This is an optimization exercise on Yosys and OpenROAD, whose aim is small area, a short achievable clock period and few clock cycles per item, not a production implementation.
At most, simulation tests tie the RTL to the original design; equivalence was not proved.
Some runs may be left out. An edit can pass the tests and still lose a function that they never use.
For runs 2 to 8, 10, 15 and 16, only the layout was checked, not whether the RTL still works.

### Port wiring, run 1

Scale bar: 100 um.
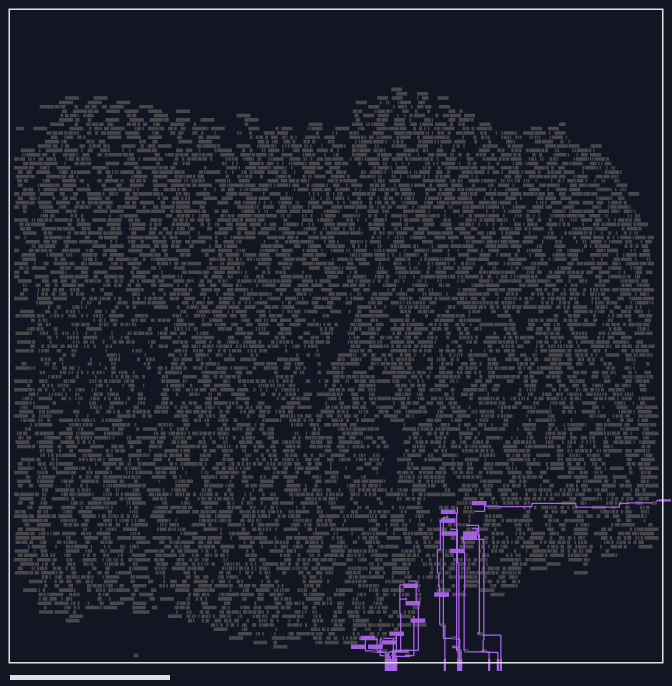
### Wires after detailed routing, run 1

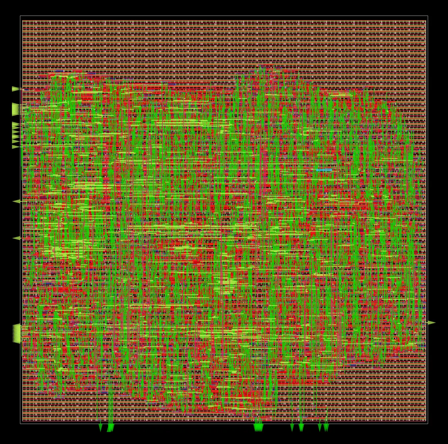
### Gate families picked out, run 1

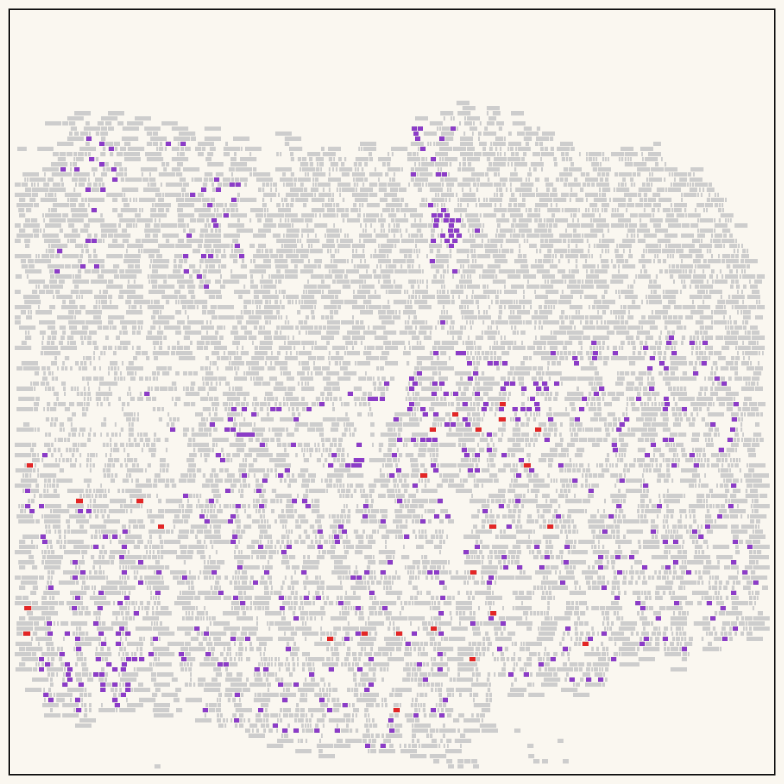
==> flow/design.v <==
typedef enum logic [1:0] {
	S_IDLE,
                S_M1,
                S_M2,
	S_UART_RX
} top_state_type;
typedef enum logic [1:0] {
	S_RXC_IDLE,
	S_RXC_SYNC,
	S_RXC_ASSEMBLE_DATA,
	S_RXC_STOP_BIT
} RX_Controller_state_type;
typedef enum logic [2:0] {
	S_US_IDLE,
	S_US_STRIP_FILE_HEADER_1,
	S_US_STRIP_FILE_HEADER_2,
	S_US_START_FIRST_BYTE_RECEIVE,
	S_US_WRITE_FIRST_BYTE,
	S_US_START_SECOND_BYTE_RECEIVE,
	S_US_WRITE_SECOND_BYTE
} UART_SRAM_state_type;
typedef enum logic [3:0] {
	S_VS_WAIT_NEW_PIXEL_ROW,
	S_VS_NEW_PIXEL_ROW_DELAY_1,
	S_VS_NEW_PIXEL_ROW_DELAY_2,
	S_VS_NEW_PIXEL_ROW_DELAY_3,
	S_VS_NEW_PIXEL_ROW_DELAY_4,
	S_VS_NEW_PIXEL_ROW_DELAY_5,
	S_VS_FETCH_PIXEL_DATA_0,
	S_VS_FETCH_PIXEL_DATA_1,
	S_VS_FETCH_PIXEL_DATA_2,
	S_VS_FETCH_PIXEL_DATA_3
} VGA_SRAM_state_type;
typedef enum logic [31:0] {
	S_M1_IDLE,
	S_LI_0,
	S_LI_1,
	S_LI_2,
	S_LI_3,
	S_LI_4,
	S_LI_5,
	S_LI_6,
	S_LI_7,
	S_LI_8,
	S_LI_9,
	S_LI_10,
	S_LI_11,
	S_LI_12,
	S_LI_13,
	S_LI_14,
	S_LI_15,
	S_LI_16,
	S_LI_17,
	S_LI_18,
	S_LI_19,
	S_LI_20,
	S_LI_21,
	S_LI_22,
	S_LI_23,
	S_LI_24,
	S_CC_0,
	S_CC_1,
	S_CC_2,
	S_CC_3,
	S_CC_4,
	S_CC_5,
	S_CC_6,
	S_CC_7,
	S_CC_8,
	S_CC_7_withbuff,
	S_CC_8_withbuff,
               S_LO_0,
	S_LO_1,
	S_LO_2,
	S_LO_3,
	S_LO_4,
	S_LO_5,
	S_LO_6,
	S_LO_7,
	S_LO_8,
                S_LO_9,
	S_LO_10,
	S_LO_11,
	S_LO_12,
	S_LO_13,
	S_LO_14,
	S_LO_15,
	S_LO_16,
	S_LO_17,
                S_LO_18,
	S_LO_19,
	S_LO_20,
	S_LO_21,
	S_LO_22,
	S_LO_23,
	S_LO_24,
	S_LO_25,
	S_LO_26,
                S_LO_27,
	S_LO_28,
	S_LO_29,
	S_LO_30,
	S_LO_31,
	S_LO_32,
	S_LO_33,
	S_LO_34,
	S_LO_35,
                S_LO_36,
	S_LO_37,
	S_LO_38,
                S_Done
} M1_state_type;
typedef enum logic [31:0] {
         S_M2_IDLE,
         LI_FS_0, 
         LI_FS_1,
         LI_FS_2,
         LI_FS_3,
         LI_FS_4,
         LI_FS_5,
         LI_FS_6,
         LI_CT_0,
         LI_CT_1,
         LI_CT_2,
         LI_CT_3,
         LI_CT_4,
         LI_CT_5,
	      LI_CT_6,
	      LI_CT_7,
         CC_CS_FS_0,
	      CC_CS_FS_0_1,
         CC_CS_FS_1,
	      CC_CS_FS_1_1,
         CC_CS_FS_2,
			CC_CS_FS_2_1,
         CC_CS_FS_3,
			CC_CS_FS_3_1,
			CC_CS_FS_3_noFS,
         CC_CS_FS_4,
			CC_CS_FS_4_1,
         CC_CS_FS_5,
			CC_CS_FS_5_1,
         CC_CS_FS_6,
			CC_CS_FS_6_1,
         CC_CS_FS_7,
			CC_CS_FS_8,
			CC_WS_CT_buff,
         CC_WS_CT_0,
			CC_WS_CT_0_1,
         CC_WS_CT_1,
			CC_WS_CT_1_1,
         CC_WS_CT_2,
			CC_WS_CT_2_1,
         CC_WS_CT_3,
         CC_WS_CT_4,
			CC_WS_CT_5_1,
			CC_WS_CT_3_1,
			CC_WS_CT_5_a,
         CC_WS_CT_5,
         CC_WS_CT_6,
         CC_WS_CT_7,
			CC_WS_CT_8,
         CC_WS_CT_last0,
         CC_WS_CT_last1,
         CC_WS_CT_end,
         LO_CS_0,
         LO_CS_1,
         LO_CS_2,
         LO_CS_3,
			LO_CS_0_1,
         LO_CS_1_1,
         LO_CS_2_1,
         LO_CS_3_1,
         LO_CS_4,
         LO_CS_5,
         LO_CS_6,
         LO_CS_7,
			LO_CS_8,
         LO_WS_0,
         LO_WS_1,
         LO_WS_2,
         LO_WS_3,
			LO_WS_1_1,
			LO_WS_2_last_1,
         LO_WS_last0,
         LO_WS_last1,
         M2_Done,
         M2_Done_all,
			S_test
} M2_state_type;
parameter 
   VIEW_AREA_LEFT = 160,
   VIEW_AREA_RIGHT = 480,
   VIEW_AREA_TOP = 120,
   VIEW_AREA_BOTTOM = 360;
`timescale 1ns/100ps
`default_nettype none
module milestone1 (
    input logic CLOCK_50_I,                   
    input logic resetn,                      
    input logic M1_start,
    input logic [15:0] SRAM_read_data,
    output logic [15:0] SRAM_write_data,
    output logic [17:0] SRAM_address,
    output logic SRAM_we_n,
	 output logic M1_done 
);
M1_state_type M1_state;
parameter 
          RGB_Y = 18'd76284,
          R_V = 18'd104595,
          G_U = 18'd25624,
			 G_V = 18'd53281,
          B_U = 18'd132251,
			 U_5 = 8'd21,
			 V_5 = 8'd21,
          U_3 = 8'd52,
			 V_3 = 8'd52,
          U_1 = 8'd159,
			 V_1 = 8'd159,
			 UV_plus = 8'd128,
			 Y_start = 18'd0,
          U_start = 18'd38400,
          V_start = 18'd57600,
			 Y_RGB_minus = 8'd16,
			 U_RGB_minus = 8'd128,
			 V_RGB_minus = 8'd128,
          RGB_start = 18'd146944,	 
			 RGB_base_address = 18'd146944;
logic [15:0] Y_value; 
logic [31:0] U_even_value;  
logic [31:0] U_odd_value;  
logic [7:0] U_buff;  
logic [31:0] V_even_value;  
logic [31:0] V_odd_value; 
logic [7:0] V_buff;  
logic [7:0] U_plus5;
logic [7:0] U_plus3;
logic [7:0] U_plus1;
logic [7:0] U_minus1;
logic [7:0] U_minus3;
logic [7:0] U_minus5;
logic [7:0] V_plus5;
logic [7:0] V_plus3;
logic [7:0] V_plus1;
logic [7:0] V_minus1;
logic [7:0] V_minus3;
logic [7:0] V_minus5;
logic [17:0] counter_Y, counter_U, counter_V, counter_RGB; 
logic [31:0] R_even, R_odd, G_even, G_odd, B_even, B_odd; 
logic [31:0] op1, op2, op3, op4;
logic [31:0] mult1, mult2; 
logic [1:0] state_pin;
logic [7:0] count_pos;
logic [7:0] count_row;
always @(posedge CLOCK_50_I or negedge resetn) begin
    if (~resetn) begin
        M1_state <= S_M1_IDLE;
        M1_done <= 1'b0;
        counter_Y <= 18'd0;
        counter_U <= 18'd0;
		  counter_V <= 18'd0;
        counter_RGB <= 18'd0;
        Y_value <= 16'd0;
        U_even_value <= 32'd0;
		  U_odd_value <= 32'd0;
		  U_buff <= 8'd0;
        V_even_value <= 32'd0;
		  V_odd_value <=32'd0;
		  V_buff <= 8'd0;
		  U_plus5 <= 8'd0;
        U_plus3 <= 8'd0;
        U_plus1 <= 8'd0;
        U_minus1 <= 8'd0;
        U_minus3 <= 8'd0;
        U_minus5 <= 8'd0;
        V_plus5 <= 8'd0;
        V_plus3 <= 8'd0;
        V_plus1 <= 8'd0;
        V_minus1 <= 8'd0;
        V_minus3 <= 8'd0;
        V_minus5 <= 8'd0;
        R_odd <=32'd0;
        G_odd <= 32'd0;
        B_odd <= 32'd0;
		  R_even <= 32'd0;
        G_even <= 32'd0;
        B_even <= 32'd0;
		  count_row <= 8'd0;
		  count_pos <= 8'd0;
		  state_pin <= 2'b0;
		  op1 <= 32'b0;
		  op2 <= 32'b0;
		  op3 <= 32'b0;
        op4 <= 32'b0;
        SRAM_address <= 18'd0;
        SRAM_write_data <= 16'd0;
        SRAM_we_n <= 1'b1;
		 end else begin
        case (M1_state)
        S_M1_IDLE: begin
		      M1_done <= 1'b0;
            if(M1_start) begin
				    counter_Y <= 18'd0;
                counter_U <= 18'd0;
		          counter_V <= 18'd0;
                counter_RGB <= 18'd0;
			 	    Y_value <= 16'd0;
                U_even_value <= 32'd0;
		          U_odd_value <= 32'd0;
		          U_buff <= 8'd0;
                V_even_value <= 32'd0;
		          V_odd_value <= 32'd0;
		          V_buff <= 8'd0;
		          U_plus5 <= 8'd0;
                U_plus3 <= 8'd0;
                U_plus1 <= 8'd0;
                U_minus1 <= 8'd0;
                U_minus3 <= 8'd0;
                U_minus5 <= 8'd0;
                V_plus5 <= 8'd0;
                V_plus3 <= 8'd0;
                V_plus1 <= 8'd0;
                V_minus1 <= 8'd0;
                V_minus3 <= 8'd0;
                V_minus5 <= 8'd0;
                R_odd <= 32'd0;
                G_odd <= 32'd0;
                B_odd <= 32'd0;
		          R_even <= 32'd0;
                G_even <= 32'd0;
                B_even <= 32'd0;
		         state_pin <= 2'b0;
					count_pos <= 8'd2;
					count_row <= 8'd0;
		         op1 <= 32'b0;
		         op2 <= 32'b0;
		         op3 <= 32'b0;
               op4 <= 32'b0;
               SRAM_we_n <= 1'b1;
               SRAM_address <= 18'd0;
               SRAM_write_data <= 16'd0;
               M1_state <= S_LI_0;
            end
        end
		  S_LI_0: begin
		      count_row <= count_row + 8'd1;
		      SRAM_we_n <= 1'b1;
		      SRAM_address <= Y_start + counter_Y;
				counter_Y <= counter_Y + 18'd1;  
            M1_state <= S_LI_1;
				end
		  S_LI_1: begin
		      SRAM_address <= U_start + counter_U;
				counter_U <= counter_U + 18'd1;  
				M1_state <= S_LI_2;
				end
		  S_LI_2: begin
				SRAM_address <= V_start + counter_V;
				counter_V <= counter_V + 18'd1;  
				M1_state <= S_LI_3;
				end
        S_LI_3: begin
		      SRAM_address <= U_start + counter_U;  
				counter_U <= counter_U + 18'd1;
				Y_value <= SRAM_read_data;
				M1_state <= S_LI_4;
			end
        S_LI_4: begin
		      SRAM_address <= V_start + counter_V;  
				counter_V <= counter_V + 18'd1;
		      U_even_value <= SRAM_read_data[15:8];  
				U_minus5 <= SRAM_read_data[15:8];  
				U_minus3 <= SRAM_read_data[15:8];  
				U_minus1 <= SRAM_read_data[15:8];  
				U_plus1 <= SRAM_read_data[7:0];  
            M1_state <= S_LI_5;
        end
       S_LI_5: begin
		      V_even_value <= SRAM_read_data[15:8];  
				V_minus5 <= SRAM_read_data[15:8];  
				V_minus3 <= SRAM_read_data[15:8];  
				V_minus1 <= SRAM_read_data[15:8];  
				V_plus1 <= SRAM_read_data[7:0];  
            M1_state <= S_LI_6;
			end
       S_LI_6: begin
		      U_plus3 <= SRAM_read_data[15:8];  
		      U_plus5 <= SRAM_read_data[7:0];  
				op1 <= Y_value[15:8] - Y_RGB_minus; 
				op2 <= RGB_Y;  
				op3 <= Y_value[7:0] - Y_RGB_minus; 
				op4 <= RGB_Y;  
				M1_state <= S_LI_7;
			end
       S_LI_7: begin
		      SRAM_address <= Y_start + counter_Y;  
				counter_Y <= counter_Y + 18'd1;
				V_plus3 <= SRAM_read_data[15:8];  
		      V_plus5 <= SRAM_read_data[7:0];  
				R_even <= mult1; 
				R_odd <= mult2;
				G_even <= mult1; 
				G_odd <= mult2;
				B_even <= mult1; 
				B_odd <= mult2;
				M1_state <= S_LI_8;
			end
       S_LI_8: begin
				SRAM_address <= U_start + counter_U;  
				counter_U <= counter_U + 18'd1;
				op1 <= U_plus5 + U_minus5;
				op2 <= U_5;
				op3 <= V_plus5 + V_minus5;
				op4 <= V_5;
				M1_state <= S_LI_9;
			end
       S_LI_9: begin
		     SRAM_address <= V_start + counter_V;  
			  counter_V <= counter_V + 18'd1;
		     U_odd_value <= mult1; 
			  V_odd_value <= mult2; 
		     op1 <= U_plus3 + U_minus3;
			  op2 <= U_3; 
			  op3 <= V_plus3 + V_minus3;
			  op4 <= V_3; 
			  M1_state <= S_LI_10;
			 end
       S_LI_10: begin
		     Y_value <= SRAM_read_data;  
		     U_odd_value <= U_odd_value - mult1; 
			  V_odd_value <= V_odd_value - mult2; 
		     op1 <= U_plus1 + U_minus1;
			  op2 <= U_1;
			  op3 <= V_plus1 + V_minus1;
			  op4 <= V_1;	
			  M1_state <= S_LI_11;
		end
       S_LI_11: begin
		     U_odd_value <= (U_odd_value + mult1 + UV_plus) >>> 8; 
			  V_odd_value <= (V_odd_value + mult2 + UV_plus) >>> 8; 
			  U_buff <= SRAM_read_data[7:0];  
			  U_minus5 <= U_minus3;  
			  U_minus3 <= U_minus1;  
			  U_minus1 <= U_plus1;  
			  U_plus1 <= U_plus3;  
			  U_plus3 <= U_plus5;  
			  U_plus5 <= SRAM_read_data[15:8];  
			  M1_state <= S_LI_12;
	   end
       S_LI_12: begin
		     V_buff <= SRAM_read_data[7:0];  
			  V_minus5 <= V_minus3;  
			  V_minus3 <= V_minus1;  
			  V_minus1 <= V_plus1;  
			  V_plus1 <= V_plus3;  
			  V_plus3 <= V_plus5;  
			  V_plus5 <= SRAM_read_data[15:8];  
		     op1 <= U_even_value - U_RGB_minus;
			  op2 <= G_U; 
			  op3 <= U_odd_value - U_RGB_minus;
		     op4 <= G_U; 
			  M1_state <= S_LI_13;
			end
       S_LI_13: begin
		     G_even <= G_even - mult1; 
			  G_odd <= G_odd - mult2; 
			  op1 <= U_even_value - U_RGB_minus;
			  op2 <= B_U;
			  op3 <= U_odd_value - U_RGB_minus;
			  op4 <= B_U;	
			  M1_state <= S_LI_14;
			end
       S_LI_14: begin
		     B_even <= B_even + mult1; 
			  B_odd <= B_odd + mult2;
			  op1 <= V_even_value - V_RGB_minus;
			  op2 <= R_V;
			  op3 <= V_odd_value - V_RGB_minus;
			  op4 <= R_V;		
			  M1_state <= S_LI_15;
			end
       S_LI_15: begin
		     R_even <= R_even + mult1; 
			  R_odd <= R_odd + mult2;
			  op1 <= V_even_value - V_RGB_minus;
			  op2 <= G_V; 
			  op3 <= V_odd_value - V_RGB_minus;
			  op4 <= G_V;	 
			  M1_state <= S_LI_16;
			end
       S_LI_16: begin
		     G_even <= G_even - mult1; 
			  G_odd <= G_odd - mult2; 
			  U_even_value <= U_minus1;  
			  V_even_value <= V_minus1;  
			  op1 <= U_plus5 + U_minus5;
			  op2 <= U_5;
			  op3 <= V_plus5 + V_minus5;
			  op4 <= V_5;
			  M1_state <= S_LI_17;
			end
       S_LI_17: begin
		     SRAM_address <= RGB_start + counter_RGB;
		     counter_RGB <= counter_RGB + 18'd1;
	        SRAM_we_n <= 1'b0; 
		     SRAM_write_data[15:8] <= (R_even[31] == 1'b1)?8'b0:((|R_even[30:24])?8'd255:R_even[23:16]);  
           SRAM_write_data[7:0] <= (G_even[31] == 1'b1)?8'b0:((|G_even[30:24])?8'd255:G_even[23:16]);  
			  U_odd_value <= mult1; 
			  V_odd_value <= mult2; 
		     op1 <= U_plus3 + U_minus3;
			  op2 <= U_3; 
			  op3 <= V_plus3 + V_minus3;
			  op4 <= V_3;	 
			  M1_state <= S_LI_18;
			end
       S_LI_18: begin
		     SRAM_address <= RGB_start + counter_RGB;
		     counter_RGB <= counter_RGB + 18'd1;
		     SRAM_write_data[15:8] <= (B_even[31] == 1'b1)?8'b0:((|B_even[30:24])?8'd255:B_even[23:16]);  
           SRAM_write_data[7:0] <= (R_odd[31] == 1'b1)?8'b0:((|R_odd[30:24])?8'd255:R_odd[23:16]);  
			  U_odd_value <= U_odd_value - mult1; 
			  V_odd_value <= V_odd_value - mult2; 
		     op1 <= U_plus1 + U_minus1;
			  op2 <= U_1;
			  op3 <= V_plus1 + V_minus1;
			  op4 <= V_1;
			  M1_state <= S_LI_19;
			end
       S_LI_19: begin
		     SRAM_address <= RGB_start + counter_RGB;
		     counter_RGB <= counter_RGB + 18'd1;
		     SRAM_write_data[15:8] <= (G_odd[31] == 1'b1)?8'b0:((|G_odd[30:24])?8'd255:G_odd[23:16]);  
           SRAM_write_data[7:0] <= (B_odd[31] == 1'b1)?8'b0:((|B_odd[30:24])?8'd255:B_odd[23:16]);  
			  U_odd_value <= (U_odd_value + mult1 + UV_plus) >>> 8; 
			  V_odd_value <= (V_odd_value + mult2 + UV_plus) >>> 8; 
		     op1 <= Y_value[15:8] - Y_RGB_minus;
			  op2 <= RGB_Y;  
			  op3 <= Y_value[7:0] - Y_RGB_minus;
			  op4 <= RGB_Y;  
			  M1_state <= S_LI_20;
			end
       S_LI_20: begin
		     SRAM_we_n <= 1'b1; 
		     SRAM_address <= Y_start + counter_Y;  
			  counter_Y <= counter_Y + 18'd1;	
	         R_even <= mult1; 
				R_odd <= mult2;
				G_even <= mult1; 
				G_odd <= mult2;
				B_even <= mult1; 
				B_odd <= mult2;
				op1 <= U_even_value - U_RGB_minus;
				op2 <= G_U; 
				op3 <= U_odd_value - U_RGB_minus;
				op4 <= G_U; 
			  M1_state <= S_LI_21;
			end
       S_LI_21: begin
	         G_even <= G_even - mult1; 
				G_odd <= G_odd - mult2; 
				op1 <= U_even_value - U_RGB_minus;
				op2 <= B_U;
				op3 <= U_odd_value - U_RGB_minus;
				op4 <= B_U;	
			  M1_state <= S_LI_22;
			end
       S_LI_22: begin
	         B_even <= B_even + mult1; 
				B_odd <= B_odd + mult2;  
				op1 <= V_even_value - V_RGB_minus;
				op2 <= R_V;
				op3 <= V_odd_value - V_RGB_minus;
				op4 <= R_V;	
			  M1_state <= S_LI_23;
			end
       S_LI_23: begin 
		      Y_value <= SRAM_read_data;  
	         R_even <= R_even + mult1; 
				R_odd <= R_odd + mult2;  
				op1 <= V_even_value - V_RGB_minus;
				op2 <= G_V; 
				op3 <= V_odd_value - V_RGB_minus;
				op4 <= G_V;	 
				U_minus5 <= U_minus3;  
				U_minus3 <= U_minus1;  
				U_minus1 <= U_plus1;  
				U_plus1 <= U_plus3;  
				U_plus3 <= U_plus5;  
				U_plus5 <= U_buff;  
			  M1_state <= S_LI_24;
			end
       S_LI_24: begin
	         G_even <= G_even - mult1; 
				G_odd <= G_odd - mult2;  
				V_minus5 <= V_minus3;  
				V_minus3 <= V_minus1;  
				V_minus1 <= V_plus1;  
				V_plus1 <= V_plus3;  
				V_plus3 <= V_plus5;  
				V_plus5 <= V_buff;  
			  M1_state <= S_CC_0;
			end
        S_CC_0: begin
		      count_pos <= count_pos + 8'd1;
		      SRAM_address <= RGB_start + counter_RGB;
		      counter_RGB <= counter_RGB + 18'd1;                                                                           
	         SRAM_we_n <= 1'b0; 
				SRAM_write_data[15:8] <= (R_even[31] == 1'b1)?8'b0:((|R_even[30:24])?8'd255:R_even[23:16]);  
            SRAM_write_data[7:0] <= (G_even[31] == 1'b1)?8'b0:((|G_even[30:24])?8'd255:G_even[23:16]);  
				op1 <= U_plus5 + U_minus5;
				op2 <= U_5;
				op3 <= V_plus5 + V_minus5;
				op4 <= V_5;
				M1_state <= S_CC_1;
			end
        S_CC_1: begin
		      SRAM_address <= RGB_start + counter_RGB;
				counter_RGB <= counter_RGB + 18'd1;
            SRAM_write_data[15:8] <= (B_even[31] == 1'b1)?8'b0:((|B_even[30:24])?8'd255:B_even[23:16]);  
            SRAM_write_data[7:0] <= (R_odd[31] == 1'b1)?8'b0:((|R_odd[30:24])?8'd255:R_odd[23:16]);  
				U_even_value <= U_minus1; 
				U_odd_value <= mult1; 
				V_odd_value <= mult2; 
			   op1 <= U_plus3 + U_minus3;
				op2 <= U_3;
				op3 <= V_plus3 + V_minus3;
				op4 <= V_3;	
				M1_state <= S_CC_2;
			end
        S_CC_2: begin
		      SRAM_address <= RGB_start + counter_RGB;
				counter_RGB <= counter_RGB + 18'd1;
            SRAM_write_data[15:8] <= (G_odd[31] == 1'b1)?8'b0:((|G_odd[30:24])?8'd255:G_odd[23:16]);  
            SRAM_write_data[7:0] <= (B_odd[31] == 1'b1)?8'b0:((|B_odd[30:24])?8'd255:B_odd[23:16]);  
				V_even_value <= V_minus1; 
				U_odd_value <= U_odd_value - mult1; 
				V_odd_value <= V_odd_value - mult2; 
				op1 <= U_plus1 + U_minus1;
				op2 <= U_1;
				op3 <= V_plus1 + V_minus1;
				op4 <= V_1;	
				M1_state <= S_CC_3;
			end
        S_CC_3: begin
		      SRAM_we_n <= 1'b1; 
	         SRAM_address <= Y_start + counter_Y;
				counter_Y <= counter_Y + 18'd1;
		      U_odd_value <= (U_odd_value + mult1 + UV_plus) >>> 8; 
				V_odd_value <= (V_odd_value + mult2 + UV_plus) >>> 8; 
				op1 <= Y_value[15:8] - Y_RGB_minus;  
				op2 <= RGB_Y;  
				op3 <= Y_value[7:0] - Y_RGB_minus;  
				op4 <= RGB_Y;  
				M1_state <= S_CC_4;
			end
        S_CC_4: begin
		      if(state_pin == 2'b0) begin 
				   SRAM_address <= U_start + counter_U;
				   counter_U <= counter_U + 18'd1;
				end
		      R_even <= mult1; 
				R_odd <= mult2;
				G_even <= mult1; 
				G_odd <= mult2;
				B_even <= mult1; 
				B_odd <= mult2;
				op1 <= U_even_value - U_RGB_minus;
				op2 <= G_U;
				op3 <= U_odd_value - U_RGB_minus;
				op4 <= G_U;	
				M1_state <= S_CC_5;
			end
        S_CC_5: begin
		      if(state_pin == 2'b0) begin 
	            SRAM_address <= V_start + counter_V;
				   counter_V = counter_V + 18'd1;
				end
				G_even <= G_even - mult1; 
				G_odd <= G_odd - mult2;
				op1 <= U_even_value - U_RGB_minus;
				op2 <= B_U;
				op3 <= U_odd_value - U_RGB_minus;
				op4 <= B_U;	
				M1_state <= S_CC_6;
			end
        S_CC_6: begin 	
		      Y_value <= SRAM_read_data;
				B_even <= B_even + mult1; 
				B_odd <= B_odd + mult2;
				op1 <= V_even_value - V_RGB_minus;
				op2 <= R_V;
				op3 <= V_odd_value - V_RGB_minus;
				op4 <= R_V;	
				if(state_pin == 2'b0) begin 
				   M1_state <= S_CC_7;
					end
				else begin
				   M1_state <= S_CC_7_withbuff;
			   end
			end
        S_CC_7: begin 	
				R_even <= R_even + mult1; 
				R_odd <= R_odd + mult2;
				op1 <= V_even_value - V_RGB_minus;
				op2 <= G_V;
				op3 <= V_odd_value - V_RGB_minus;
				op4 <= G_V;	
				U_buff <= SRAM_read_data[7:0];  
				U_minus5 <= U_minus3;  
				U_minus3 <= U_minus1;  
				U_minus1 <= U_plus1;  
				U_plus1 <= U_plus3;  
				U_plus3 <= U_plus5;  
				U_plus5 <= SRAM_read_data[15:8];  
				M1_state <= S_CC_8;
			end
        S_CC_8: begin 	
				G_even <= G_even - mult1; 
				G_odd <= G_odd - mult2;
				V_buff <= SRAM_read_data[7:0];  
				V_minus5 <= V_minus3;  
				V_minus3 <= V_minus1;  
				V_minus1 <= V_plus1;  
				V_plus1 <= V_plus3;  
				V_plus3 <= V_plus5;  
				V_plus5 <= SRAM_read_data[15:8];  
				state_pin <= 2'b1;
				M1_state <= S_CC_0;
			end
        S_CC_7_withbuff: begin 	
				R_even <= R_even + mult1; 
				R_odd <= R_odd + mult2;
				op1 <= V_even_value - V_RGB_minus;
				op2 <= G_V;
				op3 <= V_odd_value - V_RGB_minus;
				op4 <= G_V;	
				U_minus5 <= U_minus3;  
				U_minus3 <= U_minus1;  
				U_minus1 <= U_plus1;  
				U_plus1 <= U_plus3;  
				U_plus3 <= U_plus5;  
				U_plus5 <= U_buff;  
				  U_buff <= 8'b0;
				M1_state <= S_CC_8_withbuff;
			end
        S_CC_8_withbuff: begin 	
				G_even <= G_even - mult1; 
				G_odd <= G_odd - mult2;
				V_minus5 <= V_minus3;  
				V_minus3 <= V_minus1;  
				V_minus1 <= V_plus1;  
				V_plus1 <= V_plus3;  
				V_plus3 <= V_plus5;  
				V_plus5 <= V_buff;  
				state_pin <= 2'b0;
				if(count_pos == 8'd156) begin  
				   M1_state <= S_LO_0;
				end
				else begin
				   M1_state <= S_CC_0;
				end
			end
        S_LO_0: begin
		      SRAM_address <= RGB_start + counter_RGB;  
		      counter_RGB <= counter_RGB + 18'd1;
	         SRAM_we_n <= 1'b0; 
				SRAM_write_data[15:8] <= (R_even[31] == 1'b1)?8'b0:((|R_even[30:24])?8'd255:R_even[23:16]);  
           SRAM_write_data[7:0] <= (G_even[31] == 1'b1)?8'b0:((|G_even[30:24])?8'd255:G_even[23:16]);  
				op1 <= U_plus5 + U_minus5; 
				op2 <= U_5;
				op3 <= V_plus5 + V_minus5;
				op4 <= V_5;
				M1_state <= S_LO_1;
			end
		  S_LO_1: begin
				SRAM_address <= RGB_start + counter_RGB;  
				counter_RGB <= counter_RGB + 18'd1;
            SRAM_write_data[15:8] <= (B_even[31] == 1'b1)?8'b0:((|B_even[30:24])?8'd255:B_even[23:16]);  
            SRAM_write_data[7:0] <= (R_odd[31] == 1'b1)?8'b0:((|R_odd[30:24])?8'd255:R_odd[23:16]);  
				U_even_value <= U_minus1; 
				U_odd_value <= mult1; 
				V_odd_value <= mult2; 
			   op1 <= U_plus3 + U_minus3;
				op2 <= U_3;
				op3 <= V_plus3 + V_minus3;
				op4 <= V_3;	
				M1_state <= S_LO_2;
				end
        S_LO_2: begin
		      SRAM_address <= RGB_start + counter_RGB;
				counter_RGB <= counter_RGB + 18'd1;
            SRAM_write_data[15:8] <= (G_odd[31] == 1'b1)?8'b0:((|G_odd[30:24])?8'd255:G_odd[23:16]);  
            SRAM_write_data[7:0] <= (B_odd[31] == 1'b1)?8'b0:((|B_odd[30:24])?8'd255:B_odd[23:16]);  
				V_even_value <= V_minus1; 
				U_odd_value <= U_odd_value - mult1; 
				V_odd_value <= V_odd_value - mult2; 
				op1 <= U_plus1 + U_minus1;
				op2 <= U_1;
				op3 <= V_plus1 + V_minus1;
				op4 <= V_1;	
				M1_state <= S_LO_3;
			end
        S_LO_3: begin
		     SRAM_we_n <= 1'b1; 
		    SRAM_address <= Y_start + counter_Y; 
				counter_Y <= counter_Y + 18'd1;  
		      U_odd_value <= (U_odd_value + mult1 + UV_plus) >>> 8; 
				V_odd_value <= (V_odd_value + mult2 + UV_plus) >>> 8; 
				op1 <= Y_value[15:8] - Y_RGB_minus;  
				op2 <= RGB_Y;  
				op3 <= Y_value[7:0] - Y_RGB_minus;
				op4 <= RGB_Y;  
            M1_state <= S_LO_4;
        end
       S_LO_4: begin
		      R_even <= mult1; 
				R_odd <= mult2; 
				G_even <= mult1; 
				G_odd <= mult2;  
				B_even <= mult1; 
				B_odd <= mult2;  
				op1 <= U_even_value - U_RGB_minus;
				op2 <= G_U;
				op3 <= U_odd_value - U_RGB_minus;
				op4 <= G_U;	
            M1_state <= S_LO_5;
			end
       S_LO_5: begin
				G_even <= G_even - mult1; 
				G_odd <= G_odd - mult2;
				op1 <= U_even_value - U_RGB_minus;
				op2 <= B_U;
				op3 <= U_odd_value - U_RGB_minus;
				op4 <= B_U;	
				M1_state <= S_LO_6;
			end
       S_LO_6: begin
		      Y_value <= SRAM_read_data;  
				B_even <= B_even + mult1; 
				B_odd <= B_odd + mult2;  
				op1 <= V_even_value - V_RGB_minus;
				op2 <= R_V;
				op3 <= V_odd_value - V_RGB_minus;
				op4 <= R_V;	
				M1_state <= S_LO_7;
			end
       S_LO_7: begin
				R_even <= R_even + mult1; 
				R_odd <= R_odd + mult2;  
				op1 <= V_even_value - V_RGB_minus;
				op2 <= G_V;
				op3 <= V_odd_value - V_RGB_minus;
				op4 <= G_V;	
				U_minus5 <= U_minus3;  
				U_minus3 <= U_minus1;  
				U_minus1 <= U_plus1;  
				U_plus1 <= U_plus3;  
				U_plus3 <= U_plus5;  
				M1_state <= S_LO_8;
			end
       S_LO_8: begin
		     G_even <= G_even - mult1; 
			  G_odd <= G_odd - mult2;
			  V_minus5 <= V_minus3;  
			  V_minus3 <= V_minus1;  
			  V_minus1 <= V_plus1;  
			  V_plus1 <= V_plus3;  
			  V_plus3 <= V_plus5;  
			  M1_state <= S_LO_9;
			 end
       S_LO_9: begin
		    SRAM_address <= RGB_start + counter_RGB;
		    counter_RGB <= counter_RGB + 18'd1;
	       SRAM_we_n <= 1'b0; 
		    SRAM_write_data[15:8] <= (R_even[31] == 1'b1)?8'b0:((|R_even[30:24])?8'd255:R_even[23:16]);  
           SRAM_write_data[7:0] <= (G_even[31] == 1'b1)?8'b0:((|G_even[30:24])?8'd255:G_even[23:16]);  
		    op1 <= U_plus5 + U_minus5;
			 op2 <= U_5;
			 op3 <= V_plus5 + V_minus5;
			 op4 <= V_5;
			 M1_state <= S_LO_10;
		end
       S_LO_10: begin
		     SRAM_address <= RGB_start + counter_RGB;
		     counter_RGB <= counter_RGB + 18'd1;
           SRAM_write_data[15:8] <= (B_even[31] == 1'b1)?8'b0:((|B_even[30:24])?8'd255:B_even[23:16]);  
           SRAM_write_data[7:0] <= (R_odd[31] == 1'b1)?8'b0:((|R_odd[30:24])?8'd255:R_odd[23:16]);  
			  U_even_value <= U_minus1; 
			  U_odd_value <= mult1; 
		     V_odd_value <= mult2; 
			  op1 <= U_plus3 + U_minus3;
			  op2 <= U_3;
			  op3 <= V_plus3 + V_minus3;
			  op4 <= V_3;	
			  M1_state <= S_LO_11;
	   end
       S_LO_11: begin
		     SRAM_address <= RGB_start + counter_RGB;
		  	  counter_RGB <= counter_RGB + 18'd1;
           SRAM_write_data[15:8] <= (G_odd[31] == 1'b1)?8'b0:((|G_odd[30:24])?8'd255:G_odd[23:16]);  
           SRAM_write_data[7:0] <= (B_odd[31] == 1'b1)?8'b0:((|B_odd[30:24])?8'd255:B_odd[23:16]);  
			  V_even_value <= V_minus1; 
			  U_odd_value <= U_odd_value - mult1; 
			  V_odd_value <= V_odd_value - mult2; 
			  op1 <= U_plus1 + U_minus1;
			  op2 <= U_1;
			  op3 <= V_plus1 + V_minus1;
			  op4 <= V_1;	
			  M1_state <= S_LO_12;
			end
       S_LO_12: begin
		     SRAM_we_n <= 1'b1; 
		     SRAM_address <= Y_start + counter_Y; 
			  counter_Y <= counter_Y + 18'd1;
		     U_odd_value <= (U_odd_value + mult1 + UV_plus) >>> 8; 
		     V_odd_value <= (V_odd_value + mult2 + UV_plus) >>> 8; 
			  op1 <= Y_value[15:8] - Y_RGB_minus;  
			  op2 <= RGB_Y;  
			  op3 <= Y_value[7:0] - Y_RGB_minus;
			  op4 <= RGB_Y;  
			  M1_state <= S_LO_13;
			end
       S_LO_13: begin
		     R_even <= mult1; 
		     R_odd <= mult2; 
			  G_even <= mult1; 
			  G_odd <= mult2;  
			  B_even <= mult1; 
			  B_odd <= mult2;  
			  op1 <= U_even_value - U_RGB_minus;
			  op2 <= G_U;
			  op3 <= U_odd_value - U_RGB_minus;
			  op4 <= G_U;	
			  M1_state <= S_LO_14;
			end
       S_LO_14: begin
		    G_even <= G_even - mult1; 
		    G_odd <= G_odd - mult2;
			 op1 <= U_even_value - U_RGB_minus;
			 op2 <= B_U;
			 op3 <= U_odd_value - U_RGB_minus;
			 op4 <= B_U;	
			  M1_state <= S_LO_15;
			end
       S_LO_15: begin
           Y_value <= SRAM_read_data;  
			  B_even <= B_even + mult1; 
			  B_odd <= B_odd + mult2;  
			  op1 <= V_even_value - V_RGB_minus;
			  op2 <= R_V;
			  op3 <= V_odd_value - V_RGB_minus;
			  op4 <= R_V;	
			  M1_state <= S_LO_16;
			end
       S_LO_16: begin
		     R_even <= R_even + mult1; 
			  R_odd <= R_odd + mult2;  
			  op1 <= V_even_value - V_RGB_minus;
			  op2 <= G_V;
			  op3 <= V_odd_value - V_RGB_minus;
			  op4 <= G_V;	
			  U_minus5 <= U_minus3;  
			  U_minus3 <= U_minus1;  
			   U_minus1 <= U_plus1;  
			  U_plus1 <= U_plus3;  
			  M1_state <= S_LO_17;
			end
       S_LO_17: begin
		     G_even <= G_even - mult1; 
			  G_odd <= G_odd - mult2;
			  V_minus5 <= V_minus3;  
			  V_minus3 <= V_minus1;  
			  V_minus1 <= V_plus1;  
			  V_plus1 <= V_plus3;  
			  M1_state <= S_LO_18;
			end
       S_LO_18: begin
		    SRAM_address <= RGB_start + counter_RGB;
		    counter_RGB <= counter_RGB + 18'd1;
	       SRAM_we_n <= 1'b0; 
		    SRAM_write_data[15:8] <= (R_even[31] == 1'b1)?8'b0:((|R_even[30:24])?8'd255:R_even[23:16]);  
           SRAM_write_data[7:0] <= (G_even[31] == 1'b1)?8'b0:((|G_even[30:24])?8'd255:G_even[23:16]);  
		    op1 <= U_plus5 + U_minus5;
			 op2 <= U_5;
			 op3 <= V_plus5 + V_minus5;
			 op4 <= V_5;
			  M1_state <= S_LO_19;
			end
       S_LO_19: begin
		     SRAM_address <= RGB_start + counter_RGB;
		     counter_RGB <= counter_RGB + 18'd1;
           SRAM_write_data[15:8] <= (B_even[31] == 1'b1)?8'b0:((|B_even[30:24])?8'd255:B_even[23:16]);  
           SRAM_write_data[7:0] <= (R_odd[31] == 1'b1)?8'b0:((|R_odd[30:24])?8'd255:R_odd[23:16]);  
			  U_even_value <= U_minus1; 
			  U_odd_value <= mult1; 
		     V_odd_value <= mult2; 
			  op1 <= U_plus3 + U_minus3;
			  op2 <= U_3;
			  op3 <= V_plus3 + V_minus3;
			  op4 <= V_3;			
			  M1_state <= S_LO_20;
			end
       S_LO_20: begin
		     SRAM_address <= RGB_start + counter_RGB;
		  	  counter_RGB <= counter_RGB + 18'd1;
           SRAM_write_data[15:8] <= (G_odd[31] == 1'b1)?8'b0:((|G_odd[30:24])?8'd255:G_odd[23:16]);  
           SRAM_write_data[7:0] <= (B_odd[31] == 1'b1)?8'b0:((|B_odd[30:24])?8'd255:B_odd[23:16]);  
			  V_even_value <= V_minus1; 
			  U_odd_value <= U_odd_value - mult1; 
			  V_odd_value <= V_odd_value - mult2; 
			  op1 <= U_plus1 + U_minus1;
			  op2 <= U_1;
			  op3 <= V_plus1 + V_minus1;
			  op4 <= V_1;	
			  M1_state <= S_LO_21;
			end
       S_LO_21: begin
		     SRAM_we_n <= 1'b1; 
	        SRAM_address <= Y_start + counter_Y; 
			  counter_Y <= counter_Y + 18'd1;
		     U_odd_value <= (U_odd_value + mult1 + UV_plus) >>> 8; 
		     V_odd_value <= (V_odd_value + mult2 + UV_plus) >>> 8; 
			  op1 <= Y_value[15:8] - Y_RGB_minus;  
			  op2 <= RGB_Y;  
			  op3 <= Y_value[7:0] - Y_RGB_minus;
			  op4 <= RGB_Y;  
			  M1_state <= S_LO_22;
			end
       S_LO_22: begin
		     R_even <= mult1; 
		     R_odd <= mult2; 
			  G_even <= mult1; 
			  G_odd <= mult2;  
			  B_even <= mult1; 
			  B_odd <= mult2;  
			  op1 <= U_even_value - U_RGB_minus;
			  op2 <= G_U;
			  op3 <= U_odd_value - U_RGB_minus;
			  op4 <= G_U;	
			  M1_state <= S_LO_23;
			end
       S_LO_23: begin
	        G_even <= G_even - mult1; 
		     G_odd <= G_odd - mult2;
			  op1 <= U_even_value - U_RGB_minus;
			  op2 <= B_U;
			  op3 <= U_odd_value - U_RGB_minus;
			  op4 <= B_U;	
			  M1_state <= S_LO_24;
			end
       S_LO_24: begin
           Y_value <= SRAM_read_data;  
			  B_even <= B_even + mult1; 
			  B_odd <= B_odd + mult2;  
			  op1 <= V_even_value - V_RGB_minus;
			  op2 <= R_V;
			  op3 <= V_odd_value - V_RGB_minus;
			  op4 <= R_V;	
			  M1_state <= S_LO_25;
			end
       S_LO_25: begin
		     R_even <= R_even + mult1; 
			  R_odd <= R_odd + mult2;  
			  op1 <= V_even_value - V_RGB_minus;
			  op2 <= G_V;
			  op3 <= V_odd_value - V_RGB_minus;
			  op4 <= G_V;	
			  U_minus5 <= U_minus3;  
			  U_minus3 <= U_minus1;  
			  U_minus1 <= U_plus1;  
			  M1_state <= S_LO_26;
			end
       S_LO_26: begin
		     G_even <= G_even - mult1; 
			  G_odd <= G_odd - mult2;
			  V_minus5 <= V_minus3;  
			  V_minus3 <= V_minus1;  
			   V_minus1 <= V_plus1;  
			  M1_state <= S_LO_27;
			end			
       S_LO_27: begin
		    SRAM_address <= RGB_start + counter_RGB;
		    counter_RGB <= counter_RGB + 18'd1;
	       SRAM_we_n <= 1'b0; 
		   SRAM_write_data[15:8] <= (R_even[31] == 1'b1)?8'b0:((|R_even[30:24])?8'd255:R_even[23:16]);  
           SRAM_write_data[7:0] <= (G_even[31] == 1'b1)?8'b0:((|G_even[30:24])?8'd255:G_even[23:16]);  
		    op1 <= U_plus5 + U_minus5;
			 op2 <= U_5;
			 op3 <= V_plus5 + V_minus5;
			 op4 <= V_5;
			  M1_state <= S_LO_28;
			end
       S_LO_28: begin
		     SRAM_address <= RGB_start + counter_RGB;
		     counter_RGB <= counter_RGB + 18'd1;
           SRAM_write_data[15:8] <= (B_even[31] == 1'b1)?8'b0:((|B_even[30:24])?8'd255:B_even[23:16]);  
           SRAM_write_data[7:0] <= (R_odd[31] == 1'b1)?8'b0:((|R_odd[30:24])?8'd255:R_odd[23:16]);  
			  U_even_value <= U_minus1; 
			  U_odd_value <= mult1; 
		     V_odd_value <= mult2; 
			  op1 <= U_plus3 + U_minus3;
			  op2 <= U_3;
			  op3 <= V_plus3 + V_minus3;
			  op4 <= V_3;			
			  M1_state <= S_LO_29;
			end			
       S_LO_29: begin
		     SRAM_address <= RGB_start + counter_RGB;
		  	  counter_RGB <= counter_RGB + 18'd1;
           SRAM_write_data[15:8] <= (G_odd[31] == 1'b1)?8'b0:((|G_odd[30:24])?8'd255:G_odd[23:16]);  
           SRAM_write_data[7:0] <= (B_odd[31] == 1'b1)?8'b0:((|B_odd[30:24])?8'd255:B_odd[23:16]);  
			  V_even_value <= V_minus1; 
			  U_odd_value <= U_odd_value - mult1; 
			  V_odd_value <= V_odd_value - mult2; 
			  op1 <= U_plus1 + U_minus1;
			  op2 <= U_1;
			  op3 <= V_plus1 + V_minus1;
			  op4 <= V_1;	
			  M1_state <= S_LO_30;
			end
       S_LO_30: begin
			  SRAM_we_n <= 1'b1; 
		     U_odd_value <= (U_odd_value + mult1 + UV_plus) >>> 8; 
		     V_odd_value <= (V_odd_value + mult2 + UV_plus) >>> 8; 
			  op1 <= Y_value[15:8] - Y_RGB_minus;  
			  op2 <= RGB_Y;  
			  op3 <= Y_value[7:0] - Y_RGB_minus;
			  op4 <= RGB_Y;  
			  M1_state <= S_LO_31;
			end
       S_LO_31: begin
		     R_even <= mult1; 
		     R_odd <= mult2; 
			  G_even <= mult1; 
			  G_odd <= mult2;  
			  B_even <= mult1; 
			  B_odd <= mult2;  
			  op1 <= U_even_value - U_RGB_minus;
			  op2 <= G_U;
			  op3 <= U_odd_value - U_RGB_minus;
			  op4 <= G_U;	
			  M1_state <= S_LO_32;
			end			
       S_LO_32: begin
	        G_even <= G_even - mult1; 
		     G_odd <= G_odd - mult2;
			  op1 <= U_even_value - U_RGB_minus;
			  op2 <= B_U;
			  op3 <= U_odd_value - U_RGB_minus;
			  op4 <= B_U;	
			  M1_state <= S_LO_33;
			end
       S_LO_33: begin
			  B_even <= B_even + mult1; 
			  B_odd <= B_odd + mult2;  
			  op1 <= V_even_value - V_RGB_minus;
			  op2 <= R_V;
			  op3 <= V_odd_value - V_RGB_minus;
			  op4 <= R_V;	
			  M1_state <= S_LO_34;
			end
       S_LO_34: begin
		     R_even <= R_even + mult1; 
			  R_odd <= R_odd + mult2;  
			  op1 <= V_even_value - V_RGB_minus;
			  op2 <= G_V;
			  op3 <= V_odd_value - V_RGB_minus;
			  op4 <= G_V;	
			  M1_state <= S_LO_35;
			end			
       S_LO_35: begin
		     G_even <= G_even - mult1; 
			  G_odd <= G_odd - mult2;
			  M1_state <= S_LO_36;
			end	
       S_LO_36: begin
		     SRAM_address <= RGB_start + counter_RGB;
		     counter_RGB <= counter_RGB + 18'd1;
	        SRAM_we_n <= 1'b0; 
		     SRAM_write_data[15:8] <= (R_even[31] == 1'b1)?8'b0:((|R_even[30:24])?8'd255:R_even[23:16]);  
           SRAM_write_data[7:0] <= (G_even[31] == 1'b1)?8'b0:((|G_even[30:24])?8'd255:G_even[23:16]);  
			  M1_state <= S_LO_37;
			end
       S_LO_37: begin
		     SRAM_address <= RGB_start + counter_RGB;
		     counter_RGB <= counter_RGB + 18'd1;
           SRAM_write_data[15:8] <= (B_even[31] == 1'b1)?8'b0:((|B_even[30:24])?8'd255:B_even[23:16]);  
           SRAM_write_data[7:0] <= (R_odd[31] == 1'b1)?8'b0:((|R_odd[30:24])?8'd255:R_odd[23:16]);  
			  M1_state <= S_LO_38;
			end			
       S_LO_38: begin
		     SRAM_address <= RGB_start + counter_RGB;
		  	  counter_RGB <= counter_RGB + 18'd1;
           SRAM_write_data[15:8] <= (G_odd[31] == 1'b1)?8'b0:((|G_odd[30:24])?8'd255:G_odd[23:16]);  
           SRAM_write_data[7:0] <= (B_odd[31] == 1'b1)?8'b0:((|B_odd[30:24])?8'd255:B_odd[23:16]);  
			  if(count_row == 8'd240) begin
			     M1_state <= S_Done;
				 end
			  else begin
			     state_pin <= 2'b0;
				  count_pos <= 8'd2;
				  M1_state <= S_LI_0;
			end
		end	
       S_Done: begin
	       M1_done <= 1'b1;
		   end
			default: M1_state <= S_M1_IDLE;
         endcase
	 end
end
assign mult1 = op1 * op2; 
assign mult2 = op3 * op4;
endmodule
==> flow/run.sh <==
#!/bin/bash
# synth_recipe.tcl (not shown) runs the flow's synth.tcl, then flattens the netlist and writes it again
# the make line also repeats each setting of config.mk as NAME=value (left out here)
make -C /OpenROAD-flow-scripts/flow DESIGN_CONFIG=/design/flow/config.mk WORK_HOME=/design/flow/orfs CLKGATE_MAP_FILE= SYNTH_SCRIPT=/design/flow/synth_recipe.tcl finish
==> flow/config.mk <==
export PLATFORM = sky130hd
export DESIGN_NAME = milestone1
export DESIGN_NICKNAME = milestone1
export VERILOG_FILES = /design/flow/design.v
export SDC_FILE = /design/flow/constraint.sdc
export NUM_CORES = 4
export LEC_CHECK = 0
export CAP_MARGIN = 20
export CORE_MARGIN = 2
export CORE_UTILIZATION = 40
export SLEW_MARGIN = 20
==> flow/constraint.sdc <==
create_clock -name core_clock -period 10.5 [get_ports {CLOCK_50_I}]
set_input_delay 2.1000 -clock core_clock [delete_from_list [all_inputs] [get_ports {CLOCK_50_I}]]
set_output_delay 2.1000 -clock core_clock [all_outputs]
set_load 0.01 [all_outputs]
==> results.tsv, run 1 <==
metric	value	unit
run_status	complete, no violations	
combinational_family_with_the_most_area_after_synthesis	adder cells	
num-fill-cells	15900	
clock_area_share	3.62	%
cp_data_required_time	11.05	ns
multi_input_comb_area	0.0463	sq mm
synth-adder-area-share	30.2	%
globalRouteMet1Util	32.9	%
crit-reg2reg-capture	U_odd_value[31]$_DFFE_PN0P_	
grt_antenna_before_repair	8	
portBuffers	54	
setup_viol_count_final	0	
finish.utilization	44.1	%
tap-cell-count	2160	
detail_route.iter0.violations	4665	
route.antenna.remaining_nets	0	
multi_input_cells	5488	
design.final.nets	8449	
crit_cells	32	
area_share_nonclk_buffers	2.43	%
worst_setup_hold_path_clk_slew	0.07	ns
finalHoldViolCount	0	
synth_area	0.0651	sq mm
worstHoldEndpoint	SRAM_we_n$_DFFE_PN1P_	
largestClassByArea	multi-input gates	
crit_path_max_fanout	11	
use_met2	41.8	%
global_route.usage.met3	3.53	%
grt_overflow_total	0	
n_antenna_cell	1	
ctsLongestPathBuffers	3	
post_synth_num_cell_types	102	
cap_violations	0	
place.gp.congestion	0.936	
cp.arrival	10.57	ns
critical_path.top_delay_family	adder cells	
busiest_layer	met2	
pre_cts_ws	0.352	ns
vias_per_cell	5.79	
seq_area_share	20.7	%
synth_flop_cell	sky130_fd_sc_hd__dfrtp_1	
max_stage_delay	0.56	ns
number_of_core_rows	147	
fin_crit	10.02	ns
clock-skew-final	0.0567	ns
crit_path_end	U_odd_value[31]$_DFFE_PN0P_	
share_of_the_yosys_chip_area_belonging_to_registers	22.6	%
wl_per_cell	22.4	um
min_delay_path_depth	2	
yosys_reg_bits	588	
floorplan.core_area	0.161	sq mm
synth_async_reset_ratio	100	%
maxSlewHeadroom	22.7	%
Testbench counts for the RTL of run 1, summed over its fixed seeds: cycles 2,088,018, pixels 460,800.
Notes on 'Port wiring' above:
| port | color | bits | direction | edge | end cells | wire |
|---|---|---|---|---|---|---|
| SRAM_write_data | purple | 16 | output | 15 bottom, 1 right | 16 | 1,130 um |

Notes on 'Wires after detailed routing' above:
uppermost layer routed: met5
vias post-DR: 54,400
total global-route track usage: 25.0%
wire length reported by the detailed router: 210 mm
Met1 Routed Length: 89.5 mm

Notes on 'Gate families picked out' above:
| family | color | cells | most used |
|---|---|---|---|
| XOR/XNOR gates | purple | 500 | xnor2_1 |
| multiplexers | red | 25 | mux2i_1 |

==> run 2: a larger rewrite; changed files in full <==
==> flow/design.v <==
`timescale 1ns/100ps
`default_nettype none
module milestone1 (
    input  logic        CLOCK_50_I,
    input  logic        resetn,
    input  logic        M1_start,
    input  logic [15:0] SRAM_read_data,
    output logic [15:0] SRAM_write_data,
    output logic [17:0] SRAM_address,
    output logic        SRAM_we_n,
    output logic        M1_done
);
localparam logic [17:0] U_BASE   = 18'd38400;
localparam logic [17:0] V_BASE   = 18'd57600;
localparam logic [17:0] RGB_BASE = 18'd146944;
logic [1:0]  st;           
logic [2:0]  ph;           
logic [2:0]  pro;          
logic        first;        
logic [7:0]  jc;           
logic [14:0] cw;           
logic [17:0] yc;           
logic [17:0] wa;           
localparam logic [1:0] ST_IDLE = 2'd0, ST_PRO = 2'd1, ST_RUN = 2'd2, ST_DONE = 2'd3;
wire running = (st == ST_PRO) || (st == ST_RUN);
wire odd_slot = jc[0];
logic [15:0] uw0, uw1, uw2, uw3;    
logic [15:0] vw0, vw1, vw2, vw3;    
logic [15:0] yw;                    
always_ff @(posedge CLOCK_50_I) begin
    if (running && ph == 3'd2) begin
        if (odd_slot) begin
            uw0 <= uw1; uw1 <= uw2; uw2 <= uw3; uw3 <= SRAM_read_data;
        end else begin
            vw0 <= vw1; vw1 <= vw2; vw2 <= vw3; vw3 <= SRAM_read_data;
        end
    end
    if (ph == 3'd1) yw <= SRAM_read_data;
end
wire use_v = (ph == 3'd3);
wire [63:0] sw = use_v ? {vw0, vw1, vw2, vw3} : {uw0, uw1, uw2, uw3};
wire [7:0] S0 = sw[63:56], S1 = sw[55:48], S2 = sw[47:40], S3 = sw[39:32];
wire [7:0] S4 = sw[31:24], S5 = sw[23:16], S6 = sw[15:8];
logic [7:0] x0, x1, x2, x3, x4, x5;
always_comb begin
    case (jc)
        8'd0:   begin x0 = S2; x1 = S2; x2 = S2; x3 = S3; x4 = S4; x5 = S5; end
        8'd1:   begin x0 = S2; x1 = S2; x2 = S3; x3 = S4; x4 = S5; x5 = S6; end
        8'd157: begin x0 = S1; x1 = S2; x2 = S3; x3 = S4; x4 = S5; x5 = S5; end
        8'd158: begin x0 = S0; x1 = S1; x2 = S2; x3 = S3; x4 = S3; x5 = S3; end
        8'd159: begin x0 = S1; x1 = S2; x2 = S3; x3 = S3; x4 = S3; x5 = S3; end
        default: begin
            if (jc[0]) begin x0 = S1; x1 = S2; x2 = S3; x3 = S4; x4 = S5; x5 = S6; end
            else       begin x0 = S0; x1 = S1; x2 = S2; x3 = S3; x4 = S4; x5 = S5; end
        end
    endcase
end
wire [8:0] a1 = x0 + x5;
wire [8:0] a2 = x1 + x4;
wire [8:0] a3 = x2 + x3;
wire [16:0] fsum = 17'(21 * a1) - 17'(52 * a2) + 17'(159 * a3) + 17'd32896;
wire [8:0] fw = fsum[16:8];         
logic [8:0] uo, vo;                 
always_ff @(posedge CLOCK_50_I) begin
    if (ph == 3'd2) uo <= fw;
    if (ph == 3'd3) vo <= fw;
end
wire even_px = (ph == 3'd2);
wire [7:0] ue = odd_slot ? uw1[7:0] : uw1[15:8];    
wire [7:0] ve = odd_slot ? vw1[7:0] : vw2[15:8];    
wire [7:0] py = even_px ? yw[15:8] : yw[7:0];
wire [8:0] pu = even_px ? {ue[7], ~ue[7], ue[6:0]} : uo;    
wire [8:0] pv = even_px ? {ve[7], ~ve[7], ve[6:0]} : vo;    
wire ku = ~pu[8] & ~pu[7];
wire kv = ~pv[8] & ~pv[7];
wire [26:0] tr = 27'(76284 * py) + 27'(104595 * pv) + 27'(67108864 - 1220544 - 104595*256);
wire [26:0] tg = 27'(76284 * py) - 27'(25624 * pu) - 27'(53281 * pv)
               + 27'(67108864 - 1220544 + 25624*256 + 53281*256);
wire [26:0] tb = 27'(76284 * py) + 27'(132251 * pu) + 27'(67108864 - 1220544 - 132251*256);
function automatic [7:0] clip(input [26:0] t, input kill);
    if (kill || !t[26]) clip = 8'd0;
    else if (t[25] || t[24]) clip = 8'd255;
    else clip = t[23:16];
endfunction
wire [7:0] cr = clip(tr, kv);
wire [7:0] cg = clip(tg, ku | kv);
wire [7:0] cb = clip(tb, ku);
logic [7:0] b0;
always_ff @(posedge CLOCK_50_I) begin
    if (ph == 3'd2) b0 <= cb;
    case (ph)
        3'd2: SRAM_write_data <= {cr, cg};
        3'd0: SRAM_write_data <= {b0, cr};
        3'd1: SRAM_write_data <= {cg, cb};
        default: ;
    endcase
end
always_ff @(posedge CLOCK_50_I or negedge resetn) begin
    if (!resetn) begin
        st <= ST_IDLE;
        ph <= 3'd0;
        pro <= 3'd0;
        first <= 1'b0;
        jc <= 8'd0;
        cw <= 15'd0;
        yc <= 18'd0;
        wa <= 18'd0;
        SRAM_address <= 18'd0;
        SRAM_we_n <= 1'b1;
        M1_done <= 1'b0;
    end else begin
        case (st)
        ST_IDLE: begin
            if (M1_start) begin
                st <= ST_PRO;
                ph <= 3'd0;
                pro <= 3'd4;
                first <= 1'b1;
                jc <= 8'd155;
                cw <= 15'd0;
                yc <= 18'd262140;      
                wa <= RGB_BASE;
                SRAM_address <= U_BASE;
                SRAM_we_n <= 1'b1;
            end
        end
        ST_PRO, ST_RUN: begin
            ph <= (ph == 3'd4) ? 3'd0 : ph + 3'd1;
            case (ph)
            3'd0: begin                            
                SRAM_address <= wa;
                SRAM_we_n <= !(st == ST_RUN && !first);
                if (st == ST_RUN && !first) wa <= wa + 18'd1;
            end
            3'd1: begin                            
                SRAM_address <= wa;
                SRAM_we_n <= !(st == ST_RUN && !first);
                if (st == ST_RUN && !first) wa <= wa + 18'd1;
            end
            3'd2: begin                            
                SRAM_address <= wa;
                if (st == ST_RUN && !first && wa == 18'd0) begin
                    st <= ST_DONE;
                    M1_done <= 1'b1;
                    SRAM_we_n <= 1'b1;
                end else begin
                    SRAM_we_n <= !(st == ST_RUN);
                    if (st == ST_RUN) wa <= wa + 18'd1;
                end
            end
            3'd3: begin                            
                SRAM_address <= yc;
                SRAM_we_n <= 1'b1;
                yc <= yc + 18'd1;
            end
            default: begin                         
                SRAM_we_n <= 1'b1;
                jc <= (jc == 8'd159) ? 8'd0 : jc + 8'd1;
                if (!jc[0]) begin                  
                    SRAM_address <= U_BASE + {3'd0, cw};
                end else begin                     
                    SRAM_address <= V_BASE + {3'd0, cw};
                    cw <= cw + 15'd1;
                end
                if (st == ST_PRO) begin
                    if (pro == 3'd0) st <= ST_RUN;
                    else pro <= pro - 3'd1;
                end else begin
                    first <= 1'b0;
                end
            end
            endcase
        end
        default: begin
            SRAM_we_n <= 1'b1;
            M1_done <= 1'b1;
        end
        endcase
    end
end
endmodule
### Wires after detailed routing, run 2

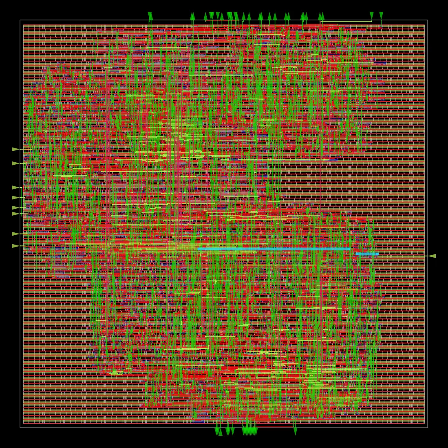
total global-route track usage: 20.4%
average routed wire per standard cell: 18.1 um

==> run 2 against run 1 <==
Still clean on timing, DRC and antenna. Sequential share of layout area up 2.0 points. Critical path depth increased by 11. Synthesized area fell by 55%. Sequential cell count shrank 314. Wire length is 64% lower. Register-to-register slack got worse by 0.15 ns. Fmax fell by 1.5%. Global-route usage down 4.6 points. Critical endpoint is now uo[4]$_DFFE_PP_. Highest routed layer unchanged.
==> results.tsv, run 2 <==
metric	value	unit	change
crit_path_max_fanout	3		-8
synth_flop_cell	sky130_fd_sc_hd__edfxtp_1		
crit_path_end	uo[4]$_DFFE_PP_		
maxSlewHeadroom	25.2	%	+2.5 points
cp.arrival	10.49	ns	-0.08 ns
fin_crit	10.17	ns	+0.152 ns
wire_length_reported_by_the_detailed_router	76.6	mm	-64%
crit-reg2reg-capture	uo[4]$_DFFE_PP_		
pre_cts_ws	0.0372	ns	-0.315 ns
ctsLongestPathBuffers	3		unchanged
design.final.nets	3995		-53%
top_layer_used	met5		
grt_antenna_before_repair	2		-6
multi_input_comb_area	0.0198	sq mm	-57%
floorplan.core_area	0.0730	sq mm	-55%
critical_path.top_delay_family	adder cells		
tap-cell-count	959		-56%
max_stage_delay	0.55	ns	about the same
portBuffers	54		unchanged
cp_data_required_time	10.82	ns	-0.23 ns
use_met2	30.8	%	-11 points
run_status	complete, no violations		
area_share_nonclk_buffers	7.16	%	+4.7 points
global_route.usage.met3	3.09	%	-0.44 points
num_vias	22100		-59%
synth_area	0.0295	sq mm	-55%
seq_area_share	22.7	%	+2.0 points
min_delay_path_depth	0		-2
largestClassByArea	multi-input gates		
post_synth_num_cell_types	92		-9.8%
synth-adder-area-share	36.2	%	+6.0 points
combinational_family_with_the_most_area_after_synthesis	adder cells		
route.layer.met1.wl	36.1	mm	-60%
detail_route.iter0.violations	1425		-69%
worst_setup_hold_path_clk_slew	0.06	ns	about the same
finish.utilization	47.0	%	+2.9 points
route.antenna.remaining_nets	0		unchanged
num-fill-cells	6831		-57%
finalHoldViolCount	0		unchanged
place.gp.congestion	0.921		-1.6%
share_of_the_yosys_chip_area_belonging_to_registers	26.4	%	+3.8 points
yosys_reg_bits	274		-53%
cap_violations	0		unchanged
worstHoldEndpoint	vw2[2]$_DFFE_PP_		
synth_async_reset_ratio	32.1	%	-68 points
n_antenna_cell	1		unchanged
### Zoomed window, run 2

Scale bar: 20 um. Region (182, 44) to (232, 94) um. Cells in gray, sequential cells in the stronger gray; small squares are vias.
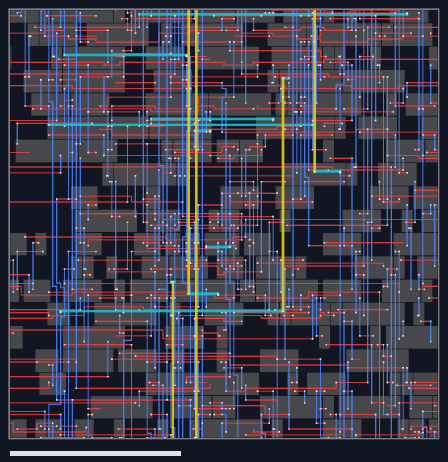
| layer | color |
|---|---|
| met1 | red |
| met2 | blue |
| met3 | cyan |
| met4 | yellow |
sequential cells in the window: 0
most frequent: inv_1 (54), ha_1 (44), fa_1 (32)
cells with their middle in the window: 163

## Run 3: files that changed since run 2, shown whole
==> flow/design.v <==
`timescale 1ns/100ps
`default_nettype none
module milestone1 (
    input  logic        CLOCK_50_I,
    input  logic        resetn,
    input  logic        M1_start,
    input  logic [15:0] SRAM_read_data,
    output logic [15:0] SRAM_write_data,
    output logic [17:0] SRAM_address,
    output logic        SRAM_we_n,
    output logic        M1_done
);
localparam logic [17:0] U_BASE   = 18'd38400;
localparam logic [17:0] V_BASE   = 18'd57600;
localparam logic [17:0] RGB_BASE = 18'd146944;
logic [1:0]  st;           
logic [2:0]  ph;           
logic [2:0]  pro;          
logic        first;        
logic [7:0]  jc;           
logic [14:0] cw;           
logic [17:0] yc;           
logic [17:0] wa;           
localparam logic [1:0] ST_IDLE = 2'd0, ST_PRO = 2'd1, ST_RUN = 2'd2, ST_DONE = 2'd3;
wire running = (st == ST_PRO) || (st == ST_RUN);
wire odd_slot = jc[0];
logic [15:0] uw0, uw1, uw2, uw3;    
logic [15:0] vw0, vw1, vw2, vw3;    
logic [15:0] yw;                    
always_ff @(posedge CLOCK_50_I) begin
    if (running && ph == 3'd2) begin
        if (odd_slot) begin
            uw0 <= uw1; uw1 <= uw2; uw2 <= uw3; uw3 <= SRAM_read_data;
        end else begin
            vw0 <= vw1; vw1 <= vw2; vw2 <= vw3; vw3 <= SRAM_read_data;
        end
    end
    if (ph == 3'd1) yw <= SRAM_read_data;
end
wire use_v = (ph == 3'd3);
wire [63:0] sw = use_v ? {vw0, vw1, vw2, vw3} : {uw0, uw1, uw2, uw3};
wire [7:0] S0 = sw[63:56], S1 = sw[55:48], S2 = sw[47:40], S3 = sw[39:32];
wire [7:0] S4 = sw[31:24], S5 = sw[23:16], S6 = sw[15:8];
logic [7:0] x0, x1, x2, x3, x4, x5;
always_comb begin
    case (jc)
        8'd0:   begin x0 = S2; x1 = S2; x2 = S2; x3 = S3; x4 = S4; x5 = S5; end
        8'd1:   begin x0 = S2; x1 = S2; x2 = S3; x3 = S4; x4 = S5; x5 = S6; end
        8'd157: begin x0 = S1; x1 = S2; x2 = S3; x3 = S4; x4 = S5; x5 = S5; end
        8'd158: begin x0 = S0; x1 = S1; x2 = S2; x3 = S3; x4 = S3; x5 = S3; end
        8'd159: begin x0 = S1; x1 = S2; x2 = S3; x3 = S3; x4 = S3; x5 = S3; end
        default: begin
            if (jc[0]) begin x0 = S1; x1 = S2; x2 = S3; x3 = S4; x4 = S5; x5 = S6; end
            else       begin x0 = S0; x1 = S1; x2 = S2; x3 = S3; x4 = S4; x5 = S5; end
        end
    endcase
end
wire [8:0] a1 = x0 + x5;
wire [8:0] a2 = x1 + x4;
wire [8:0] a3 = x2 + x3;
wire [16:0] fsum;
m1_filter u_filter (.a1(a1), .a2(a2), .a3(a3), .fs(fsum));
wire [8:0] fw = fsum[16:8];         
logic [8:0] uo, vo;                 
always_ff @(posedge CLOCK_50_I) begin
    if (ph == 3'd2) uo <= fw;
    if (ph == 3'd3) vo <= fw;
end
wire even_px = (ph == 3'd2);
wire [7:0] ue = odd_slot ? uw1[7:0] : uw1[15:8];    
wire [7:0] ve = odd_slot ? vw1[7:0] : vw2[15:8];    
wire [7:0] py = even_px ? yw[15:8] : yw[7:0];
wire [8:0] pu = even_px ? {ue[7], ~ue[7], ue[6:0]} : uo;    
wire [8:0] pv = even_px ? {ve[7], ~ve[7], ve[6:0]} : vo;    
wire ku = ~pu[8] & ~pu[7];
wire kv = ~pv[8] & ~pv[7];
wire [26:0] tr, tg, tb;
m1_engine u_engine (.py(py), .pu(pu), .pv(pv), .tr(tr), .tg(tg), .tb(tb));
function automatic [7:0] clip(input [26:0] t, input kill);
    if (kill || !t[26]) clip = 8'd0;
    else if (t[25] || t[24]) clip = 8'd255;
    else clip = t[23:16];
endfunction
wire [7:0] cr = clip(tr, kv);
wire [7:0] cg = clip(tg, ku | kv);
wire [7:0] cb = clip(tb, ku);
logic [7:0] b0;
always_ff @(posedge CLOCK_50_I) begin
    if (ph == 3'd2) b0 <= cb;
    case (ph)
        3'd2: SRAM_write_data <= {cr, cg};
        3'd0: SRAM_write_data <= {b0, cr};
        3'd1: SRAM_write_data <= {cg, cb};
        default: ;
    endcase
end
always_ff @(posedge CLOCK_50_I or negedge resetn) begin
    if (!resetn) begin
        st <= ST_IDLE;
        ph <= 3'd0;
        pro <= 3'd0;
        first <= 1'b0;
        jc <= 8'd0;
        cw <= 15'd0;
        yc <= 18'd0;
        wa <= 18'd0;
        SRAM_address <= 18'd0;
        SRAM_we_n <= 1'b1;
        M1_done <= 1'b0;
    end else begin
        case (st)
        ST_IDLE: begin
            if (M1_start) begin
                st <= ST_PRO;
                ph <= 3'd0;
                pro <= 3'd4;
                first <= 1'b1;
                jc <= 8'd155;
                cw <= 15'd0;
                yc <= 18'd262140;      
                wa <= RGB_BASE;
                SRAM_address <= U_BASE;
                SRAM_we_n <= 1'b1;
            end
        end
        ST_PRO, ST_RUN: begin
            ph <= (ph == 3'd4) ? 3'd0 : ph + 3'd1;
            case (ph)
            3'd0: begin                            
                SRAM_address <= wa;
                SRAM_we_n <= !(st == ST_RUN && !first);
                if (st == ST_RUN && !first) wa <= wa + 18'd1;
            end
            3'd1: begin                            
                SRAM_address <= wa;
                SRAM_we_n <= !(st == ST_RUN && !first);
                if (st == ST_RUN && !first) wa <= wa + 18'd1;
            end
            3'd2: begin                            
                SRAM_address <= wa;
                if (st == ST_RUN && !first && wa == 18'd0) begin
                    st <= ST_DONE;
                    M1_done <= 1'b1;
                    SRAM_we_n <= 1'b1;
                end else begin
                    SRAM_we_n <= !(st == ST_RUN);
                    if (st == ST_RUN) wa <= wa + 18'd1;
                end
            end
            3'd3: begin                            
                SRAM_address <= yc;
                SRAM_we_n <= 1'b1;
                yc <= yc + 18'd1;
            end
            default: begin                         
                SRAM_we_n <= 1'b1;
                jc <= (jc == 8'd159) ? 8'd0 : jc + 8'd1;
                if (!jc[0]) begin                  
                    SRAM_address <= U_BASE + {3'd0, cw};
                end else begin                     
                    SRAM_address <= V_BASE + {3'd0, cw};
                    cw <= cw + 15'd1;
                end
                if (st == ST_PRO) begin
                    if (pro == 3'd0) st <= ST_RUN;
                    else pro <= pro - 3'd1;
                end else begin
                    first <= 1'b0;
                end
            end
            endcase
        end
        default: begin
            SRAM_we_n <= 1'b1;
            M1_done <= 1'b1;
        end
        endcase
    end
end
endmodule
module m1_engine (
    input  wire [7:0] py,
    input  wire [8:0] pu,
    input  wire [8:0] pv,
    output wire [26:0] tr,
    output wire [26:0] tg,
    output wire [26:0] tb
);
wire e_n0 = ~(pv[2] ^ pv[1]);
wire e_n1 = pv[2] | pv[1];
wire e_n2 = pv[3] ^ pv[2] ^ ~py[1];
wire e_n3 = (pv[3] & pv[2]) | (pv[3] & ~py[1]) | (pv[2] & ~py[1]);
wire e_n4 = pv[4] ^ pv[3] ^ pv[0];
wire e_n5 = (pv[4] & pv[3]) | (pv[4] & pv[0]) | (pv[3] & pv[0]);
wire e_n6 = ~py[2] ^ e_n3 ^ e_n4;
wire e_n7 = (~py[2] & e_n3) | (~py[2] & e_n4) | (e_n3 & e_n4);
wire e_n8 = pv[5] ^ pv[4] ^ pv[1];
wire e_n9 = (pv[5] & pv[4]) | (pv[5] & pv[1]) | (pv[4] & pv[1]);
wire e_n10 = ~py[3] ^ e_n5 ^ e_n8;
wire e_n11 = (~py[3] & e_n5) | (~py[3] & e_n8) | (e_n5 & e_n8);
wire e_n12 = ~(pv[6] ^ pv[5]);
wire e_n13 = pv[6] | pv[5];
wire e_n14 = pv[2] ^ ~py[4] ^ e_n12;
wire e_n15 = (pv[2] & ~py[4]) | (pv[2] & e_n12) | (~py[4] & e_n12);
wire e_n16 = e_n9 ^ e_n14 ^ e_n11;
wire e_n17 = (e_n9 & e_n14) | (e_n9 & e_n11) | (e_n14 & e_n11);
wire e_n18 = pv[7] ^ pv[6] ^ pv[3];
wire e_n19 = (pv[7] & pv[6]) | (pv[7] & pv[3]) | (pv[6] & pv[3]);
wire e_n20 = pv[0] ^ ~py[5] ^ e_n13;
wire e_n21 = (pv[0] & ~py[5]) | (pv[0] & e_n13) | (~py[5] & e_n13);
wire e_n22 = e_n18 ^ e_n15 ^ e_n20;
wire e_n23 = (e_n18 & e_n15) | (e_n18 & e_n20) | (e_n15 & e_n20);
wire e_n24 = ~(pv[8] ^ pv[7]);
wire e_n25 = pv[8] | pv[7];
wire e_n26 = pv[4] ^ pv[1] ^ ~py[6];
wire e_n27 = (pv[4] & pv[1]) | (pv[4] & ~py[6]) | (pv[1] & ~py[6]);
wire e_n28 = e_n24 ^ e_n19 ^ e_n21;
wire e_n29 = (e_n24 & e_n19) | (e_n24 & e_n21) | (e_n19 & e_n21);
wire e_n30 = e_n26 ^ e_n23 ^ e_n28;
wire e_n31 = (e_n26 & e_n23) | (e_n26 & e_n28) | (e_n23 & e_n28);
wire e_n32 = py[0] ^ pv[8] ^ pv[5];
wire e_n33 = (py[0] & pv[8]) | (py[0] & pv[5]) | (pv[8] & pv[5]);
wire e_n34 = pv[2] ^ ~py[7] ^ e_n25;
wire e_n35 = (pv[2] & ~py[7]) | (pv[2] & e_n25) | (~py[7] & e_n25);
wire e_n36 = e_n27 ^ e_n32 ^ e_n34;
wire e_n37 = (e_n27 & e_n32) | (e_n27 & e_n34) | (e_n32 & e_n34);
wire e_n38 = e_n29 ^ e_n36 ^ e_n31;
wire e_n39 = (e_n29 & e_n36) | (e_n29 & e_n31) | (e_n36 & e_n31);
wire e_n40 = py[1] ^ pv[6] ^ pv[3];
wire e_n41 = (py[1] & pv[6]) | (py[1] & pv[3]) | (pv[6] & pv[3]);
wire e_n42 = e_n33 ^ e_n40 ^ e_n35;
wire e_n43 = (e_n33 & e_n40) | (e_n33 & e_n35) | (e_n40 & e_n35);
wire e_n44 = e_n37 ^ e_n42 ^ e_n39;
wire e_n45 = (e_n37 & e_n42) | (e_n37 & e_n39) | (e_n42 & e_n39);
wire e_n46 = ~(py[2] ^ py[0]);
wire e_n47 = py[2] | py[0];
wire e_n48 = pv[7] ^ pv[4] ^ pv[0];
wire e_n49 = (pv[7] & pv[4]) | (pv[7] & pv[0]) | (pv[4] & pv[0]);
wire e_n50 = e_n46 ^ e_n41 ^ e_n48;
wire e_n51 = (e_n46 & e_n41) | (e_n46 & e_n48) | (e_n41 & e_n48);
wire e_n52 = e_n43 ^ e_n50 ^ e_n45;
wire e_n53 = (e_n43 & e_n50) | (e_n43 & e_n45) | (e_n50 & e_n45);
wire e_n54 = py[3] ^ py[1] ^ pv[8];
wire e_n55 = (py[3] & py[1]) | (py[3] & pv[8]) | (py[1] & pv[8]);
wire e_n56 = pv[5] ^ pv[1] ^ pv[0];
wire e_n57 = (pv[5] & pv[1]) | (pv[5] & pv[0]) | (pv[1] & pv[0]);
wire e_n58 = e_n47 ^ e_n49 ^ e_n54;
wire e_n59 = (e_n47 & e_n49) | (e_n47 & e_n54) | (e_n49 & e_n54);
wire e_n60 = e_n56 ^ e_n51 ^ e_n58;
wire e_n61 = (e_n56 & e_n51) | (e_n56 & e_n58) | (e_n51 & e_n58);
wire e_n62 = py[4] ^ py[2] ^ py[0];
wire e_n63 = (py[4] & py[2]) | (py[4] & py[0]) | (py[2] & py[0]);
wire e_n64 = pv[6] ^ pv[2] ^ pv[1];
wire e_n65 = (pv[6] & pv[2]) | (pv[6] & pv[1]) | (pv[2] & pv[1]);
wire e_n66 = e_n55 ^ e_n57 ^ e_n62;
wire e_n67 = (e_n55 & e_n57) | (e_n55 & e_n62) | (e_n57 & e_n62);
wire e_n68 = e_n64 ^ e_n59 ^ e_n66;
wire e_n69 = (e_n64 & e_n59) | (e_n64 & e_n66) | (e_n59 & e_n66);
wire e_n70 = ~(py[5] ^ py[3]);
wire e_n71 = py[5] | py[3];
wire e_n72 = py[1] ^ pv[7] ^ pv[3];
wire e_n73 = (py[1] & pv[7]) | (py[1] & pv[3]) | (pv[7] & pv[3]);
wire e_n74 = pv[2] ^ e_n70 ^ e_n63;
wire e_n75 = (pv[2] & e_n70) | (pv[2] & e_n63) | (e_n70 & e_n63);
wire e_n76 = e_n65 ^ e_n72 ^ e_n67;
wire e_n77 = (e_n65 & e_n72) | (e_n65 & e_n67) | (e_n72 & e_n67);
wire e_n78 = e_n74 ^ e_n69 ^ e_n76;
wire e_n79 = (e_n74 & e_n69) | (e_n74 & e_n76) | (e_n69 & e_n76);
wire e_n80 = ~(py[6] ^ py[4]);
wire e_n81 = py[6] | py[4];
wire e_n82 = py[2] ^ pv[8] ^ pv[4];
wire e_n83 = (py[2] & pv[8]) | (py[2] & pv[4]) | (pv[8] & pv[4]);
wire e_n84 = pv[3] ^ pv[0] ^ e_n71;
wire e_n85 = (pv[3] & pv[0]) | (pv[3] & e_n71) | (pv[0] & e_n71);
wire e_n86 = e_n80 ^ e_n73 ^ e_n82;
wire e_n87 = (e_n80 & e_n73) | (e_n80 & e_n82) | (e_n73 & e_n82);
wire e_n88 = e_n84 ^ e_n75 ^ e_n86;
wire e_n89 = (e_n84 & e_n75) | (e_n84 & e_n86) | (e_n75 & e_n86);
wire e_n90 = e_n77 ^ e_n88 ^ e_n79;
wire e_n91 = (e_n77 & e_n88) | (e_n77 & e_n79) | (e_n88 & e_n79);
wire e_n92 = py[7] ^ py[5] ^ py[3];
wire e_n93 = (py[7] & py[5]) | (py[7] & py[3]) | (py[5] & py[3]);
wire e_n94 = py[0] ^ pv[5] ^ pv[4];
wire e_n95 = (py[0] & pv[5]) | (py[0] & pv[4]) | (pv[5] & pv[4]);
wire e_n96 = pv[1] ^ pv[0] ^ e_n81;
wire e_n97 = (pv[1] & pv[0]) | (pv[1] & e_n81) | (pv[0] & e_n81);
wire e_n98 = e_n83 ^ e_n92 ^ e_n94;
wire e_n99 = (e_n83 & e_n92) | (e_n83 & e_n94) | (e_n92 & e_n94);
wire e_n100 = e_n85 ^ e_n96 ^ e_n87;
wire e_n101 = (e_n85 & e_n96) | (e_n85 & e_n87) | (e_n96 & e_n87);
wire e_n102 = e_n98 ^ e_n89 ^ e_n100;
wire e_n103 = (e_n98 & e_n89) | (e_n98 & e_n100) | (e_n89 & e_n100);
wire e_n104 = py[6] ^ py[4] ^ py[1];
wire e_n105 = (py[6] & py[4]) | (py[6] & py[1]) | (py[4] & py[1]);
wire e_n106 = pv[6] ^ pv[5] ^ pv[2];
wire e_n107 = (pv[6] & pv[5]) | (pv[6] & pv[2]) | (pv[5] & pv[2]);
wire e_n108 = pv[1] ^ e_n93 ^ e_n95;
wire e_n109 = (pv[1] & e_n93) | (pv[1] & e_n95) | (e_n93 & e_n95);
wire e_n110 = e_n104 ^ e_n106 ^ e_n97;
wire e_n111 = (e_n104 & e_n106) | (e_n104 & e_n97) | (e_n106 & e_n97);
wire e_n112 = e_n99 ^ e_n108 ^ e_n110;
wire e_n113 = (e_n99 & e_n108) | (e_n99 & e_n110) | (e_n108 & e_n110);
wire e_n114 = e_n101 ^ e_n112 ^ e_n103;
wire e_n115 = (e_n101 & e_n112) | (e_n101 & e_n103) | (e_n112 & e_n103);
wire e_n116 = ~(py[7] ^ py[5]);
wire e_n117 = py[7] | py[5];
wire e_n118 = py[2] ^ pv[7] ^ pv[6];
wire e_n119 = (py[2] & pv[7]) | (py[2] & pv[6]) | (pv[7] & pv[6]);
wire e_n120 = pv[3] ^ pv[2] ^ e_n116;
wire e_n121 = (pv[3] & pv[2]) | (pv[3] & e_n116) | (pv[2] & e_n116);
wire e_n122 = e_n105 ^ e_n107 ^ e_n118;
wire e_n123 = (e_n105 & e_n107) | (e_n105 & e_n118) | (e_n107 & e_n118);
wire e_n124 = e_n120 ^ e_n109 ^ e_n111;
wire e_n125 = (e_n120 & e_n109) | (e_n120 & e_n111) | (e_n109 & e_n111);
wire e_n126 = e_n122 ^ e_n113 ^ e_n124;
wire e_n127 = (e_n122 & e_n113) | (e_n122 & e_n124) | (e_n113 & e_n124);
wire e_n128 = py[6] ^ py[3] ^ pv[8];
wire e_n129 = (py[6] & py[3]) | (py[6] & pv[8]) | (py[3] & pv[8]);
wire e_n130 = pv[7] ^ pv[4] ^ pv[3];
wire e_n131 = (pv[7] & pv[4]) | (pv[7] & pv[3]) | (pv[4] & pv[3]);
wire e_n132 = e_n117 ^ e_n119 ^ e_n128;
wire e_n133 = (e_n117 & e_n119) | (e_n117 & e_n128) | (e_n119 & e_n128);
wire e_n134 = e_n130 ^ e_n121 ^ e_n123;
wire e_n135 = (e_n130 & e_n121) | (e_n130 & e_n123) | (e_n121 & e_n123);
wire e_n136 = e_n132 ^ e_n125 ^ e_n134;
wire e_n137 = (e_n132 & e_n125) | (e_n132 & e_n134) | (e_n125 & e_n134);
wire e_n138 = ~(py[7] ^ py[4]);
wire e_n139 = py[7] | py[4];
wire e_n140 = pv[8] ^ pv[5] ^ pv[4];
wire e_n141 = (pv[8] & pv[5]) | (pv[8] & pv[4]) | (pv[5] & pv[4]);
wire e_n142 = e_n138 ^ e_n129 ^ e_n131;
wire e_n143 = (e_n138 & e_n129) | (e_n138 & e_n131) | (e_n129 & e_n131);
wire e_n144 = e_n140 ^ e_n133 ^ e_n142;
wire e_n145 = (e_n140 & e_n133) | (e_n140 & e_n142) | (e_n133 & e_n142);
wire e_n146 = e_n135 ^ e_n144 ^ e_n137;
wire e_n147 = (e_n135 & e_n144) | (e_n135 & e_n137) | (e_n144 & e_n137);
wire e_n148 = py[5] ^ pv[6] ^ pv[5];
wire e_n149 = (py[5] & pv[6]) | (py[5] & pv[5]) | (pv[6] & pv[5]);
wire e_n150 = e_n139 ^ e_n141 ^ e_n148;
wire e_n151 = (e_n139 & e_n141) | (e_n139 & e_n148) | (e_n141 & e_n148);
wire e_n152 = e_n143 ^ e_n150 ^ e_n145;
wire e_n153 = (e_n143 & e_n150) | (e_n143 & e_n145) | (e_n150 & e_n145);
wire e_n154 = ~(py[6] ^ pv[7]);
wire e_n155 = py[6] | pv[7];
wire e_n156 = pv[6] ^ e_n154 ^ e_n149;
wire e_n157 = (pv[6] & e_n154) | (pv[6] & e_n149) | (e_n154 & e_n149);
wire e_n158 = e_n151 ^ e_n156 ^ e_n153;
wire e_n159 = (e_n151 & e_n156) | (e_n151 & e_n153) | (e_n156 & e_n153);
wire e_n160 = py[7] ^ pv[8] ^ pv[7];
wire e_n161 = (py[7] & pv[8]) | (py[7] & pv[7]) | (pv[8] & pv[7]);
wire e_n162 = e_n155 ^ e_n160 ^ e_n157;
wire e_n163 = (e_n155 & e_n160) | (e_n155 & e_n157) | (e_n160 & e_n157);
wire e_n164 = pv[8] ^ e_n161 ^ e_n163;
wire e_n165 = (pv[8] & e_n161) | (pv[8] & e_n163) | (e_n161 & e_n163);
wire [26:0] tr_a = {1'b0, 1'b1, e_n164, e_n162, e_n158, e_n152, e_n146, e_n127, e_n126, e_n114, e_n102, e_n90, e_n78, e_n61, e_n60, e_n52, e_n44, e_n38, e_n30, e_n22, e_n16, e_n7, e_n6, e_n1, ~py[0], pv[1], pv[0]};
wire [26:0] tr_b = {1'b0, e_n165, 1'b0, e_n159, 1'b0, e_n147, 1'b0, e_n136, e_n115, 1'b0, e_n91, 1'b0, 1'b0, e_n68, e_n53, 1'b0, 1'b0, 1'b0, 1'b0, e_n17, 1'b0, e_n10, 1'b0, e_n2, e_n0, pv[0], 1'b0};
assign tr = tr_a + tr_b;
wire e_n166 = ~(~py[0] ^ ~pv[2]);
wire e_n167 = ~py[0] | ~pv[2];
wire e_n168 = pu[0] ^ ~py[1] ^ ~pv[3];
wire e_n169 = (pu[0] & ~py[1]) | (pu[0] & ~pv[3]) | (~py[1] & ~pv[3]);
wire e_n170 = pu[1] ^ ~py[2] ^ ~pv[4];
wire e_n171 = (pu[1] & ~py[2]) | (pu[1] & ~pv[4]) | (~py[2] & ~pv[4]);
wire e_n172 = pu[2] ^ ~py[3] ^ ~pu[0];
wire e_n173 = (pu[2] & ~py[3]) | (pu[2] & ~pu[0]) | (~py[3] & ~pu[0]);
wire e_n174 = ~pv[5] ^ ~pv[0] ^ e_n171;
wire e_n175 = (~pv[5] & ~pv[0]) | (~pv[5] & e_n171) | (~pv[0] & e_n171);
wire e_n176 = pu[3] ^ ~py[4] ^ ~pu[1];
wire e_n177 = (pu[3] & ~py[4]) | (pu[3] & ~pu[1]) | (~py[4] & ~pu[1]);
wire e_n178 = ~pv[6] ^ ~pv[1] ^ e_n173;
wire e_n179 = (~pv[6] & ~pv[1]) | (~pv[6] & e_n173) | (~pv[1] & e_n173);
wire e_n180 = e_n176 ^ e_n175 ^ e_n178;
wire e_n181 = (e_n176 & e_n175) | (e_n176 & e_n178) | (e_n175 & e_n178);
wire e_n182 = ~(pu[4] ^ ~py[5]);
wire e_n183 = pu[4] | ~py[5];
wire e_n184 = ~pu[2] ^ ~pv[7] ^ ~pv[2];
wire e_n185 = (~pu[2] & ~pv[7]) | (~pu[2] & ~pv[2]) | (~pv[7] & ~pv[2]);
wire e_n186 = e_n182 ^ e_n177 ^ e_n184;
wire e_n187 = (e_n182 & e_n177) | (e_n182 & e_n184) | (e_n177 & e_n184);
wire e_n188 = e_n179 ^ e_n186 ^ e_n181;
wire e_n189 = (e_n179 & e_n186) | (e_n179 & e_n181) | (e_n186 & e_n181);
wire e_n190 = ~(pu[5] ^ ~py[6]);
wire e_n191 = pu[5] | ~py[6];
wire e_n192 = ~pu[3] ^ ~pv[8] ^ ~pv[3];
wire e_n193 = (~pu[3] & ~pv[8]) | (~pu[3] & ~pv[3]) | (~pv[8] & ~pv[3]);
wire e_n194 = e_n183 ^ e_n190 ^ e_n185;
wire e_n195 = (e_n183 & e_n190) | (e_n183 & e_n185) | (e_n190 & e_n185);
wire e_n196 = e_n192 ^ e_n194 ^ e_n187;
wire e_n197 = (e_n192 & e_n194) | (e_n192 & e_n187) | (e_n194 & e_n187);
wire e_n198 = ~(py[0] ^ pu[6]);
wire e_n199 = py[0] | pu[6];
wire e_n200 = ~py[7] ^ ~pu[4] ^ ~pv[4];
wire e_n201 = (~py[7] & ~pu[4]) | (~py[7] & ~pv[4]) | (~pu[4] & ~pv[4]);
wire e_n202 = e_n191 ^ e_n198 ^ e_n193;
wire e_n203 = (e_n191 & e_n198) | (e_n191 & e_n193) | (e_n198 & e_n193);
wire e_n204 = e_n200 ^ e_n195 ^ e_n202;
wire e_n205 = (e_n200 & e_n195) | (e_n200 & e_n202) | (e_n195 & e_n202);
wire e_n206 = ~(py[1] ^ pu[7]);
wire e_n207 = py[1] | pu[7];
wire e_n208 = ~pu[5] ^ ~pu[0] ^ ~pv[5];
wire e_n209 = (~pu[5] & ~pu[0]) | (~pu[5] & ~pv[5]) | (~pu[0] & ~pv[5]);
wire e_n210 = e_n199 ^ e_n206 ^ e_n201;
wire e_n211 = (e_n199 & e_n206) | (e_n199 & e_n201) | (e_n206 & e_n201);
wire e_n212 = e_n208 ^ e_n203 ^ e_n210;
wire e_n213 = (e_n208 & e_n203) | (e_n208 & e_n210) | (e_n203 & e_n210);
wire e_n214 = py[2] ^ py[0] ^ pu[8];
wire e_n215 = (py[2] & py[0]) | (py[2] & pu[8]) | (py[0] & pu[8]);
wire e_n216 = ~pu[6] ^ ~pu[1] ^ ~pv[6];
wire e_n217 = (~pu[6] & ~pu[1]) | (~pu[6] & ~pv[6]) | (~pu[1] & ~pv[6]);
wire e_n218 = e_n207 ^ e_n209 ^ e_n214;
wire e_n219 = (e_n207 & e_n209) | (e_n207 & e_n214) | (e_n209 & e_n214);
wire e_n220 = e_n216 ^ e_n211 ^ e_n218;
wire e_n221 = (e_n216 & e_n211) | (e_n216 & e_n218) | (e_n211 & e_n218);
wire e_n222 = py[3] ^ py[1] ^ ~pu[7];
wire e_n223 = (py[3] & py[1]) | (py[3] & ~pu[7]) | (py[1] & ~pu[7]);
wire e_n224 = ~pu[2] ^ ~pv[7] ^ ~pv[0];
wire e_n225 = (~pu[2] & ~pv[7]) | (~pu[2] & ~pv[0]) | (~pv[7] & ~pv[0]);
wire e_n226 = e_n215 ^ e_n217 ^ e_n222;
wire e_n227 = (e_n215 & e_n217) | (e_n215 & e_n222) | (e_n217 & e_n222);
wire e_n228 = e_n224 ^ e_n219 ^ e_n226;
wire e_n229 = (e_n224 & e_n219) | (e_n224 & e_n226) | (e_n219 & e_n226);
wire e_n230 = ~(py[4] ^ py[2]);
wire e_n231 = py[4] | py[2];
wire e_n232 = py[0] ^ pu[0] ^ ~pu[8];
wire e_n233 = (py[0] & pu[0]) | (py[0] & ~pu[8]) | (pu[0] & ~pu[8]);
wire e_n234 = ~pu[3] ^ ~pv[8] ^ ~pv[1];
wire e_n235 = (~pu[3] & ~pv[8]) | (~pu[3] & ~pv[1]) | (~pv[8] & ~pv[1]);
wire e_n236 = e_n230 ^ e_n223 ^ e_n225;
wire e_n237 = (e_n230 & e_n223) | (e_n230 & e_n225) | (e_n223 & e_n225);
wire e_n238 = e_n232 ^ e_n234 ^ e_n236;
wire e_n239 = (e_n232 & e_n234) | (e_n232 & e_n236) | (e_n234 & e_n236);
wire e_n240 = e_n227 ^ e_n238 ^ e_n229;
wire e_n241 = (e_n227 & e_n238) | (e_n227 & e_n229) | (e_n238 & e_n229);
wire e_n242 = py[5] ^ py[3] ^ py[1];
wire e_n243 = (py[5] & py[3]) | (py[5] & py[1]) | (py[3] & py[1]);
wire e_n244 = pu[1] ^ pv[0] ^ ~pu[4];
wire e_n245 = (pu[1] & pv[0]) | (pu[1] & ~pu[4]) | (pv[0] & ~pu[4]);
wire e_n246 = ~pv[2] ^ e_n231 ^ e_n233;
wire e_n247 = (~pv[2] & e_n231) | (~pv[2] & e_n233) | (e_n231 & e_n233);
wire e_n248 = e_n235 ^ e_n242 ^ e_n244;
wire e_n249 = (e_n235 & e_n242) | (e_n235 & e_n244) | (e_n242 & e_n244);
wire e_n250 = e_n237 ^ e_n246 ^ e_n248;
wire e_n251 = (e_n237 & e_n246) | (e_n237 & e_n248) | (e_n246 & e_n248);
wire e_n252 = e_n239 ^ e_n250 ^ e_n241;
wire e_n253 = (e_n239 & e_n250) | (e_n239 & e_n241) | (e_n250 & e_n241);
wire e_n254 = ~(py[6] ^ py[4]);
wire e_n255 = py[6] | py[4];
wire e_n256 = py[2] ^ pu[2] ^ pv[1];
wire e_n257 = (py[2] & pu[2]) | (py[2] & pv[1]) | (pu[2] & pv[1]);
wire e_n258 = ~pu[5] ^ ~pu[0] ^ ~pv[3];
wire e_n259 = (~pu[5] & ~pu[0]) | (~pu[5] & ~pv[3]) | (~pu[0] & ~pv[3]);
wire e_n260 = e_n254 ^ e_n243 ^ e_n245;
wire e_n261 = (e_n254 & e_n243) | (e_n254 & e_n245) | (e_n243 & e_n245);
wire e_n262 = e_n256 ^ e_n258 ^ e_n247;
wire e_n263 = (e_n256 & e_n258) | (e_n256 & e_n247) | (e_n258 & e_n247);
wire e_n264 = e_n260 ^ e_n249 ^ e_n262;
wire e_n265 = (e_n260 & e_n249) | (e_n260 & e_n262) | (e_n249 & e_n262);
wire e_n266 = e_n251 ^ e_n264 ^ e_n253;
wire e_n267 = (e_n251 & e_n264) | (e_n251 & e_n253) | (e_n264 & e_n253);
wire e_n268 = py[7] ^ py[5] ^ py[3];
wire e_n269 = (py[7] & py[5]) | (py[7] & py[3]) | (py[5] & py[3]);
wire e_n270 = py[0] ^ pu[3] ^ pv[2];
wire e_n271 = (py[0] & pu[3]) | (py[0] & pv[2]) | (pu[3] & pv[2]);
wire e_n272 = ~pu[6] ^ ~pu[1] ^ ~pv[4];
wire e_n273 = (~pu[6] & ~pu[1]) | (~pu[6] & ~pv[4]) | (~pu[1] & ~pv[4]);
wire e_n274 = ~pv[0] ^ e_n255 ^ e_n257;
wire e_n275 = (~pv[0] & e_n255) | (~pv[0] & e_n257) | (e_n255 & e_n257);
wire e_n276 = e_n259 ^ e_n268 ^ e_n270;
wire e_n277 = (e_n259 & e_n268) | (e_n259 & e_n270) | (e_n268 & e_n270);
wire e_n278 = e_n272 ^ e_n261 ^ e_n274;
wire e_n279 = (e_n272 & e_n261) | (e_n272 & e_n274) | (e_n261 & e_n274);
wire e_n280 = e_n276 ^ e_n263 ^ e_n278;
wire e_n281 = (e_n276 & e_n263) | (e_n276 & e_n278) | (e_n263 & e_n278);
wire e_n282 = e_n265 ^ e_n280 ^ e_n267;
wire e_n283 = (e_n265 & e_n280) | (e_n265 & e_n267) | (e_n280 & e_n267);
wire e_n284 = ~(py[6] ^ py[4]);
wire e_n285 = py[6] | py[4];
wire e_n286 = py[1] ^ pu[4] ^ pv[3];
wire e_n287 = (py[1] & pu[4]) | (py[1] & pv[3]) | (pu[4] & pv[3]);
wire e_n288 = ~pu[7] ^ ~pu[2] ^ ~pv[5];
wire e_n289 = (~pu[7] & ~pu[2]) | (~pu[7] & ~pv[5]) | (~pu[2] & ~pv[5]);
wire e_n290 = ~pv[1] ^ e_n284 ^ e_n269;
wire e_n291 = (~pv[1] & e_n284) | (~pv[1] & e_n269) | (e_n284 & e_n269);
wire e_n292 = e_n271 ^ e_n273 ^ e_n286;
wire e_n293 = (e_n271 & e_n273) | (e_n271 & e_n286) | (e_n273 & e_n286);
wire e_n294 = e_n288 ^ e_n275 ^ e_n277;
wire e_n295 = (e_n288 & e_n275) | (e_n288 & e_n277) | (e_n275 & e_n277);
wire e_n296 = e_n290 ^ e_n292 ^ e_n279;
wire e_n297 = (e_n290 & e_n292) | (e_n290 & e_n279) | (e_n292 & e_n279);
wire e_n298 = e_n294 ^ e_n281 ^ e_n296;
wire e_n299 = (e_n294 & e_n281) | (e_n294 & e_n296) | (e_n281 & e_n296);
wire e_n300 = py[7] ^ py[5] ^ py[2];
wire e_n301 = (py[7] & py[5]) | (py[7] & py[2]) | (py[5] & py[2]);
wire e_n302 = pu[5] ^ pv[4] ^ ~pu[8];
wire e_n303 = (pu[5] & pv[4]) | (pu[5] & ~pu[8]) | (pv[4] & ~pu[8]);
wire e_n304 = ~pu[3] ^ ~pv[6] ^ ~pv[2];
wire e_n305 = (~pu[3] & ~pv[6]) | (~pu[3] & ~pv[2]) | (~pv[6] & ~pv[2]);
wire e_n306 = e_n285 ^ e_n287 ^ e_n289;
wire e_n307 = (e_n285 & e_n287) | (e_n285 & e_n289) | (e_n287 & e_n289);
wire e_n308 = e_n300 ^ e_n302 ^ e_n304;
wire e_n309 = (e_n300 & e_n302) | (e_n300 & e_n304) | (e_n302 & e_n304);
wire e_n310 = e_n291 ^ e_n293 ^ e_n306;
wire e_n311 = (e_n291 & e_n293) | (e_n291 & e_n306) | (e_n293 & e_n306);
wire e_n312 = e_n308 ^ e_n295 ^ e_n310;
wire e_n313 = (e_n308 & e_n295) | (e_n308 & e_n310) | (e_n295 & e_n310);
wire e_n314 = e_n297 ^ e_n312 ^ e_n299;
wire e_n315 = (e_n297 & e_n312) | (e_n297 & e_n299) | (e_n312 & e_n299);
wire e_n316 = ~(py[6] ^ py[3]);
wire e_n317 = py[6] | py[3];
wire e_n318 = pu[6] ^ pv[5] ^ ~pu[4];
wire e_n319 = (pu[6] & pv[5]) | (pu[6] & ~pu[4]) | (pv[5] & ~pu[4]);
wire e_n320 = ~pv[7] ^ ~pv[3] ^ e_n316;
wire e_n321 = (~pv[7] & ~pv[3]) | (~pv[7] & e_n316) | (~pv[3] & e_n316);
wire e_n322 = e_n301 ^ e_n303 ^ e_n305;
wire e_n323 = (e_n301 & e_n303) | (e_n301 & e_n305) | (e_n303 & e_n305);
wire e_n324 = e_n318 ^ e_n320 ^ e_n307;
wire e_n325 = (e_n318 & e_n320) | (e_n318 & e_n307) | (e_n320 & e_n307);
wire e_n326 = e_n322 ^ e_n309 ^ e_n311;
wire e_n327 = (e_n322 & e_n309) | (e_n322 & e_n311) | (e_n309 & e_n311);
wire e_n328 = e_n324 ^ e_n313 ^ e_n326;
wire e_n329 = (e_n324 & e_n313) | (e_n324 & e_n326) | (e_n313 & e_n326);
wire e_n330 = ~(py[7] ^ py[4]);
wire e_n331 = py[7] | py[4];
wire e_n332 = pu[7] ^ pv[6] ^ ~pu[5];
wire e_n333 = (pu[7] & pv[6]) | (pu[7] & ~pu[5]) | (pv[6] & ~pu[5]);
wire e_n334 = ~pv[8] ^ ~pv[4] ^ e_n317;
wire e_n335 = (~pv[8] & ~pv[4]) | (~pv[8] & e_n317) | (~pv[4] & e_n317);
wire e_n336 = e_n330 ^ e_n319 ^ e_n332;
wire e_n337 = (e_n330 & e_n319) | (e_n330 & e_n332) | (e_n319 & e_n332);
wire e_n338 = e_n321 ^ e_n334 ^ e_n323;
wire e_n339 = (e_n321 & e_n334) | (e_n321 & e_n323) | (e_n334 & e_n323);
wire e_n340 = e_n336 ^ e_n325 ^ e_n338;
wire e_n341 = (e_n336 & e_n325) | (e_n336 & e_n338) | (e_n325 & e_n338);
wire e_n342 = e_n327 ^ e_n340 ^ e_n329;
wire e_n343 = (e_n327 & e_n340) | (e_n327 & e_n329) | (e_n340 & e_n329);
wire e_n344 = ~(py[5] ^ pu[8]);
wire e_n345 = py[5] | pu[8];
wire e_n346 = pv[7] ^ ~pu[6] ^ ~pv[5];
wire e_n347 = (pv[7] & ~pu[6]) | (pv[7] & ~pv[5]) | (~pu[6] & ~pv[5]);
wire e_n348 = e_n331 ^ e_n344 ^ e_n333;
wire e_n349 = (e_n331 & e_n344) | (e_n331 & e_n333) | (e_n344 & e_n333);
wire e_n350 = e_n335 ^ e_n346 ^ e_n348;
wire e_n351 = (e_n335 & e_n346) | (e_n335 & e_n348) | (e_n346 & e_n348);
wire e_n352 = e_n337 ^ e_n339 ^ e_n350;
wire e_n353 = (e_n337 & e_n339) | (e_n337 & e_n350) | (e_n339 & e_n350);
wire e_n354 = e_n341 ^ e_n352 ^ e_n343;
wire e_n355 = (e_n341 & e_n352) | (e_n341 & e_n343) | (e_n352 & e_n343);
wire e_n356 = ~(py[6] ^ pv[8]);
wire e_n357 = py[6] | pv[8];
wire e_n358 = ~pu[7] ^ ~pv[6] ^ e_n345;
wire e_n359 = (~pu[7] & ~pv[6]) | (~pu[7] & e_n345) | (~pv[6] & e_n345);
wire e_n360 = e_n356 ^ e_n347 ^ e_n358;
wire e_n361 = (e_n356 & e_n347) | (e_n356 & e_n358) | (e_n347 & e_n358);
wire e_n362 = e_n349 ^ e_n360 ^ e_n351;
wire e_n363 = (e_n349 & e_n360) | (e_n349 & e_n351) | (e_n360 & e_n351);
wire e_n364 = e_n353 ^ e_n362 ^ e_n355;
wire e_n365 = (e_n353 & e_n362) | (e_n353 & e_n355) | (e_n362 & e_n355);
wire e_n366 = ~(py[7] ^ ~pu[8]);
wire e_n367 = py[7] | ~pu[8];
wire e_n368 = ~pv[7] ^ e_n357 ^ e_n366;
wire e_n369 = (~pv[7] & e_n357) | (~pv[7] & e_n366) | (e_n357 & e_n366);
wire e_n370 = e_n359 ^ e_n368 ^ e_n361;
wire e_n371 = (e_n359 & e_n368) | (e_n359 & e_n361) | (e_n368 & e_n361);
wire e_n372 = e_n370 ^ e_n363 ^ e_n365;
wire e_n373 = (e_n370 & e_n363) | (e_n370 & e_n365) | (e_n363 & e_n365);
wire e_n374 = ~(~pv[8] ^ e_n367);
wire e_n375 = ~pv[8] | e_n367;
wire e_n376 = e_n374 ^ e_n369 ^ e_n371;
wire e_n377 = (e_n374 & e_n369) | (e_n374 & e_n371) | (e_n369 & e_n371);
wire [26:0] tg_a = {1'b0, e_n375, e_n376, e_n372, e_n364, e_n354, e_n342, e_n328, e_n314, e_n298, e_n282, e_n266, e_n252, e_n240, e_n221, e_n213, e_n205, e_n197, e_n196, e_n188, e_n180, e_n172, e_n169, e_n167, e_n166, ~pv[1], 1'b1};
wire [26:0] tg_b = {1'b0, e_n377, e_n373, 1'b0, 1'b0, 1'b0, 1'b0, e_n315, 1'b0, e_n283, 1'b0, 1'b0, 1'b0, 1'b0, e_n228, e_n220, e_n212, e_n204, e_n189, 1'b0, 1'b0, e_n174, e_n170, e_n168, 1'b0, 1'b0, ~pv[0]};
assign tg = tg_a + tg_b;
wire e_n378 = ~py[0] ^ ~pu[2] ^ ~pu[0];
wire e_n379 = (~py[0] & ~pu[2]) | (~py[0] & ~pu[0]) | (~pu[2] & ~pu[0]);
wire e_n380 = ~(~py[1] ^ ~pu[3]);
wire e_n381 = ~py[1] | ~pu[3];
wire e_n382 = ~pu[1] ^ e_n380 ^ e_n379;
wire e_n383 = (~pu[1] & e_n380) | (~pu[1] & e_n379) | (e_n380 & e_n379);
wire e_n384 = ~py[2] ^ ~pu[4] ^ ~pu[2];
wire e_n385 = (~py[2] & ~pu[4]) | (~py[2] & ~pu[2]) | (~pu[4] & ~pu[2]);
wire e_n386 = e_n381 ^ e_n384 ^ e_n383;
wire e_n387 = (e_n381 & e_n384) | (e_n381 & e_n383) | (e_n384 & e_n383);
wire e_n388 = pu[0] ^ ~py[3] ^ ~pu[5];
wire e_n389 = (pu[0] & ~py[3]) | (pu[0] & ~pu[5]) | (~py[3] & ~pu[5]);
wire e_n390 = ~pu[3] ^ e_n385 ^ e_n388;
wire e_n391 = (~pu[3] & e_n385) | (~pu[3] & e_n388) | (e_n385 & e_n388);
wire e_n392 = ~(pu[1] ^ ~py[4]);
wire e_n393 = pu[1] | ~py[4];
wire e_n394 = ~pu[6] ^ ~pu[4] ^ e_n392;
wire e_n395 = (~pu[6] & ~pu[4]) | (~pu[6] & e_n392) | (~pu[4] & e_n392);
wire e_n396 = e_n389 ^ e_n394 ^ e_n391;
wire e_n397 = (e_n389 & e_n394) | (e_n389 & e_n391) | (e_n394 & e_n391);
wire e_n398 = pu[2] ^ pu[0] ^ ~py[5];
wire e_n399 = (pu[2] & pu[0]) | (pu[2] & ~py[5]) | (pu[0] & ~py[5]);
wire e_n400 = ~pu[7] ^ ~pu[5] ^ e_n393;
wire e_n401 = (~pu[7] & ~pu[5]) | (~pu[7] & e_n393) | (~pu[5] & e_n393);
wire e_n402 = e_n398 ^ e_n395 ^ e_n400;
wire e_n403 = (e_n398 & e_n395) | (e_n398 & e_n400) | (e_n395 & e_n400);
wire e_n404 = ~(pu[3] ^ pu[1]);
wire e_n405 = pu[3] | pu[1];
wire e_n406 = ~py[6] ^ ~pu[8] ^ ~pu[6];
wire e_n407 = (~py[6] & ~pu[8]) | (~py[6] & ~pu[6]) | (~pu[8] & ~pu[6]);
wire e_n408 = e_n404 ^ e_n399 ^ e_n406;
wire e_n409 = (e_n404 & e_n399) | (e_n404 & e_n406) | (e_n399 & e_n406);
wire e_n410 = e_n401 ^ e_n408 ^ e_n403;
wire e_n411 = (e_n401 & e_n408) | (e_n401 & e_n403) | (e_n408 & e_n403);
wire e_n412 = ~(py[0] ^ pu[4]);
wire e_n413 = py[0] | pu[4];
wire e_n414 = pu[2] ^ ~py[7] ^ ~pu[7];
wire e_n415 = (pu[2] & ~py[7]) | (pu[2] & ~pu[7]) | (~py[7] & ~pu[7]);
wire e_n416 = e_n405 ^ e_n412 ^ e_n407;
wire e_n417 = (e_n405 & e_n412) | (e_n405 & e_n407) | (e_n412 & e_n407);
wire e_n418 = e_n414 ^ e_n416 ^ e_n409;
wire e_n419 = (e_n414 & e_n416) | (e_n414 & e_n409) | (e_n416 & e_n409);
wire e_n420 = ~(py[1] ^ pu[5]);
wire e_n421 = py[1] | pu[5];
wire e_n422 = pu[3] ^ pu[0] ^ ~pu[8];
wire e_n423 = (pu[3] & pu[0]) | (pu[3] & ~pu[8]) | (pu[0] & ~pu[8]);
wire e_n424 = e_n413 ^ e_n420 ^ e_n415;
wire e_n425 = (e_n413 & e_n420) | (e_n413 & e_n415) | (e_n420 & e_n415);
wire e_n426 = e_n422 ^ e_n417 ^ e_n424;
wire e_n427 = (e_n422 & e_n417) | (e_n422 & e_n424) | (e_n417 & e_n424);
wire e_n428 = py[2] ^ py[0] ^ pu[6];
wire e_n429 = (py[2] & py[0]) | (py[2] & pu[6]) | (py[0] & pu[6]);
wire e_n430 = pu[4] ^ pu[1] ^ e_n421;
wire e_n431 = (pu[4] & pu[1]) | (pu[4] & e_n421) | (pu[1] & e_n421);
wire e_n432 = e_n423 ^ e_n428 ^ e_n430;
wire e_n433 = (e_n423 & e_n428) | (e_n423 & e_n430) | (e_n428 & e_n430);
wire e_n434 = e_n425 ^ e_n432 ^ e_n427;
wire e_n435 = (e_n425 & e_n432) | (e_n425 & e_n427) | (e_n432 & e_n427);
wire e_n436 = ~(py[3] ^ py[1]);
wire e_n437 = py[3] | py[1];
wire e_n438 = pu[7] ^ pu[5] ^ pu[2];
wire e_n439 = (pu[7] & pu[5]) | (pu[7] & pu[2]) | (pu[5] & pu[2]);
wire e_n440 = e_n436 ^ e_n429 ^ e_n438;
wire e_n441 = (e_n436 & e_n429) | (e_n436 & e_n438) | (e_n429 & e_n438);
wire e_n442 = e_n431 ^ e_n440 ^ e_n433;
wire e_n443 = (e_n431 & e_n440) | (e_n431 & e_n433) | (e_n440 & e_n433);
wire e_n444 = ~(py[4] ^ py[2]);
wire e_n445 = py[4] | py[2];
wire e_n446 = py[0] ^ pu[8] ^ pu[6];
wire e_n447 = (py[0] & pu[8]) | (py[0] & pu[6]) | (pu[8] & pu[6]);
wire e_n448 = pu[3] ^ e_n437 ^ e_n444;
wire e_n449 = (pu[3] & e_n437) | (pu[3] & e_n444) | (e_n437 & e_n444);
wire e_n450 = e_n439 ^ e_n446 ^ e_n448;
wire e_n451 = (e_n439 & e_n446) | (e_n439 & e_n448) | (e_n446 & e_n448);
wire e_n452 = e_n441 ^ e_n450 ^ e_n443;
wire e_n453 = (e_n441 & e_n450) | (e_n441 & e_n443) | (e_n450 & e_n443);
wire e_n454 = py[5] ^ py[3] ^ py[1];
wire e_n455 = (py[5] & py[3]) | (py[5] & py[1]) | (py[3] & py[1]);
wire e_n456 = pu[7] ^ pu[4] ^ e_n445;
wire e_n457 = (pu[7] & pu[4]) | (pu[7] & e_n445) | (pu[4] & e_n445);
wire e_n458 = e_n447 ^ e_n454 ^ e_n449;
wire e_n459 = (e_n447 & e_n454) | (e_n447 & e_n449) | (e_n454 & e_n449);
wire e_n460 = e_n456 ^ e_n451 ^ e_n458;
wire e_n461 = (e_n456 & e_n451) | (e_n456 & e_n458) | (e_n451 & e_n458);
wire e_n462 = ~(py[6] ^ py[4]);
wire e_n463 = py[6] | py[4];
wire e_n464 = py[2] ^ pu[8] ^ pu[5];
wire e_n465 = (py[2] & pu[8]) | (py[2] & pu[5]) | (pu[8] & pu[5]);
wire e_n466 = e_n462 ^ e_n455 ^ e_n464;
wire e_n467 = (e_n462 & e_n455) | (e_n462 & e_n464) | (e_n455 & e_n464);
wire e_n468 = e_n457 ^ e_n459 ^ e_n466;
wire e_n469 = (e_n457 & e_n459) | (e_n457 & e_n466) | (e_n459 & e_n466);
wire e_n470 = py[7] ^ py[5] ^ py[3];
wire e_n471 = (py[7] & py[5]) | (py[7] & py[3]) | (py[5] & py[3]);
wire e_n472 = py[0] ^ pu[6] ^ e_n463;
wire e_n473 = (py[0] & pu[6]) | (py[0] & e_n463) | (pu[6] & e_n463);
wire e_n474 = e_n465 ^ e_n470 ^ e_n472;
wire e_n475 = (e_n465 & e_n470) | (e_n465 & e_n472) | (e_n470 & e_n472);
wire e_n476 = e_n467 ^ e_n474 ^ e_n469;
wire e_n477 = (e_n467 & e_n474) | (e_n467 & e_n469) | (e_n474 & e_n469);
wire e_n478 = py[6] ^ py[4] ^ py[1];
wire e_n479 = (py[6] & py[4]) | (py[6] & py[1]) | (py[4] & py[1]);
wire e_n480 = pu[7] ^ pu[0] ^ e_n471;
wire e_n481 = (pu[7] & pu[0]) | (pu[7] & e_n471) | (pu[0] & e_n471);
wire e_n482 = e_n478 ^ e_n473 ^ e_n480;
wire e_n483 = (e_n478 & e_n473) | (e_n478 & e_n480) | (e_n473 & e_n480);
wire e_n484 = e_n475 ^ e_n482 ^ e_n477;
wire e_n485 = (e_n475 & e_n482) | (e_n475 & e_n477) | (e_n482 & e_n477);
wire e_n486 = py[7] ^ py[5] ^ py[2];
wire e_n487 = (py[7] & py[5]) | (py[7] & py[2]) | (py[5] & py[2]);
wire e_n488 = pu[8] ^ pu[1] ^ e_n479;
wire e_n489 = (pu[8] & pu[1]) | (pu[8] & e_n479) | (pu[1] & e_n479);
wire e_n490 = e_n486 ^ e_n481 ^ e_n488;
wire e_n491 = (e_n486 & e_n481) | (e_n486 & e_n488) | (e_n481 & e_n488);
wire e_n492 = e_n483 ^ e_n490 ^ e_n485;
wire e_n493 = (e_n483 & e_n490) | (e_n483 & e_n485) | (e_n490 & e_n485);
wire e_n494 = ~(py[6] ^ py[3]);
wire e_n495 = py[6] | py[3];
wire e_n496 = pu[2] ^ e_n494 ^ e_n487;
wire e_n497 = (pu[2] & e_n494) | (pu[2] & e_n487) | (e_n494 & e_n487);
wire e_n498 = e_n489 ^ e_n496 ^ e_n491;
wire e_n499 = (e_n489 & e_n496) | (e_n489 & e_n491) | (e_n496 & e_n491);
wire e_n500 = py[7] ^ py[4] ^ pu[3];
wire e_n501 = (py[7] & py[4]) | (py[7] & pu[3]) | (py[4] & pu[3]);
wire e_n502 = e_n495 ^ e_n500 ^ e_n497;
wire e_n503 = (e_n495 & e_n500) | (e_n495 & e_n497) | (e_n500 & e_n497);
wire e_n504 = ~(py[5] ^ pu[4]);
wire e_n505 = py[5] | pu[4];
wire e_n506 = e_n504 ^ e_n501 ^ e_n503;
wire e_n507 = (e_n504 & e_n501) | (e_n504 & e_n503) | (e_n501 & e_n503);
wire e_n508 = ~(py[6] ^ pu[5]);
wire e_n509 = py[6] | pu[5];
wire e_n510 = e_n505 ^ e_n508 ^ e_n507;
wire e_n511 = (e_n505 & e_n508) | (e_n505 & e_n507) | (e_n508 & e_n507);
wire e_n512 = ~(py[7] ^ pu[6]);
wire e_n513 = py[7] | pu[6];
wire e_n514 = e_n509 ^ e_n512 ^ e_n511;
wire e_n515 = (e_n509 & e_n512) | (e_n509 & e_n511) | (e_n512 & e_n511);
wire e_n516 = ~(pu[7] ^ e_n513);
wire e_n517 = pu[7] | e_n513;
wire [26:0] tb_a = {1'b0, pu[8], e_n516, e_n514, e_n510, e_n506, e_n502, e_n498, e_n492, e_n484, e_n476, e_n461, e_n460, e_n452, e_n442, e_n434, e_n419, e_n418, e_n410, e_n402, e_n396, e_n390, e_n386, e_n382, e_n378, ~pu[1], 1'b1};
wire [26:0] tb_b = {1'b0, e_n517, e_n515, 1'b0, 1'b0, 1'b0, e_n499, e_n493, 1'b0, 1'b0, 1'b0, e_n468, e_n453, 1'b0, e_n435, 1'b0, e_n426, e_n411, 1'b0, e_n397, 1'b0, e_n387, 1'b0, 1'b0, 1'b0, 1'b0, ~pu[0]};
assign tb = tb_a + tb_b;
endmodule
module m1_filter (
    input  wire [8:0] a1,
    input  wire [8:0] a2,
    input  wire [8:0] a3,
    output wire [16:0] fs
);
wire f_n0 = ~(a1[0] ^ ~a3[0]);
wire f_n1 = a1[0] | ~a3[0];
wire f_n2 = a1[1] ^ ~a3[1] ^ f_n1;
wire f_n3 = (a1[1] & ~a3[1]) | (a1[1] & f_n1) | (~a3[1] & f_n1);
wire f_n4 = ~(a1[2] ^ a1[0]);
wire f_n5 = a1[2] | a1[0];
wire f_n6 = ~a2[0] ^ ~a3[2] ^ f_n4;
wire f_n7 = (~a2[0] & ~a3[2]) | (~a2[0] & f_n4) | (~a3[2] & f_n4);
wire f_n8 = a1[3] ^ a1[1] ^ ~a2[1];
wire f_n9 = (a1[3] & a1[1]) | (a1[3] & ~a2[1]) | (a1[1] & ~a2[1]);
wire f_n10 = ~a3[3] ^ f_n5 ^ f_n8;
wire f_n11 = (~a3[3] & f_n5) | (~a3[3] & f_n8) | (f_n5 & f_n8);
wire f_n12 = a1[4] ^ a1[2] ^ a1[0];
wire f_n13 = (a1[4] & a1[2]) | (a1[4] & a1[0]) | (a1[2] & a1[0]);
wire f_n14 = a2[0] ^ ~a2[2] ^ ~a3[4];
wire f_n15 = (a2[0] & ~a2[2]) | (a2[0] & ~a3[4]) | (~a2[2] & ~a3[4]);
wire f_n16 = f_n9 ^ f_n12 ^ f_n14;
wire f_n17 = (f_n9 & f_n12) | (f_n9 & f_n14) | (f_n12 & f_n14);
wire f_n18 = a1[5] ^ a1[3] ^ a1[1];
wire f_n19 = (a1[5] & a1[3]) | (a1[5] & a1[1]) | (a1[3] & a1[1]);
wire f_n20 = a2[1] ^ a3[0] ^ ~a2[3];
wire f_n21 = (a2[1] & a3[0]) | (a2[1] & ~a2[3]) | (a3[0] & ~a2[3]);
wire f_n22 = ~a3[5] ^ f_n13 ^ f_n15;
wire f_n23 = (~a3[5] & f_n13) | (~a3[5] & f_n15) | (f_n13 & f_n15);
wire f_n24 = f_n18 ^ f_n20 ^ f_n22;
wire f_n25 = (f_n18 & f_n20) | (f_n18 & f_n22) | (f_n20 & f_n22);
wire f_n26 = ~(a1[6] ^ a1[4]);
wire f_n27 = a1[6] | a1[4];
wire f_n28 = a1[2] ^ a2[2] ^ a3[1];
wire f_n29 = (a1[2] & a2[2]) | (a1[2] & a3[1]) | (a2[2] & a3[1]);
wire f_n30 = ~a2[4] ^ ~a2[0] ^ ~a3[6];
wire f_n31 = (~a2[4] & ~a2[0]) | (~a2[4] & ~a3[6]) | (~a2[0] & ~a3[6]);
wire f_n32 = f_n26 ^ f_n19 ^ f_n21;
wire f_n33 = (f_n26 & f_n19) | (f_n26 & f_n21) | (f_n19 & f_n21);
wire f_n34 = f_n28 ^ f_n30 ^ f_n23;
wire f_n35 = (f_n28 & f_n30) | (f_n28 & f_n23) | (f_n30 & f_n23);
wire f_n36 = f_n32 ^ f_n25 ^ f_n34;
wire f_n37 = (f_n32 & f_n25) | (f_n32 & f_n34) | (f_n25 & f_n34);
wire f_n38 = ~(a1[7] ^ a1[5]);
wire f_n39 = a1[7] | a1[5];
wire f_n40 = a1[3] ^ a2[3] ^ a3[2];
wire f_n41 = (a1[3] & a2[3]) | (a1[3] & a3[2]) | (a2[3] & a3[2]);
wire f_n42 = a3[0] ^ ~a2[5] ^ ~a2[1];
wire f_n43 = (a3[0] & ~a2[5]) | (a3[0] & ~a2[1]) | (~a2[5] & ~a2[1]);
wire f_n44 = ~a3[7] ^ f_n27 ^ f_n38;
wire f_n45 = (~a3[7] & f_n27) | (~a3[7] & f_n38) | (f_n27 & f_n38);
wire f_n46 = f_n29 ^ f_n31 ^ f_n40;
wire f_n47 = (f_n29 & f_n31) | (f_n29 & f_n40) | (f_n31 & f_n40);
wire f_n48 = f_n42 ^ f_n44 ^ f_n33;
wire f_n49 = (f_n42 & f_n44) | (f_n42 & f_n33) | (f_n44 & f_n33);
wire f_n50 = f_n46 ^ f_n35 ^ f_n48;
wire f_n51 = (f_n46 & f_n35) | (f_n46 & f_n48) | (f_n35 & f_n48);
wire f_n52 = a1[8] ^ a1[6] ^ a1[4];
wire f_n53 = (a1[8] & a1[6]) | (a1[8] & a1[4]) | (a1[6] & a1[4]);
wire f_n54 = a2[4] ^ a3[3] ^ a3[1];
wire f_n55 = (a2[4] & a3[3]) | (a2[4] & a3[1]) | (a3[3] & a3[1]);
wire f_n56 = ~a2[6] ^ ~a2[2] ^ ~a3[8];
wire f_n57 = (~a2[6] & ~a2[2]) | (~a2[6] & ~a3[8]) | (~a2[2] & ~a3[8]);
wire f_n58 = f_n39 ^ f_n41 ^ f_n43;
wire f_n59 = (f_n39 & f_n41) | (f_n39 & f_n43) | (f_n41 & f_n43);
wire f_n60 = f_n52 ^ f_n54 ^ f_n56;
wire f_n61 = (f_n52 & f_n54) | (f_n52 & f_n56) | (f_n54 & f_n56);
wire f_n62 = f_n45 ^ f_n47 ^ f_n58;
wire f_n63 = (f_n45 & f_n47) | (f_n45 & f_n58) | (f_n47 & f_n58);
wire f_n64 = f_n60 ^ f_n49 ^ f_n62;
wire f_n65 = (f_n60 & f_n49) | (f_n60 & f_n62) | (f_n49 & f_n62);
wire f_n66 = ~(a1[7] ^ a1[5]);
wire f_n67 = a1[7] | a1[5];
wire f_n68 = a2[5] ^ a3[4] ^ a3[2];
wire f_n69 = (a2[5] & a3[4]) | (a2[5] & a3[2]) | (a3[4] & a3[2]);
wire f_n70 = ~a2[7] ^ ~a2[3] ^ f_n66;
wire f_n71 = (~a2[7] & ~a2[3]) | (~a2[7] & f_n66) | (~a2[3] & f_n66);
wire f_n72 = f_n53 ^ f_n55 ^ f_n57;
wire f_n73 = (f_n53 & f_n55) | (f_n53 & f_n57) | (f_n55 & f_n57);
wire f_n74 = f_n68 ^ f_n70 ^ f_n59;
wire f_n75 = (f_n68 & f_n70) | (f_n68 & f_n59) | (f_n70 & f_n59);
wire f_n76 = f_n72 ^ f_n61 ^ f_n63;
wire f_n77 = (f_n72 & f_n61) | (f_n72 & f_n63) | (f_n61 & f_n63);
wire f_n78 = f_n74 ^ f_n65 ^ f_n76;
wire f_n79 = (f_n74 & f_n65) | (f_n74 & f_n76) | (f_n65 & f_n76);
wire f_n80 = ~(a1[8] ^ a1[6]);
wire f_n81 = a1[8] | a1[6];
wire f_n82 = a2[6] ^ a3[5] ^ a3[3];
wire f_n83 = (a2[6] & a3[5]) | (a2[6] & a3[3]) | (a3[5] & a3[3]);
wire f_n84 = ~a2[8] ^ ~a2[4] ^ f_n67;
wire f_n85 = (~a2[8] & ~a2[4]) | (~a2[8] & f_n67) | (~a2[4] & f_n67);
wire f_n86 = f_n80 ^ f_n69 ^ f_n82;
wire f_n87 = (f_n80 & f_n69) | (f_n80 & f_n82) | (f_n69 & f_n82);
wire f_n88 = f_n71 ^ f_n84 ^ f_n73;
wire f_n89 = (f_n71 & f_n84) | (f_n71 & f_n73) | (f_n84 & f_n73);
wire f_n90 = f_n86 ^ f_n75 ^ f_n88;
wire f_n91 = (f_n86 & f_n75) | (f_n86 & f_n88) | (f_n75 & f_n88);
wire f_n92 = f_n77 ^ f_n90 ^ f_n79;
wire f_n93 = (f_n77 & f_n90) | (f_n77 & f_n79) | (f_n90 & f_n79);
wire f_n94 = a1[7] ^ a2[7] ^ a3[6];
wire f_n95 = (a1[7] & a2[7]) | (a1[7] & a3[6]) | (a2[7] & a3[6]);
wire f_n96 = a3[4] ^ ~a2[5] ^ f_n81;
wire f_n97 = (a3[4] & ~a2[5]) | (a3[4] & f_n81) | (~a2[5] & f_n81);
wire f_n98 = f_n83 ^ f_n94 ^ f_n85;
wire f_n99 = (f_n83 & f_n94) | (f_n83 & f_n85) | (f_n94 & f_n85);
wire f_n100 = f_n96 ^ f_n87 ^ f_n98;
wire f_n101 = (f_n96 & f_n87) | (f_n96 & f_n98) | (f_n87 & f_n98);
wire f_n102 = f_n89 ^ f_n100 ^ f_n91;
wire f_n103 = (f_n89 & f_n100) | (f_n89 & f_n91) | (f_n100 & f_n91);
wire f_n104 = ~(a1[8] ^ a2[8]);
wire f_n105 = a1[8] | a2[8];
wire f_n106 = a3[7] ^ a3[5] ^ ~a2[6];
wire f_n107 = (a3[7] & a3[5]) | (a3[7] & ~a2[6]) | (a3[5] & ~a2[6]);
wire f_n108 = f_n104 ^ f_n95 ^ f_n97;
wire f_n109 = (f_n104 & f_n95) | (f_n104 & f_n97) | (f_n95 & f_n97);
wire f_n110 = f_n106 ^ f_n99 ^ f_n108;
wire f_n111 = (f_n106 & f_n99) | (f_n106 & f_n108) | (f_n99 & f_n108);
wire f_n112 = f_n101 ^ f_n110 ^ f_n103;
wire f_n113 = (f_n101 & f_n110) | (f_n101 & f_n103) | (f_n110 & f_n103);
wire f_n114 = ~(a3[8] ^ a3[6]);
wire f_n115 = a3[8] | a3[6];
wire f_n116 = ~a2[7] ^ f_n105 ^ f_n114;
wire f_n117 = (~a2[7] & f_n105) | (~a2[7] & f_n114) | (f_n105 & f_n114);
wire f_n118 = f_n107 ^ f_n116 ^ f_n109;
wire f_n119 = (f_n107 & f_n116) | (f_n107 & f_n109) | (f_n116 & f_n109);
wire f_n120 = f_n111 ^ f_n118 ^ f_n113;
wire f_n121 = (f_n111 & f_n118) | (f_n111 & f_n113) | (f_n118 & f_n113);
wire f_n122 = ~(a3[7] ^ ~a2[8]);
wire f_n123 = a3[7] | ~a2[8];
wire f_n124 = f_n115 ^ f_n122 ^ f_n117;
wire f_n125 = (f_n115 & f_n122) | (f_n115 & f_n117) | (f_n122 & f_n117);
wire f_n126 = f_n124 ^ f_n119 ^ f_n121;
wire f_n127 = (f_n124 & f_n119) | (f_n124 & f_n121) | (f_n119 & f_n121);
wire f_n128 = ~(a3[8] ^ f_n123);
wire f_n129 = a3[8] | f_n123;
wire f_n130 = f_n128 ^ f_n125 ^ f_n127;
wire f_n131 = (f_n128 & f_n125) | (f_n128 & f_n127) | (f_n125 & f_n127);
wire f_n132 = ~(f_n129 ^ f_n131);
wire f_n133 = f_n129 | f_n131;
wire [16:0] fs_a = {f_n132, f_n130, f_n126, f_n120, f_n112, f_n102, f_n92, f_n78, f_n51, f_n37, f_n36, f_n17, f_n11, f_n7, f_n3, f_n2, f_n0};
wire [16:0] fs_b = {1'b0, 1'b0, 1'b0, 1'b0, 1'b0, f_n93, 1'b0, 1'b0, f_n64, f_n50, 1'b0, f_n24, f_n16, f_n10, f_n6, 1'b0, 1'b0};
assign fs = fs_a + fs_b;
endmodule
### Zoomed window, run 3

Scale bar: 20 um. Region (159, 36) to (209, 86) um. Cells in gray, sequential cells in the stronger gray; small squares are vias.
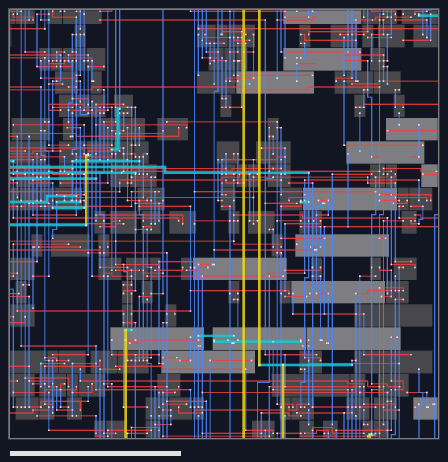
| layer | color |
|---|---|
| met3 | cyan |
| met1 | red |
| met4 | yellow |
| met2 | blue |
netlist names of flops here include: b0 (8), wa (4)
sequential cells in the window: 13
cells with their middle in the window: 145
most frequent: nand2_1 (20), nor2_1 (20), o21ai_0 (9)

==> run 3 against run 2 <==
Register-to-register slack improved by 0.70 ns. Hold slack is essentially flat. Clock skew rose by 0.022 ns.
==> results.tsv, run 3 <==
metric	value	unit	change
grt_antenna_before_repair	3		+1
n_antenna_cell	1		unchanged
yosys_reg_bits	274		unchanged
route.antenna.remaining_nets	0		unchanged
worst_setup_hold_path_clk_slew	0.06	ns	about the same
multi_input_comb_area	0.0137	sq mm	-31%
groute.usage.overall	21.5	%	+1.1 points
wire_length_reported_by_the_detailed_router	63.4	mm	-17%
pre_cts_ws	1.05	ns	+1.01 ns
global_route.usage.met3	3.36	%	+0.27 points
critical_path.top_delay_family	adder cells		
finalHoldViolCount	0		unchanged
rrSetupSlack	1.03	ns	
placed_cells	2974		
place.gp.congestion	0.974		+5.8%
synth_area	0.0233	sq mm	-21%
detail_route.iter0.violations	1256		-12%
crit_path_max_fanout	22		+19
largestClassByArea	multi-input gates		
num-fill-cells	5378		-21%
worstHoldEndpoint	vw2[6]$_DFFE_PP_		
max_stage_delay	0.61	ns	+0.06 ns
min_delay_path_depth	0		unchanged
globalRouteMet1Util	30.5	%	
share_of_the_yosys_chip_area_belonging_to_registers	33.5	%	+7.0 points
crit-reg2reg-capture	uo[8]$_DFFE_PP_		
synth_async_reset_ratio	32.1	%	unchanged
synthMostInstantiatedCell	sky130_fd_sc_hd__inv_1		
crit_path_end_kind	flop		
combinational_family_with_the_most_area_after_synthesis	adder cells		
route.layer.met1.wl	28.8	mm	-20%
fin_crit	9.47	ns	-0.697 ns
portBuffers	54		unchanged
run_status	complete, no violations		
layout.cell_area.non_filler	0.0258	sq mm	
maxSlewHeadroom	31.4	%	+6.2 points
top_layer_used	met5		
crit_path_end	uo[8]$_DFFE_PP_		
critical_path_buf_inv_count	4		
num_vias	16300		-26%
worst_hold_startpoint	vw3[6]$_DFFE_PP_		
synth_flop_cell	sky130_fd_sc_hd__edfxtp_1		
floorplan.core_area	0.0576	sq mm	-21%
cap_violations	0		unchanged
cp_data_required_time	10.82	ns	about the same
synth-adder-area-share	30.9	%	-5.3 points
seq_area_share	30.1	%	+7.4 points
area_share_nonclk_buffers	3.13	%	-4.0 points
ctsLongestPathBuffers	3		unchanged
cp.arrival	9.79	ns	-0.70 ns
first_pass_grt_wire_length	99.1	mm	
design.final.nets	2669		-33%
post_synth_num_cell_types	85		-7.6%
### Gate families picked out, run 3

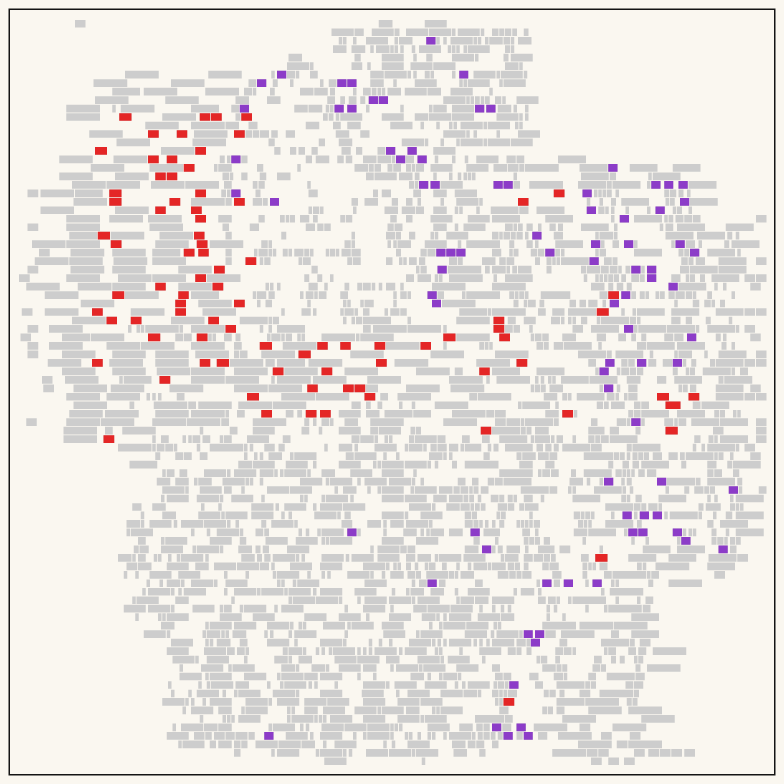
| family | color | cells | most used |
|---|---|---|---|
| multiplexers | red | 85 | mux2i_1 |
| XOR/XNOR gates | purple | 87 | xnor2_1 |

## Run 4: large edit since run 3, in outline
flow/design.v: 860 -> 1309 lines; modules unchanged: 0
  milestone1: edited, 178 -> 171 lines
  m1_engine: edited, 536 -> 911 lines
  m1_filter: edited, 144 -> 225 lines
==> module milestone1 as of run 4 <==
module milestone1 (
    input  logic        CLOCK_50_I,
    input  logic        resetn,
    input  logic        M1_start,
    input  logic [15:0] SRAM_read_data,
    output logic [15:0] SRAM_write_data,
    output logic [17:0] SRAM_address,
    output logic        SRAM_we_n,
    output logic        M1_done
);
localparam logic [17:0] U_BASE   = 18'd38400;
localparam logic [17:0] V_BASE   = 18'd57600;
localparam logic [17:0] RGB_BASE = 18'd146944;
logic        run;          
logic        pro_n;        
logic [2:0]  pro;          
logic        first;        
logic [4:0]  ph;           
logic [7:0]  jc;           
logic [14:0] cw;           
logic [15:0] yc;           
logic [17:0] wa;           
wire odd_slot = jc[0];
logic [15:0] uw0, uw1, uw2, uw3;    
logic [15:0] vw0, vw1, vw2, vw3;    
logic [15:0] yw;                    
always_ff @(posedge CLOCK_50_I) begin
    if (run && ph[2]) begin
        if (odd_slot) begin
            uw0 <= uw1; uw1 <= uw2; uw2 <= uw3; uw3 <= SRAM_read_data;
        end else begin
            vw0 <= vw1; vw1 <= vw2; vw2 <= vw3; vw3 <= SRAM_read_data;
        end
    end
    if (ph[1]) yw <= SRAM_read_data;
end
logic use_v;                        
logic c_j0, c_j1, c_j157, c_j158, c_j159, c_odd;    
always_ff @(posedge CLOCK_50_I) begin
    use_v  <= ph[2];
    c_j0   <= (jc == 8'd0);
    c_j1   <= (jc == 8'd1);
    c_j157 <= (jc == 8'd157);
    c_j158 <= (jc == 8'd158);
    c_j159 <= (jc == 8'd159);
    c_odd  <= jc[0];
end
wire [63:0] sw = use_v ? {vw0, vw1, vw2, vw3} : {uw0, uw1, uw2, uw3};
wire [7:0] S0 = sw[63:56], S1 = sw[55:48], S2 = sw[47:40], S3 = sw[39:32];
wire [7:0] S4 = sw[31:24], S5 = sw[23:16], S6 = sw[15:8];
logic [7:0] x0, x1, x2, x3, x4, x5;
always_comb begin
    if (c_j0)        begin x0 = S2; x1 = S2; x2 = S2; x3 = S3; x4 = S4; x5 = S5; end
    else if (c_j1)   begin x0 = S2; x1 = S2; x2 = S3; x3 = S4; x4 = S5; x5 = S6; end
    else if (c_j157) begin x0 = S1; x1 = S2; x2 = S3; x3 = S4; x4 = S5; x5 = S5; end
    else if (c_j158) begin x0 = S0; x1 = S1; x2 = S2; x3 = S3; x4 = S3; x5 = S3; end
    else if (c_j159) begin x0 = S1; x1 = S2; x2 = S3; x3 = S3; x4 = S3; x5 = S3; end
    else if (c_odd)  begin x0 = S1; x1 = S2; x2 = S3; x3 = S4; x4 = S5; x5 = S6; end
    else             begin x0 = S0; x1 = S1; x2 = S2; x3 = S3; x4 = S4; x5 = S5; end
end
logic [8:0] a1, a2, a3;
always_ff @(posedge CLOCK_50_I) begin
    a1 <= x0 + x5;
    a2 <= x1 + x4;
    a3 <= x2 + x3;
end
wire [16:0] fsum;
m1_filter u_filter (.a1(a1), .a2(a2), .a3(a3), .fs(fsum));
wire [8:0] fw = fsum[16:8];         
logic [8:0] uo, vo;                 
always_ff @(posedge CLOCK_50_I) begin
    if (ph[3]) uo <= fw;
    if (ph[4]) vo <= fw;
end
logic even_px;                      
always_ff @(posedge CLOCK_50_I) even_px <= ph[1];
wire [7:0] ue = c_odd ? uw1[7:0] : uw1[15:8];    
wire [7:0] ve = c_odd ? vw1[7:0] : vw2[15:8];    
wire [7:0] py = even_px ? yw[15:8] : yw[7:0];
wire [8:0] pu = even_px ? {ue[7], ~ue[7], ue[6:0]} : uo;    
wire [8:0] pv = even_px ? {ve[7], ~ve[7], ve[6:0]} : vo;    
wire ku = ~pu[8] & ~pu[7];
wire kv = ~pv[8] & ~pv[7];
wire [26:0] tr, tg, tb;
m1_engine u_engine (.py(py), .pu(pu), .pv(pv), .tr(tr), .tg(tg), .tb(tb));
function automatic [7:0] clip(input [26:0] t, input kill);
    if (kill || !t[26]) clip = 8'd0;
    else if (t[25] || t[24]) clip = 8'd255;
    else clip = t[23:16];
endfunction
wire [7:0] cr = clip(tr, kv);
wire [7:0] cg = clip(tg, ku | kv);
wire [7:0] cb = clip(tb, ku);
logic [7:0] b0;
always_ff @(posedge CLOCK_50_I) begin
    if (ph[2]) b0 <= cb;
    if (ph[2])      SRAM_write_data <= {cr, cg};
    else if (ph[0]) SRAM_write_data <= {b0, cr};
    else            SRAM_write_data <= {cg, cb};
end
wire writing = run & pro_n;
always_ff @(posedge CLOCK_50_I or negedge resetn) begin
    if (!resetn) begin
        run <= 1'b0;
        pro_n <= 1'b0;
        pro <= 3'd0;
        first <= 1'b0;
        ph <= 5'b00001;
        jc <= 8'd0;
        cw <= 15'd0;
        yc <= 16'd0;
        wa <= 18'd0;
        SRAM_address <= 18'd0;
        SRAM_we_n <= 1'b1;
        M1_done <= 1'b0;
    end else if (!run) begin
        if (M1_start && !M1_done) begin
            run <= 1'b1;
            pro_n <= 1'b0;
            ph <= 5'b00001;
            pro <= 3'd4;
            first <= 1'b1;
            jc <= 8'd155;
            cw <= 15'd0;
            yc <= 16'd0;
            wa <= RGB_BASE;
            SRAM_address <= U_BASE;
        end
        SRAM_we_n <= 1'b1;
    end else begin
        ph <= {ph[3:0], ph[4]};
        if (ph[0] || ph[1]) begin                  
            SRAM_address <= wa;
            SRAM_we_n <= !(writing && !first);
            if (writing && !first) wa <= wa + 18'd1;
        end
        if (ph[2]) begin                           
            SRAM_address <= wa;
            if (!first && wa == 18'd0) begin
                run <= 1'b0;
                M1_done <= 1'b1;
                SRAM_we_n <= 1'b1;
            end else begin
                SRAM_we_n <= !writing;
                if (writing) wa <= wa + 18'd1;
            end
        end
        if (ph[3]) begin                           
            SRAM_address <= {2'd0, yc};
            SRAM_we_n <= 1'b1;
            if (writing || pro == 3'd0) yc <= yc + 16'd1;
        end
        if (ph[4]) begin                           
            SRAM_we_n <= 1'b1;
            jc <= (jc == 8'd159) ? 8'd0 : jc + 8'd1;
            if (!jc[0]) begin                      
                SRAM_address <= U_BASE + {3'd0, cw};
            end else begin                         
                SRAM_address <= V_BASE + {3'd0, cw};
                cw <= cw + 15'd1;
            end
            if (!pro_n) begin
                if (pro == 3'd0) pro_n <= 1'b1;
                else pro <= pro - 3'd1;
            end else begin
                first <= 1'b0;
            end
        end
    end
end
endmodule
### Port wiring, run 4

Scale bar: 50 um.
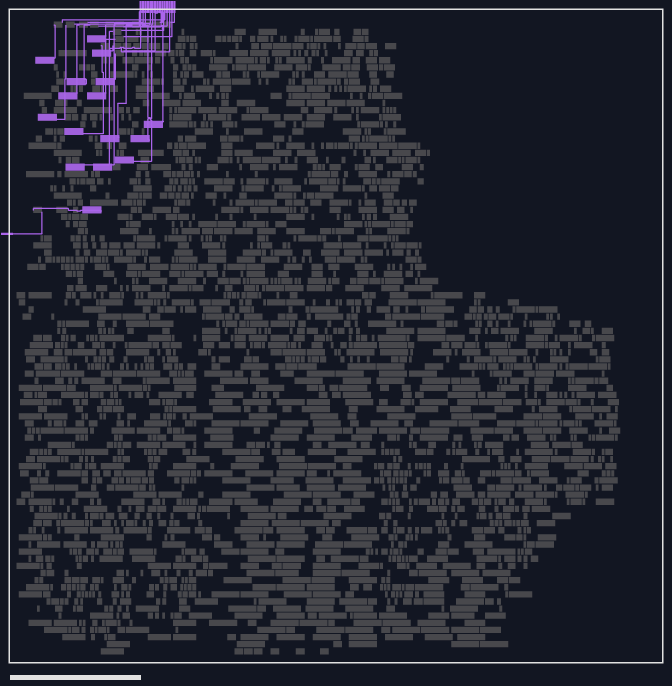
| port | color | bits | direction | edge | end cells | wire |
|---|---|---|---|---|---|---|
| SRAM_write_data | purple | 16 | output | 15 top, 1 left | 16 | 898 um |

==> run 4 against run 3 <==
Still clean on timing, DRC and antenna. Clock skew is 0.025 ns lower. Utilization rose by 0.23 points. First-iteration DRC count down 4.8%. Hold slack worse by 0.00052 ns. Cell count rose by 3.2%. Synthesized area is 3.3% higher. Critical endpoint is now SRAM_write_data[0]$_DFF_P_. Highest routed layer unchanged.
==> results.tsv, run 4 <==
metric	value	unit	change
synth_async_reset_ratio	28.5	%	-3.6 points
cap_violations	0		unchanged
crit-reg2reg-capture	SRAM_write_data[0]$_DFF_P_		
placed_cells	3062		+3.0%
crit_path_end_kind	flop		
globalRouteMet1Util	27.7	%	-2.8 points
pre_cts_ws	3.44	ns	+2.39 ns
route.antenna.remaining_nets	0		unchanged
synth-adder-area-share	29.7	%	-1.2 points
combinational_family_with_the_most_area_after_synthesis	adder cells		
first_pass_grt_wire_length	99.3	mm	+0.15%
synth_flop_cell	sky130_fd_sc_hd__edfxtp_1		
ctsLongestPathBuffers	3		unchanged
num_vias	16500		+1.8%
maxSlewHeadroom	26.3	%	-5.1 points
crit_path_end	SRAM_write_data[0]$_DFF_P_		
multi_input_comb_area	0.0140	sq mm	+1.8%
seq_area_share	31.2	%	+1.0 points
top_layer_used	met5		
share_of_the_yosys_chip_area_belonging_to_registers	34.7	%	+1.2 points
crit_path_max_fanout	28		+27%
detail_route.iter0.violations	1196		-4.8%
design.final.nets	2772		+3.9%
min_delay_path_depth	0		unchanged
synthMostInstantiatedCell	sky130_fd_sc_hd__inv_1		
cp.arrival	7.57	ns	-2.22 ns
floorplan.core_area	0.0592	sq mm	+2.9%
critical_path.top_delay_family	adder cells		
cp_data_required_time	10.92	ns	+0.10 ns
area_share_nonclk_buffers	2.88	%	-0.24 points
post_synth_num_cell_types	83		-2.4%
worst_hold_startpoint	uw3[2]$_DFFE_PP_		
groute.usage.overall	20.6	%	-0.88 points
run_status	complete, no violations		
synth_area	0.0240	sq mm	+3.3%
max_stage_delay	0.88	ns	+0.27 ns
worstHoldEndpoint	uw2[2]$_DFFE_PP_		
critical_path_buf_inv_count	6		+2
largestClassByArea	multi-input gates		
n_antenna_cell	0		-1
### Final layout, run 4

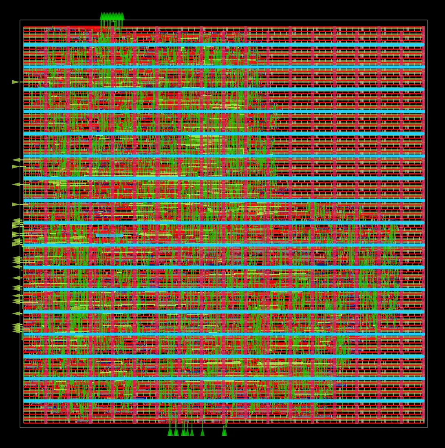
number of core rows: 89
fin util: 45.1%

## Run 5: what changed since run 4
--- a/flow/config.mk
+++ b/flow/config.mk
@@ -8,4 +8,5 @@
 export CAP_MARGIN = 20
 export CORE_MARGIN = 2
 export CORE_UTILIZATION = 40
+export SETUP_SLACK_MARGIN = 4.5
 export SLEW_MARGIN = 20
### The metal 1 layer, run 5

Supply wires on this layer in gray.
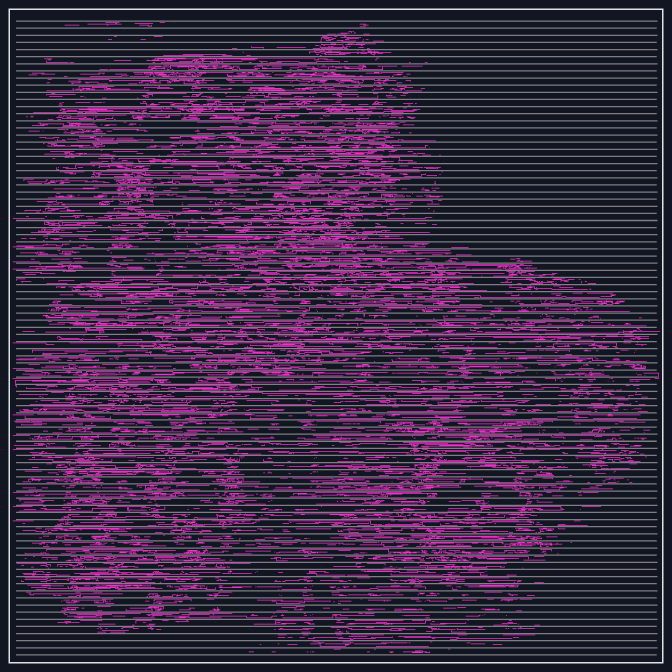
wire length on this layer: 28.6 mm
longest straight run: 52.9 um

==> run 5 against run 4 <==
Still clean on timing, DRC and antenna. Global-route usage grew 0.70 points. Via count grew 2.7%. First-iteration DRC count shrank 13%. Synthesized area is the same. Design area grew 4.8%. Wire length grew 3.3%. Clock skew grew 0.0023 ns. Fmax grew 23%. Register-to-register slack gained 1.3 ns. Synthesized cell count is the same. Utilization grew 2.2 points.
==> results.tsv, run 5 <==
metric	value	unit	change
n_antenna_cell	0		unchanged
synthMostInstantiatedCell	sky130_fd_sc_hd__inv_1		
cp_data_required_time	10.94	ns	+0.02 ns
insertion_delay	0.56	ns	
floorplan.die_area	0.0620	sq mm	
synth_flop_cell	sky130_fd_sc_hd__edfxtp_1		
finish.utilization	47.3	%	+2.2 points
combinational_family_with_the_most_area_after_synthesis	adder cells		
max_stage_delay	0.50	ns	-0.38 ns
top_layer_used	met4		
worst_hold_startpoint	vw3[5]$_DFFE_PP_		
multi_input_logic_portion_of_the_cell_area	51.2	%	
globalRouteMet1Util	28.5	%	+0.83 points
maxSlewHeadroom	26.3	%	-0.028 points
synth_area	0.0240	sq mm	unchanged
cap_violations	0		unchanged
min_delay_path_depth	0		unchanged
design.final.nets	2855		+3.0%
synth_largest_area_cell	sky130_fd_sc_hd__edfxtp_1		
largestClassByArea	multi-input gates		
floorplan.core_area	0.0592	sq mm	unchanged
share_of_the_yosys_chip_area_belonging_to_registers	34.7	%	unchanged
detail_route.iter0.violations	1046		-13%
crit_path_end_kind	flop		
cp.arrival	6.26	ns	-1.31 ns
groute.usage.overall	21.3	%	+0.70 points
critical_path_buf_inv_count	5		-1
finalHoldWorstSlack	0.419	ns	
crit_path_max_fanout	10		-64%
critical_path.top_delay_family	adder cells		
num_vias	17000		+2.7%
crit_path_start_kind	flop		
setup.worst_path.class	flop to flop		
crit-reg2reg-capture	SRAM_write_data[3]$_DFF_P_		
first_pass_grt_wire_length	103	mm	+3.3%
area_share_nonclk_buffers	5.42	%	+2.5 points
synth-xor-area-share	3.61	%	
yosys.area_share.simple	8.60	%	
grt_overflow_total	0		
multi_input_comb_area	0.0143	sq mm	+2.6%
route.layer.met1.wl	28.6	mm	
worstHoldEndpoint	vw2[5]$_DFFE_PP_		
seq_area_share	29.8	%	-1.4 points
synth-adder-area-share	29.7	%	unchanged
numCtsBuffers	35		
run_status	complete, no violations		
routed-wl-met2	31.0	mm	
first_global_vias	17800		
crit_path_end	SRAM_write_data[3]$_DFF_P_		
post_synth_num_cell_types	83		unchanged
pre_cts_ws	2.94	ns	-0.505 ns
synth_async_reset_ratio	28.5	%	unchanged
placed_cells	3063		+0.033%
### Gate families picked out, run 5

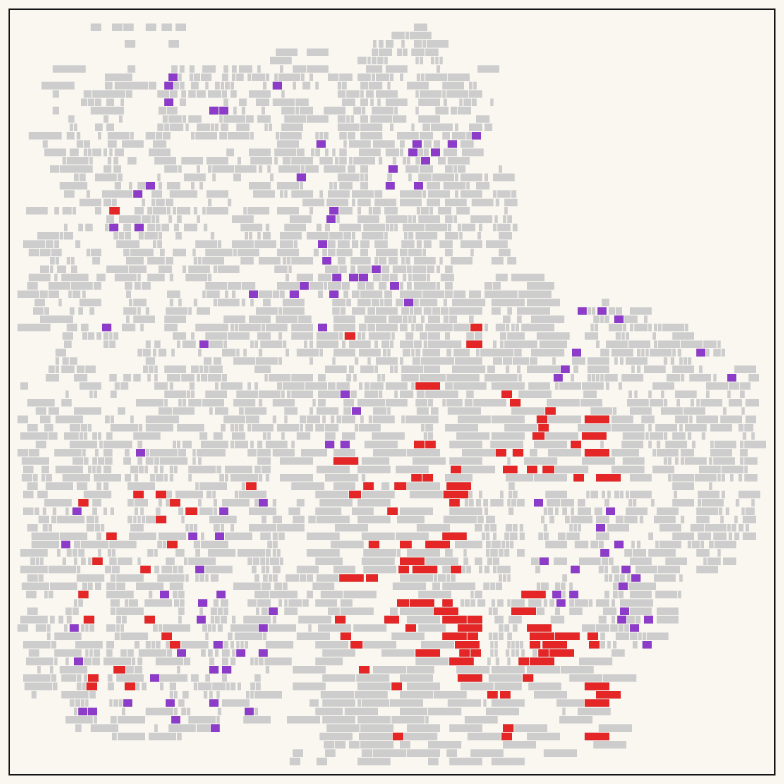
| family | color | cells | most used |
|---|---|---|---|
| XOR/XNOR gates | purple | 99 | xnor2_1 |
| multiplexers | red | 110 | mux2i_1 |

==> run 6: too many edits to list; what changed since run 5 <==
flow/design.v: 1309 -> 1338 lines; modules unchanged: 0
  milestone1: edited, 171 -> 169 lines
  m1_engine: edited, 911 -> 932 lines
  m1_filter: edited, 225 -> 235 lines
==> module m1_filter as of run 6 <==
module m1_filter (
    input  wire [8:0] a1,
    input  wire [8:0] a2,
    input  wire [8:0] a3,
    output wire [8:0] fs
);
wire f_n0 = 1'b1 ^ a1[7];
wire f_n1 = 1'b1 & a1[7];
wire f_n2 = a1[8] ^ a1[6];
wire f_n3 = a1[8] & a1[6];
wire f_n4 = a1[5] ^ a1[3];
wire f_n5 = a1[5] & a1[3];
wire f_n6 = ~(a1[6] ^ a1[4]);
wire f_n7 = a1[6] | a1[4];
wire f_n8 = a1[2] ^ a2[2] ^ a3[1];
wire f_n9 = (a1[2] & a2[2]) | (a1[2] & a3[1]) | (a2[2] & a3[1]);
wire f_n10 = a1[5] ^ a1[3] ^ a2[3];
wire f_n11 = (a1[5] & a1[3]) | (a1[5] & a2[3]) | (a1[3] & a2[3]);
wire f_n12 = a3[2] ^ a3[0] ^ ~a2[5];
wire f_n13 = (a3[2] & a3[0]) | (a3[2] & ~a2[5]) | (a3[0] & ~a2[5]);
wire f_n14 = ~a2[1] ^ ~a3[7];
wire f_n15 = ~a2[1] & ~a3[7];
wire f_n16 = a1[4] ^ a2[4] ^ a3[3];
wire f_n17 = (a1[4] & a2[4]) | (a1[4] & a3[3]) | (a2[4] & a3[3]);
wire f_n18 = a3[1] ^ ~a2[6] ^ ~a2[2];
wire f_n19 = (a3[1] & ~a2[6]) | (a3[1] & ~a2[2]) | (~a2[6] & ~a2[2]);
wire f_n20 = ~a3[8] ^ f_n1 ^ f_n2;
wire f_n21 = (~a3[8] & f_n1) | (~a3[8] & f_n2) | (f_n1 & f_n2);
wire f_n22 = ~(a1[7] ^ a1[5]);
wire f_n23 = a1[7] | a1[5];
wire f_n24 = a2[5] ^ a3[4] ^ a3[2];
wire f_n25 = (a2[5] & a3[4]) | (a2[5] & a3[2]) | (a3[4] & a3[2]);
wire f_n26 = ~a2[7] ^ ~a2[3] ^ f_n3;
wire f_n27 = (~a2[7] & ~a2[3]) | (~a2[7] & f_n3) | (~a2[3] & f_n3);
wire f_n28 = ~(a1[8] ^ a1[6]);
wire f_n29 = a1[8] | a1[6];
wire f_n30 = a2[6] ^ a3[5] ^ a3[3];
wire f_n31 = (a2[6] & a3[5]) | (a2[6] & a3[3]) | (a3[5] & a3[3]);
wire f_n32 = ~a2[8] ^ ~a2[4];
wire f_n33 = ~a2[8] & ~a2[4];
wire f_n34 = a1[7] ^ a2[7] ^ a3[6];
wire f_n35 = (a1[7] & a2[7]) | (a1[7] & a3[6]) | (a2[7] & a3[6]);
wire f_n36 = 1'b1 ^ a1[8];
wire f_n37 = 1'b1 & a1[8];
wire f_n38 = 1'b1 ^ a1[2];
wire f_n39 = 1'b1 & a1[2];
wire f_n40 = a1[3] ^ a1[1];
wire f_n41 = a1[3] & a1[1];
wire f_n42 = a1[4] ^ a1[2] ^ a1[0];
wire f_n43 = (a1[4] & a1[2]) | (a1[4] & a1[0]) | (a1[2] & a1[0]);
wire f_n44 = a2[0] ^ ~a2[2];
wire f_n45 = a2[0] & ~a2[2];
wire f_n46 = a1[1] ^ a2[1] ^ a3[0];
wire f_n47 = (a1[1] & a2[1]) | (a1[1] & a3[0]) | (a2[1] & a3[0]);
wire f_n48 = ~a2[3] ^ ~a3[5] ^ f_n4;
wire f_n49 = (~a2[3] & ~a3[5]) | (~a2[3] & f_n4) | (~a3[5] & f_n4);
wire f_n50 = ~a2[4] ^ ~a2[0] ^ ~a3[6];
wire f_n51 = (~a2[4] & ~a2[0]) | (~a2[4] & ~a3[6]) | (~a2[0] & ~a3[6]);
wire f_n52 = f_n5 ^ f_n6 ^ f_n8;
wire f_n53 = (f_n5 & f_n6) | (f_n5 & f_n8) | (f_n6 & f_n8);
wire f_n54 = f_n0 ^ f_n14 ^ f_n7;
wire f_n55 = (f_n0 & f_n14) | (f_n0 & f_n7) | (f_n14 & f_n7);
wire f_n56 = f_n9 ^ f_n10 ^ f_n12;
wire f_n57 = (f_n9 & f_n10) | (f_n9 & f_n12) | (f_n10 & f_n12);
wire f_n58 = f_n15 ^ f_n11 ^ f_n13;
wire f_n59 = (f_n15 & f_n11) | (f_n15 & f_n13) | (f_n11 & f_n13);
wire f_n60 = f_n16 ^ f_n18 ^ f_n20;
wire f_n61 = (f_n16 & f_n18) | (f_n16 & f_n20) | (f_n18 & f_n20);
wire f_n62 = f_n17 ^ f_n19 ^ f_n22;
wire f_n63 = (f_n17 & f_n19) | (f_n17 & f_n22) | (f_n19 & f_n22);
wire f_n64 = f_n24 ^ f_n21 ^ f_n26;
wire f_n65 = (f_n24 & f_n21) | (f_n24 & f_n26) | (f_n21 & f_n26);
wire f_n66 = f_n32 ^ f_n23 ^ f_n25;
wire f_n67 = (f_n32 & f_n23) | (f_n32 & f_n25) | (f_n23 & f_n25);
wire f_n68 = f_n28 ^ f_n30 ^ f_n27;
wire f_n69 = (f_n28 & f_n30) | (f_n28 & f_n27) | (f_n30 & f_n27);
wire f_n70 = a3[4] ^ ~a2[5] ^ f_n33;
wire f_n71 = (a3[4] & ~a2[5]) | (a3[4] & f_n33) | (~a2[5] & f_n33);
wire f_n72 = f_n29 ^ f_n31 ^ f_n34;
wire f_n73 = (f_n29 & f_n31) | (f_n29 & f_n34) | (f_n31 & f_n34);
wire f_n74 = a2[8] ^ a3[7] ^ a3[5];
wire f_n75 = (a2[8] & a3[7]) | (a2[8] & a3[5]) | (a3[7] & a3[5]);
wire f_n76 = ~a2[6] ^ f_n36 ^ f_n35;
wire f_n77 = (~a2[6] & f_n36) | (~a2[6] & f_n35) | (f_n36 & f_n35);
wire f_n78 = ~(a3[8] ^ a3[6]);
wire f_n79 = a3[8] | a3[6];
wire f_n80 = ~a2[7] ^ f_n37;
wire f_n81 = ~a2[7] & f_n37;
wire f_n82 = 1'b1 ^ a3[7];
wire f_n83 = 1'b1 & a3[7];
wire f_n84 = a1[0] ^ ~a2[0];
wire f_n85 = a1[0] & ~a2[0];
wire f_n86 = ~a2[1] ^ ~a3[3] ^ f_n39;
wire f_n87 = (~a2[1] & ~a3[3]) | (~a2[1] & f_n39) | (~a3[3] & f_n39);
wire f_n88 = ~a3[4] ^ f_n41 ^ f_n44;
wire f_n89 = (~a3[4] & f_n41) | (~a3[4] & f_n44) | (f_n41 & f_n44);
wire f_n90 = f_n45 ^ f_n43 ^ f_n46;
wire f_n91 = (f_n45 & f_n43) | (f_n45 & f_n46) | (f_n43 & f_n46);
wire f_n92 = f_n47 ^ f_n50 ^ f_n49;
wire f_n93 = (f_n47 & f_n50) | (f_n47 & f_n49) | (f_n50 & f_n49);
wire f_n94 = f_n51 ^ f_n54 ^ f_n53;
wire f_n95 = (f_n51 & f_n54) | (f_n51 & f_n53) | (f_n54 & f_n53);
wire f_n96 = f_n55 ^ f_n58 ^ f_n57;
wire f_n97 = (f_n55 & f_n58) | (f_n55 & f_n57) | (f_n58 & f_n57);
wire f_n98 = f_n59 ^ f_n62 ^ f_n61;
wire f_n99 = (f_n59 & f_n62) | (f_n59 & f_n61) | (f_n62 & f_n61);
wire f_n100 = f_n66 ^ f_n63 ^ f_n68;
wire f_n101 = (f_n66 & f_n63) | (f_n66 & f_n68) | (f_n63 & f_n68);
wire f_n102 = f_n70 ^ f_n67 ^ f_n72;
wire f_n103 = (f_n70 & f_n67) | (f_n70 & f_n72) | (f_n67 & f_n72);
wire f_n104 = f_n74 ^ f_n71 ^ f_n76;
wire f_n105 = (f_n74 & f_n71) | (f_n74 & f_n76) | (f_n71 & f_n76);
wire f_n106 = f_n75 ^ f_n78 ^ f_n80;
wire f_n107 = (f_n75 & f_n78) | (f_n75 & f_n80) | (f_n78 & f_n80);
wire f_n108 = ~a2[8] ^ f_n82 ^ f_n79;
wire f_n109 = (~a2[8] & f_n82) | (~a2[8] & f_n79) | (f_n82 & f_n79);
wire f_n110 = 1'b1 ^ a3[8];
wire f_n111 = 1'b1 & a3[8];
wire f_n112 = 1'b1 ^ a1[0];
wire f_n113 = 1'b1 & a1[0];
wire f_n114 = a1[1] ^ ~a3[1];
wire f_n115 = a1[1] & ~a3[1];
wire f_n116 = ~a3[2] ^ f_n38 ^ f_n84;
wire f_n117 = (~a3[2] & f_n38) | (~a3[2] & f_n84) | (f_n38 & f_n84);
wire f_n118 = f_n40 ^ f_n85 ^ f_n86;
wire f_n119 = (f_n40 & f_n85) | (f_n40 & f_n86) | (f_n85 & f_n86);
wire f_n120 = f_n42 ^ f_n87 ^ f_n88;
wire f_n121 = (f_n42 & f_n87) | (f_n42 & f_n88) | (f_n87 & f_n88);
wire f_n122 = f_n89 ^ f_n48 ^ f_n90;
wire f_n123 = (f_n89 & f_n48) | (f_n89 & f_n90) | (f_n48 & f_n90);
wire f_n124 = f_n91 ^ f_n52 ^ f_n92;
wire f_n125 = (f_n91 & f_n52) | (f_n91 & f_n92) | (f_n52 & f_n92);
wire f_n126 = f_n56 ^ f_n93 ^ f_n94;
wire f_n127 = (f_n56 & f_n93) | (f_n56 & f_n94) | (f_n93 & f_n94);
wire f_n128 = f_n60 ^ f_n95 ^ f_n96;
wire f_n129 = (f_n60 & f_n95) | (f_n60 & f_n96) | (f_n95 & f_n96);
wire f_n130 = f_n64 ^ f_n97 ^ f_n98;
wire f_n131 = (f_n64 & f_n97) | (f_n64 & f_n98) | (f_n97 & f_n98);
wire f_n132 = f_n65 ^ f_n99 ^ f_n100;
wire f_n133 = (f_n65 & f_n99) | (f_n65 & f_n100) | (f_n99 & f_n100);
wire f_n134 = f_n69 ^ f_n102 ^ f_n101;
wire f_n135 = (f_n69 & f_n102) | (f_n69 & f_n101) | (f_n102 & f_n101);
wire f_n136 = f_n73 ^ f_n104 ^ f_n103;
wire f_n137 = (f_n73 & f_n104) | (f_n73 & f_n103) | (f_n104 & f_n103);
wire f_n138 = f_n77 ^ f_n106 ^ f_n105;
wire f_n139 = (f_n77 & f_n106) | (f_n77 & f_n105) | (f_n106 & f_n105);
wire f_n140 = f_n81 ^ f_n108 ^ f_n107;
wire f_n141 = (f_n81 & f_n108) | (f_n81 & f_n107) | (f_n108 & f_n107);
wire f_n142 = f_n83 ^ f_n110 ^ f_n109;
wire f_n143 = (f_n83 & f_n110) | (f_n83 & f_n109) | (f_n110 & f_n109);
wire f_n144 = 1'b1 ^ f_n111;
wire f_n145 = 1'b1 & f_n111;
wire [16:0] fs_a = {f_n144, f_n142, f_n140, f_n138, f_n136, f_n134, f_n132, f_n130, f_n128, f_n126, f_n124, f_n122, f_n120, f_n118, f_n116, f_n114, ~a3[0]};
wire [16:0] fs_b = {f_n143, f_n141, f_n139, f_n137, f_n135, f_n133, f_n131, f_n129, f_n127, f_n125, f_n123, f_n121, f_n119, f_n117, f_n115, f_n113, f_n112};
wire [16:0] fs_g = fs_a & fs_b;
wire [16:0] fs_p = fs_a ^ fs_b;
wire fs_lo_t0_0 = fs_g[1] | (fs_p[1] & fs_g[0]);
wire fs_lo_t0_2 = fs_g[3] | (fs_p[3] & fs_g[2]);
wire fs_lo_q0_2 = fs_p[3] & fs_p[2];
wire fs_lo_t0_4 = fs_g[5] | (fs_p[5] & fs_g[4]);
wire fs_lo_q0_4 = fs_p[5] & fs_p[4];
wire fs_lo_t0_6 = fs_g[7] | (fs_p[7] & fs_g[6]);
wire fs_lo_q0_6 = fs_p[7] & fs_p[6];
wire fs_lo_t1_0 = fs_lo_t0_2 | (fs_lo_q0_2 & fs_lo_t0_0);
wire fs_lo_t1_2 = fs_lo_t0_6 | (fs_lo_q0_6 & fs_lo_t0_4);
wire fs_lo_q1_2 = fs_lo_q0_6 & fs_lo_q0_4;
wire fs_lo_t2_0 = fs_lo_t1_2 | (fs_lo_q1_2 & fs_lo_t1_0);
wire fs_cl = fs_lo_t2_0;
wire fs_s8 = fs_p[8] ^ fs_cl;
wire fs_s9 = fs_p[9] ^ (fs_g[8] | (fs_p[8] & fs_cl));
wire fs_u10_t0_0 = fs_g[9] | (fs_p[9] & fs_g[8]);
wire fs_u10_q0_0 = fs_p[9] & fs_p[8];
wire fs_s10 = fs_p[10] ^ (fs_u10_t0_0 | (fs_u10_q0_0 & fs_cl));
wire fs_u11_t0_0 = fs_g[9] | (fs_p[9] & fs_g[8]);
wire fs_u11_q0_0 = fs_p[9] & fs_p[8];
wire fs_u11_t1_0 = fs_g[10] | (fs_p[10] & fs_u11_t0_0);
wire fs_u11_q1_0 = fs_p[10] & fs_u11_q0_0;
wire fs_s11 = fs_p[11] ^ (fs_u11_t1_0 | (fs_u11_q1_0 & fs_cl));
wire fs_u12_t0_0 = fs_g[9] | (fs_p[9] & fs_g[8]);
wire fs_u12_q0_0 = fs_p[9] & fs_p[8];
wire fs_u12_t0_2 = fs_g[11] | (fs_p[11] & fs_g[10]);
wire fs_u12_q0_2 = fs_p[11] & fs_p[10];
wire fs_u12_t1_0 = fs_u12_t0_2 | (fs_u12_q0_2 & fs_u12_t0_0);
wire fs_u12_q1_0 = fs_u12_q0_2 & fs_u12_q0_0;
wire fs_s12 = fs_p[12] ^ (fs_u12_t1_0 | (fs_u12_q1_0 & fs_cl));
wire fs_u13_t0_0 = fs_g[9] | (fs_p[9] & fs_g[8]);
wire fs_u13_q0_0 = fs_p[9] & fs_p[8];
wire fs_u13_t0_2 = fs_g[11] | (fs_p[11] & fs_g[10]);
wire fs_u13_q0_2 = fs_p[11] & fs_p[10];
wire fs_u13_t1_0 = fs_u13_t0_2 | (fs_u13_q0_2 & fs_u13_t0_0);
wire fs_u13_q1_0 = fs_u13_q0_2 & fs_u13_q0_0;
wire fs_u13_t2_0 = fs_g[12] | (fs_p[12] & fs_u13_t1_0);
wire fs_u13_q2_0 = fs_p[12] & fs_u13_q1_0;
wire fs_s13 = fs_p[13] ^ (fs_u13_t2_0 | (fs_u13_q2_0 & fs_cl));
wire fs_u14_t0_0 = fs_g[9] | (fs_p[9] & fs_g[8]);
wire fs_u14_q0_0 = fs_p[9] & fs_p[8];
wire fs_u14_t0_2 = fs_g[11] | (fs_p[11] & fs_g[10]);
wire fs_u14_q0_2 = fs_p[11] & fs_p[10];
wire fs_u14_t0_4 = fs_g[13] | (fs_p[13] & fs_g[12]);
wire fs_u14_q0_4 = fs_p[13] & fs_p[12];
wire fs_u14_t1_0 = fs_u14_t0_2 | (fs_u14_q0_2 & fs_u14_t0_0);
wire fs_u14_q1_0 = fs_u14_q0_2 & fs_u14_q0_0;
wire fs_u14_t2_0 = fs_u14_t0_4 | (fs_u14_q0_4 & fs_u14_t1_0);
wire fs_u14_q2_0 = fs_u14_q0_4 & fs_u14_q1_0;
wire fs_s14 = fs_p[14] ^ (fs_u14_t2_0 | (fs_u14_q2_0 & fs_cl));
wire fs_u15_t0_0 = fs_g[9] | (fs_p[9] & fs_g[8]);
wire fs_u15_q0_0 = fs_p[9] & fs_p[8];
wire fs_u15_t0_2 = fs_g[11] | (fs_p[11] & fs_g[10]);
wire fs_u15_q0_2 = fs_p[11] & fs_p[10];
wire fs_u15_t0_4 = fs_g[13] | (fs_p[13] & fs_g[12]);
wire fs_u15_q0_4 = fs_p[13] & fs_p[12];
wire fs_u15_t1_0 = fs_u15_t0_2 | (fs_u15_q0_2 & fs_u15_t0_0);
wire fs_u15_q1_0 = fs_u15_q0_2 & fs_u15_q0_0;
wire fs_u15_t1_2 = fs_g[14] | (fs_p[14] & fs_u15_t0_4);
wire fs_u15_q1_2 = fs_p[14] & fs_u15_q0_4;
wire fs_u15_t2_0 = fs_u15_t1_2 | (fs_u15_q1_2 & fs_u15_t1_0);
wire fs_u15_q2_0 = fs_u15_q1_2 & fs_u15_q1_0;
wire fs_s15 = fs_p[15] ^ (fs_u15_t2_0 | (fs_u15_q2_0 & fs_cl));
wire fs_u16_t0_0 = fs_g[9] | (fs_p[9] & fs_g[8]);
wire fs_u16_q0_0 = fs_p[9] & fs_p[8];
wire fs_u16_t0_2 = fs_g[11] | (fs_p[11] & fs_g[10]);
wire fs_u16_q0_2 = fs_p[11] & fs_p[10];
wire fs_u16_t0_4 = fs_g[13] | (fs_p[13] & fs_g[12]);
wire fs_u16_q0_4 = fs_p[13] & fs_p[12];
wire fs_u16_t0_6 = fs_g[15] | (fs_p[15] & fs_g[14]);
wire fs_u16_q0_6 = fs_p[15] & fs_p[14];
wire fs_u16_t1_0 = fs_u16_t0_2 | (fs_u16_q0_2 & fs_u16_t0_0);
wire fs_u16_q1_0 = fs_u16_q0_2 & fs_u16_q0_0;
wire fs_u16_t1_2 = fs_u16_t0_6 | (fs_u16_q0_6 & fs_u16_t0_4);
wire fs_u16_q1_2 = fs_u16_q0_6 & fs_u16_q0_4;
wire fs_u16_t2_0 = fs_u16_t1_2 | (fs_u16_q1_2 & fs_u16_t1_0);
wire fs_u16_q2_0 = fs_u16_q1_2 & fs_u16_q1_0;
wire fs_s16 = fs_p[16] ^ (fs_u16_t2_0 | (fs_u16_q2_0 & fs_cl));
assign fs = {fs_s16, fs_s15, fs_s14, fs_s13, fs_s12, fs_s11, fs_s10, fs_s9, fs_s8};
endmodule
--- a/flow/config.mk
+++ b/flow/config.mk
@@ -9,4 +9,4 @@
 export CORE_MARGIN = 2
 export CORE_UTILIZATION = 40
-export SETUP_SLACK_MARGIN = 4.5
+export SETUP_SLACK_MARGIN = 5
 export SLEW_MARGIN = 20
### Wires after detailed routing, run 6

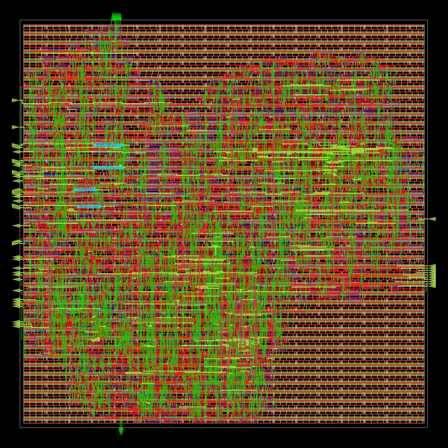
average routed wire per standard cell: 19.8 um
Met1 Routed Length: 30.0 mm
wire length reported by the detailed router: 65.7 mm
routed length on met2: 30.7 mm
Met3 Wirelength: 3.44 mm

==> run 6 against run 5 <==
Global-route usage up 0.41 points. Via count increased by 3.0%. Design area rose by 1.0%. Critical endpoint is now SRAM_write_data[6]$_DFF_P_. Register-to-register slack gained 0.07 ns. Critical path depth shrank 2. Clock skew increased by 0.026 ns. Non-clock buffer count rose by 53. Hold slack improved by 0.027 ns. Clock-buffer cell count unchanged.
==> results.tsv, run 6 <==
metric	value	unit	change
synth_async_reset_ratio	9.22	%	-19 points
critical_path.top_delay_family	adder cells		
worstHoldEndpoint	vs[0][0]$_DFFE_PP_		
synth_area	0.0238	sq mm	-1.1%
post_synth_num_cell_types	76		-8.4%
crit-reg2reg-capture	SRAM_write_data[6]$_DFF_P_		
synth-adder-area-share	30.0	%	+0.33 points
setup.worst_path.class	flop to flop		
yosys.area_share.simple	9.59	%	+0.99 points
pre_cts_ws	3.47	ns	+0.532 ns
min_delay_path_depth	0		unchanged
synth_flop_cell	sky130_fd_sc_hd__edfxtp_1		
crit_path_start_kind	flop		
groute.usage.overall	21.7	%	+0.41 points
first_global_vias	18200		+2.4%
finish.utilization	48.0	%	+0.75 points
area_share_nonclk_buffers	7.07	%	+1.6 points
multi_input_comb_area	0.0151	sq mm	+5.5%
seq_area_share	26.7	%	-3.1 points
worst_hold_startpoint	vs[2][0]$_DFFE_PP_		
run_status	complete, no violations		
synth-xor-area-share	4.35	%	+0.74 points
largestClassByArea	multi-input gates		
cp.arrival	6.25	ns	about the same
crit_path_end	SRAM_write_data[6]$_DFF_P_		
detail_route.iter0.violations	1300		+24%
finalHoldWorstSlack	0.446	ns	+0.0274 ns
combinational_family_with_the_most_area_after_synthesis	adder cells		
num_vias	17500		+3.0%
cp_data_required_time	11.00	ns	+0.06 ns
synth_largest_area_cell	sky130_fd_sc_hd__fa_1		
synthMostInstantiatedCell	sky130_fd_sc_hd__inv_1		
first_pass_grt_wire_length	104	mm	+1.1%
### Gate families picked out, run 6

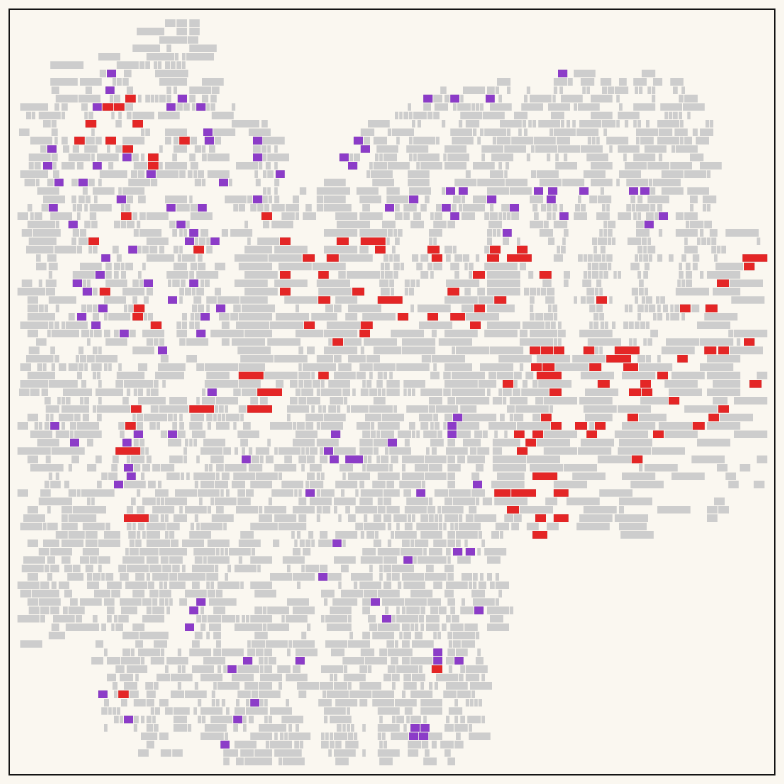
| family | color | cells | most used |
|---|---|---|---|
| multiplexers | red | 114 | mux2i_1 |
| XOR/XNOR gates | purple | 118 | xnor2_1 |

## Run 7: what changed since run 6
--- a/flow/config.mk
+++ b/flow/config.mk
@@ -10,3 +10,5 @@
 export CORE_UTILIZATION = 40
 export SETUP_SLACK_MARGIN = 5
 export SLEW_MARGIN = 20
+export SYNTH_HIERARCHICAL = 1
+export SYNTH_MINIMUM_KEEP_SIZE = 0
### The metal 1 layer, run 7

Supply wires on this layer in gray.
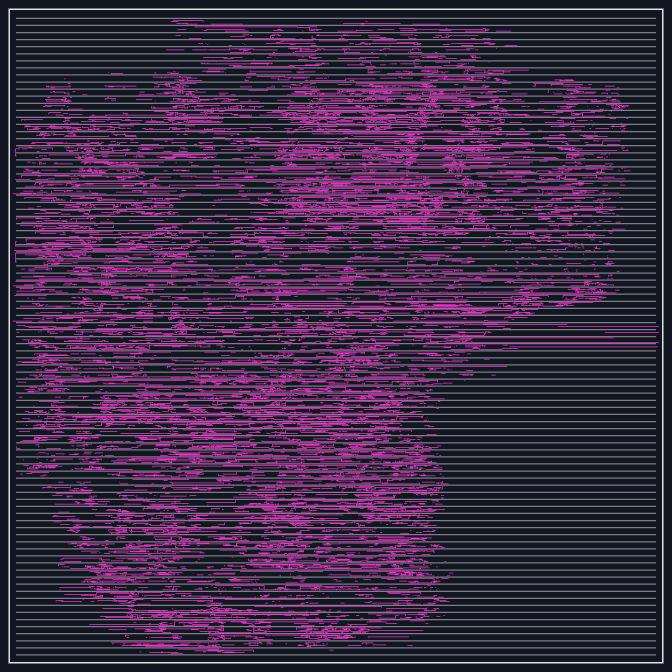
main direction: horizontal
nets with wire on the layer: 2,783
wire length on this layer: 28.8 mm

==> run 7 against run 6 <==
Utilization is 0.92 points lower. Sequential cell count did not move. Non-clock buffer count decreased by 36. Critical path depth up 3. Synthesized cell count grew 1.7%. Highest routed layer unchanged.
==> results.tsv, run 7 <==
metric	value	unit	change
run_status	complete, no violations		
first_pass_grt_wire_length	101	mm	-2.4%
synth_flop_cell	sky130_fd_sc_hd__edfxtp_1		
crit_path_end	SRAM_write_data[7]$_DFF_P_		
crit_path_start_kind	flop		
synth-adder-area-share	30.1	%	+0.13 points
combinational_family_with_the_most_area_after_synthesis	adder cells		
num_vias	17200		-1.8%
detail_route.iter0.violations	1083		-17%
yosys_reg_bits	293		
groute.usage.overall	20.7	%	-0.97 points
yosys.area_share.simple	8.95	%	-0.64 points
cp.arrival	5.95	ns	-0.30 ns
synth_area	0.0244	sq mm	+2.5%
routed-wl-met3	3.85	mm	+12%
first_global_vias	17500		-3.8%
top_layer_used	met5		
pre_cts_ws	3.59	ns	+0.119 ns
multi_input_comb_area	0.0154	sq mm	+2.0%
synth_largest_area_cell	sky130_fd_sc_hd__fa_1		
area_share_nonclk_buffers	6.38	%	-0.69 points
worstHoldEndpoint	us[4][4]$_DFFE_PP_		
final_layout_size_suffix_gt1_share	15.9	%	
min_delay_path_depth	0		unchanged
routed-wl-met2	30.5	mm	-0.67%
seq_area_share	26.6	%	-0.077 points
die_w	251	um	
finalHoldWorstSlack	0.447	ns	+0.000708 ns
cp_data_required_time	10.95	ns	-0.05 ns
wl_per_cell	19.8	um	about the same
synthMostInstantiatedCell	sky130_fd_sc_hd__inv_1		
synth_async_reset_ratio	9.22	%	unchanged
cap_violations	0		
crit-reg2reg-capture	SRAM_write_data[7]$_DFF_P_		
synth-xor-area-share	4.14	%	-0.21 points
post_synth_num_cell_types	91		+20%
### Final layout, run 7

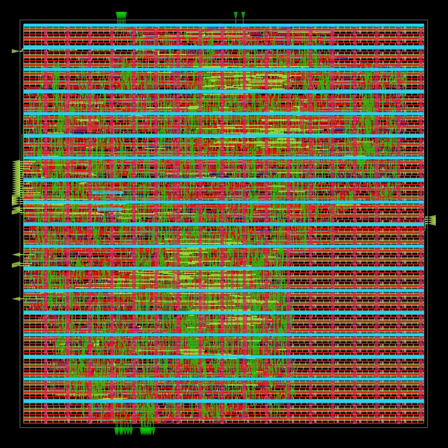
number of core rows: 90
wire length reported by the detailed router: 65.0 mm
final cell count without fillers: 3,286
fin util: 47.1%

## Run 8: what changed since run 7
--- a/flow/design.v
+++ b/flow/design.v
@@ -25,7 +25,6 @@
 wire odd_slot = jc[0];
 logic [7:0] us [0:6];
 logic [7:0] vs [0:6];
-logic [15:0] yw;                    
 always_ff @(posedge CLOCK_50_I) begin
     if (run && ph[2]) begin
         if (!odd_slot) begin
@@ -36,7 +35,6 @@
             vs[5] <= SRAM_read_data[15:8]; vs[6] <= SRAM_read_data[7:0];
         end
     end
-    if (ph[1]) yw <= SRAM_read_data;
 end
 logic use_v;                        
 logic c_j0, c_j1, c_j157, c_j158, c_j159, c_odd;    
@@ -74,18 +72,26 @@
 end
 wire [8:0] fw;                      
 m1_filter u_filter (.a1(a1), .a2(a2), .a3(a3), .fs(fw));
-logic [8:0] uo, vo;                 
-always_ff @(posedge CLOCK_50_I) begin
-    if (ph[3]) uo <= fw;
-    if (ph[4]) vo <= fw;
-end
-logic even_px;                      
-always_ff @(posedge CLOCK_50_I) even_px <= ph[1];
+logic [7:0] op_y, ylo;
+logic [8:0] op_u, op_v;             
 wire [7:0] ue = c_odd ? us[2] : us[3];    
 wire [7:0] ve = c_odd ? vs[4] : vs[3];    
-wire [7:0] py = even_px ? yw[15:8] : yw[7:0];
-wire [8:0] pu = even_px ? {ue[7], ~ue[7], ue[6:0]} : uo;    
-wire [8:0] pv = even_px ? {ve[7], ~ve[7], ve[6:0]} : vo;    
+always_ff @(posedge CLOCK_50_I) begin
+    if (ph[1]) begin
+        op_y <= SRAM_read_data[15:8];
+        ylo  <= SRAM_read_data[7:0];
+        op_u <= {ue[7], ~ue[7], ue[6:0]};
+        op_v <= {ve[7], ~ve[7], ve[6:0]};
+    end
+    if (ph[3]) op_u <= fw;
+    if (ph[4]) begin
+        op_y <= ylo;
+        op_v <= fw;
+    end
+end
+wire [7:0] py = op_y;
+wire [8:0] pu = op_u;
+wire [8:0] pv = op_v;
 wire ku = ~pu[8] & ~pu[7];
 wire kv = ~pv[8] & ~pv[7];
 wire [10:0] tr, tg, tb;             
### The metal 1 layer, run 8

Supply wires on this layer in gray.
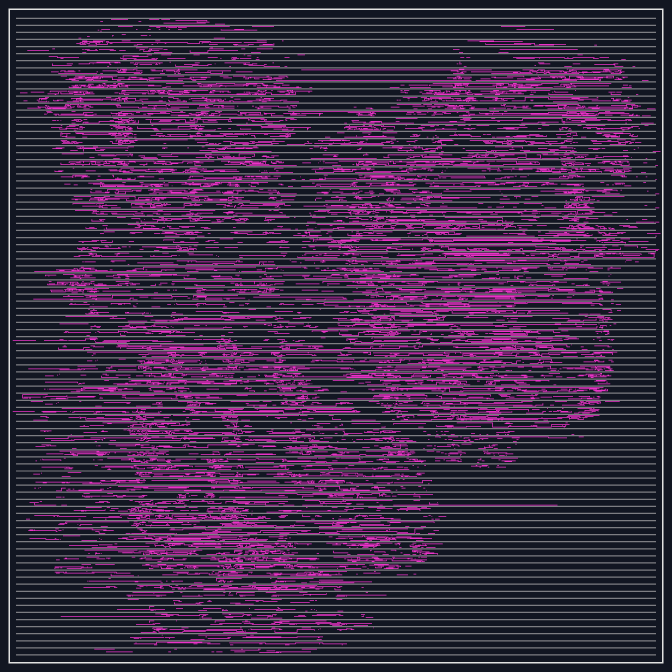
wire length on this layer: 28.5 mm
longest straight run: 83.7 um
nets with wire on the layer: 2,782
share of all routed wire: 45%
main direction: horizontal

==> run 8 against run 7 <==
Fmax grew 3.3%. Clock-buffer cell count grew 8. Still clean. Synthesized area is essentially flat. Critical path type unchanged. Via count shrank 1.5%. Cell count shrank 0.76%. Design area shrank 3.8%.
==> results.tsv, run 8 <==
metric	value	unit	change
run_status	complete, no violations		
worstHoldEndpoint	vs[3][0]$_DFFE_PP_		
die_w	251	um	about the same
cp.arrival	5.76	ns	-0.19 ns
finish.utilization	45.4	%	-1.8 points
cp_data_required_time	10.93	ns	-0.02 ns
crit-reg2reg-capture	SRAM_write_data[9]$_DFF_P_		
synth-xor-area-share	4.25	%	+0.11 points
combinational_family_with_the_most_area_after_synthesis	adder cells		
wire_length_reported_by_the_detailed_router	63.1	mm	-3.0%
yosys.area_share.simple	9.36	%	+0.41 points
top_layer_used	met4		
routed-wl-met3	2.84	mm	-26%
synth-adder-area-share	30.1	%	about the same
first_global_vias	17500		-0.41%
yosys_reg_bits	292		-0.34%
synth_largest_area_cell	sky130_fd_sc_hd__fa_1		
final_layout_size_suffix_gt1_share	11.0	%	-4.9 points
wl_per_cell	19.4	um	-2.2%
post-cts-setup-buffer-count	41		
detail_route.iter0.violations	1176		+8.6%
synth_async_reset_ratio	9.25	%	+0.032 points
routed-wl-met2	29.7	mm	-2.6%
route.layer.met1.wl	28.5	mm	
multi_input_comb_area	0.0148	sq mm	-4.3%
floorplan.core_area	0.0602	sq mm	
globalRouteMet1Util	27.5	%	
report.final.slew_viol_count	0		
crit_cells	21		
post_synth_inst_count	2393		
groute.usage.overall	20.5	%	-0.25 points
cts_num_sinks	292		
first_pass_grt_wire_length	99.4	mm	-1.8%
critical_path_buf_inv_count	4		
min_delay_path_depth	0		unchanged
num-fill-cells	5644		
synthMostInstantiatedCell	sky130_fd_sc_hd__inv_1		
finalHoldWorstSlack	0.426	ns	-0.0203 ns
post_synth_num_cell_types	90		-1.1%
synth_area	0.0243	sq mm	about the same
area_share_nonclk_buffers	4.49	%	-1.9 points
number_of_core_rows	90		unchanged
pre_cts_ws	4.39	ns	+0.799 ns
cap_violations	0		unchanged
seq_area_share	27.6	%	+0.93 points
crit_path_end	SRAM_write_data[9]$_DFF_P_		
global_route.usage.met3	2.73	%	
num_vias	17000		-1.5%
### Register map, names as in the netlist, run 8

Scale bar: 100 um.
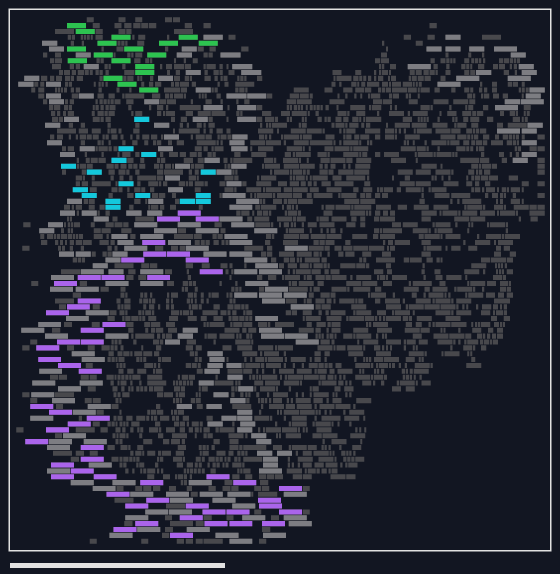
| netlist name | color | sequential cells |
|---|---|---|
| SRAM_address | green | 18 |
| us | purple | 56 |
| yc | cyan | 16 |
not colored: 202

## Run 9: what changed since run 8
--- a/flow/design.v
+++ b/flow/design.v
@@ -15,11 +15,9 @@
 localparam logic [17:0] RGB_BASE = 18'd146944;
 logic        run;          
 logic        pro_n;        
-logic [2:0]  pro;          
-logic        first;        
+logic        wr12;         
 logic [4:0]  ph;           
 logic [7:0]  jc;           
-logic [14:0] cw;           
 logic [15:0] yc;           
 logic [17:0] wa;           
 wire odd_slot = jc[0];
@@ -110,23 +108,21 @@
     else            SRAM_write_data <= {cg, cb};
 end
 wire writing = run & pro_n;
+wire [15:0] yc3 = yc + 16'd3;
+wire [14:0] cw = yc3[15:1];
 always_ff @(posedge CLOCK_50_I) begin
     if (!run) begin
-        pro <= 3'd3;
-        first <= 1'b1;
+        wr12 <= 1'b0;
         jc <= 8'd156;
-        cw <= 15'd0;
-        yc <= 16'd0;
+        yc <= 16'hFFFD;
         wa <= RGB_BASE;
     end else begin
-        if ((ph[0] || ph[1]) && writing && !first) wa <= wa + 18'd1;
+        if ((ph[0] || ph[1]) && wr12) wa <= wa + 18'd1;
         if (ph[2] && writing) wa <= wa + 18'd1;
-        if (ph[3] && (writing || pro == 3'd0)) yc <= yc + 16'd1;
+        if (ph[3]) yc <= yc + 16'd1;
         if (ph[4]) begin
-            jc <= (jc == 8'd159) ? 8'd0 : jc + 8'd1;
-            if (!jc[0]) cw <= cw + 15'd1;          
-            if (!pro_n) pro <= pro - 3'd1;
-            else first <= 1'b0;
+            jc <= c_j159 ? 8'd0 : jc + 8'd1;
+            wr12 <= pro_n;
         end
     end
 end
@@ -150,11 +146,11 @@
         ph <= {ph[3:0], ph[4]};
         if (ph[0] || ph[1]) begin                  
             SRAM_address <= wa;
-            SRAM_we_n <= !(writing && !first);
+            SRAM_we_n <= !wr12;
         end
         if (ph[2]) begin                           
             SRAM_address <= wa;
-            if (!first && wa == 18'd0) begin
+            if (wr12 && wa == 18'd0) begin
                 run <= 1'b0;
                 M1_done <= 1'b1;
                 SRAM_we_n <= 1'b1;
@@ -170,7 +166,7 @@
             SRAM_we_n <= 1'b1;
             if (jc[0]) SRAM_address <= U_BASE + {3'd0, cw};      
             else       SRAM_address <= V_BASE + {3'd0, cw};      
-            if (!pro_n && pro == 3'd0) pro_n <= 1'b1;
+            if (c_j159) pro_n <= 1'b1;
         end
     end
 end
### Wires after detailed routing, run 9

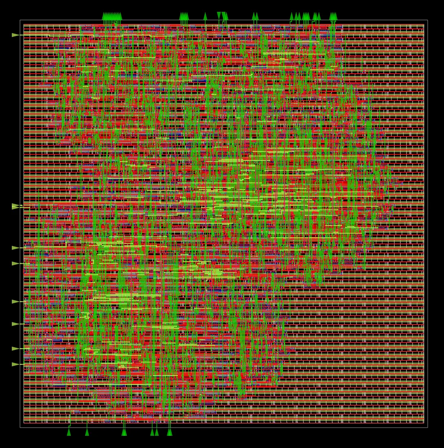
vias post-DR: 16,500
total global-route track usage: 20.6%

==> run 9 against run 8 <==
Hold slack improved by 0.011 ns. Synthesized cell count fell by 1.6%. Sequential cell count down 18. Largest cell class unchanged.
==> results.tsv, run 9 <==
metric	value	unit	change
synth_area	0.0237	sq mm	-2.6%
crit-reg2reg-capture	SRAM_write_data[1]$_DFF_P_		
multi_input_comb_area	0.0143	sq mm	-3.3%
area_share_nonclk_buffers	3.93	%	-0.57 points
routed-wl-met3	3.33	mm	+17%
number_of_core_rows	89		-1.1%
tap-cell-count	773		
global_route.usage.met3	3.01	%	+0.27 points
cp_data_required_time	10.95	ns	+0.02 ns
route.layer.met1.wl	27.6	mm	-2.9%
worstHoldEndpoint	vs[3][5]$_DFFE_PP_		
post_synth_inst_count	2354		-1.6%
synth-adder-area-share	30.8	%	+0.64 points
globalRouteMet1Util	28.4	%	+0.89 points
wire_length_reported_by_the_detailed_router	61.4	mm	-2.7%
first_pass_grt_wire_length	98.0	mm	-1.4%
yosys.area_share.simple	8.51	%	-0.85 points
first_global_vias	17200		-1.6%
critical_path_buf_inv_count	4		unchanged
final_layout_size_suffix_gt1_share	9.14	%	-1.8 points
cap_violations	0		unchanged
crit_cells	20		-4.8%
num-fill-cells	5658		+0.25%
cp.arrival	5.75	ns	about the same
top_layer_used	met4		
run_status	complete, no violations		
floorplan.core_area	0.0588	sq mm	-2.4%
cts_num_sinks	274		-6.2%
yosys_reg_bits	274		-6.2%
finalHoldWorstSlack	0.437	ns	+0.0109 ns
combinational_family_with_the_most_area_after_synthesis	adder cells		
post_synth_num_cell_types	86		-4.4%
finish.utilization	44.6	%	-0.81 points
synthMostInstantiatedCell	sky130_fd_sc_hd__inv_1		
seq_area_share	27.4	%	-0.17 points
min_delay_path_depth	0		unchanged
synth_async_reset_ratio	9.85	%	+0.61 points
synth-xor-area-share	3.87	%	-0.37 points
report.final.slew_viol_count	0		unchanged
synth_largest_area_cell	sky130_fd_sc_hd__fa_1		
detail_route.iter0.violations	1178		+0.17%
Testbench counts for the RTL of run 9, summed over its fixed seeds: cycles 1,152,150, pixels 460,800.
### Gate families picked out, run 9

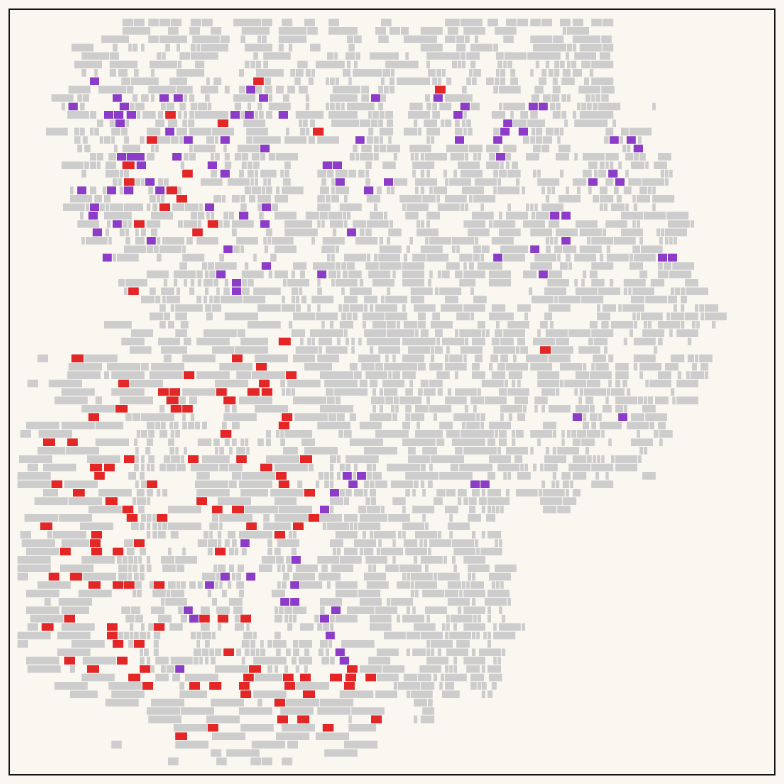
| family | color | cells | most used |
|---|---|---|---|
| multiplexers | red | 119 | mux2i_1 |
| XOR/XNOR gates | purple | 104 | xnor2_1 |

==> run 10: too many edits to list; what changed since run 9 <==
flow/design.v: 1340 -> 1287 lines; modules unchanged: 0
  milestone1: edited, 171 -> 187 lines
  m1_engine1: new, 643 lines
  m1_final: new, 117 lines
  m1_pre: new, 176 lines
  m1_filter: edited, 235 -> 162 lines
  removed: m1_engine
==> module milestone1 as of run 10 <==
module milestone1 (
    input  logic        CLOCK_50_I,
    input  logic        resetn,
    input  logic        M1_start,
    input  logic [15:0] SRAM_read_data,
    output logic [15:0] SRAM_write_data,
    output logic [17:0] SRAM_address,
    output logic        SRAM_we_n,
    output logic        M1_done
);
localparam logic [17:0] U_BASE   = 18'd38400;
localparam logic [17:0] V_BASE   = 18'd57600;
localparam logic [17:0] RGB_BASE = 18'd146944;
logic        run;          
logic        pro_n;        
logic        wr;           
logic [4:0]  ph;           
logic [15:0] k;            
logic [7:0]  jc;           
logic [17:0] wa;           
logic [7:0] us [0:6];
logic [7:0] vs [0:6];
always_ff @(posedge CLOCK_50_I) begin
    if (ph[1]) begin
        if (!k[0]) begin
            us[0] <= us[2]; us[1] <= us[3]; us[2] <= us[4]; us[3] <= us[5]; us[4] <= us[6];
            us[5] <= SRAM_read_data[15:8]; us[6] <= SRAM_read_data[7:0];
        end else begin
            vs[0] <= vs[2]; vs[1] <= vs[3]; vs[2] <= vs[4]; vs[3] <= vs[5]; vs[4] <= vs[6];
            vs[5] <= SRAM_read_data[15:8]; vs[6] <= SRAM_read_data[7:0];
        end
    end
end
logic use_v;                        
logic c_j0, c_j1, c_j157, c_j158, c_j159, c_odd;    
logic c_ne, c_no;                   
always_ff @(posedge CLOCK_50_I) begin
    use_v  <= ph[0];
    c_j0   <= (jc == 8'd0);
    c_j1   <= (jc == 8'd1);
    c_j157 <= (jc == 8'd157);
    c_j158 <= (jc == 8'd158);
    c_j159 <= (jc == 8'd159);
    c_odd  <= jc[0];
    c_ne   <= !jc[0] && jc != 8'd0 && jc != 8'd158;
    c_no   <= jc[0] && jc != 8'd1 && jc != 8'd157 && jc != 8'd159;
end
wire [7:0] S0 = use_v ? vs[0] : us[0];
wire [7:0] S1 = use_v ? vs[1] : us[1];
wire [7:0] S2 = use_v ? vs[2] : us[2];
wire [7:0] S3 = use_v ? vs[3] : us[3];
wire [7:0] S4 = use_v ? vs[4] : us[4];
wire [7:0] S5 = use_v ? vs[5] : us[5];
wire [7:0] S6 = use_v ? vs[6] : us[6];
function automatic [7:0] pick(input [3:0] sel, input [7:0] a, input [7:0] b,
                              input [7:0] c, input [7:0] d);
    pick = ({8{sel[0]}} & a) | ({8{sel[1]}} & b) | ({8{sel[2]}} & c) | ({8{sel[3]}} & d);
endfunction
wire [7:0] x0 = pick({1'b0, c_j0, c_j1 | c_j158 | c_ne, c_j157 | c_j159 | c_no}, S0, S1, S3, 8'd0);
wire [7:0] x1 = pick({1'b0, c_j0, c_j158 | c_ne, c_j1 | c_j157 | c_j159 | c_no}, S1, S2, S3, 8'd0);
wire [7:0] x2 = pick({2'b0, c_j0 | c_j158 | c_ne, c_j1 | c_j157 | c_j159 | c_no}, S2, S3, 8'd0, 8'd0);
wire [7:0] x3 = pick({1'b0, c_j0 | c_j158 | c_ne, c_j1 | c_j157 | c_no, c_j159}, S2, S3, S4, 8'd0);
wire [7:0] x4 = pick({1'b0, c_j0 | c_ne, c_j1 | c_j157 | c_j158 | c_no, c_j159}, S2, S4, S5, 8'd0);
wire [7:0] x5 = pick({c_j0 | c_ne, c_j1 | c_no, c_j157 | c_j158, c_j159}, S2, S4, S5, S6);
logic [9:0] d1, d2;                 
logic [8:0] a3;
wire [9:0] d1_n, d2_n;
wire [8:0] a3_n;
m1_pre u_pre (.x0(x0), .x1(x1), .x2(x2), .x3(x3), .x4(x4), .x5(x5),
    .d1(d1_n), .d2(d2_n), .a3(a3_n));
always_ff @(posedge CLOCK_50_I) begin
    d1 <= d1_n;
    d2 <= d2_n;
    a3 <= a3_n;
end
wire [8:0] fw;                      
m1_filter u_filter (.d1(d1), .d2(d2), .a3(a3), .fs(fw));
logic [7:0] op_y, ylo;
logic [8:0] op_u, op_v;             
logic [8:0] fv;                     
wire [7:0] ue = c_odd ? us[2] : us[3];    
wire [7:0] ve = c_odd ? vs[2] : vs[1];    
always_ff @(posedge CLOCK_50_I) begin
    if (ph[2]) begin
        op_y <= SRAM_read_data[15:8];
        ylo  <= SRAM_read_data[7:0];
        fv   <= fw;
    end
    if (ph[3]) begin
        op_u <= {ue[7], ~ue[7], ue[6:0]};
        op_v <= {ve[7], ~ve[7], ve[6:0]};
    end
    if (ph[4]) begin
        op_y <= ylo;
        op_u <= fw;
        op_v <= fv;
    end
end
wire [10:0] r_ha, r_hb, g_ha, g_hb, b_ha, b_hb;
wire [3:0]  r_gg, r_gp, g_gg, g_gp, b_gg, b_gp;
m1_engine1 u_e1 (.py(op_y), .pu(op_u), .pv(op_v),
    .tr_ha(r_ha), .tr_hb(r_hb), .tr_gg(r_gg), .tr_gp(r_gp),
    .tg_ha(g_ha), .tg_hb(g_hb), .tg_gg(g_gg), .tg_gp(g_gp),
    .tb_ha(b_ha), .tb_hb(b_hb), .tb_gg(b_gg), .tb_gp(b_gp));
logic [10:0] q_r_ha, q_r_hb, q_g_ha, q_g_hb, q_b_ha, q_b_hb;
logic [3:0]  q_r_gg, q_r_gp, q_g_gg, q_g_gp, q_b_gg, q_b_gp;
logic        q_ku, q_kv;
always_ff @(posedge CLOCK_50_I) begin
    q_r_ha <= r_ha; q_r_hb <= r_hb; q_r_gg <= r_gg; q_r_gp <= r_gp;
    q_g_ha <= g_ha; q_g_hb <= g_hb; q_g_gg <= g_gg; q_g_gp <= g_gp;
    q_b_ha <= b_ha; q_b_hb <= b_hb; q_b_gg <= b_gg; q_b_gp <= b_gp;
    q_ku <= ~op_u[8] & ~op_u[7];
    q_kv <= ~op_v[8] & ~op_v[7];
end
wire [10:0] tr, tg, tb;
m1_final u_fr (.ha(q_r_ha), .hb(q_r_hb), .gg(q_r_gg), .gp(q_r_gp), .t(tr));
m1_final u_fg (.ha(q_g_ha), .hb(q_g_hb), .gg(q_g_gg), .gp(q_g_gp), .t(tg));
m1_final u_fb (.ha(q_b_ha), .hb(q_b_hb), .gg(q_b_gg), .gp(q_b_gp), .t(tb));
function automatic [7:0] clip(input [10:0] t, input kill);
    clip = {8{~kill & t[10]}} & ({8{t[9] | t[8]}} | t[7:0]);
endfunction
wire [7:0] cr = clip(tr, q_kv);
wire [7:0] cg = clip(tg, q_ku | q_kv);
wire [7:0] cb = clip(tb, q_ku);
logic [7:0] b0;
always_ff @(posedge CLOCK_50_I) begin
    if (ph[0]) b0 <= cb;
    if (ph[0])      SRAM_write_data <= {cr, cg};
    else if (ph[1]) SRAM_write_data <= {b0, cr};
    else            SRAM_write_data <= {cg, cb};
end
wire [15:0] ynext = k - 16'd4;               
wire [14:0] cidx = k[15:1];                  
always_ff @(posedge CLOCK_50_I) begin
    if (!run) begin
        wr <= 1'b0;
        k <= 16'd0;
        jc <= 8'd155;
        wa <= RGB_BASE;
    end else begin
        if ((ph[0] || ph[1] || ph[2]) && wr) wa <= wa + 18'd1;
        if (ph[4]) begin
            k <= k + 16'd1;
            jc <= c_j159 ? 8'd0 : jc + 8'd1;
            wr <= pro_n;
        end
    end
end
always_ff @(posedge CLOCK_50_I or negedge resetn) begin
    if (!resetn) begin
        run <= 1'b0;
        pro_n <= 1'b0;
        ph <= 5'b10000;
        SRAM_address <= 18'd0;
        SRAM_we_n <= 1'b1;
        M1_done <= 1'b0;
    end else if (!run) begin
        if (M1_start && !M1_done) begin
            run <= 1'b1;
            SRAM_address <= V_BASE;                
        end
        pro_n <= 1'b0;
        ph <= 5'b10000;
        SRAM_we_n <= 1'b1;
    end else begin
        ph <= {ph[3:0], ph[4]};
        if (ph[0] || ph[1] || ph[2]) begin         
            SRAM_address <= wa;
            SRAM_we_n <= !wr;
        end
        if (ph[3]) begin                           
            SRAM_we_n <= 1'b1;
            if (k[0]) SRAM_address <= U_BASE + {3'd0, cidx};
            else      SRAM_address <= V_BASE + {3'd0, cidx};
            if (wr && wa == 18'd0) begin
                run <= 1'b0;
                M1_done <= 1'b1;
            end
        end
        if (ph[4]) begin                           
            SRAM_address <= {2'd0, ynext};
            SRAM_we_n <= 1'b1;
            if (c_j159) pro_n <= 1'b1;
        end
    end
end
endmodule
==> module m1_final as of run 10 <==
module m1_final (
    input  wire [10:0] ha,
    input  wire [10:0] hb,
    input  wire [3:0] gg,
    input  wire [3:0] gp,
    output wire [10:0] t
);
wire c_t0_0 = gg[1] | (gp[1] & gg[0]);
wire c_t0_2 = gg[3] | (gp[3] & gg[2]);
wire c_q0_2 = gp[3] & gp[2];
wire c_t1_0 = c_t0_2 | (c_q0_2 & c_t0_0);
wire cin = c_t1_0;
wire [10:0] hg = ha & hb;
wire [10:0] hp = ha ^ hb;
wire s0 = hp[0] ^ cin;
wire s1 = hp[1] ^ (hg[0] | (hp[0] & cin));
wire u2_t0_0 = hg[1] | (hp[1] & hg[0]);
wire u2_q0_0 = hp[1] & hp[0];
wire s2 = hp[2] ^ (u2_t0_0 | (u2_q0_0 & cin));
wire u3_t0_0 = hg[1] | (hp[1] & hg[0]);
wire u3_q0_0 = hp[1] & hp[0];
wire u3_t1_0 = hg[2] | (hp[2] & u3_t0_0);
wire u3_q1_0 = hp[2] & u3_q0_0;
wire s3 = hp[3] ^ (u3_t1_0 | (u3_q1_0 & cin));
wire u4_t0_0 = hg[1] | (hp[1] & hg[0]);
wire u4_q0_0 = hp[1] & hp[0];
wire u4_t0_2 = hg[3] | (hp[3] & hg[2]);
wire u4_q0_2 = hp[3] & hp[2];
wire u4_t1_0 = u4_t0_2 | (u4_q0_2 & u4_t0_0);
wire u4_q1_0 = u4_q0_2 & u4_q0_0;
wire s4 = hp[4] ^ (u4_t1_0 | (u4_q1_0 & cin));
wire u5_t0_0 = hg[1] | (hp[1] & hg[0]);
wire u5_q0_0 = hp[1] & hp[0];
wire u5_t0_2 = hg[3] | (hp[3] & hg[2]);
wire u5_q0_2 = hp[3] & hp[2];
wire u5_t1_0 = u5_t0_2 | (u5_q0_2 & u5_t0_0);
wire u5_q1_0 = u5_q0_2 & u5_q0_0;
wire u5_t2_0 = hg[4] | (hp[4] & u5_t1_0);
wire u5_q2_0 = hp[4] & u5_q1_0;
wire s5 = hp[5] ^ (u5_t2_0 | (u5_q2_0 & cin));
wire u6_t0_0 = hg[1] | (hp[1] & hg[0]);
wire u6_q0_0 = hp[1] & hp[0];
wire u6_t0_2 = hg[3] | (hp[3] & hg[2]);
wire u6_q0_2 = hp[3] & hp[2];
wire u6_t0_4 = hg[5] | (hp[5] & hg[4]);
wire u6_q0_4 = hp[5] & hp[4];
wire u6_t1_0 = u6_t0_2 | (u6_q0_2 & u6_t0_0);
wire u6_q1_0 = u6_q0_2 & u6_q0_0;
wire u6_t2_0 = u6_t0_4 | (u6_q0_4 & u6_t1_0);
wire u6_q2_0 = u6_q0_4 & u6_q1_0;
wire s6 = hp[6] ^ (u6_t2_0 | (u6_q2_0 & cin));
wire u7_t0_0 = hg[1] | (hp[1] & hg[0]);
wire u7_q0_0 = hp[1] & hp[0];
wire u7_t0_2 = hg[3] | (hp[3] & hg[2]);
wire u7_q0_2 = hp[3] & hp[2];
wire u7_t0_4 = hg[5] | (hp[5] & hg[4]);
wire u7_q0_4 = hp[5] & hp[4];
wire u7_t1_0 = u7_t0_2 | (u7_q0_2 & u7_t0_0);
wire u7_q1_0 = u7_q0_2 & u7_q0_0;
wire u7_t1_2 = hg[6] | (hp[6] & u7_t0_4);
wire u7_q1_2 = hp[6] & u7_q0_4;
wire u7_t2_0 = u7_t1_2 | (u7_q1_2 & u7_t1_0);
wire u7_q2_0 = u7_q1_2 & u7_q1_0;
wire s7 = hp[7] ^ (u7_t2_0 | (u7_q2_0 & cin));
wire u8_t0_0 = hg[1] | (hp[1] & hg[0]);
wire u8_q0_0 = hp[1] & hp[0];
wire u8_t0_2 = hg[3] | (hp[3] & hg[2]);
wire u8_q0_2 = hp[3] & hp[2];
wire u8_t0_4 = hg[5] | (hp[5] & hg[4]);
wire u8_q0_4 = hp[5] & hp[4];
wire u8_t0_6 = hg[7] | (hp[7] & hg[6]);
wire u8_q0_6 = hp[7] & hp[6];
wire u8_t1_0 = u8_t0_2 | (u8_q0_2 & u8_t0_0);
wire u8_q1_0 = u8_q0_2 & u8_q0_0;
wire u8_t1_2 = u8_t0_6 | (u8_q0_6 & u8_t0_4);
wire u8_q1_2 = u8_q0_6 & u8_q0_4;
wire u8_t2_0 = u8_t1_2 | (u8_q1_2 & u8_t1_0);
wire u8_q2_0 = u8_q1_2 & u8_q1_0;
wire s8 = hp[8] ^ (u8_t2_0 | (u8_q2_0 & cin));
wire u9_t0_0 = hg[1] | (hp[1] & hg[0]);
wire u9_q0_0 = hp[1] & hp[0];
wire u9_t0_2 = hg[3] | (hp[3] & hg[2]);
wire u9_q0_2 = hp[3] & hp[2];
wire u9_t0_4 = hg[5] | (hp[5] & hg[4]);
wire u9_q0_4 = hp[5] & hp[4];
wire u9_t0_6 = hg[7] | (hp[7] & hg[6]);
wire u9_q0_6 = hp[7] & hp[6];
wire u9_t1_0 = u9_t0_2 | (u9_q0_2 & u9_t0_0);
wire u9_q1_0 = u9_q0_2 & u9_q0_0;
wire u9_t1_2 = u9_t0_6 | (u9_q0_6 & u9_t0_4);
wire u9_q1_2 = u9_q0_6 & u9_q0_4;
wire u9_t2_0 = u9_t1_2 | (u9_q1_2 & u9_t1_0);
wire u9_q2_0 = u9_q1_2 & u9_q1_0;
wire u9_t3_0 = hg[8] | (hp[8] & u9_t2_0);
wire u9_q3_0 = hp[8] & u9_q2_0;
wire s9 = hp[9] ^ (u9_t3_0 | (u9_q3_0 & cin));
wire u10_t0_0 = hg[1] | (hp[1] & hg[0]);
wire u10_q0_0 = hp[1] & hp[0];
wire u10_t0_2 = hg[3] | (hp[3] & hg[2]);
wire u10_q0_2 = hp[3] & hp[2];
wire u10_t0_4 = hg[5] | (hp[5] & hg[4]);
wire u10_q0_4 = hp[5] & hp[4];
wire u10_t0_6 = hg[7] | (hp[7] & hg[6]);
wire u10_q0_6 = hp[7] & hp[6];
wire u10_t0_8 = hg[9] | (hp[9] & hg[8]);
wire u10_q0_8 = hp[9] & hp[8];
wire u10_t1_0 = u10_t0_2 | (u10_q0_2 & u10_t0_0);
wire u10_q1_0 = u10_q0_2 & u10_q0_0;
wire u10_t1_2 = u10_t0_6 | (u10_q0_6 & u10_t0_4);
wire u10_q1_2 = u10_q0_6 & u10_q0_4;
wire u10_t2_0 = u10_t1_2 | (u10_q1_2 & u10_t1_0);
wire u10_q2_0 = u10_q1_2 & u10_q1_0;
wire u10_t3_0 = u10_t0_8 | (u10_q0_8 & u10_t2_0);
wire u10_q3_0 = u10_q0_8 & u10_q2_0;
wire s10 = hp[10] ^ (u10_t3_0 | (u10_q3_0 & cin));
assign t = {s10, s9, s8, s7, s6, s5, s4, s3, s2, s1, s0};
endmodule
### Wires after detailed routing, run 10

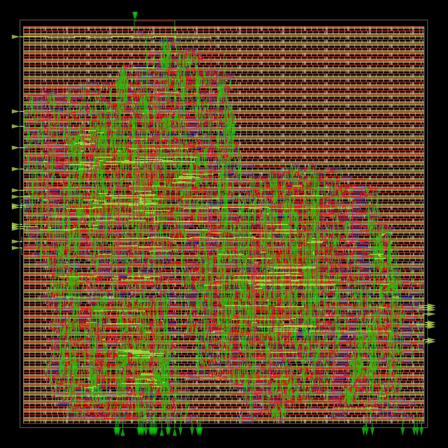
Met3 Wirelength: 2.61 mm
routed length on met2: 29.2 mm
uppermost layer routed: met4
average routed wire per standard cell: 18.4 um
total global-route track usage: 18.2%

==> run 10 against run 9 <==
Fmax rose by 8.4%. Design area grew 7.3%. Worst setup slack better by 0.41 ns. Non-clock buffer count decreased by 53. Clock skew rose by 0.0090 ns. Utilization is 1.0 points lower. Hold slack worse by 0.0061 ns. Die area up 10%. Sequential cell count rose by 102. Wire length down 2.8%. Critical path type unchanged. Global-route usage shrank 2.5 points.
==> results.tsv, run 10 <==
metric	value	unit	change
cp_data_required_time	11.03	ns	+0.08 ns
synth_area	0.0262	sq mm	+10%
crit-reg2reg-capture	d1[8]$_DFF_P_		
seq_area_share	33.1	%	+5.7 points
wire_length_reported_by_the_detailed_router	59.7	mm	-2.8%
report.final.slew_viol_count	0		unchanged
first_pass_grt_wire_length	96.0	mm	-2.1%
num-fill-cells	6017		+6.3%
min_delay_path_depth	0		unchanged
cap_violations	0		unchanged
cpMostUsedCell	sky130_fd_sc_hd__fa_1		
nFlopsAndLatches	376		
layout.cell_area.non_filler	0.0281	sq mm	
seq_area	0.00930	sq mm	
worstHoldEndpoint	vs[1][6]$_DFFE_PP_		
final_layout_size_suffix_gt1_share	6.91	%	-2.2 points
crit_cells	12		-40%
globalRouteMet1Util	23.6	%	-4.8 points
tap-cell-count	855		+11%
multi_input_comb_area	0.0140	sq mm	-1.9%
pre_cts_ws	5.34	ns	
crit_path_start_kind	flop		
worst_hold_startpoint	vs[3][6]$_DFFE_PP_		
clock_area_share	5.15	%	
floorplan.core_area	0.0646	sq mm	+9.8%
critical_path_buf_inv_count	2		-2
number_of_core_rows	93		+4.5%
route.layer.met1.wl	26.2	mm	-5.2%
detail_route.iter0.violations	1063		-9.8%
setup_total_negative_slack	0	ns	
cp.arrival	5.43	ns	-0.32 ns
post_synth_inst_count	2436		+3.5%
area_share_nonclk_buffers	2.24	%	-1.7 points
rrSetupSlack	5.61	ns	
cts_num_sinks	376		+37%
run_status	complete, no violations		
finalHoldWorstSlack	0.431	ns	-0.00613 ns
### Gate families picked out, run 10

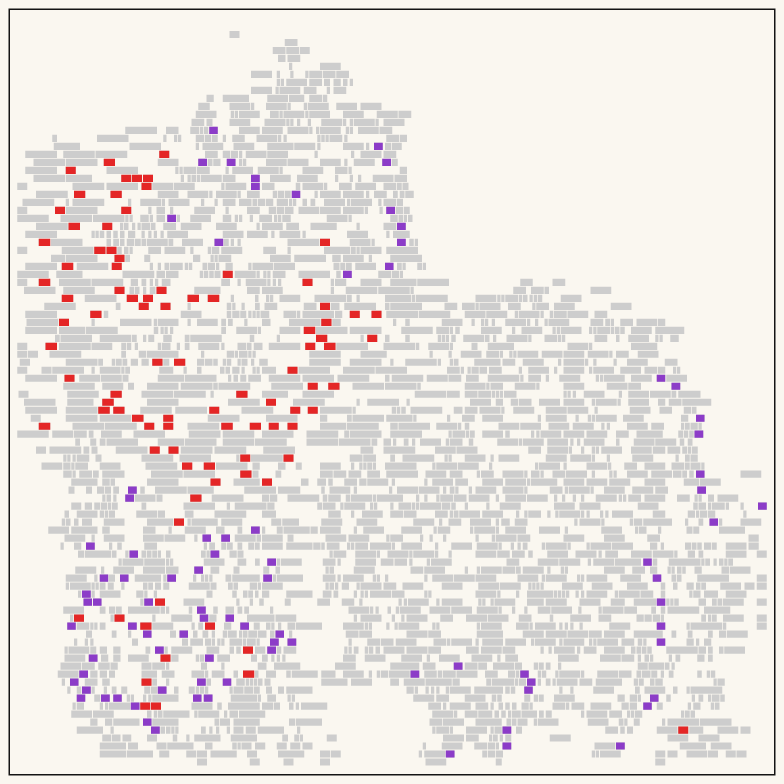
| family | color | cells | most used |
|---|---|---|---|
| multiplexers | red | 91 | mux2i_1 |
| XOR/XNOR gates | purple | 86 | xor2_1 |

--- run 11: outline of the changes from run 10 ---
flow/design.v: 1287 -> 1307 lines; modules unchanged: 2
  milestone1: edited, 187 -> 197 lines
  m1_pre: edited, 176 -> 176 lines
  m1_filter: edited, 162 -> 172 lines
==> module m1_pre as of run 11 <==
module m1_pre (
    input  wire [7:0] x0,
    input  wire [7:0] x1n,
    input  wire [7:0] x2,
    input  wire [7:0] x3,
    input  wire [7:0] x4n,
    input  wire [7:0] x5,
    output wire [9:0] d1,
    output wire [9:0] d2,
    output wire [8:0] a3
);
wire p_n0 = x0[0] ^ x5[0] ^ x1n[0];
wire p_n1 = (x0[0] & x5[0]) | (x0[0] & x1n[0]) | (x5[0] & x1n[0]);
wire p_n2 = x0[1] ^ x5[1] ^ x1n[1];
wire p_n3 = (x0[1] & x5[1]) | (x0[1] & x1n[1]) | (x5[1] & x1n[1]);
wire p_n4 = x4n[1] ^ p_n1;
wire p_n5 = x4n[1] & p_n1;
wire p_n6 = x0[2] ^ x5[2] ^ x1n[2];
wire p_n7 = (x0[2] & x5[2]) | (x0[2] & x1n[2]) | (x5[2] & x1n[2]);
wire p_n8 = x4n[2] ^ p_n3 ^ p_n6;
wire p_n9 = (x4n[2] & p_n3) | (x4n[2] & p_n6) | (p_n3 & p_n6);
wire p_n10 = x0[3] ^ x5[3] ^ x1n[3];
wire p_n11 = (x0[3] & x5[3]) | (x0[3] & x1n[3]) | (x5[3] & x1n[3]);
wire p_n12 = x4n[3] ^ p_n7 ^ p_n10;
wire p_n13 = (x4n[3] & p_n7) | (x4n[3] & p_n10) | (p_n7 & p_n10);
wire p_n14 = x0[4] ^ x5[4] ^ x1n[4];
wire p_n15 = (x0[4] & x5[4]) | (x0[4] & x1n[4]) | (x5[4] & x1n[4]);
wire p_n16 = x4n[4] ^ p_n11 ^ p_n14;
wire p_n17 = (x4n[4] & p_n11) | (x4n[4] & p_n14) | (p_n11 & p_n14);
wire p_n18 = x0[5] ^ x5[5] ^ x1n[5];
wire p_n19 = (x0[5] & x5[5]) | (x0[5] & x1n[5]) | (x5[5] & x1n[5]);
wire p_n20 = x4n[5] ^ p_n15 ^ p_n18;
wire p_n21 = (x4n[5] & p_n15) | (x4n[5] & p_n18) | (p_n15 & p_n18);
wire p_n22 = x0[6] ^ x5[6] ^ x1n[6];
wire p_n23 = (x0[6] & x5[6]) | (x0[6] & x1n[6]) | (x5[6] & x1n[6]);
wire p_n24 = x4n[6] ^ p_n19 ^ p_n22;
wire p_n25 = (x4n[6] & p_n19) | (x4n[6] & p_n22) | (p_n19 & p_n22);
wire p_n26 = x0[7] ^ x5[7] ^ x1n[7];
wire p_n27 = (x0[7] & x5[7]) | (x0[7] & x1n[7]) | (x5[7] & x1n[7]);
wire p_n28 = x4n[7] ^ p_n23 ^ p_n26;
wire p_n29 = (x4n[7] & p_n23) | (x4n[7] & p_n26) | (p_n23 & p_n26);
wire [9:0] d1_a = {1'b0, p_n27, p_n25, p_n21, p_n17, p_n13, p_n9, p_n5, p_n2, x4n[0]};
wire [9:0] d1_b = {1'b0, p_n29, p_n28, p_n24, p_n20, p_n16, p_n12, p_n8, p_n4, p_n0};
wire [9:0] d1_g = d1_a & d1_b;
wire [9:0] d1_p = d1_a ^ d1_b;
wire d1_G0_1 = d1_g[1] | (d1_p[1] & d1_g[0]);
wire d1_P0_1 = d1_p[1] & d1_p[0];
wire d1_G0_3 = d1_g[3] | (d1_p[3] & d1_g[2]);
wire d1_P0_3 = d1_p[3] & d1_p[2];
wire d1_G0_5 = d1_g[5] | (d1_p[5] & d1_g[4]);
wire d1_P0_5 = d1_p[5] & d1_p[4];
wire d1_G0_7 = d1_g[7] | (d1_p[7] & d1_g[6]);
wire d1_P0_7 = d1_p[7] & d1_p[6];
wire d1_G0_9 = d1_g[9] | (d1_p[9] & d1_g[8]);
wire d1_P0_9 = d1_p[9] & d1_p[8];
wire d1_G1_2 = d1_g[2] | (d1_p[2] & d1_G0_1);
wire d1_P1_2 = d1_p[2] & d1_P0_1;
wire d1_G1_3 = d1_G0_3 | (d1_P0_3 & d1_G0_1);
wire d1_P1_3 = d1_P0_3 & d1_P0_1;
wire d1_G1_6 = d1_g[6] | (d1_p[6] & d1_G0_5);
wire d1_P1_6 = d1_p[6] & d1_P0_5;
wire d1_G1_7 = d1_G0_7 | (d1_P0_7 & d1_G0_5);
wire d1_P1_7 = d1_P0_7 & d1_P0_5;
wire d1_G2_4 = d1_g[4] | (d1_p[4] & d1_G1_3);
wire d1_P2_4 = d1_p[4] & d1_P1_3;
wire d1_G2_5 = d1_G0_5 | (d1_P0_5 & d1_G1_3);
wire d1_P2_5 = d1_P0_5 & d1_P1_3;
wire d1_G2_6 = d1_G1_6 | (d1_P1_6 & d1_G1_3);
wire d1_P2_6 = d1_P1_6 & d1_P1_3;
wire d1_G2_7 = d1_G1_7 | (d1_P1_7 & d1_G1_3);
wire d1_P2_7 = d1_P1_7 & d1_P1_3;
wire d1_G3_8 = d1_g[8] | (d1_p[8] & d1_G2_7);
wire d1_P3_8 = d1_p[8] & d1_P2_7;
wire d1_G3_9 = d1_G0_9 | (d1_P0_9 & d1_G2_7);
wire d1_P3_9 = d1_P0_9 & d1_P2_7;
wire [9:0] d1_c = {d1_G3_8, d1_G2_7, d1_G2_6, d1_G2_5, d1_G2_4, d1_G1_3, d1_G1_2, d1_G0_1, d1_g[0], 1'b0};
assign d1 = d1_p ^ d1_c;
wire p_n30 = x2[0] ^ x3[0] ^ x1n[0];
wire p_n31 = (x2[0] & x3[0]) | (x2[0] & x1n[0]) | (x3[0] & x1n[0]);
wire p_n32 = x2[1] ^ x3[1] ^ x1n[1];
wire p_n33 = (x2[1] & x3[1]) | (x2[1] & x1n[1]) | (x3[1] & x1n[1]);
wire p_n34 = x4n[1] ^ p_n31;
wire p_n35 = x4n[1] & p_n31;
wire p_n36 = x2[2] ^ x3[2] ^ x1n[2];
wire p_n37 = (x2[2] & x3[2]) | (x2[2] & x1n[2]) | (x3[2] & x1n[2]);
wire p_n38 = x4n[2] ^ p_n33 ^ p_n36;
wire p_n39 = (x4n[2] & p_n33) | (x4n[2] & p_n36) | (p_n33 & p_n36);
wire p_n40 = x2[3] ^ x3[3] ^ x1n[3];
wire p_n41 = (x2[3] & x3[3]) | (x2[3] & x1n[3]) | (x3[3] & x1n[3]);
wire p_n42 = x4n[3] ^ p_n37 ^ p_n40;
wire p_n43 = (x4n[3] & p_n37) | (x4n[3] & p_n40) | (p_n37 & p_n40);
wire p_n44 = x2[4] ^ x3[4] ^ x1n[4];
wire p_n45 = (x2[4] & x3[4]) | (x2[4] & x1n[4]) | (x3[4] & x1n[4]);
wire p_n46 = x4n[4] ^ p_n41 ^ p_n44;
wire p_n47 = (x4n[4] & p_n41) | (x4n[4] & p_n44) | (p_n41 & p_n44);
wire p_n48 = x2[5] ^ x3[5] ^ x1n[5];
wire p_n49 = (x2[5] & x3[5]) | (x2[5] & x1n[5]) | (x3[5] & x1n[5]);
wire p_n50 = x4n[5] ^ p_n45 ^ p_n48;
wire p_n51 = (x4n[5] & p_n45) | (x4n[5] & p_n48) | (p_n45 & p_n48);
wire p_n52 = x2[6] ^ x3[6] ^ x1n[6];
wire p_n53 = (x2[6] & x3[6]) | (x2[6] & x1n[6]) | (x3[6] & x1n[6]);
wire p_n54 = x4n[6] ^ p_n49 ^ p_n52;
wire p_n55 = (x4n[6] & p_n49) | (x4n[6] & p_n52) | (p_n49 & p_n52);
wire p_n56 = x2[7] ^ x3[7] ^ x1n[7];
wire p_n57 = (x2[7] & x3[7]) | (x2[7] & x1n[7]) | (x3[7] & x1n[7]);
wire p_n58 = x4n[7] ^ p_n53 ^ p_n56;
wire p_n59 = (x4n[7] & p_n53) | (x4n[7] & p_n56) | (p_n53 & p_n56);
wire [9:0] d2_a = {1'b0, p_n57, p_n55, p_n51, p_n47, p_n43, p_n39, p_n35, p_n32, x4n[0]};
wire [9:0] d2_b = {1'b0, p_n59, p_n58, p_n54, p_n50, p_n46, p_n42, p_n38, p_n34, p_n30};
wire [9:0] d2_g = d2_a & d2_b;
wire [9:0] d2_p = d2_a ^ d2_b;
wire d2_G0_1 = d2_g[1] | (d2_p[1] & d2_g[0]);
wire d2_P0_1 = d2_p[1] & d2_p[0];
wire d2_G0_3 = d2_g[3] | (d2_p[3] & d2_g[2]);
wire d2_P0_3 = d2_p[3] & d2_p[2];
wire d2_G0_5 = d2_g[5] | (d2_p[5] & d2_g[4]);
wire d2_P0_5 = d2_p[5] & d2_p[4];
wire d2_G0_7 = d2_g[7] | (d2_p[7] & d2_g[6]);
wire d2_P0_7 = d2_p[7] & d2_p[6];
wire d2_G0_9 = d2_g[9] | (d2_p[9] & d2_g[8]);
wire d2_P0_9 = d2_p[9] & d2_p[8];
wire d2_G1_2 = d2_g[2] | (d2_p[2] & d2_G0_1);
wire d2_P1_2 = d2_p[2] & d2_P0_1;
wire d2_G1_3 = d2_G0_3 | (d2_P0_3 & d2_G0_1);
wire d2_P1_3 = d2_P0_3 & d2_P0_1;
wire d2_G1_6 = d2_g[6] | (d2_p[6] & d2_G0_5);
wire d2_P1_6 = d2_p[6] & d2_P0_5;
wire d2_G1_7 = d2_G0_7 | (d2_P0_7 & d2_G0_5);
wire d2_P1_7 = d2_P0_7 & d2_P0_5;
wire d2_G2_4 = d2_g[4] | (d2_p[4] & d2_G1_3);
wire d2_P2_4 = d2_p[4] & d2_P1_3;
wire d2_G2_5 = d2_G0_5 | (d2_P0_5 & d2_G1_3);
wire d2_P2_5 = d2_P0_5 & d2_P1_3;
wire d2_G2_6 = d2_G1_6 | (d2_P1_6 & d2_G1_3);
wire d2_P2_6 = d2_P1_6 & d2_P1_3;
wire d2_G2_7 = d2_G1_7 | (d2_P1_7 & d2_G1_3);
wire d2_P2_7 = d2_P1_7 & d2_P1_3;
wire d2_G3_8 = d2_g[8] | (d2_p[8] & d2_G2_7);
wire d2_P3_8 = d2_p[8] & d2_P2_7;
wire d2_G3_9 = d2_G0_9 | (d2_P0_9 & d2_G2_7);
wire d2_P3_9 = d2_P0_9 & d2_P2_7;
wire [9:0] d2_c = {d2_G3_8, d2_G2_7, d2_G2_6, d2_G2_5, d2_G2_4, d2_G1_3, d2_G1_2, d2_G0_1, d2_g[0], 1'b0};
assign d2 = d2_p ^ d2_c;
wire [8:0] a3_a = {1'b0, x2[7], x2[6], x2[5], x2[4], x2[3], x2[2], x2[1], x2[0]};
wire [8:0] a3_b = {1'b0, x3[7], x3[6], x3[5], x3[4], x3[3], x3[2], x3[1], x3[0]};
wire [8:0] a3_g = a3_a & a3_b;
wire [8:0] a3_p = a3_a ^ a3_b;
wire a3_G0_1 = a3_g[1] | (a3_p[1] & a3_g[0]);
wire a3_P0_1 = a3_p[1] & a3_p[0];
wire a3_G0_3 = a3_g[3] | (a3_p[3] & a3_g[2]);
wire a3_P0_3 = a3_p[3] & a3_p[2];
wire a3_G0_5 = a3_g[5] | (a3_p[5] & a3_g[4]);
wire a3_P0_5 = a3_p[5] & a3_p[4];
wire a3_G0_7 = a3_g[7] | (a3_p[7] & a3_g[6]);
wire a3_P0_7 = a3_p[7] & a3_p[6];
wire a3_G1_2 = a3_g[2] | (a3_p[2] & a3_G0_1);
wire a3_P1_2 = a3_p[2] & a3_P0_1;
wire a3_G1_3 = a3_G0_3 | (a3_P0_3 & a3_G0_1);
wire a3_P1_3 = a3_P0_3 & a3_P0_1;
wire a3_G1_6 = a3_g[6] | (a3_p[6] & a3_G0_5);
wire a3_P1_6 = a3_p[6] & a3_P0_5;
wire a3_G1_7 = a3_G0_7 | (a3_P0_7 & a3_G0_5);
wire a3_P1_7 = a3_P0_7 & a3_P0_5;
wire a3_G2_4 = a3_g[4] | (a3_p[4] & a3_G1_3);
wire a3_P2_4 = a3_p[4] & a3_P1_3;
wire a3_G2_5 = a3_G0_5 | (a3_P0_5 & a3_G1_3);
wire a3_P2_5 = a3_P0_5 & a3_P1_3;
wire a3_G2_6 = a3_G1_6 | (a3_P1_6 & a3_G1_3);
wire a3_P2_6 = a3_P1_6 & a3_P1_3;
wire a3_G2_7 = a3_G1_7 | (a3_P1_7 & a3_G1_3);
wire a3_P2_7 = a3_P1_7 & a3_P1_3;
wire a3_G3_8 = a3_g[8] | (a3_p[8] & a3_G2_7);
wire a3_P3_8 = a3_p[8] & a3_P2_7;
wire [8:0] a3_c = {a3_G2_7, a3_G2_6, a3_G2_5, a3_G2_4, a3_G1_3, a3_G1_2, a3_G0_1, a3_g[0], 1'b0};
assign a3 = a3_p ^ a3_c;
endmodule
### Zoomed window, run 11

Scale bar: 20 um. Region (170, 40) to (220, 90) um. Cells in gray, sequential cells in the stronger gray; small squares are vias.
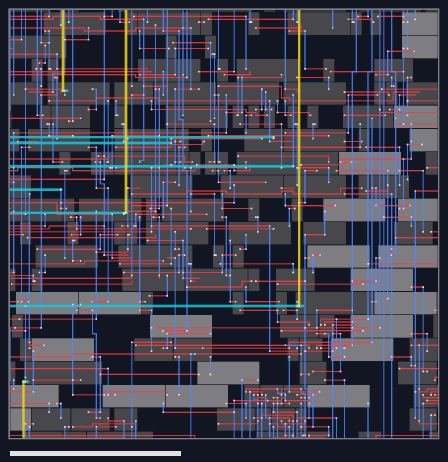
| layer | color |
|---|---|
| met4 | yellow |
| met3 | cyan |
| met2 | blue |
| met1 | red |
netlist names of flops here include: q_g_ha (6), q_g_hb (6), q_r_ha (4)
cells with their middle in the window: 134
sequential cells in the window: 21
most frequent: inv_1 (49), fa_1 (30), dfxtp_1 (21)

==> run 11 against run 10 <==
Via count is 1.7% lower. Global-route usage is 0.19 points higher. Cell count is 2.1% lower. Utilization is 0.19 points lower. Wire length is 1.8% higher.
==> results.tsv, run 11 <==
metric	value	unit	change
cts_num_sinks	380		+1.1%
report.final.slew_viol_count	0		unchanged
cp_data_required_time	11.02	ns	about the same
synth_area	0.0262	sq mm	+0.10%
routed-wl-met2	29.1	mm	-0.21%
max_stage_delay	0.65	ns	
crit-reg2reg-capture	d1[8]$_DFF_P_		
groute.usage.overall	18.3	%	+0.19 points
crit_cells	11		-1
setup_viol_count_final	0		
rrSetupSlack	5.91	ns	+0.31 ns
num-fill-cells	6080		+1.0%
die-height	260	um	
clock_area_share	4.99	%	-0.16 points
floorplan.core_area	0.0647	sq mm	+0.18%
tap-cell-count	855		unchanged
post_synth_inst_count	2371		-2.7%
wl_per_cell	19.1	um	+3.9%
area_share_nonclk_buffers	2.30	%	+0.060 points
cp.arrival	5.11	ns	-0.32 ns
cpMostUsedCell	sky130_fd_sc_hd__fa_1		
run_status	complete, no violations		
cap_violations	0		unchanged
global_route.usage.met3	3.55	%	
top_layer_used	met5		
portBuffers	54		
wire_length_reported_by_the_detailed_router	60.7	mm	+1.8%
worst_hold_startpoint	vs[4][5]$_DFFE_PP_		
finalHoldWorstSlack	0.438	ns	+0.00710 ns
number_of_core_rows	93		unchanged
seq_area_share	33.5	%	+0.37 points
routed-wl-met3	3.15	mm	+21%
final_layout_size_suffix_gt1_share	7.89	%	+0.98 points
min_delay_path_depth	0		unchanged
multi_input_comb_area	0.0141	sq mm	+0.21%
first_global_vias	17200		
multi_input_logic_portion_of_the_cell_area	50.1	%	
nFlopsAndLatches	380		+1.1%
grt_antenna_before_repair	6		
cts_resized	0		
critical_path_buf_inv_count	2		unchanged
detail_route.iter0.violations	1183		+11%
globalRouteMet1Util	24.1	%	+0.50 points
busiest_layer	met2		
route.layer.met1.wl	26.8	mm	+2.2%
seq_area	0.00938	sq mm	+0.85%
pre_cts_ws	5.94	ns	+0.591 ns
layout.cell_area.non_filler	0.0280	sq mm	-0.27%
crit_path_start_kind	flop		
worstHoldEndpoint	vs[2][5]$_DFFE_PP_		
mostFrequentLayoutCell	sky130_fd_sc_hd__inv_1		
first_pass_grt_wire_length	96.2	mm	+0.21%
setup_total_negative_slack	0	ns	unchanged
Testbench counts for the RTL of run 11, summed over its fixed seeds: cycles 1,152,162, pixels 460,800.
### Gate families picked out, run 11

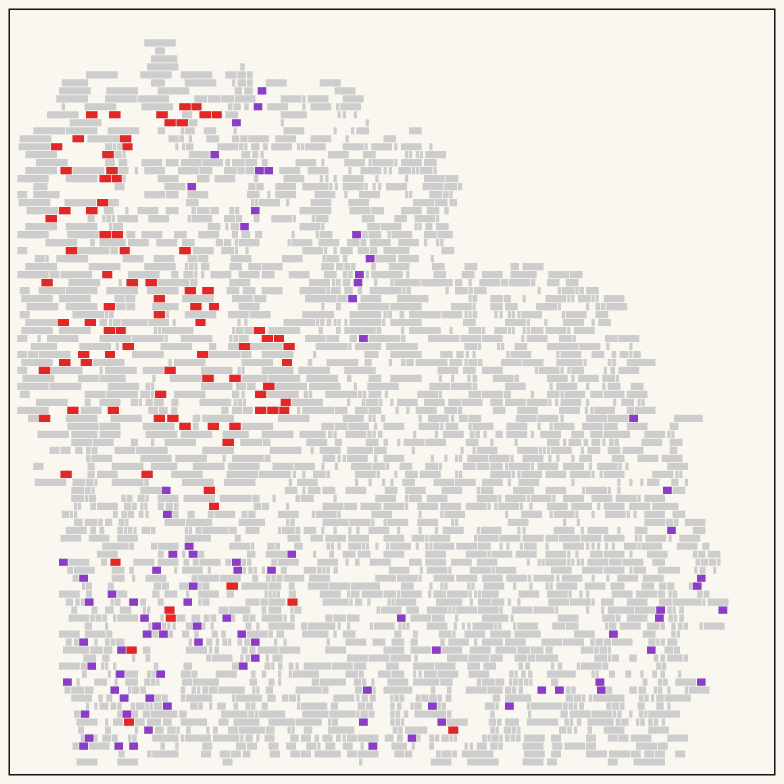
| family | color | cells | most used |
|---|---|---|---|
| multiplexers | red | 87 | mux2_2 |
| XOR/XNOR gates | purple | 84 | xnor2_1 |

## Run 12: what changed since run 11
==> flow/flow/run.sh (new file) <==
#!/bin/bash
set -euo pipefail
sed 's/SETUP_SLACK_MARGIN=5 /SETUP_SLACK_MARGIN=7.5 /' standard.sh > standard_m.sh
grep -q 'SETUP_SLACK_MARGIN=7.5 ' standard_m.sh
bash standard_m.sh > standard_m.log 2>&1
==> flow/standard.sh (new file) <==
#!/bin/bash
# synth_recipe.tcl (not shown) runs the flow's synth.tcl, then flattens the netlist and writes it again
# the make line also repeats each setting of config.mk as NAME=value (left out here)
make -C /OpenROAD-flow-scripts/flow DESIGN_CONFIG=/design/flow/config.mk WORK_HOME=/design/flow/orfs CLKGATE_MAP_FILE= SYNTH_SCRIPT=/design/flow/synth_recipe.tcl "${@:-finish}"
removed: flow/run.sh
### The metal 1 layer, run 12

Supply wires on this layer in gray.
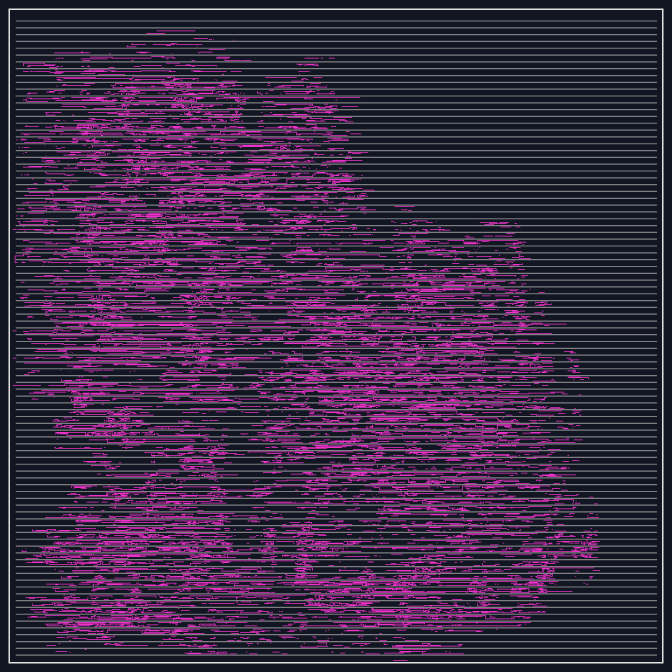
nets with wire on the layer: 2,819
share of all routed wire: 43%
longest straight run: 78.7 um
wire length on this layer: 28.1 mm
main direction: horizontal

==> run 12 against run 11 <==
Still clean on timing, DRC and antenna. Highest routed layer is now met4. Utilization increased by 4.3 points. Die area unchanged. Cell count increased by 5.4%.
==> results.tsv, run 12 <==
metric	value	unit	change
global_route.usage.met3	3.00	%	-0.55 points
seq_area_share	30.5	%	-2.9 points
multi_input_comb_area	0.0152	sq mm	+8.3%
cap_violations	0		unchanged
min_delay_path_depth	0		unchanged
routed-wl-met2	31.5	mm	+8.2%
wire_length_reported_by_the_detailed_router	64.9	mm	+6.9%
pre_cts_ws	6.06	ns	+0.122 ns
worstHoldEndpoint	vs[3][7]$_DFFE_PP_		
run_status	complete, no violations		
max_stage_delay	0.54	ns	-0.11 ns
report.final.slew_viol_count	0		unchanged
crit-reg2reg-capture	op_u[7]$_DFFE_PP_		
first_global_vias	17800		+3.4%
globalRouteMet1Util	25.4	%	+1.3 points
setup_total_negative_slack	0	ns	unchanged
detail_route.iter0.violations	1469		+24%
first_pass_grt_wire_length	100	mm	+4.4%
rrSetupSlack	6.47	ns	+0.55 ns
area_share_nonclk_buffers	6.89	%	+4.6 points
setup_viol_count_final	0		unchanged
top_layer_used	met4		
post_synth_inst_count	2371		unchanged
critical_path_buf_inv_count	2		unchanged
busiest_layer	met2		
### Wires after detailed routing, run 12

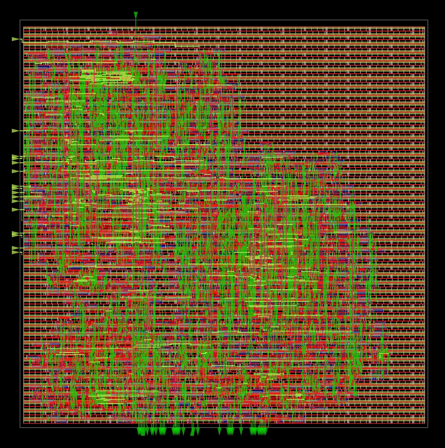
total global-route track usage: 19.2%
Met3 Wirelength: 3.39 mm
average routed wire per standard cell: 19.4 um
Met1 Routed Length: 28.1 mm
vias post-DR: 17,200

## Run 13: what changed since run 12
==> flow/flow/run.sh (replaced) <==
#!/bin/bash
set -euo pipefail
sed 's/SETUP_SLACK_MARGIN=5 /SETUP_SLACK_MARGIN=9 /' standard.sh > standard_m.sh
grep -q 'SETUP_SLACK_MARGIN=9 ' standard_m.sh
bash standard_m.sh > standard_m.log 2>&1
### Zoomed window, run 13

Scale bar: 20 um. Region (170, 40) to (220, 90) um. Cells in gray, sequential cells in the stronger gray; small squares are vias.
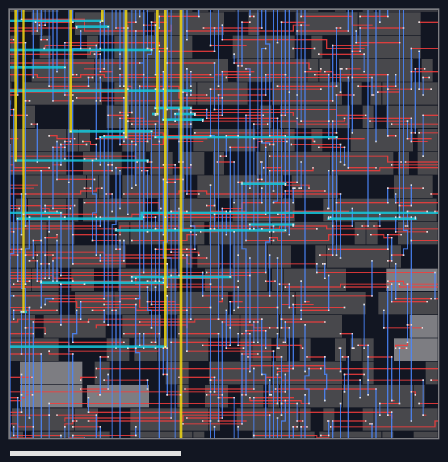
| layer | color |
|---|---|
| met3 | cyan |
| met2 | blue |
| met4 | yellow |
| met1 | red |
sequential cells in the window: 5
cells with their middle in the window: 153
most frequent: inv_1 (43), fa_1 (35), buf_4 (14)
netlist names of flops here include: q_g_gg (2), q_r_ha (2)

==> run 13 against run 12 <==
Clock skew down 0.00052 ns. Largest cell class unchanged. Hold slack better by 0.0042 ns. First-iteration DRC count shrank 6.5%. Cell count is 4.3% higher.
==> results.tsv, run 13 <==
metric	value	unit	change
run_status	complete, no violations		
critical_path.top_delay_family	adder cells		
routed-wl-met2	35.0	mm	+11%
first_global_vias	18700		+5.4%
setup_total_negative_slack	0	ns	unchanged
crit-reg2reg-capture	op_u[7]$_DFFE_PP_		
busiest_layer	met2		
multi_input_comb_area	0.0166	sq mm	+8.8%
ctsLongestPathBuffers	3		
detail_route.iter0.violations	1374		-6.5%
setup.worst_path.class	flop to flop		
worstHoldEndpoint	vs[4][7]$_DFFE_PP_		
groute.usage.overall	20.9	%	+1.8 points
num_vias	18200		+5.9%
cap_violations	0		unchanged
first_pass_grt_wire_length	108	mm	+7.9%
wl_per_cell	20.7	um	+6.8%
post_synth_inst_count	2371		unchanged
report.final.slew_viol_count	0		unchanged
area_share_nonclk_buffers	12.5	%	+5.7 points
route.layer.met1.wl	30.5	mm	+8.7%
inverters_excl_clock	396		
seq_area_share	27.4	%	-3.1 points
max_stage_delay	0.54	ns	about the same
global_route.usage.met3	3.13	%	+0.13 points
setup_viol_count_final	0		unchanged
globalRouteMet1Util	27.3	%	+1.9 points
top_layer_used	met5		
critical_path_buf_inv_count	2		unchanged
wire_length_reported_by_the_detailed_router	72.4	mm	+11%
routed-wl-met3	3.81	mm	+12%
rrSetupSlack	6.46	ns	about the same
### Gate families picked out, run 13

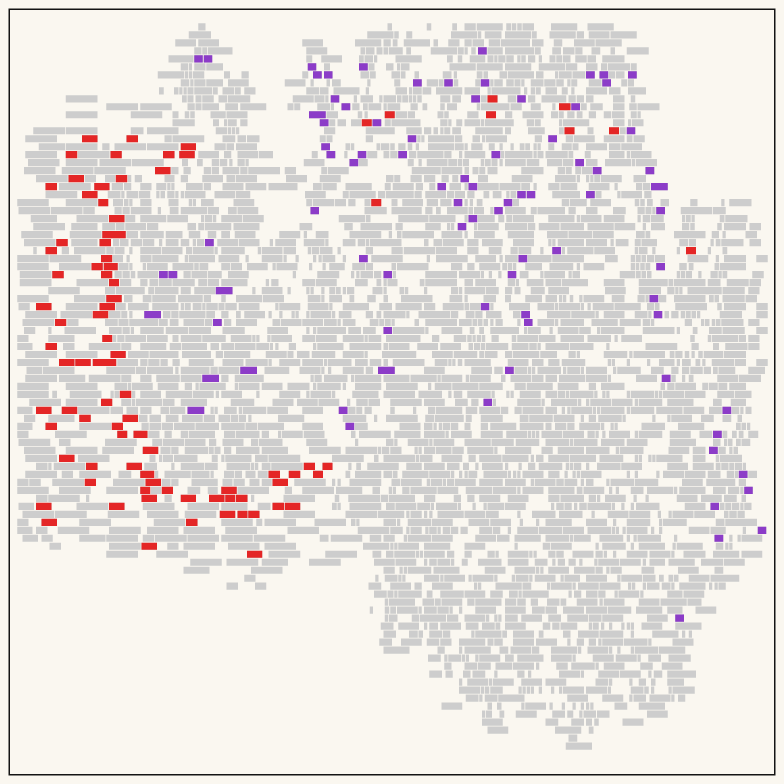
| family | color | cells | most used |
|---|---|---|---|
| XOR/XNOR gates | purple | 84 | xnor2_1 |
| multiplexers | red | 87 | mux2_4 |

## Run 14: what changed since run 13
==> flow/flow/run.sh (replaced) <==
#!/bin/bash
set -euo pipefail
sed 's/SETUP_SLACK_MARGIN=5 /SETUP_SLACK_MARGIN=6.5 /' standard.sh > standard_m.sh
grep -q 'SETUP_SLACK_MARGIN=6.5 ' standard_m.sh
bash standard_m.sh > standard_m.log 2>&1
### Gate families picked out, run 14

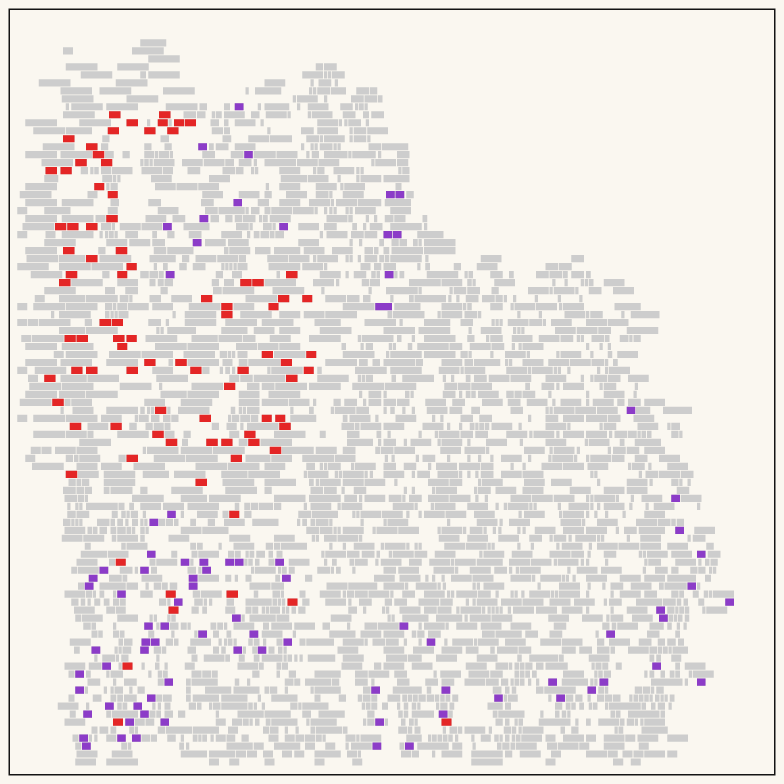
| family | color | cells | most used |
|---|---|---|---|
| multiplexers | red | 87 | mux2_2 |
| XOR/XNOR gates | purple | 84 | xnor2_1 |

==> run 14 against run 13 <==
Sequential cell count did not move. Clock-buffer cell count grew 6. First-iteration DRC count is 16% lower. Largest cell class unchanged. Synthesized cell count stayed put. Cell count decreased by 8.5%. Fmax is 0.81% lower. Still clean on timing, DRC and antenna. Non-clock buffer count decreased by 292. Critical path type unchanged.
==> results.tsv, run 14 <==
metric	value	unit	change
min_delay_path_depth	0		
detail_route.iter0.violations	1150		-16%
post_synth_inst_count	2371		unchanged
first_global_vias	17100		-8.6%
max_stage_delay	0.56	ns	+0.02 ns
wire_length_reported_by_the_detailed_router	60.9	mm	-16%
inverters_excl_clock	396		unchanged
area_share_nonclk_buffers	2.91	%	-9.6 points
report.final.slew_viol_count	0		unchanged
crit-reg2reg-capture	op_u[8]$_DFFE_PP_		
critical_path_buf_inv_count	3		+1
nonClockBufferCount	84		
cp.arrival	4.36	ns	
wl_per_cell	19.1	um	-8.0%
worstHoldEndpoint	us[2][0]$_DFFE_PP_		
rrSetupSlack	6.43	ns	-0.03 ns
critical_path.top_delay_family	adder cells		
global_route.usage.met3	2.76	%	-0.37 points
tritoncts	done		
ctsLongestPathBuffers	3		unchanged
worst_setup_hold_path_clk_slew	0.06	ns	
worst_hold_startpoint	us[4][0]$_DFFE_PP_		
first_pass_grt_wire_length	95.7	mm	-12%
fin_cells	3193		
cap_violations	0		unchanged
num_vias	16500		-9.6%
cts_num_sinks	380		
grt_max_degree	72		
route.layer.met1.wl	26.5	mm	-13%
globalRouteMet1Util	23.8	%	-3.5 points
groute.usage.overall	18.2	%	-2.7 points
postLayoutSetupSlackWorst	6.43	ns	
seq_area_share	32.9	%	+5.5 points
setup.worst_path.class	flop to flop		
setup_total_negative_slack	0	ns	unchanged
grt_setup_unrepaired	true		
top_layer_used	met5		
run_status	complete, no violations		
fin_crit	4.07	ns	
mostFrequentLayoutCell	sky130_fd_sc_hd__inv_1		
synth-warning-count	9		
routed-wl-met2	29.8	mm	-15%
setup_viol_count_final	0		unchanged
busiest_layer	met2		
multi_input_comb_area	0.0142	sq mm	-14%
routed-wl-met3	2.82	mm	-26%
### Port wiring, run 14

Scale bar: 100 um.
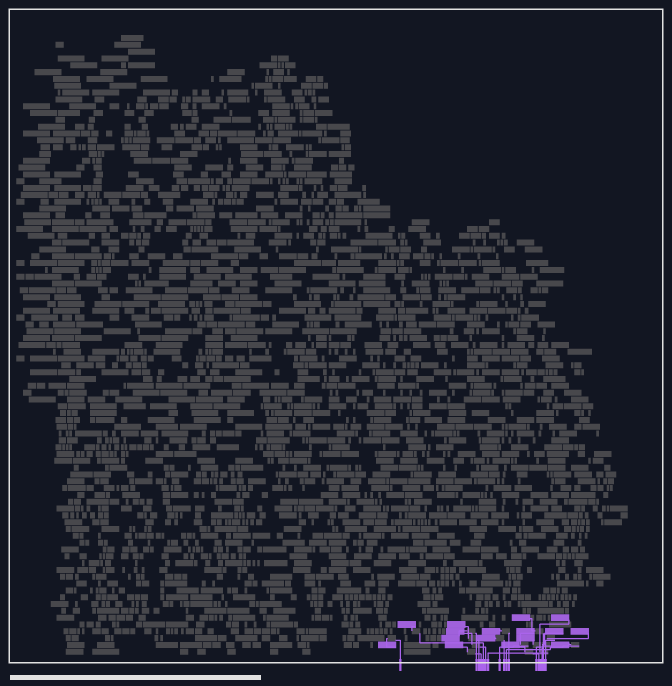
| port | color | bits | direction | edge | end cells | wire |
|---|---|---|---|---|---|---|
| SRAM_write_data | purple | 16 | output | bottom | 16 | 343 um |

--- run 15: outline of the changes from run 14 ---
flow/design.v: 1307 -> 1566 lines; modules unchanged: 0
  milestone1: edited, 197 -> 204 lines
  m1_engine1: edited, 643 -> 644 lines
  m1_final10: new, 98 lines
  m1_final11: new, 117 lines
  m1_tap: new, 108 lines
  m1_pq: new, 263 lines
  m1_filter: edited, 172 -> 130 lines
  removed: m1_final, m1_pre
==> flow/flow/run.sh (replaced) <==
#!/bin/bash
set -euo pipefail
sed 's/SETUP_SLACK_MARGIN=5 /SETUP_SLACK_MARGIN=7 /' standard.sh > standard_m.sh
grep -q 'SETUP_SLACK_MARGIN=7 ' standard_m.sh
bash standard_m.sh > standard_m.log 2>&1
### Port wiring, run 15

Scale bar: 100 um.
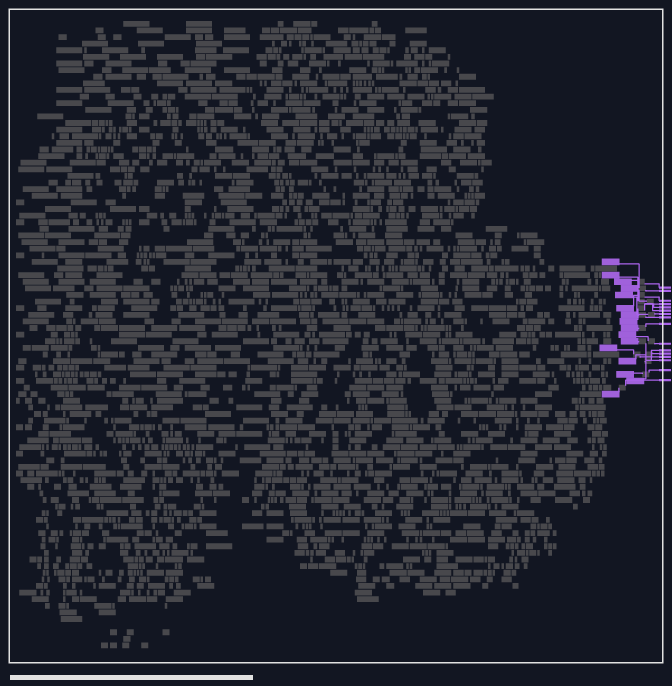
| port | color | bits | direction | edge | end cells | wire |
|---|---|---|---|---|---|---|
| SRAM_write_data | purple | 16 | output | right | 16 | 232 um |

==> run 15 against run 14 <==
First-iteration DRC count rose by 19%. Cell count grew 12%. Via count increased by 9.8%. Critical path depth unchanged. Die area increased by 6.3%. Worst setup slack improved by 0.56 ns. Wire length grew 12%. Sequential share of layout area down 0.51 points. Hold slack lost 0.055 ns. Largest cell class unchanged.
==> results.tsv, run 15 <==
metric	value	unit	change
num_vias	18100		+9.8%
area_share_nonclk_buffers	3.45	%	+0.54 points
pre_cts_ws	6.55	ns	
seq_area	0.00996	sq mm	
tritoncts	done		
top_layer_used	met4		
setup.worst_path.class	flop to flop		
grt_overflow_total	0		
globalRouteMet1Util	26.3	%	+2.5 points
worst_setup_hold_path_clk_slew	0.06	ns	about the same
route.layer.met1.wl	30.6	mm	+15%
first_pass_grt_wire_length	107	mm	+11%
multi_input_comb_area	0.0151	sq mm	+6.7%
nClkBuffers	62		
grt_setup_unrepaired	true		
post_synth_inst_count	2622		+11%
fin_crit	3.51	ns	-0.560 ns
grt_antenna_before_repair	2		
mostFrequentLayoutCell	sky130_fd_sc_hd__inv_1		
routed-wl-met3	3.63	mm	+29%
setup_viol_count_final	0		unchanged
nonClockBufferCount	129		+54%
run_status	complete, no violations		
critical_path.top_delay_family	adder cells		
max_stage_delay	0.53	ns	-0.03 ns
busiest_layer	met2		
seq_area_share	32.4	%	-0.51 points
critical_path_buf_inv_count	4		+1
global_route.usage.met3	2.85	%	+0.092 points
report.final.slew_viol_count	0		unchanged
worst_hold_startpoint	a3[3]$_DFF_P_		
postLayoutSetupSlackWorst	6.99	ns	+0.560 ns
inverters_excl_clock	465		+17%
cts_root_buf	sky130_fd_sc_hd__clkbuf_16		
rrSetupSlack	6.99	ns	+0.56 ns
crit-reg2reg-capture	fp[9]$_DFF_P_		
ctsLongestPathBuffers	3		unchanged
synthToLayoutAreaGrowth	10.0	%	
grt_max_degree	57		-21%
cp.arrival	3.99	ns	-0.37 ns
min_delay_path_depth	0		unchanged
design.final.nets	3126		
setup_total_negative_slack	0	ns	unchanged
routed-wl-met2	32.3	mm	+8.2%
fin_cells	3576		+12%
transition_time_at_the_pin_with_the_least_slew_margin	0.893	ns	
synth-warning-count	9		unchanged
first_global_vias	18700		+9.4%
cap_violations	0		unchanged
### Wires after detailed routing, run 15

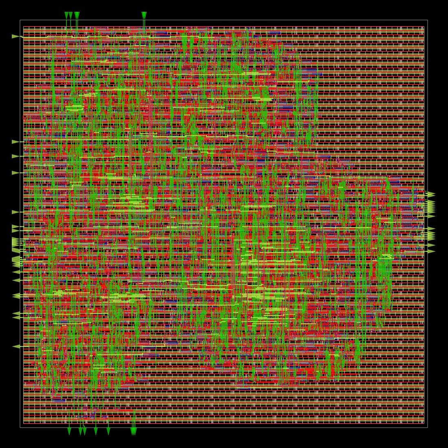
average routed wire per standard cell: 19.0 um
wire length reported by the detailed router: 68.0 mm
total global-route track usage: 19.2%

## Run 16: what changed since run 15
==> flow/flow/run.sh (replaced) <==
#!/bin/bash
set -euo pipefail
sed 's/SETUP_SLACK_MARGIN=5 /SETUP_SLACK_MARGIN=7.6 /' standard.sh > standard_m.sh
grep -q 'SETUP_SLACK_MARGIN=7.6 ' standard_m.sh
bash standard_m.sh > standard_m.log 2>&1
### Zoomed window, run 16

Scale bar: 20 um. Region (176, 42) to (226, 92) um. Cells in gray, sequential cells in the stronger gray; small squares are vias.
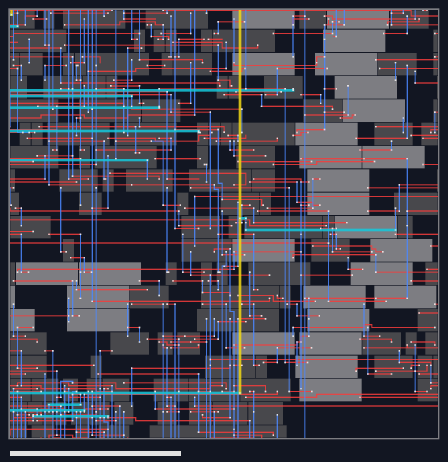
| layer | color |
|---|---|
| met3 | cyan |
| met4 | yellow |
| met1 | red |
| met2 | blue |
netlist names of flops here include: q_b_hb (10), q_b_ha (9), q_g_ha (2)
sequential cells in the window: 27
most frequent: inv_1 (30), dfxtp_1 (27), ha_1 (22)
cells with their middle in the window: 136

==> run 16 against run 15 <==
Clock-buffer cell count stayed put. Sequential cell count stayed put. Wire length is 0.54% higher. Cell count is 2.3% higher. Clock skew is 0.023 ns higher. Register-to-register slack better by 0.11 ns. First-iteration DRC count is 22% lower. Global-route usage is 0.10 points lower.
==> results.tsv, run 16 <==
metric	value	unit	change
transition_time_at_the_pin_with_the_least_slew_margin	1.03	ns	+0.132 ns
nClkBuffers	62		unchanged
min_delay_path_depth	0		unchanged
grt_setup_unrepaired	true		
fin_cells	3659		+2.3%
routed-wl-met3	3.88	mm	+6.9%
routed-wl-met2	32.6	mm	+1.1%
floorplan.core_area	0.0688	sq mm	
ctsLongestPathBuffers	3		unchanged
seq_area	0.00998	sq mm	+0.25%
max_stage_delay	0.52	ns	about the same
run_status	complete, no violations		
route.layer.met1.wl	29.9	mm	-2.2%
first_pass_grt_wire_length	106	mm	-0.60%
worst_hold_startpoint	a3[3]$_DFF_P_		
worst_setup_hold_path_clk_slew	0.06	ns	about the same
worstHoldEndpoint	fa3[3]$_DFF_P_		
cap_violations	0		unchanged
globalRouteMet1Util	25.1	%	-1.2 points
synthToLayoutAreaGrowth	17.1	%	
first_global_vias	19000		+1.7%
crit-reg2reg-capture	fp[9]$_DFF_P_		
nonClockBufferCount	212		+64%
inverters_excl_clock	465		unchanged
critical_path.top_delay_family	adder cells		
tritoncts	done		
critical_path_buf_inv_count	4		unchanged
num_vias	18300		+1.1%
global_route.usage.met3	3.88	%	+1.0 points
setup.worst_path.class	flop to flop		
setup_viol_count_final	0		unchanged
multi_input_comb_area	0.0163	sq mm	+8.0%
grt_overflow_total	0		unchanged
largestClassByArea	multi-input gates		
setup_total_negative_slack	0	ns	unchanged
cts_root_buf	sky130_fd_sc_hd__clkbuf_16		
busiest_layer	met2		
synth-warning-count	9		unchanged
cp.arrival	3.86	ns	-0.13 ns
top_layer_used	met5		
report.final.slew_viol_count	0		unchanged
postLayoutSetupSlackWorst	7.10	ns	+0.113 ns
### Wires after detailed routing, run 16

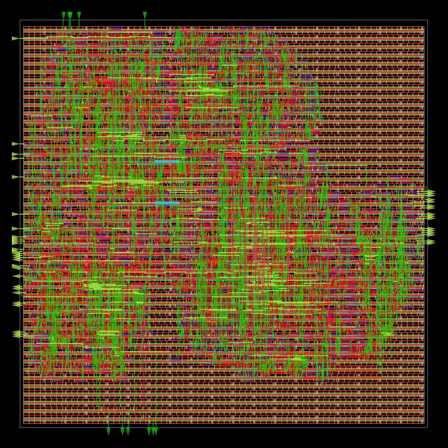
wire length reported by the detailed router: 68.3 mm
total global-route track usage: 19.1%

==> run 17: too many edits to list; what changed since run 16 <==
flow/design.v: 1566 -> 1452 lines; modules unchanged: 4
  milestone1: edited, 204 -> 205 lines
  m1_dif: new, 119 lines
  m1_filter: edited, 130 -> 159 lines
  removed: m1_pq
==> flow/flow/run.sh (replaced) <==
#!/bin/bash
set -euo pipefail
sed 's/SETUP_SLACK_MARGIN=5 /SETUP_SLACK_MARGIN=7 /' standard.sh > standard_m.sh
grep -q 'SETUP_SLACK_MARGIN=7 ' standard_m.sh
bash standard_m.sh > standard_m.log 2>&1
--- a/flow/config.mk
+++ b/flow/config.mk
@@ -9,4 +9,5 @@
 export CORE_MARGIN = 2
 export CORE_UTILIZATION = 40
+export CTS_BUF_LIST = sky130_fd_sc_hd__clkbuf_4 sky130_fd_sc_hd__clkbuf_8
 export SETUP_SLACK_MARGIN = 5
 export SLEW_MARGIN = 20
### Final layout, run 17

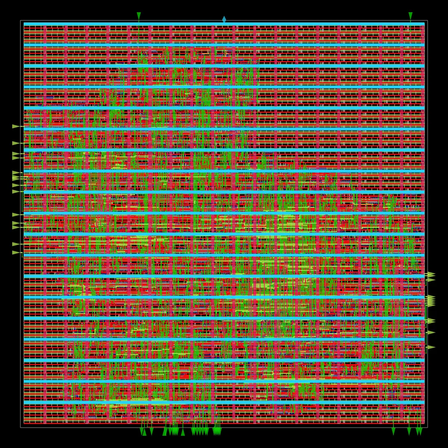
number of core rows: 95
area of all placed cells without fillers: 0.0297 sq mm

==> run 17 against run 16 <==
Register-to-register slack lost 0.11 ns. Critical endpoint is now op_u[7]$_DFFE_PP_. Critical path depth grew 3. Clock-buffer cell count grew 40. Die area shrank 3.5%. Sequential share of layout area grew 3.0 points. Design area shrank 9.3%. Via count shrank 5.0%.
==> results.tsv, run 17 <==
metric	value	unit	change
tritoncts	done		
setup_total_negative_slack	0	ns	unchanged
run_status	complete, no violations		
critical_path_buf_inv_count	5		+1
route.antenna.remaining_nets	0		
critical_path.top_delay_family	adder cells		
worstHoldEndpoint	fa3[5]$_DFF_P_		
nClkBuffers	102		+65%
setup.worst_path.class	flop to flop		
cts_root_buf	sky130_fd_sc_hd__clkbuf_8		
grt_overflow_total	0		unchanged
setup_viol_count_final	0		unchanged
inverters_excl_clock	418		-10%
cap_violations	0		unchanged
crit_path_end_kind	flop		
top_layer_used	met4		
fin_crit_sh	33.4	%	
max_stage_delay	0.55	ns	+0.03 ns
report.final.slew_viol_count	0		unchanged
busiest_layer	met2		
first_pass_grt_wire_length	98.1	mm	-7.4%
postLayoutSetupSlackWorst	6.99	ns	-0.113 ns
nonClockBufferCount	128		-40%
crit-reg2reg-capture	op_u[7]$_DFFE_PP_		
first_global_vias	17900		-6.0%
clock_area_share	5.46	%	
grt_setup_unrepaired	true		
fin_cells	3446		-5.8%
seq_area	0.00995	sq mm	-0.30%
global_route.usage.met3	3.77	%	-0.11 points
synthToLayoutAreaGrowth	10.2	%	
transition_time_at_the_pin_with_the_least_slew_margin	0.933	ns	-0.0923 ns
globalRouteMet1Util	23.2	%	-1.9 points
floorplan.core_area	0.0669	sq mm	-2.8%
ctsLongestPathBuffers	3		unchanged
io_pins	55		
route.layer.met1.wl	27.0	mm	-9.8%
min_delay_path_depth	0		unchanged
wire_length_reported_by_the_detailed_router	62.5	mm	-8.5%
synth-warning-count	9		unchanged
multi_input_comb_area	0.0143	sq mm	-13%
Testbench counts for the RTL of run 17, summed over its fixed seeds: cycles 1,152,162, pixels 460,800.
### Wires after detailed routing, run 17

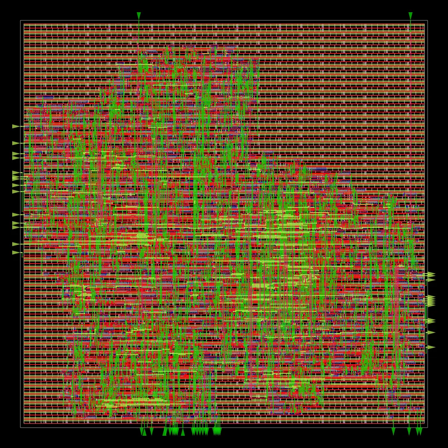
total global-route track usage: 18.1%
vias post-DR: 17,300
routed length on met2: 29.4 mm
average routed wire per standard cell: 18.1 um
Met3 Wirelength: 3.69 mm

## Run 18: what changed since run 17
--- a/flow/config.mk
+++ b/flow/config.mk
@@ -8,7 +8,6 @@
 export CAP_MARGIN = 20
 export CORE_MARGIN = 2
 export CORE_UTILIZATION = 40
-export CTS_BUF_LIST = sky130_fd_sc_hd__clkbuf_4 sky130_fd_sc_hd__clkbuf_8
 export SETUP_SLACK_MARGIN = 5
 export SLEW_MARGIN = 20
 export SYNTH_HIERARCHICAL = 1
### Gate families picked out, run 18

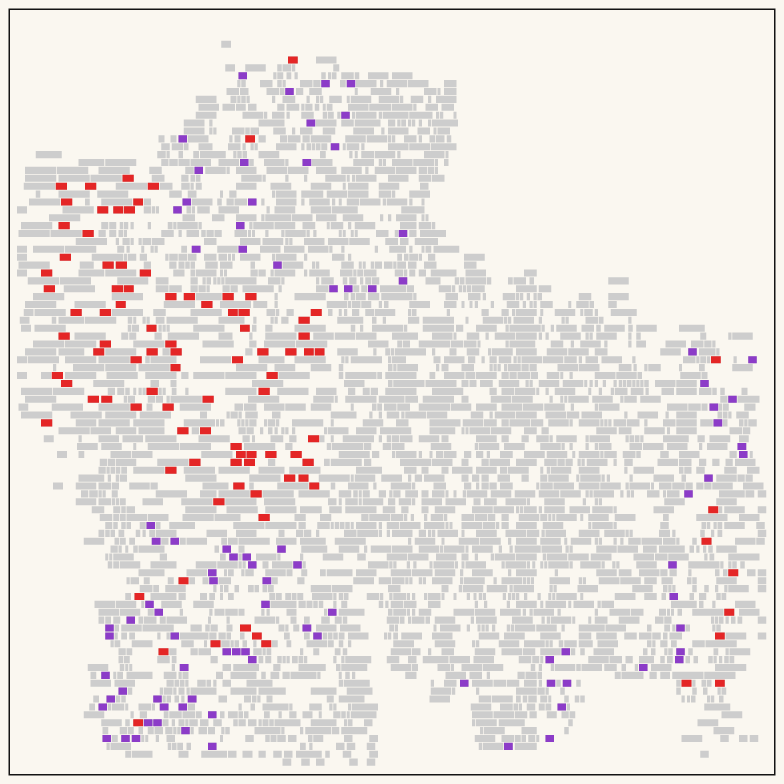
| family | color | cells | most used |
|---|---|---|---|
| multiplexers | red | 96 | mux2_2 |
| XOR/XNOR gates | purple | 90 | xnor2_1 |

==> run 18 against run 17 <==
Still clean on timing, DRC and antenna. Wire length is 0.44% lower. Via count down 1.5%. Synthesized cell count did not move. Sequential cell count is the same. Global-route usage shrank 0.24 points. Sequential share of layout area grew 0.22 points. Highest routed layer is now met5.
==> results.tsv, run 18 <==
metric	value	unit	change
worstHoldEndpoint	fa3[5]$_DFF_P_		
critical_path_buf_inv_count	5		unchanged
top_layer_used	met5		
critical-path-slowest-cell	sky130_fd_sc_hd__fa_1		
multi_input_comb_area	0.0143	sq mm	about the same
routed-wl-met2	28.9	mm	-1.6%
cts_root_buf	sky130_fd_sc_hd__clkbuf_16		
report.final.slew_viol_count	0		unchanged
first_pass_grt_wire_length	97.1	mm	-1.0%
cap_violations	0		unchanged
clock_area_share	5.22	%	-0.24 points
first_global_vias	17600		-1.4%
busiest_layer	met2		
area_share_nonclk_buffers	3.42	%	
wl_per_cell	18.3	um	+1.1%
route.layer.met1.wl	26.8	mm	-0.69%
cts_resized	54		
tritoncts	done		
rrSetupSlack	6.97	ns	
nClkBuffers	66		-35%
fin_crit_sh	33.6	%	+0.21 points
layout.cell_area.non_filler	0.0294	sq mm	-0.70%
routed-wl-met3	3.84	mm	+3.9%
critical_path.top_delay_family	adder cells		
postLayoutSetupSlackWorst	6.97	ns	-0.0221 ns
setup.worst_path.class	flop to flop		
floorplan.core_area	0.0669	sq mm	unchanged
transition_time_at_the_pin_with_the_least_slew_margin	0.918	ns	-0.0157 ns
synth-warning-count	9		unchanged
max_stage_delay	0.43	ns	-0.12 ns
wire_length_reported_by_the_detailed_router	62.2	mm	-0.44%
inverters_excl_clock	418		unchanged
grt_max_degree	61		
setup_total_negative_slack	0	ns	unchanged
grt_setup_unrepaired	true		
largestClassByArea	multi-input gates		
setup_viol_count_final	0		unchanged
global_route.usage.met3	4.22	%	+0.45 points
nonClockBufferCount	122		-4.7%
initial_standard_cell_utilization_of_the_core	40.2	%	
pre_cts_ws	6.72	ns	
min_delay_path_depth	0		unchanged
seq_area	0.00995	sq mm	about the same
worst_setup_hold_path_clk_slew	0.06	ns	
run_status	complete, no violations		
crit_path_end_kind	flop		
number_of_core_rows	95		unchanged
crit-reg2reg-capture	op_u[8]$_DFFE_PP_		
ctsLongestPathBuffers	3		unchanged
multi_input_cells	1480		
grt_overflow_total	0		unchanged
groute.usage.overall	17.9	%	-0.24 points
num_vias	17100		-1.5%
synthToLayoutAreaGrowth	9.42	%	
### Final layout, run 18

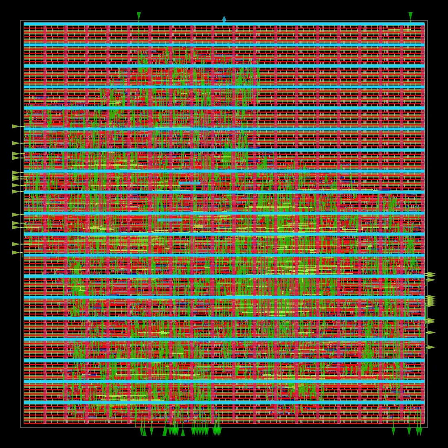
I/O pins: 55
final cell count without fillers: 3,394
horizontal die dimension: 263 um


==> screenshots <==
Gate families picked out.
image #1
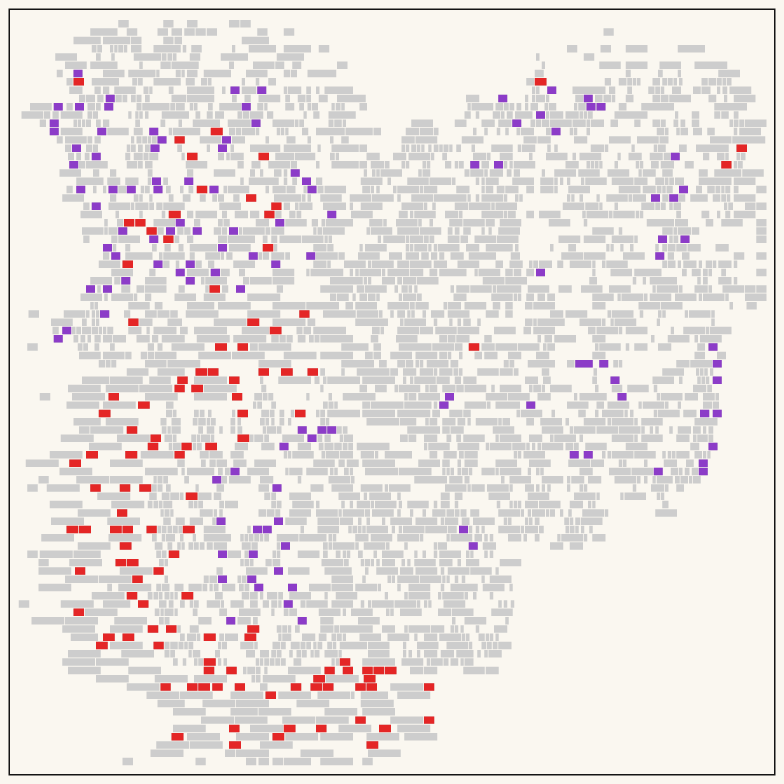
image #2
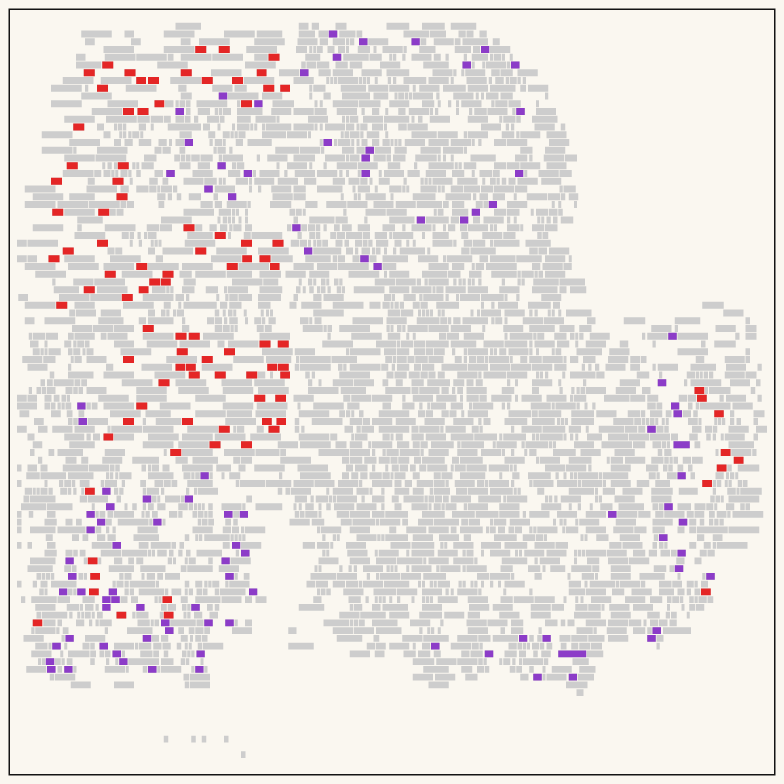
image #3
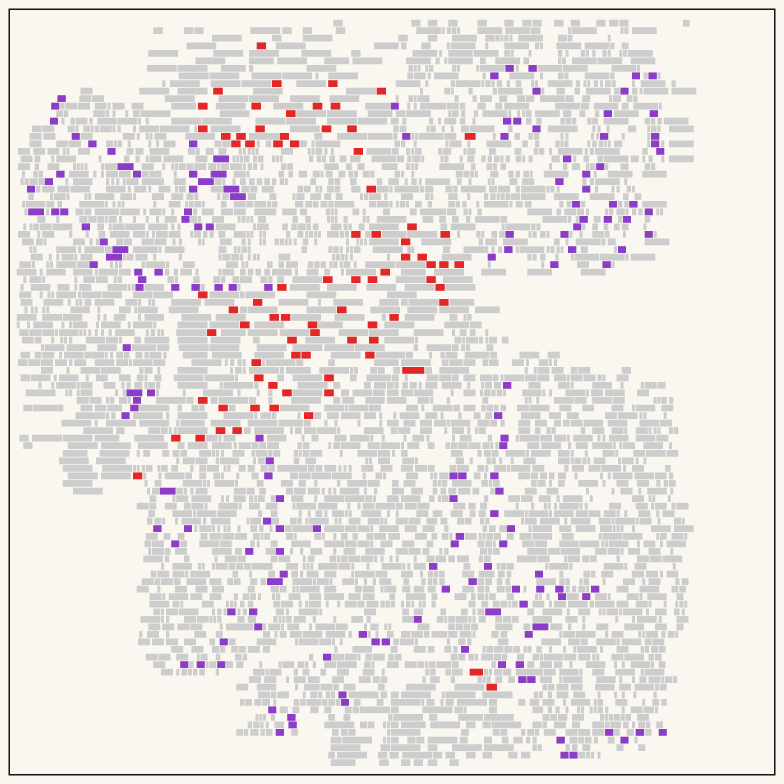
image #4
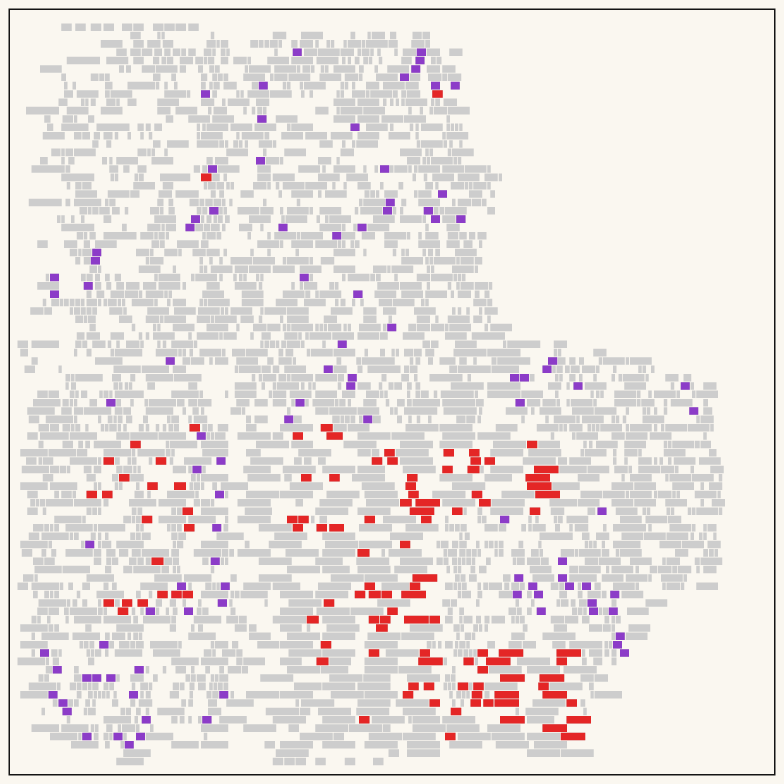
image #5
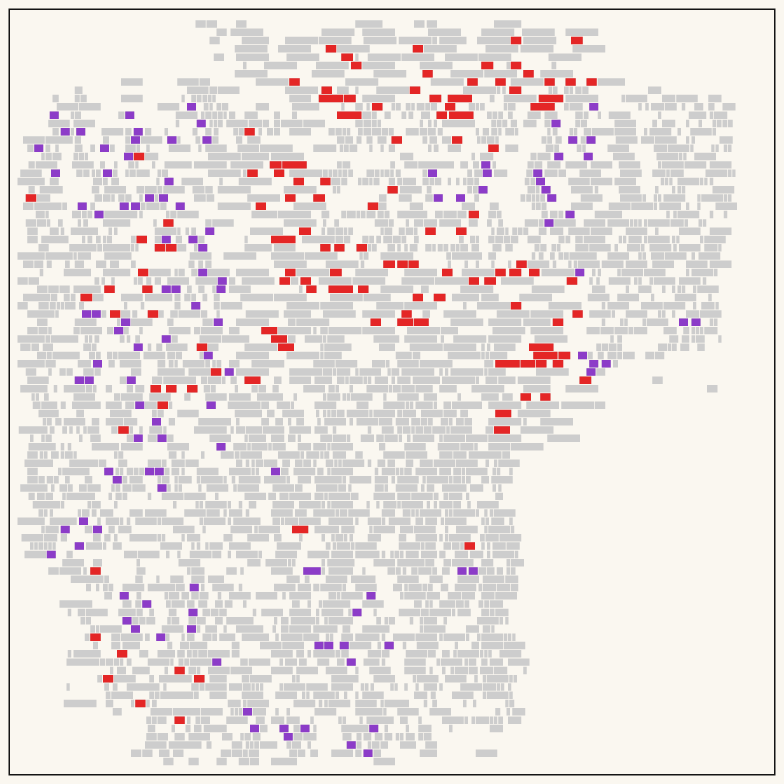
image #6
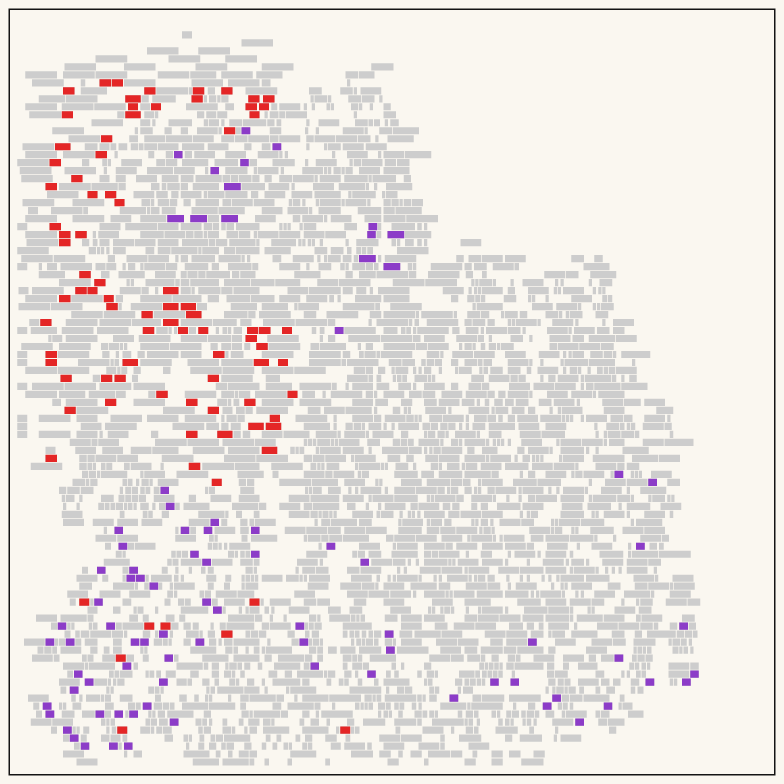
- image #5 = run 7
- image #1 = run 8
- image #3 = run 2
- image #4 = run 4
- image #2 = run 16
- image #6 = run 12

Key to image #6:
| family | color | cells | most used |
|---|---|---|---|
| XOR/XNOR gates | purple | 84 | xnor2_1 |
| multiplexers | red | 87 | mux2_2 |

[afterwards: timing with drivers on the ports]
The flow's constraints put no driver on any port. The routed layouts listed below were extracted and timed again, unchanged, in two steps. Step 1, drivers: a clkbuf_16 drives CLOCK_50_I and a buf_2 each remaining input, both assumed. Step 2 adds t to the input delays and takes it off the output delays; t is the mean of the earliest and latest rising clock arrival at the registers after step 1. Input paths then give back, and output paths get back, about the clock's delay inside the block. Slacks: ideal / step 1 / step 2; pairs: ideal / step 1.
| run | shift t [ns] | setup slack, ns | pins driven straight from the clock port |
|---|---|---|---|
| run 1 | 0.760 | 0.482 / 0.482 / 0.482 | 1 |
| run 2 | 0.637 | 0.330 / 0.330 / 0.330 | 1 |
| run 3 | 0.616 | 1.027 / 1.027 / 1.027 | 1 |
| run 4 | 0.591 | 3.349 / 3.349 / 3.349 | 1 |
| run 5 | 0.608 | 4.679 / 4.679 / 4.679 | 1 |
| run 6 | 0.643 | 4.748 / 4.748 / 4.748 | 1 |
| run 7 | 0.629 | 5.000 / 5.000 / 5.000 | 1 |
| run 8 | 0.624 | 5.175 / 5.175 / 5.175 | 1 |
| run 9 | 0.643 | 5.197 / 5.197 / 5.197 | 1 |
| run 10 | 0.631 | 5.606 / 5.606 / 5.606 | 1 |
| run 11 | 0.637 | 5.914 / 5.914 / 5.914 | 1 |
| run 12 | 0.636 | 6.465 / 6.465 / 6.465 | 1 |
| run 13 | 0.653 | 6.464 / 6.464 / 6.464 | 1 |
| run 14 | 0.649 | 6.431 / 6.431 / 6.431 | 1 |
| run 15 | 0.655 | 6.991 / 6.991 / 6.686 | 1 |
| run 16 | 0.659 | 7.104 / 7.071 / 6.981 | 1 |
| run 17 | 0.742 | 6.991 / 6.991 / 6.694 | 1 |
| run 18 | 0.649 | 6.969 / 6.969 / 6.692 | 1 |
After both steps every run listed still meets setup and hold. For run 15, which loses most, drivers alone change the setup slack by 0.000 ns; drivers and shift together by -0.305 ns.
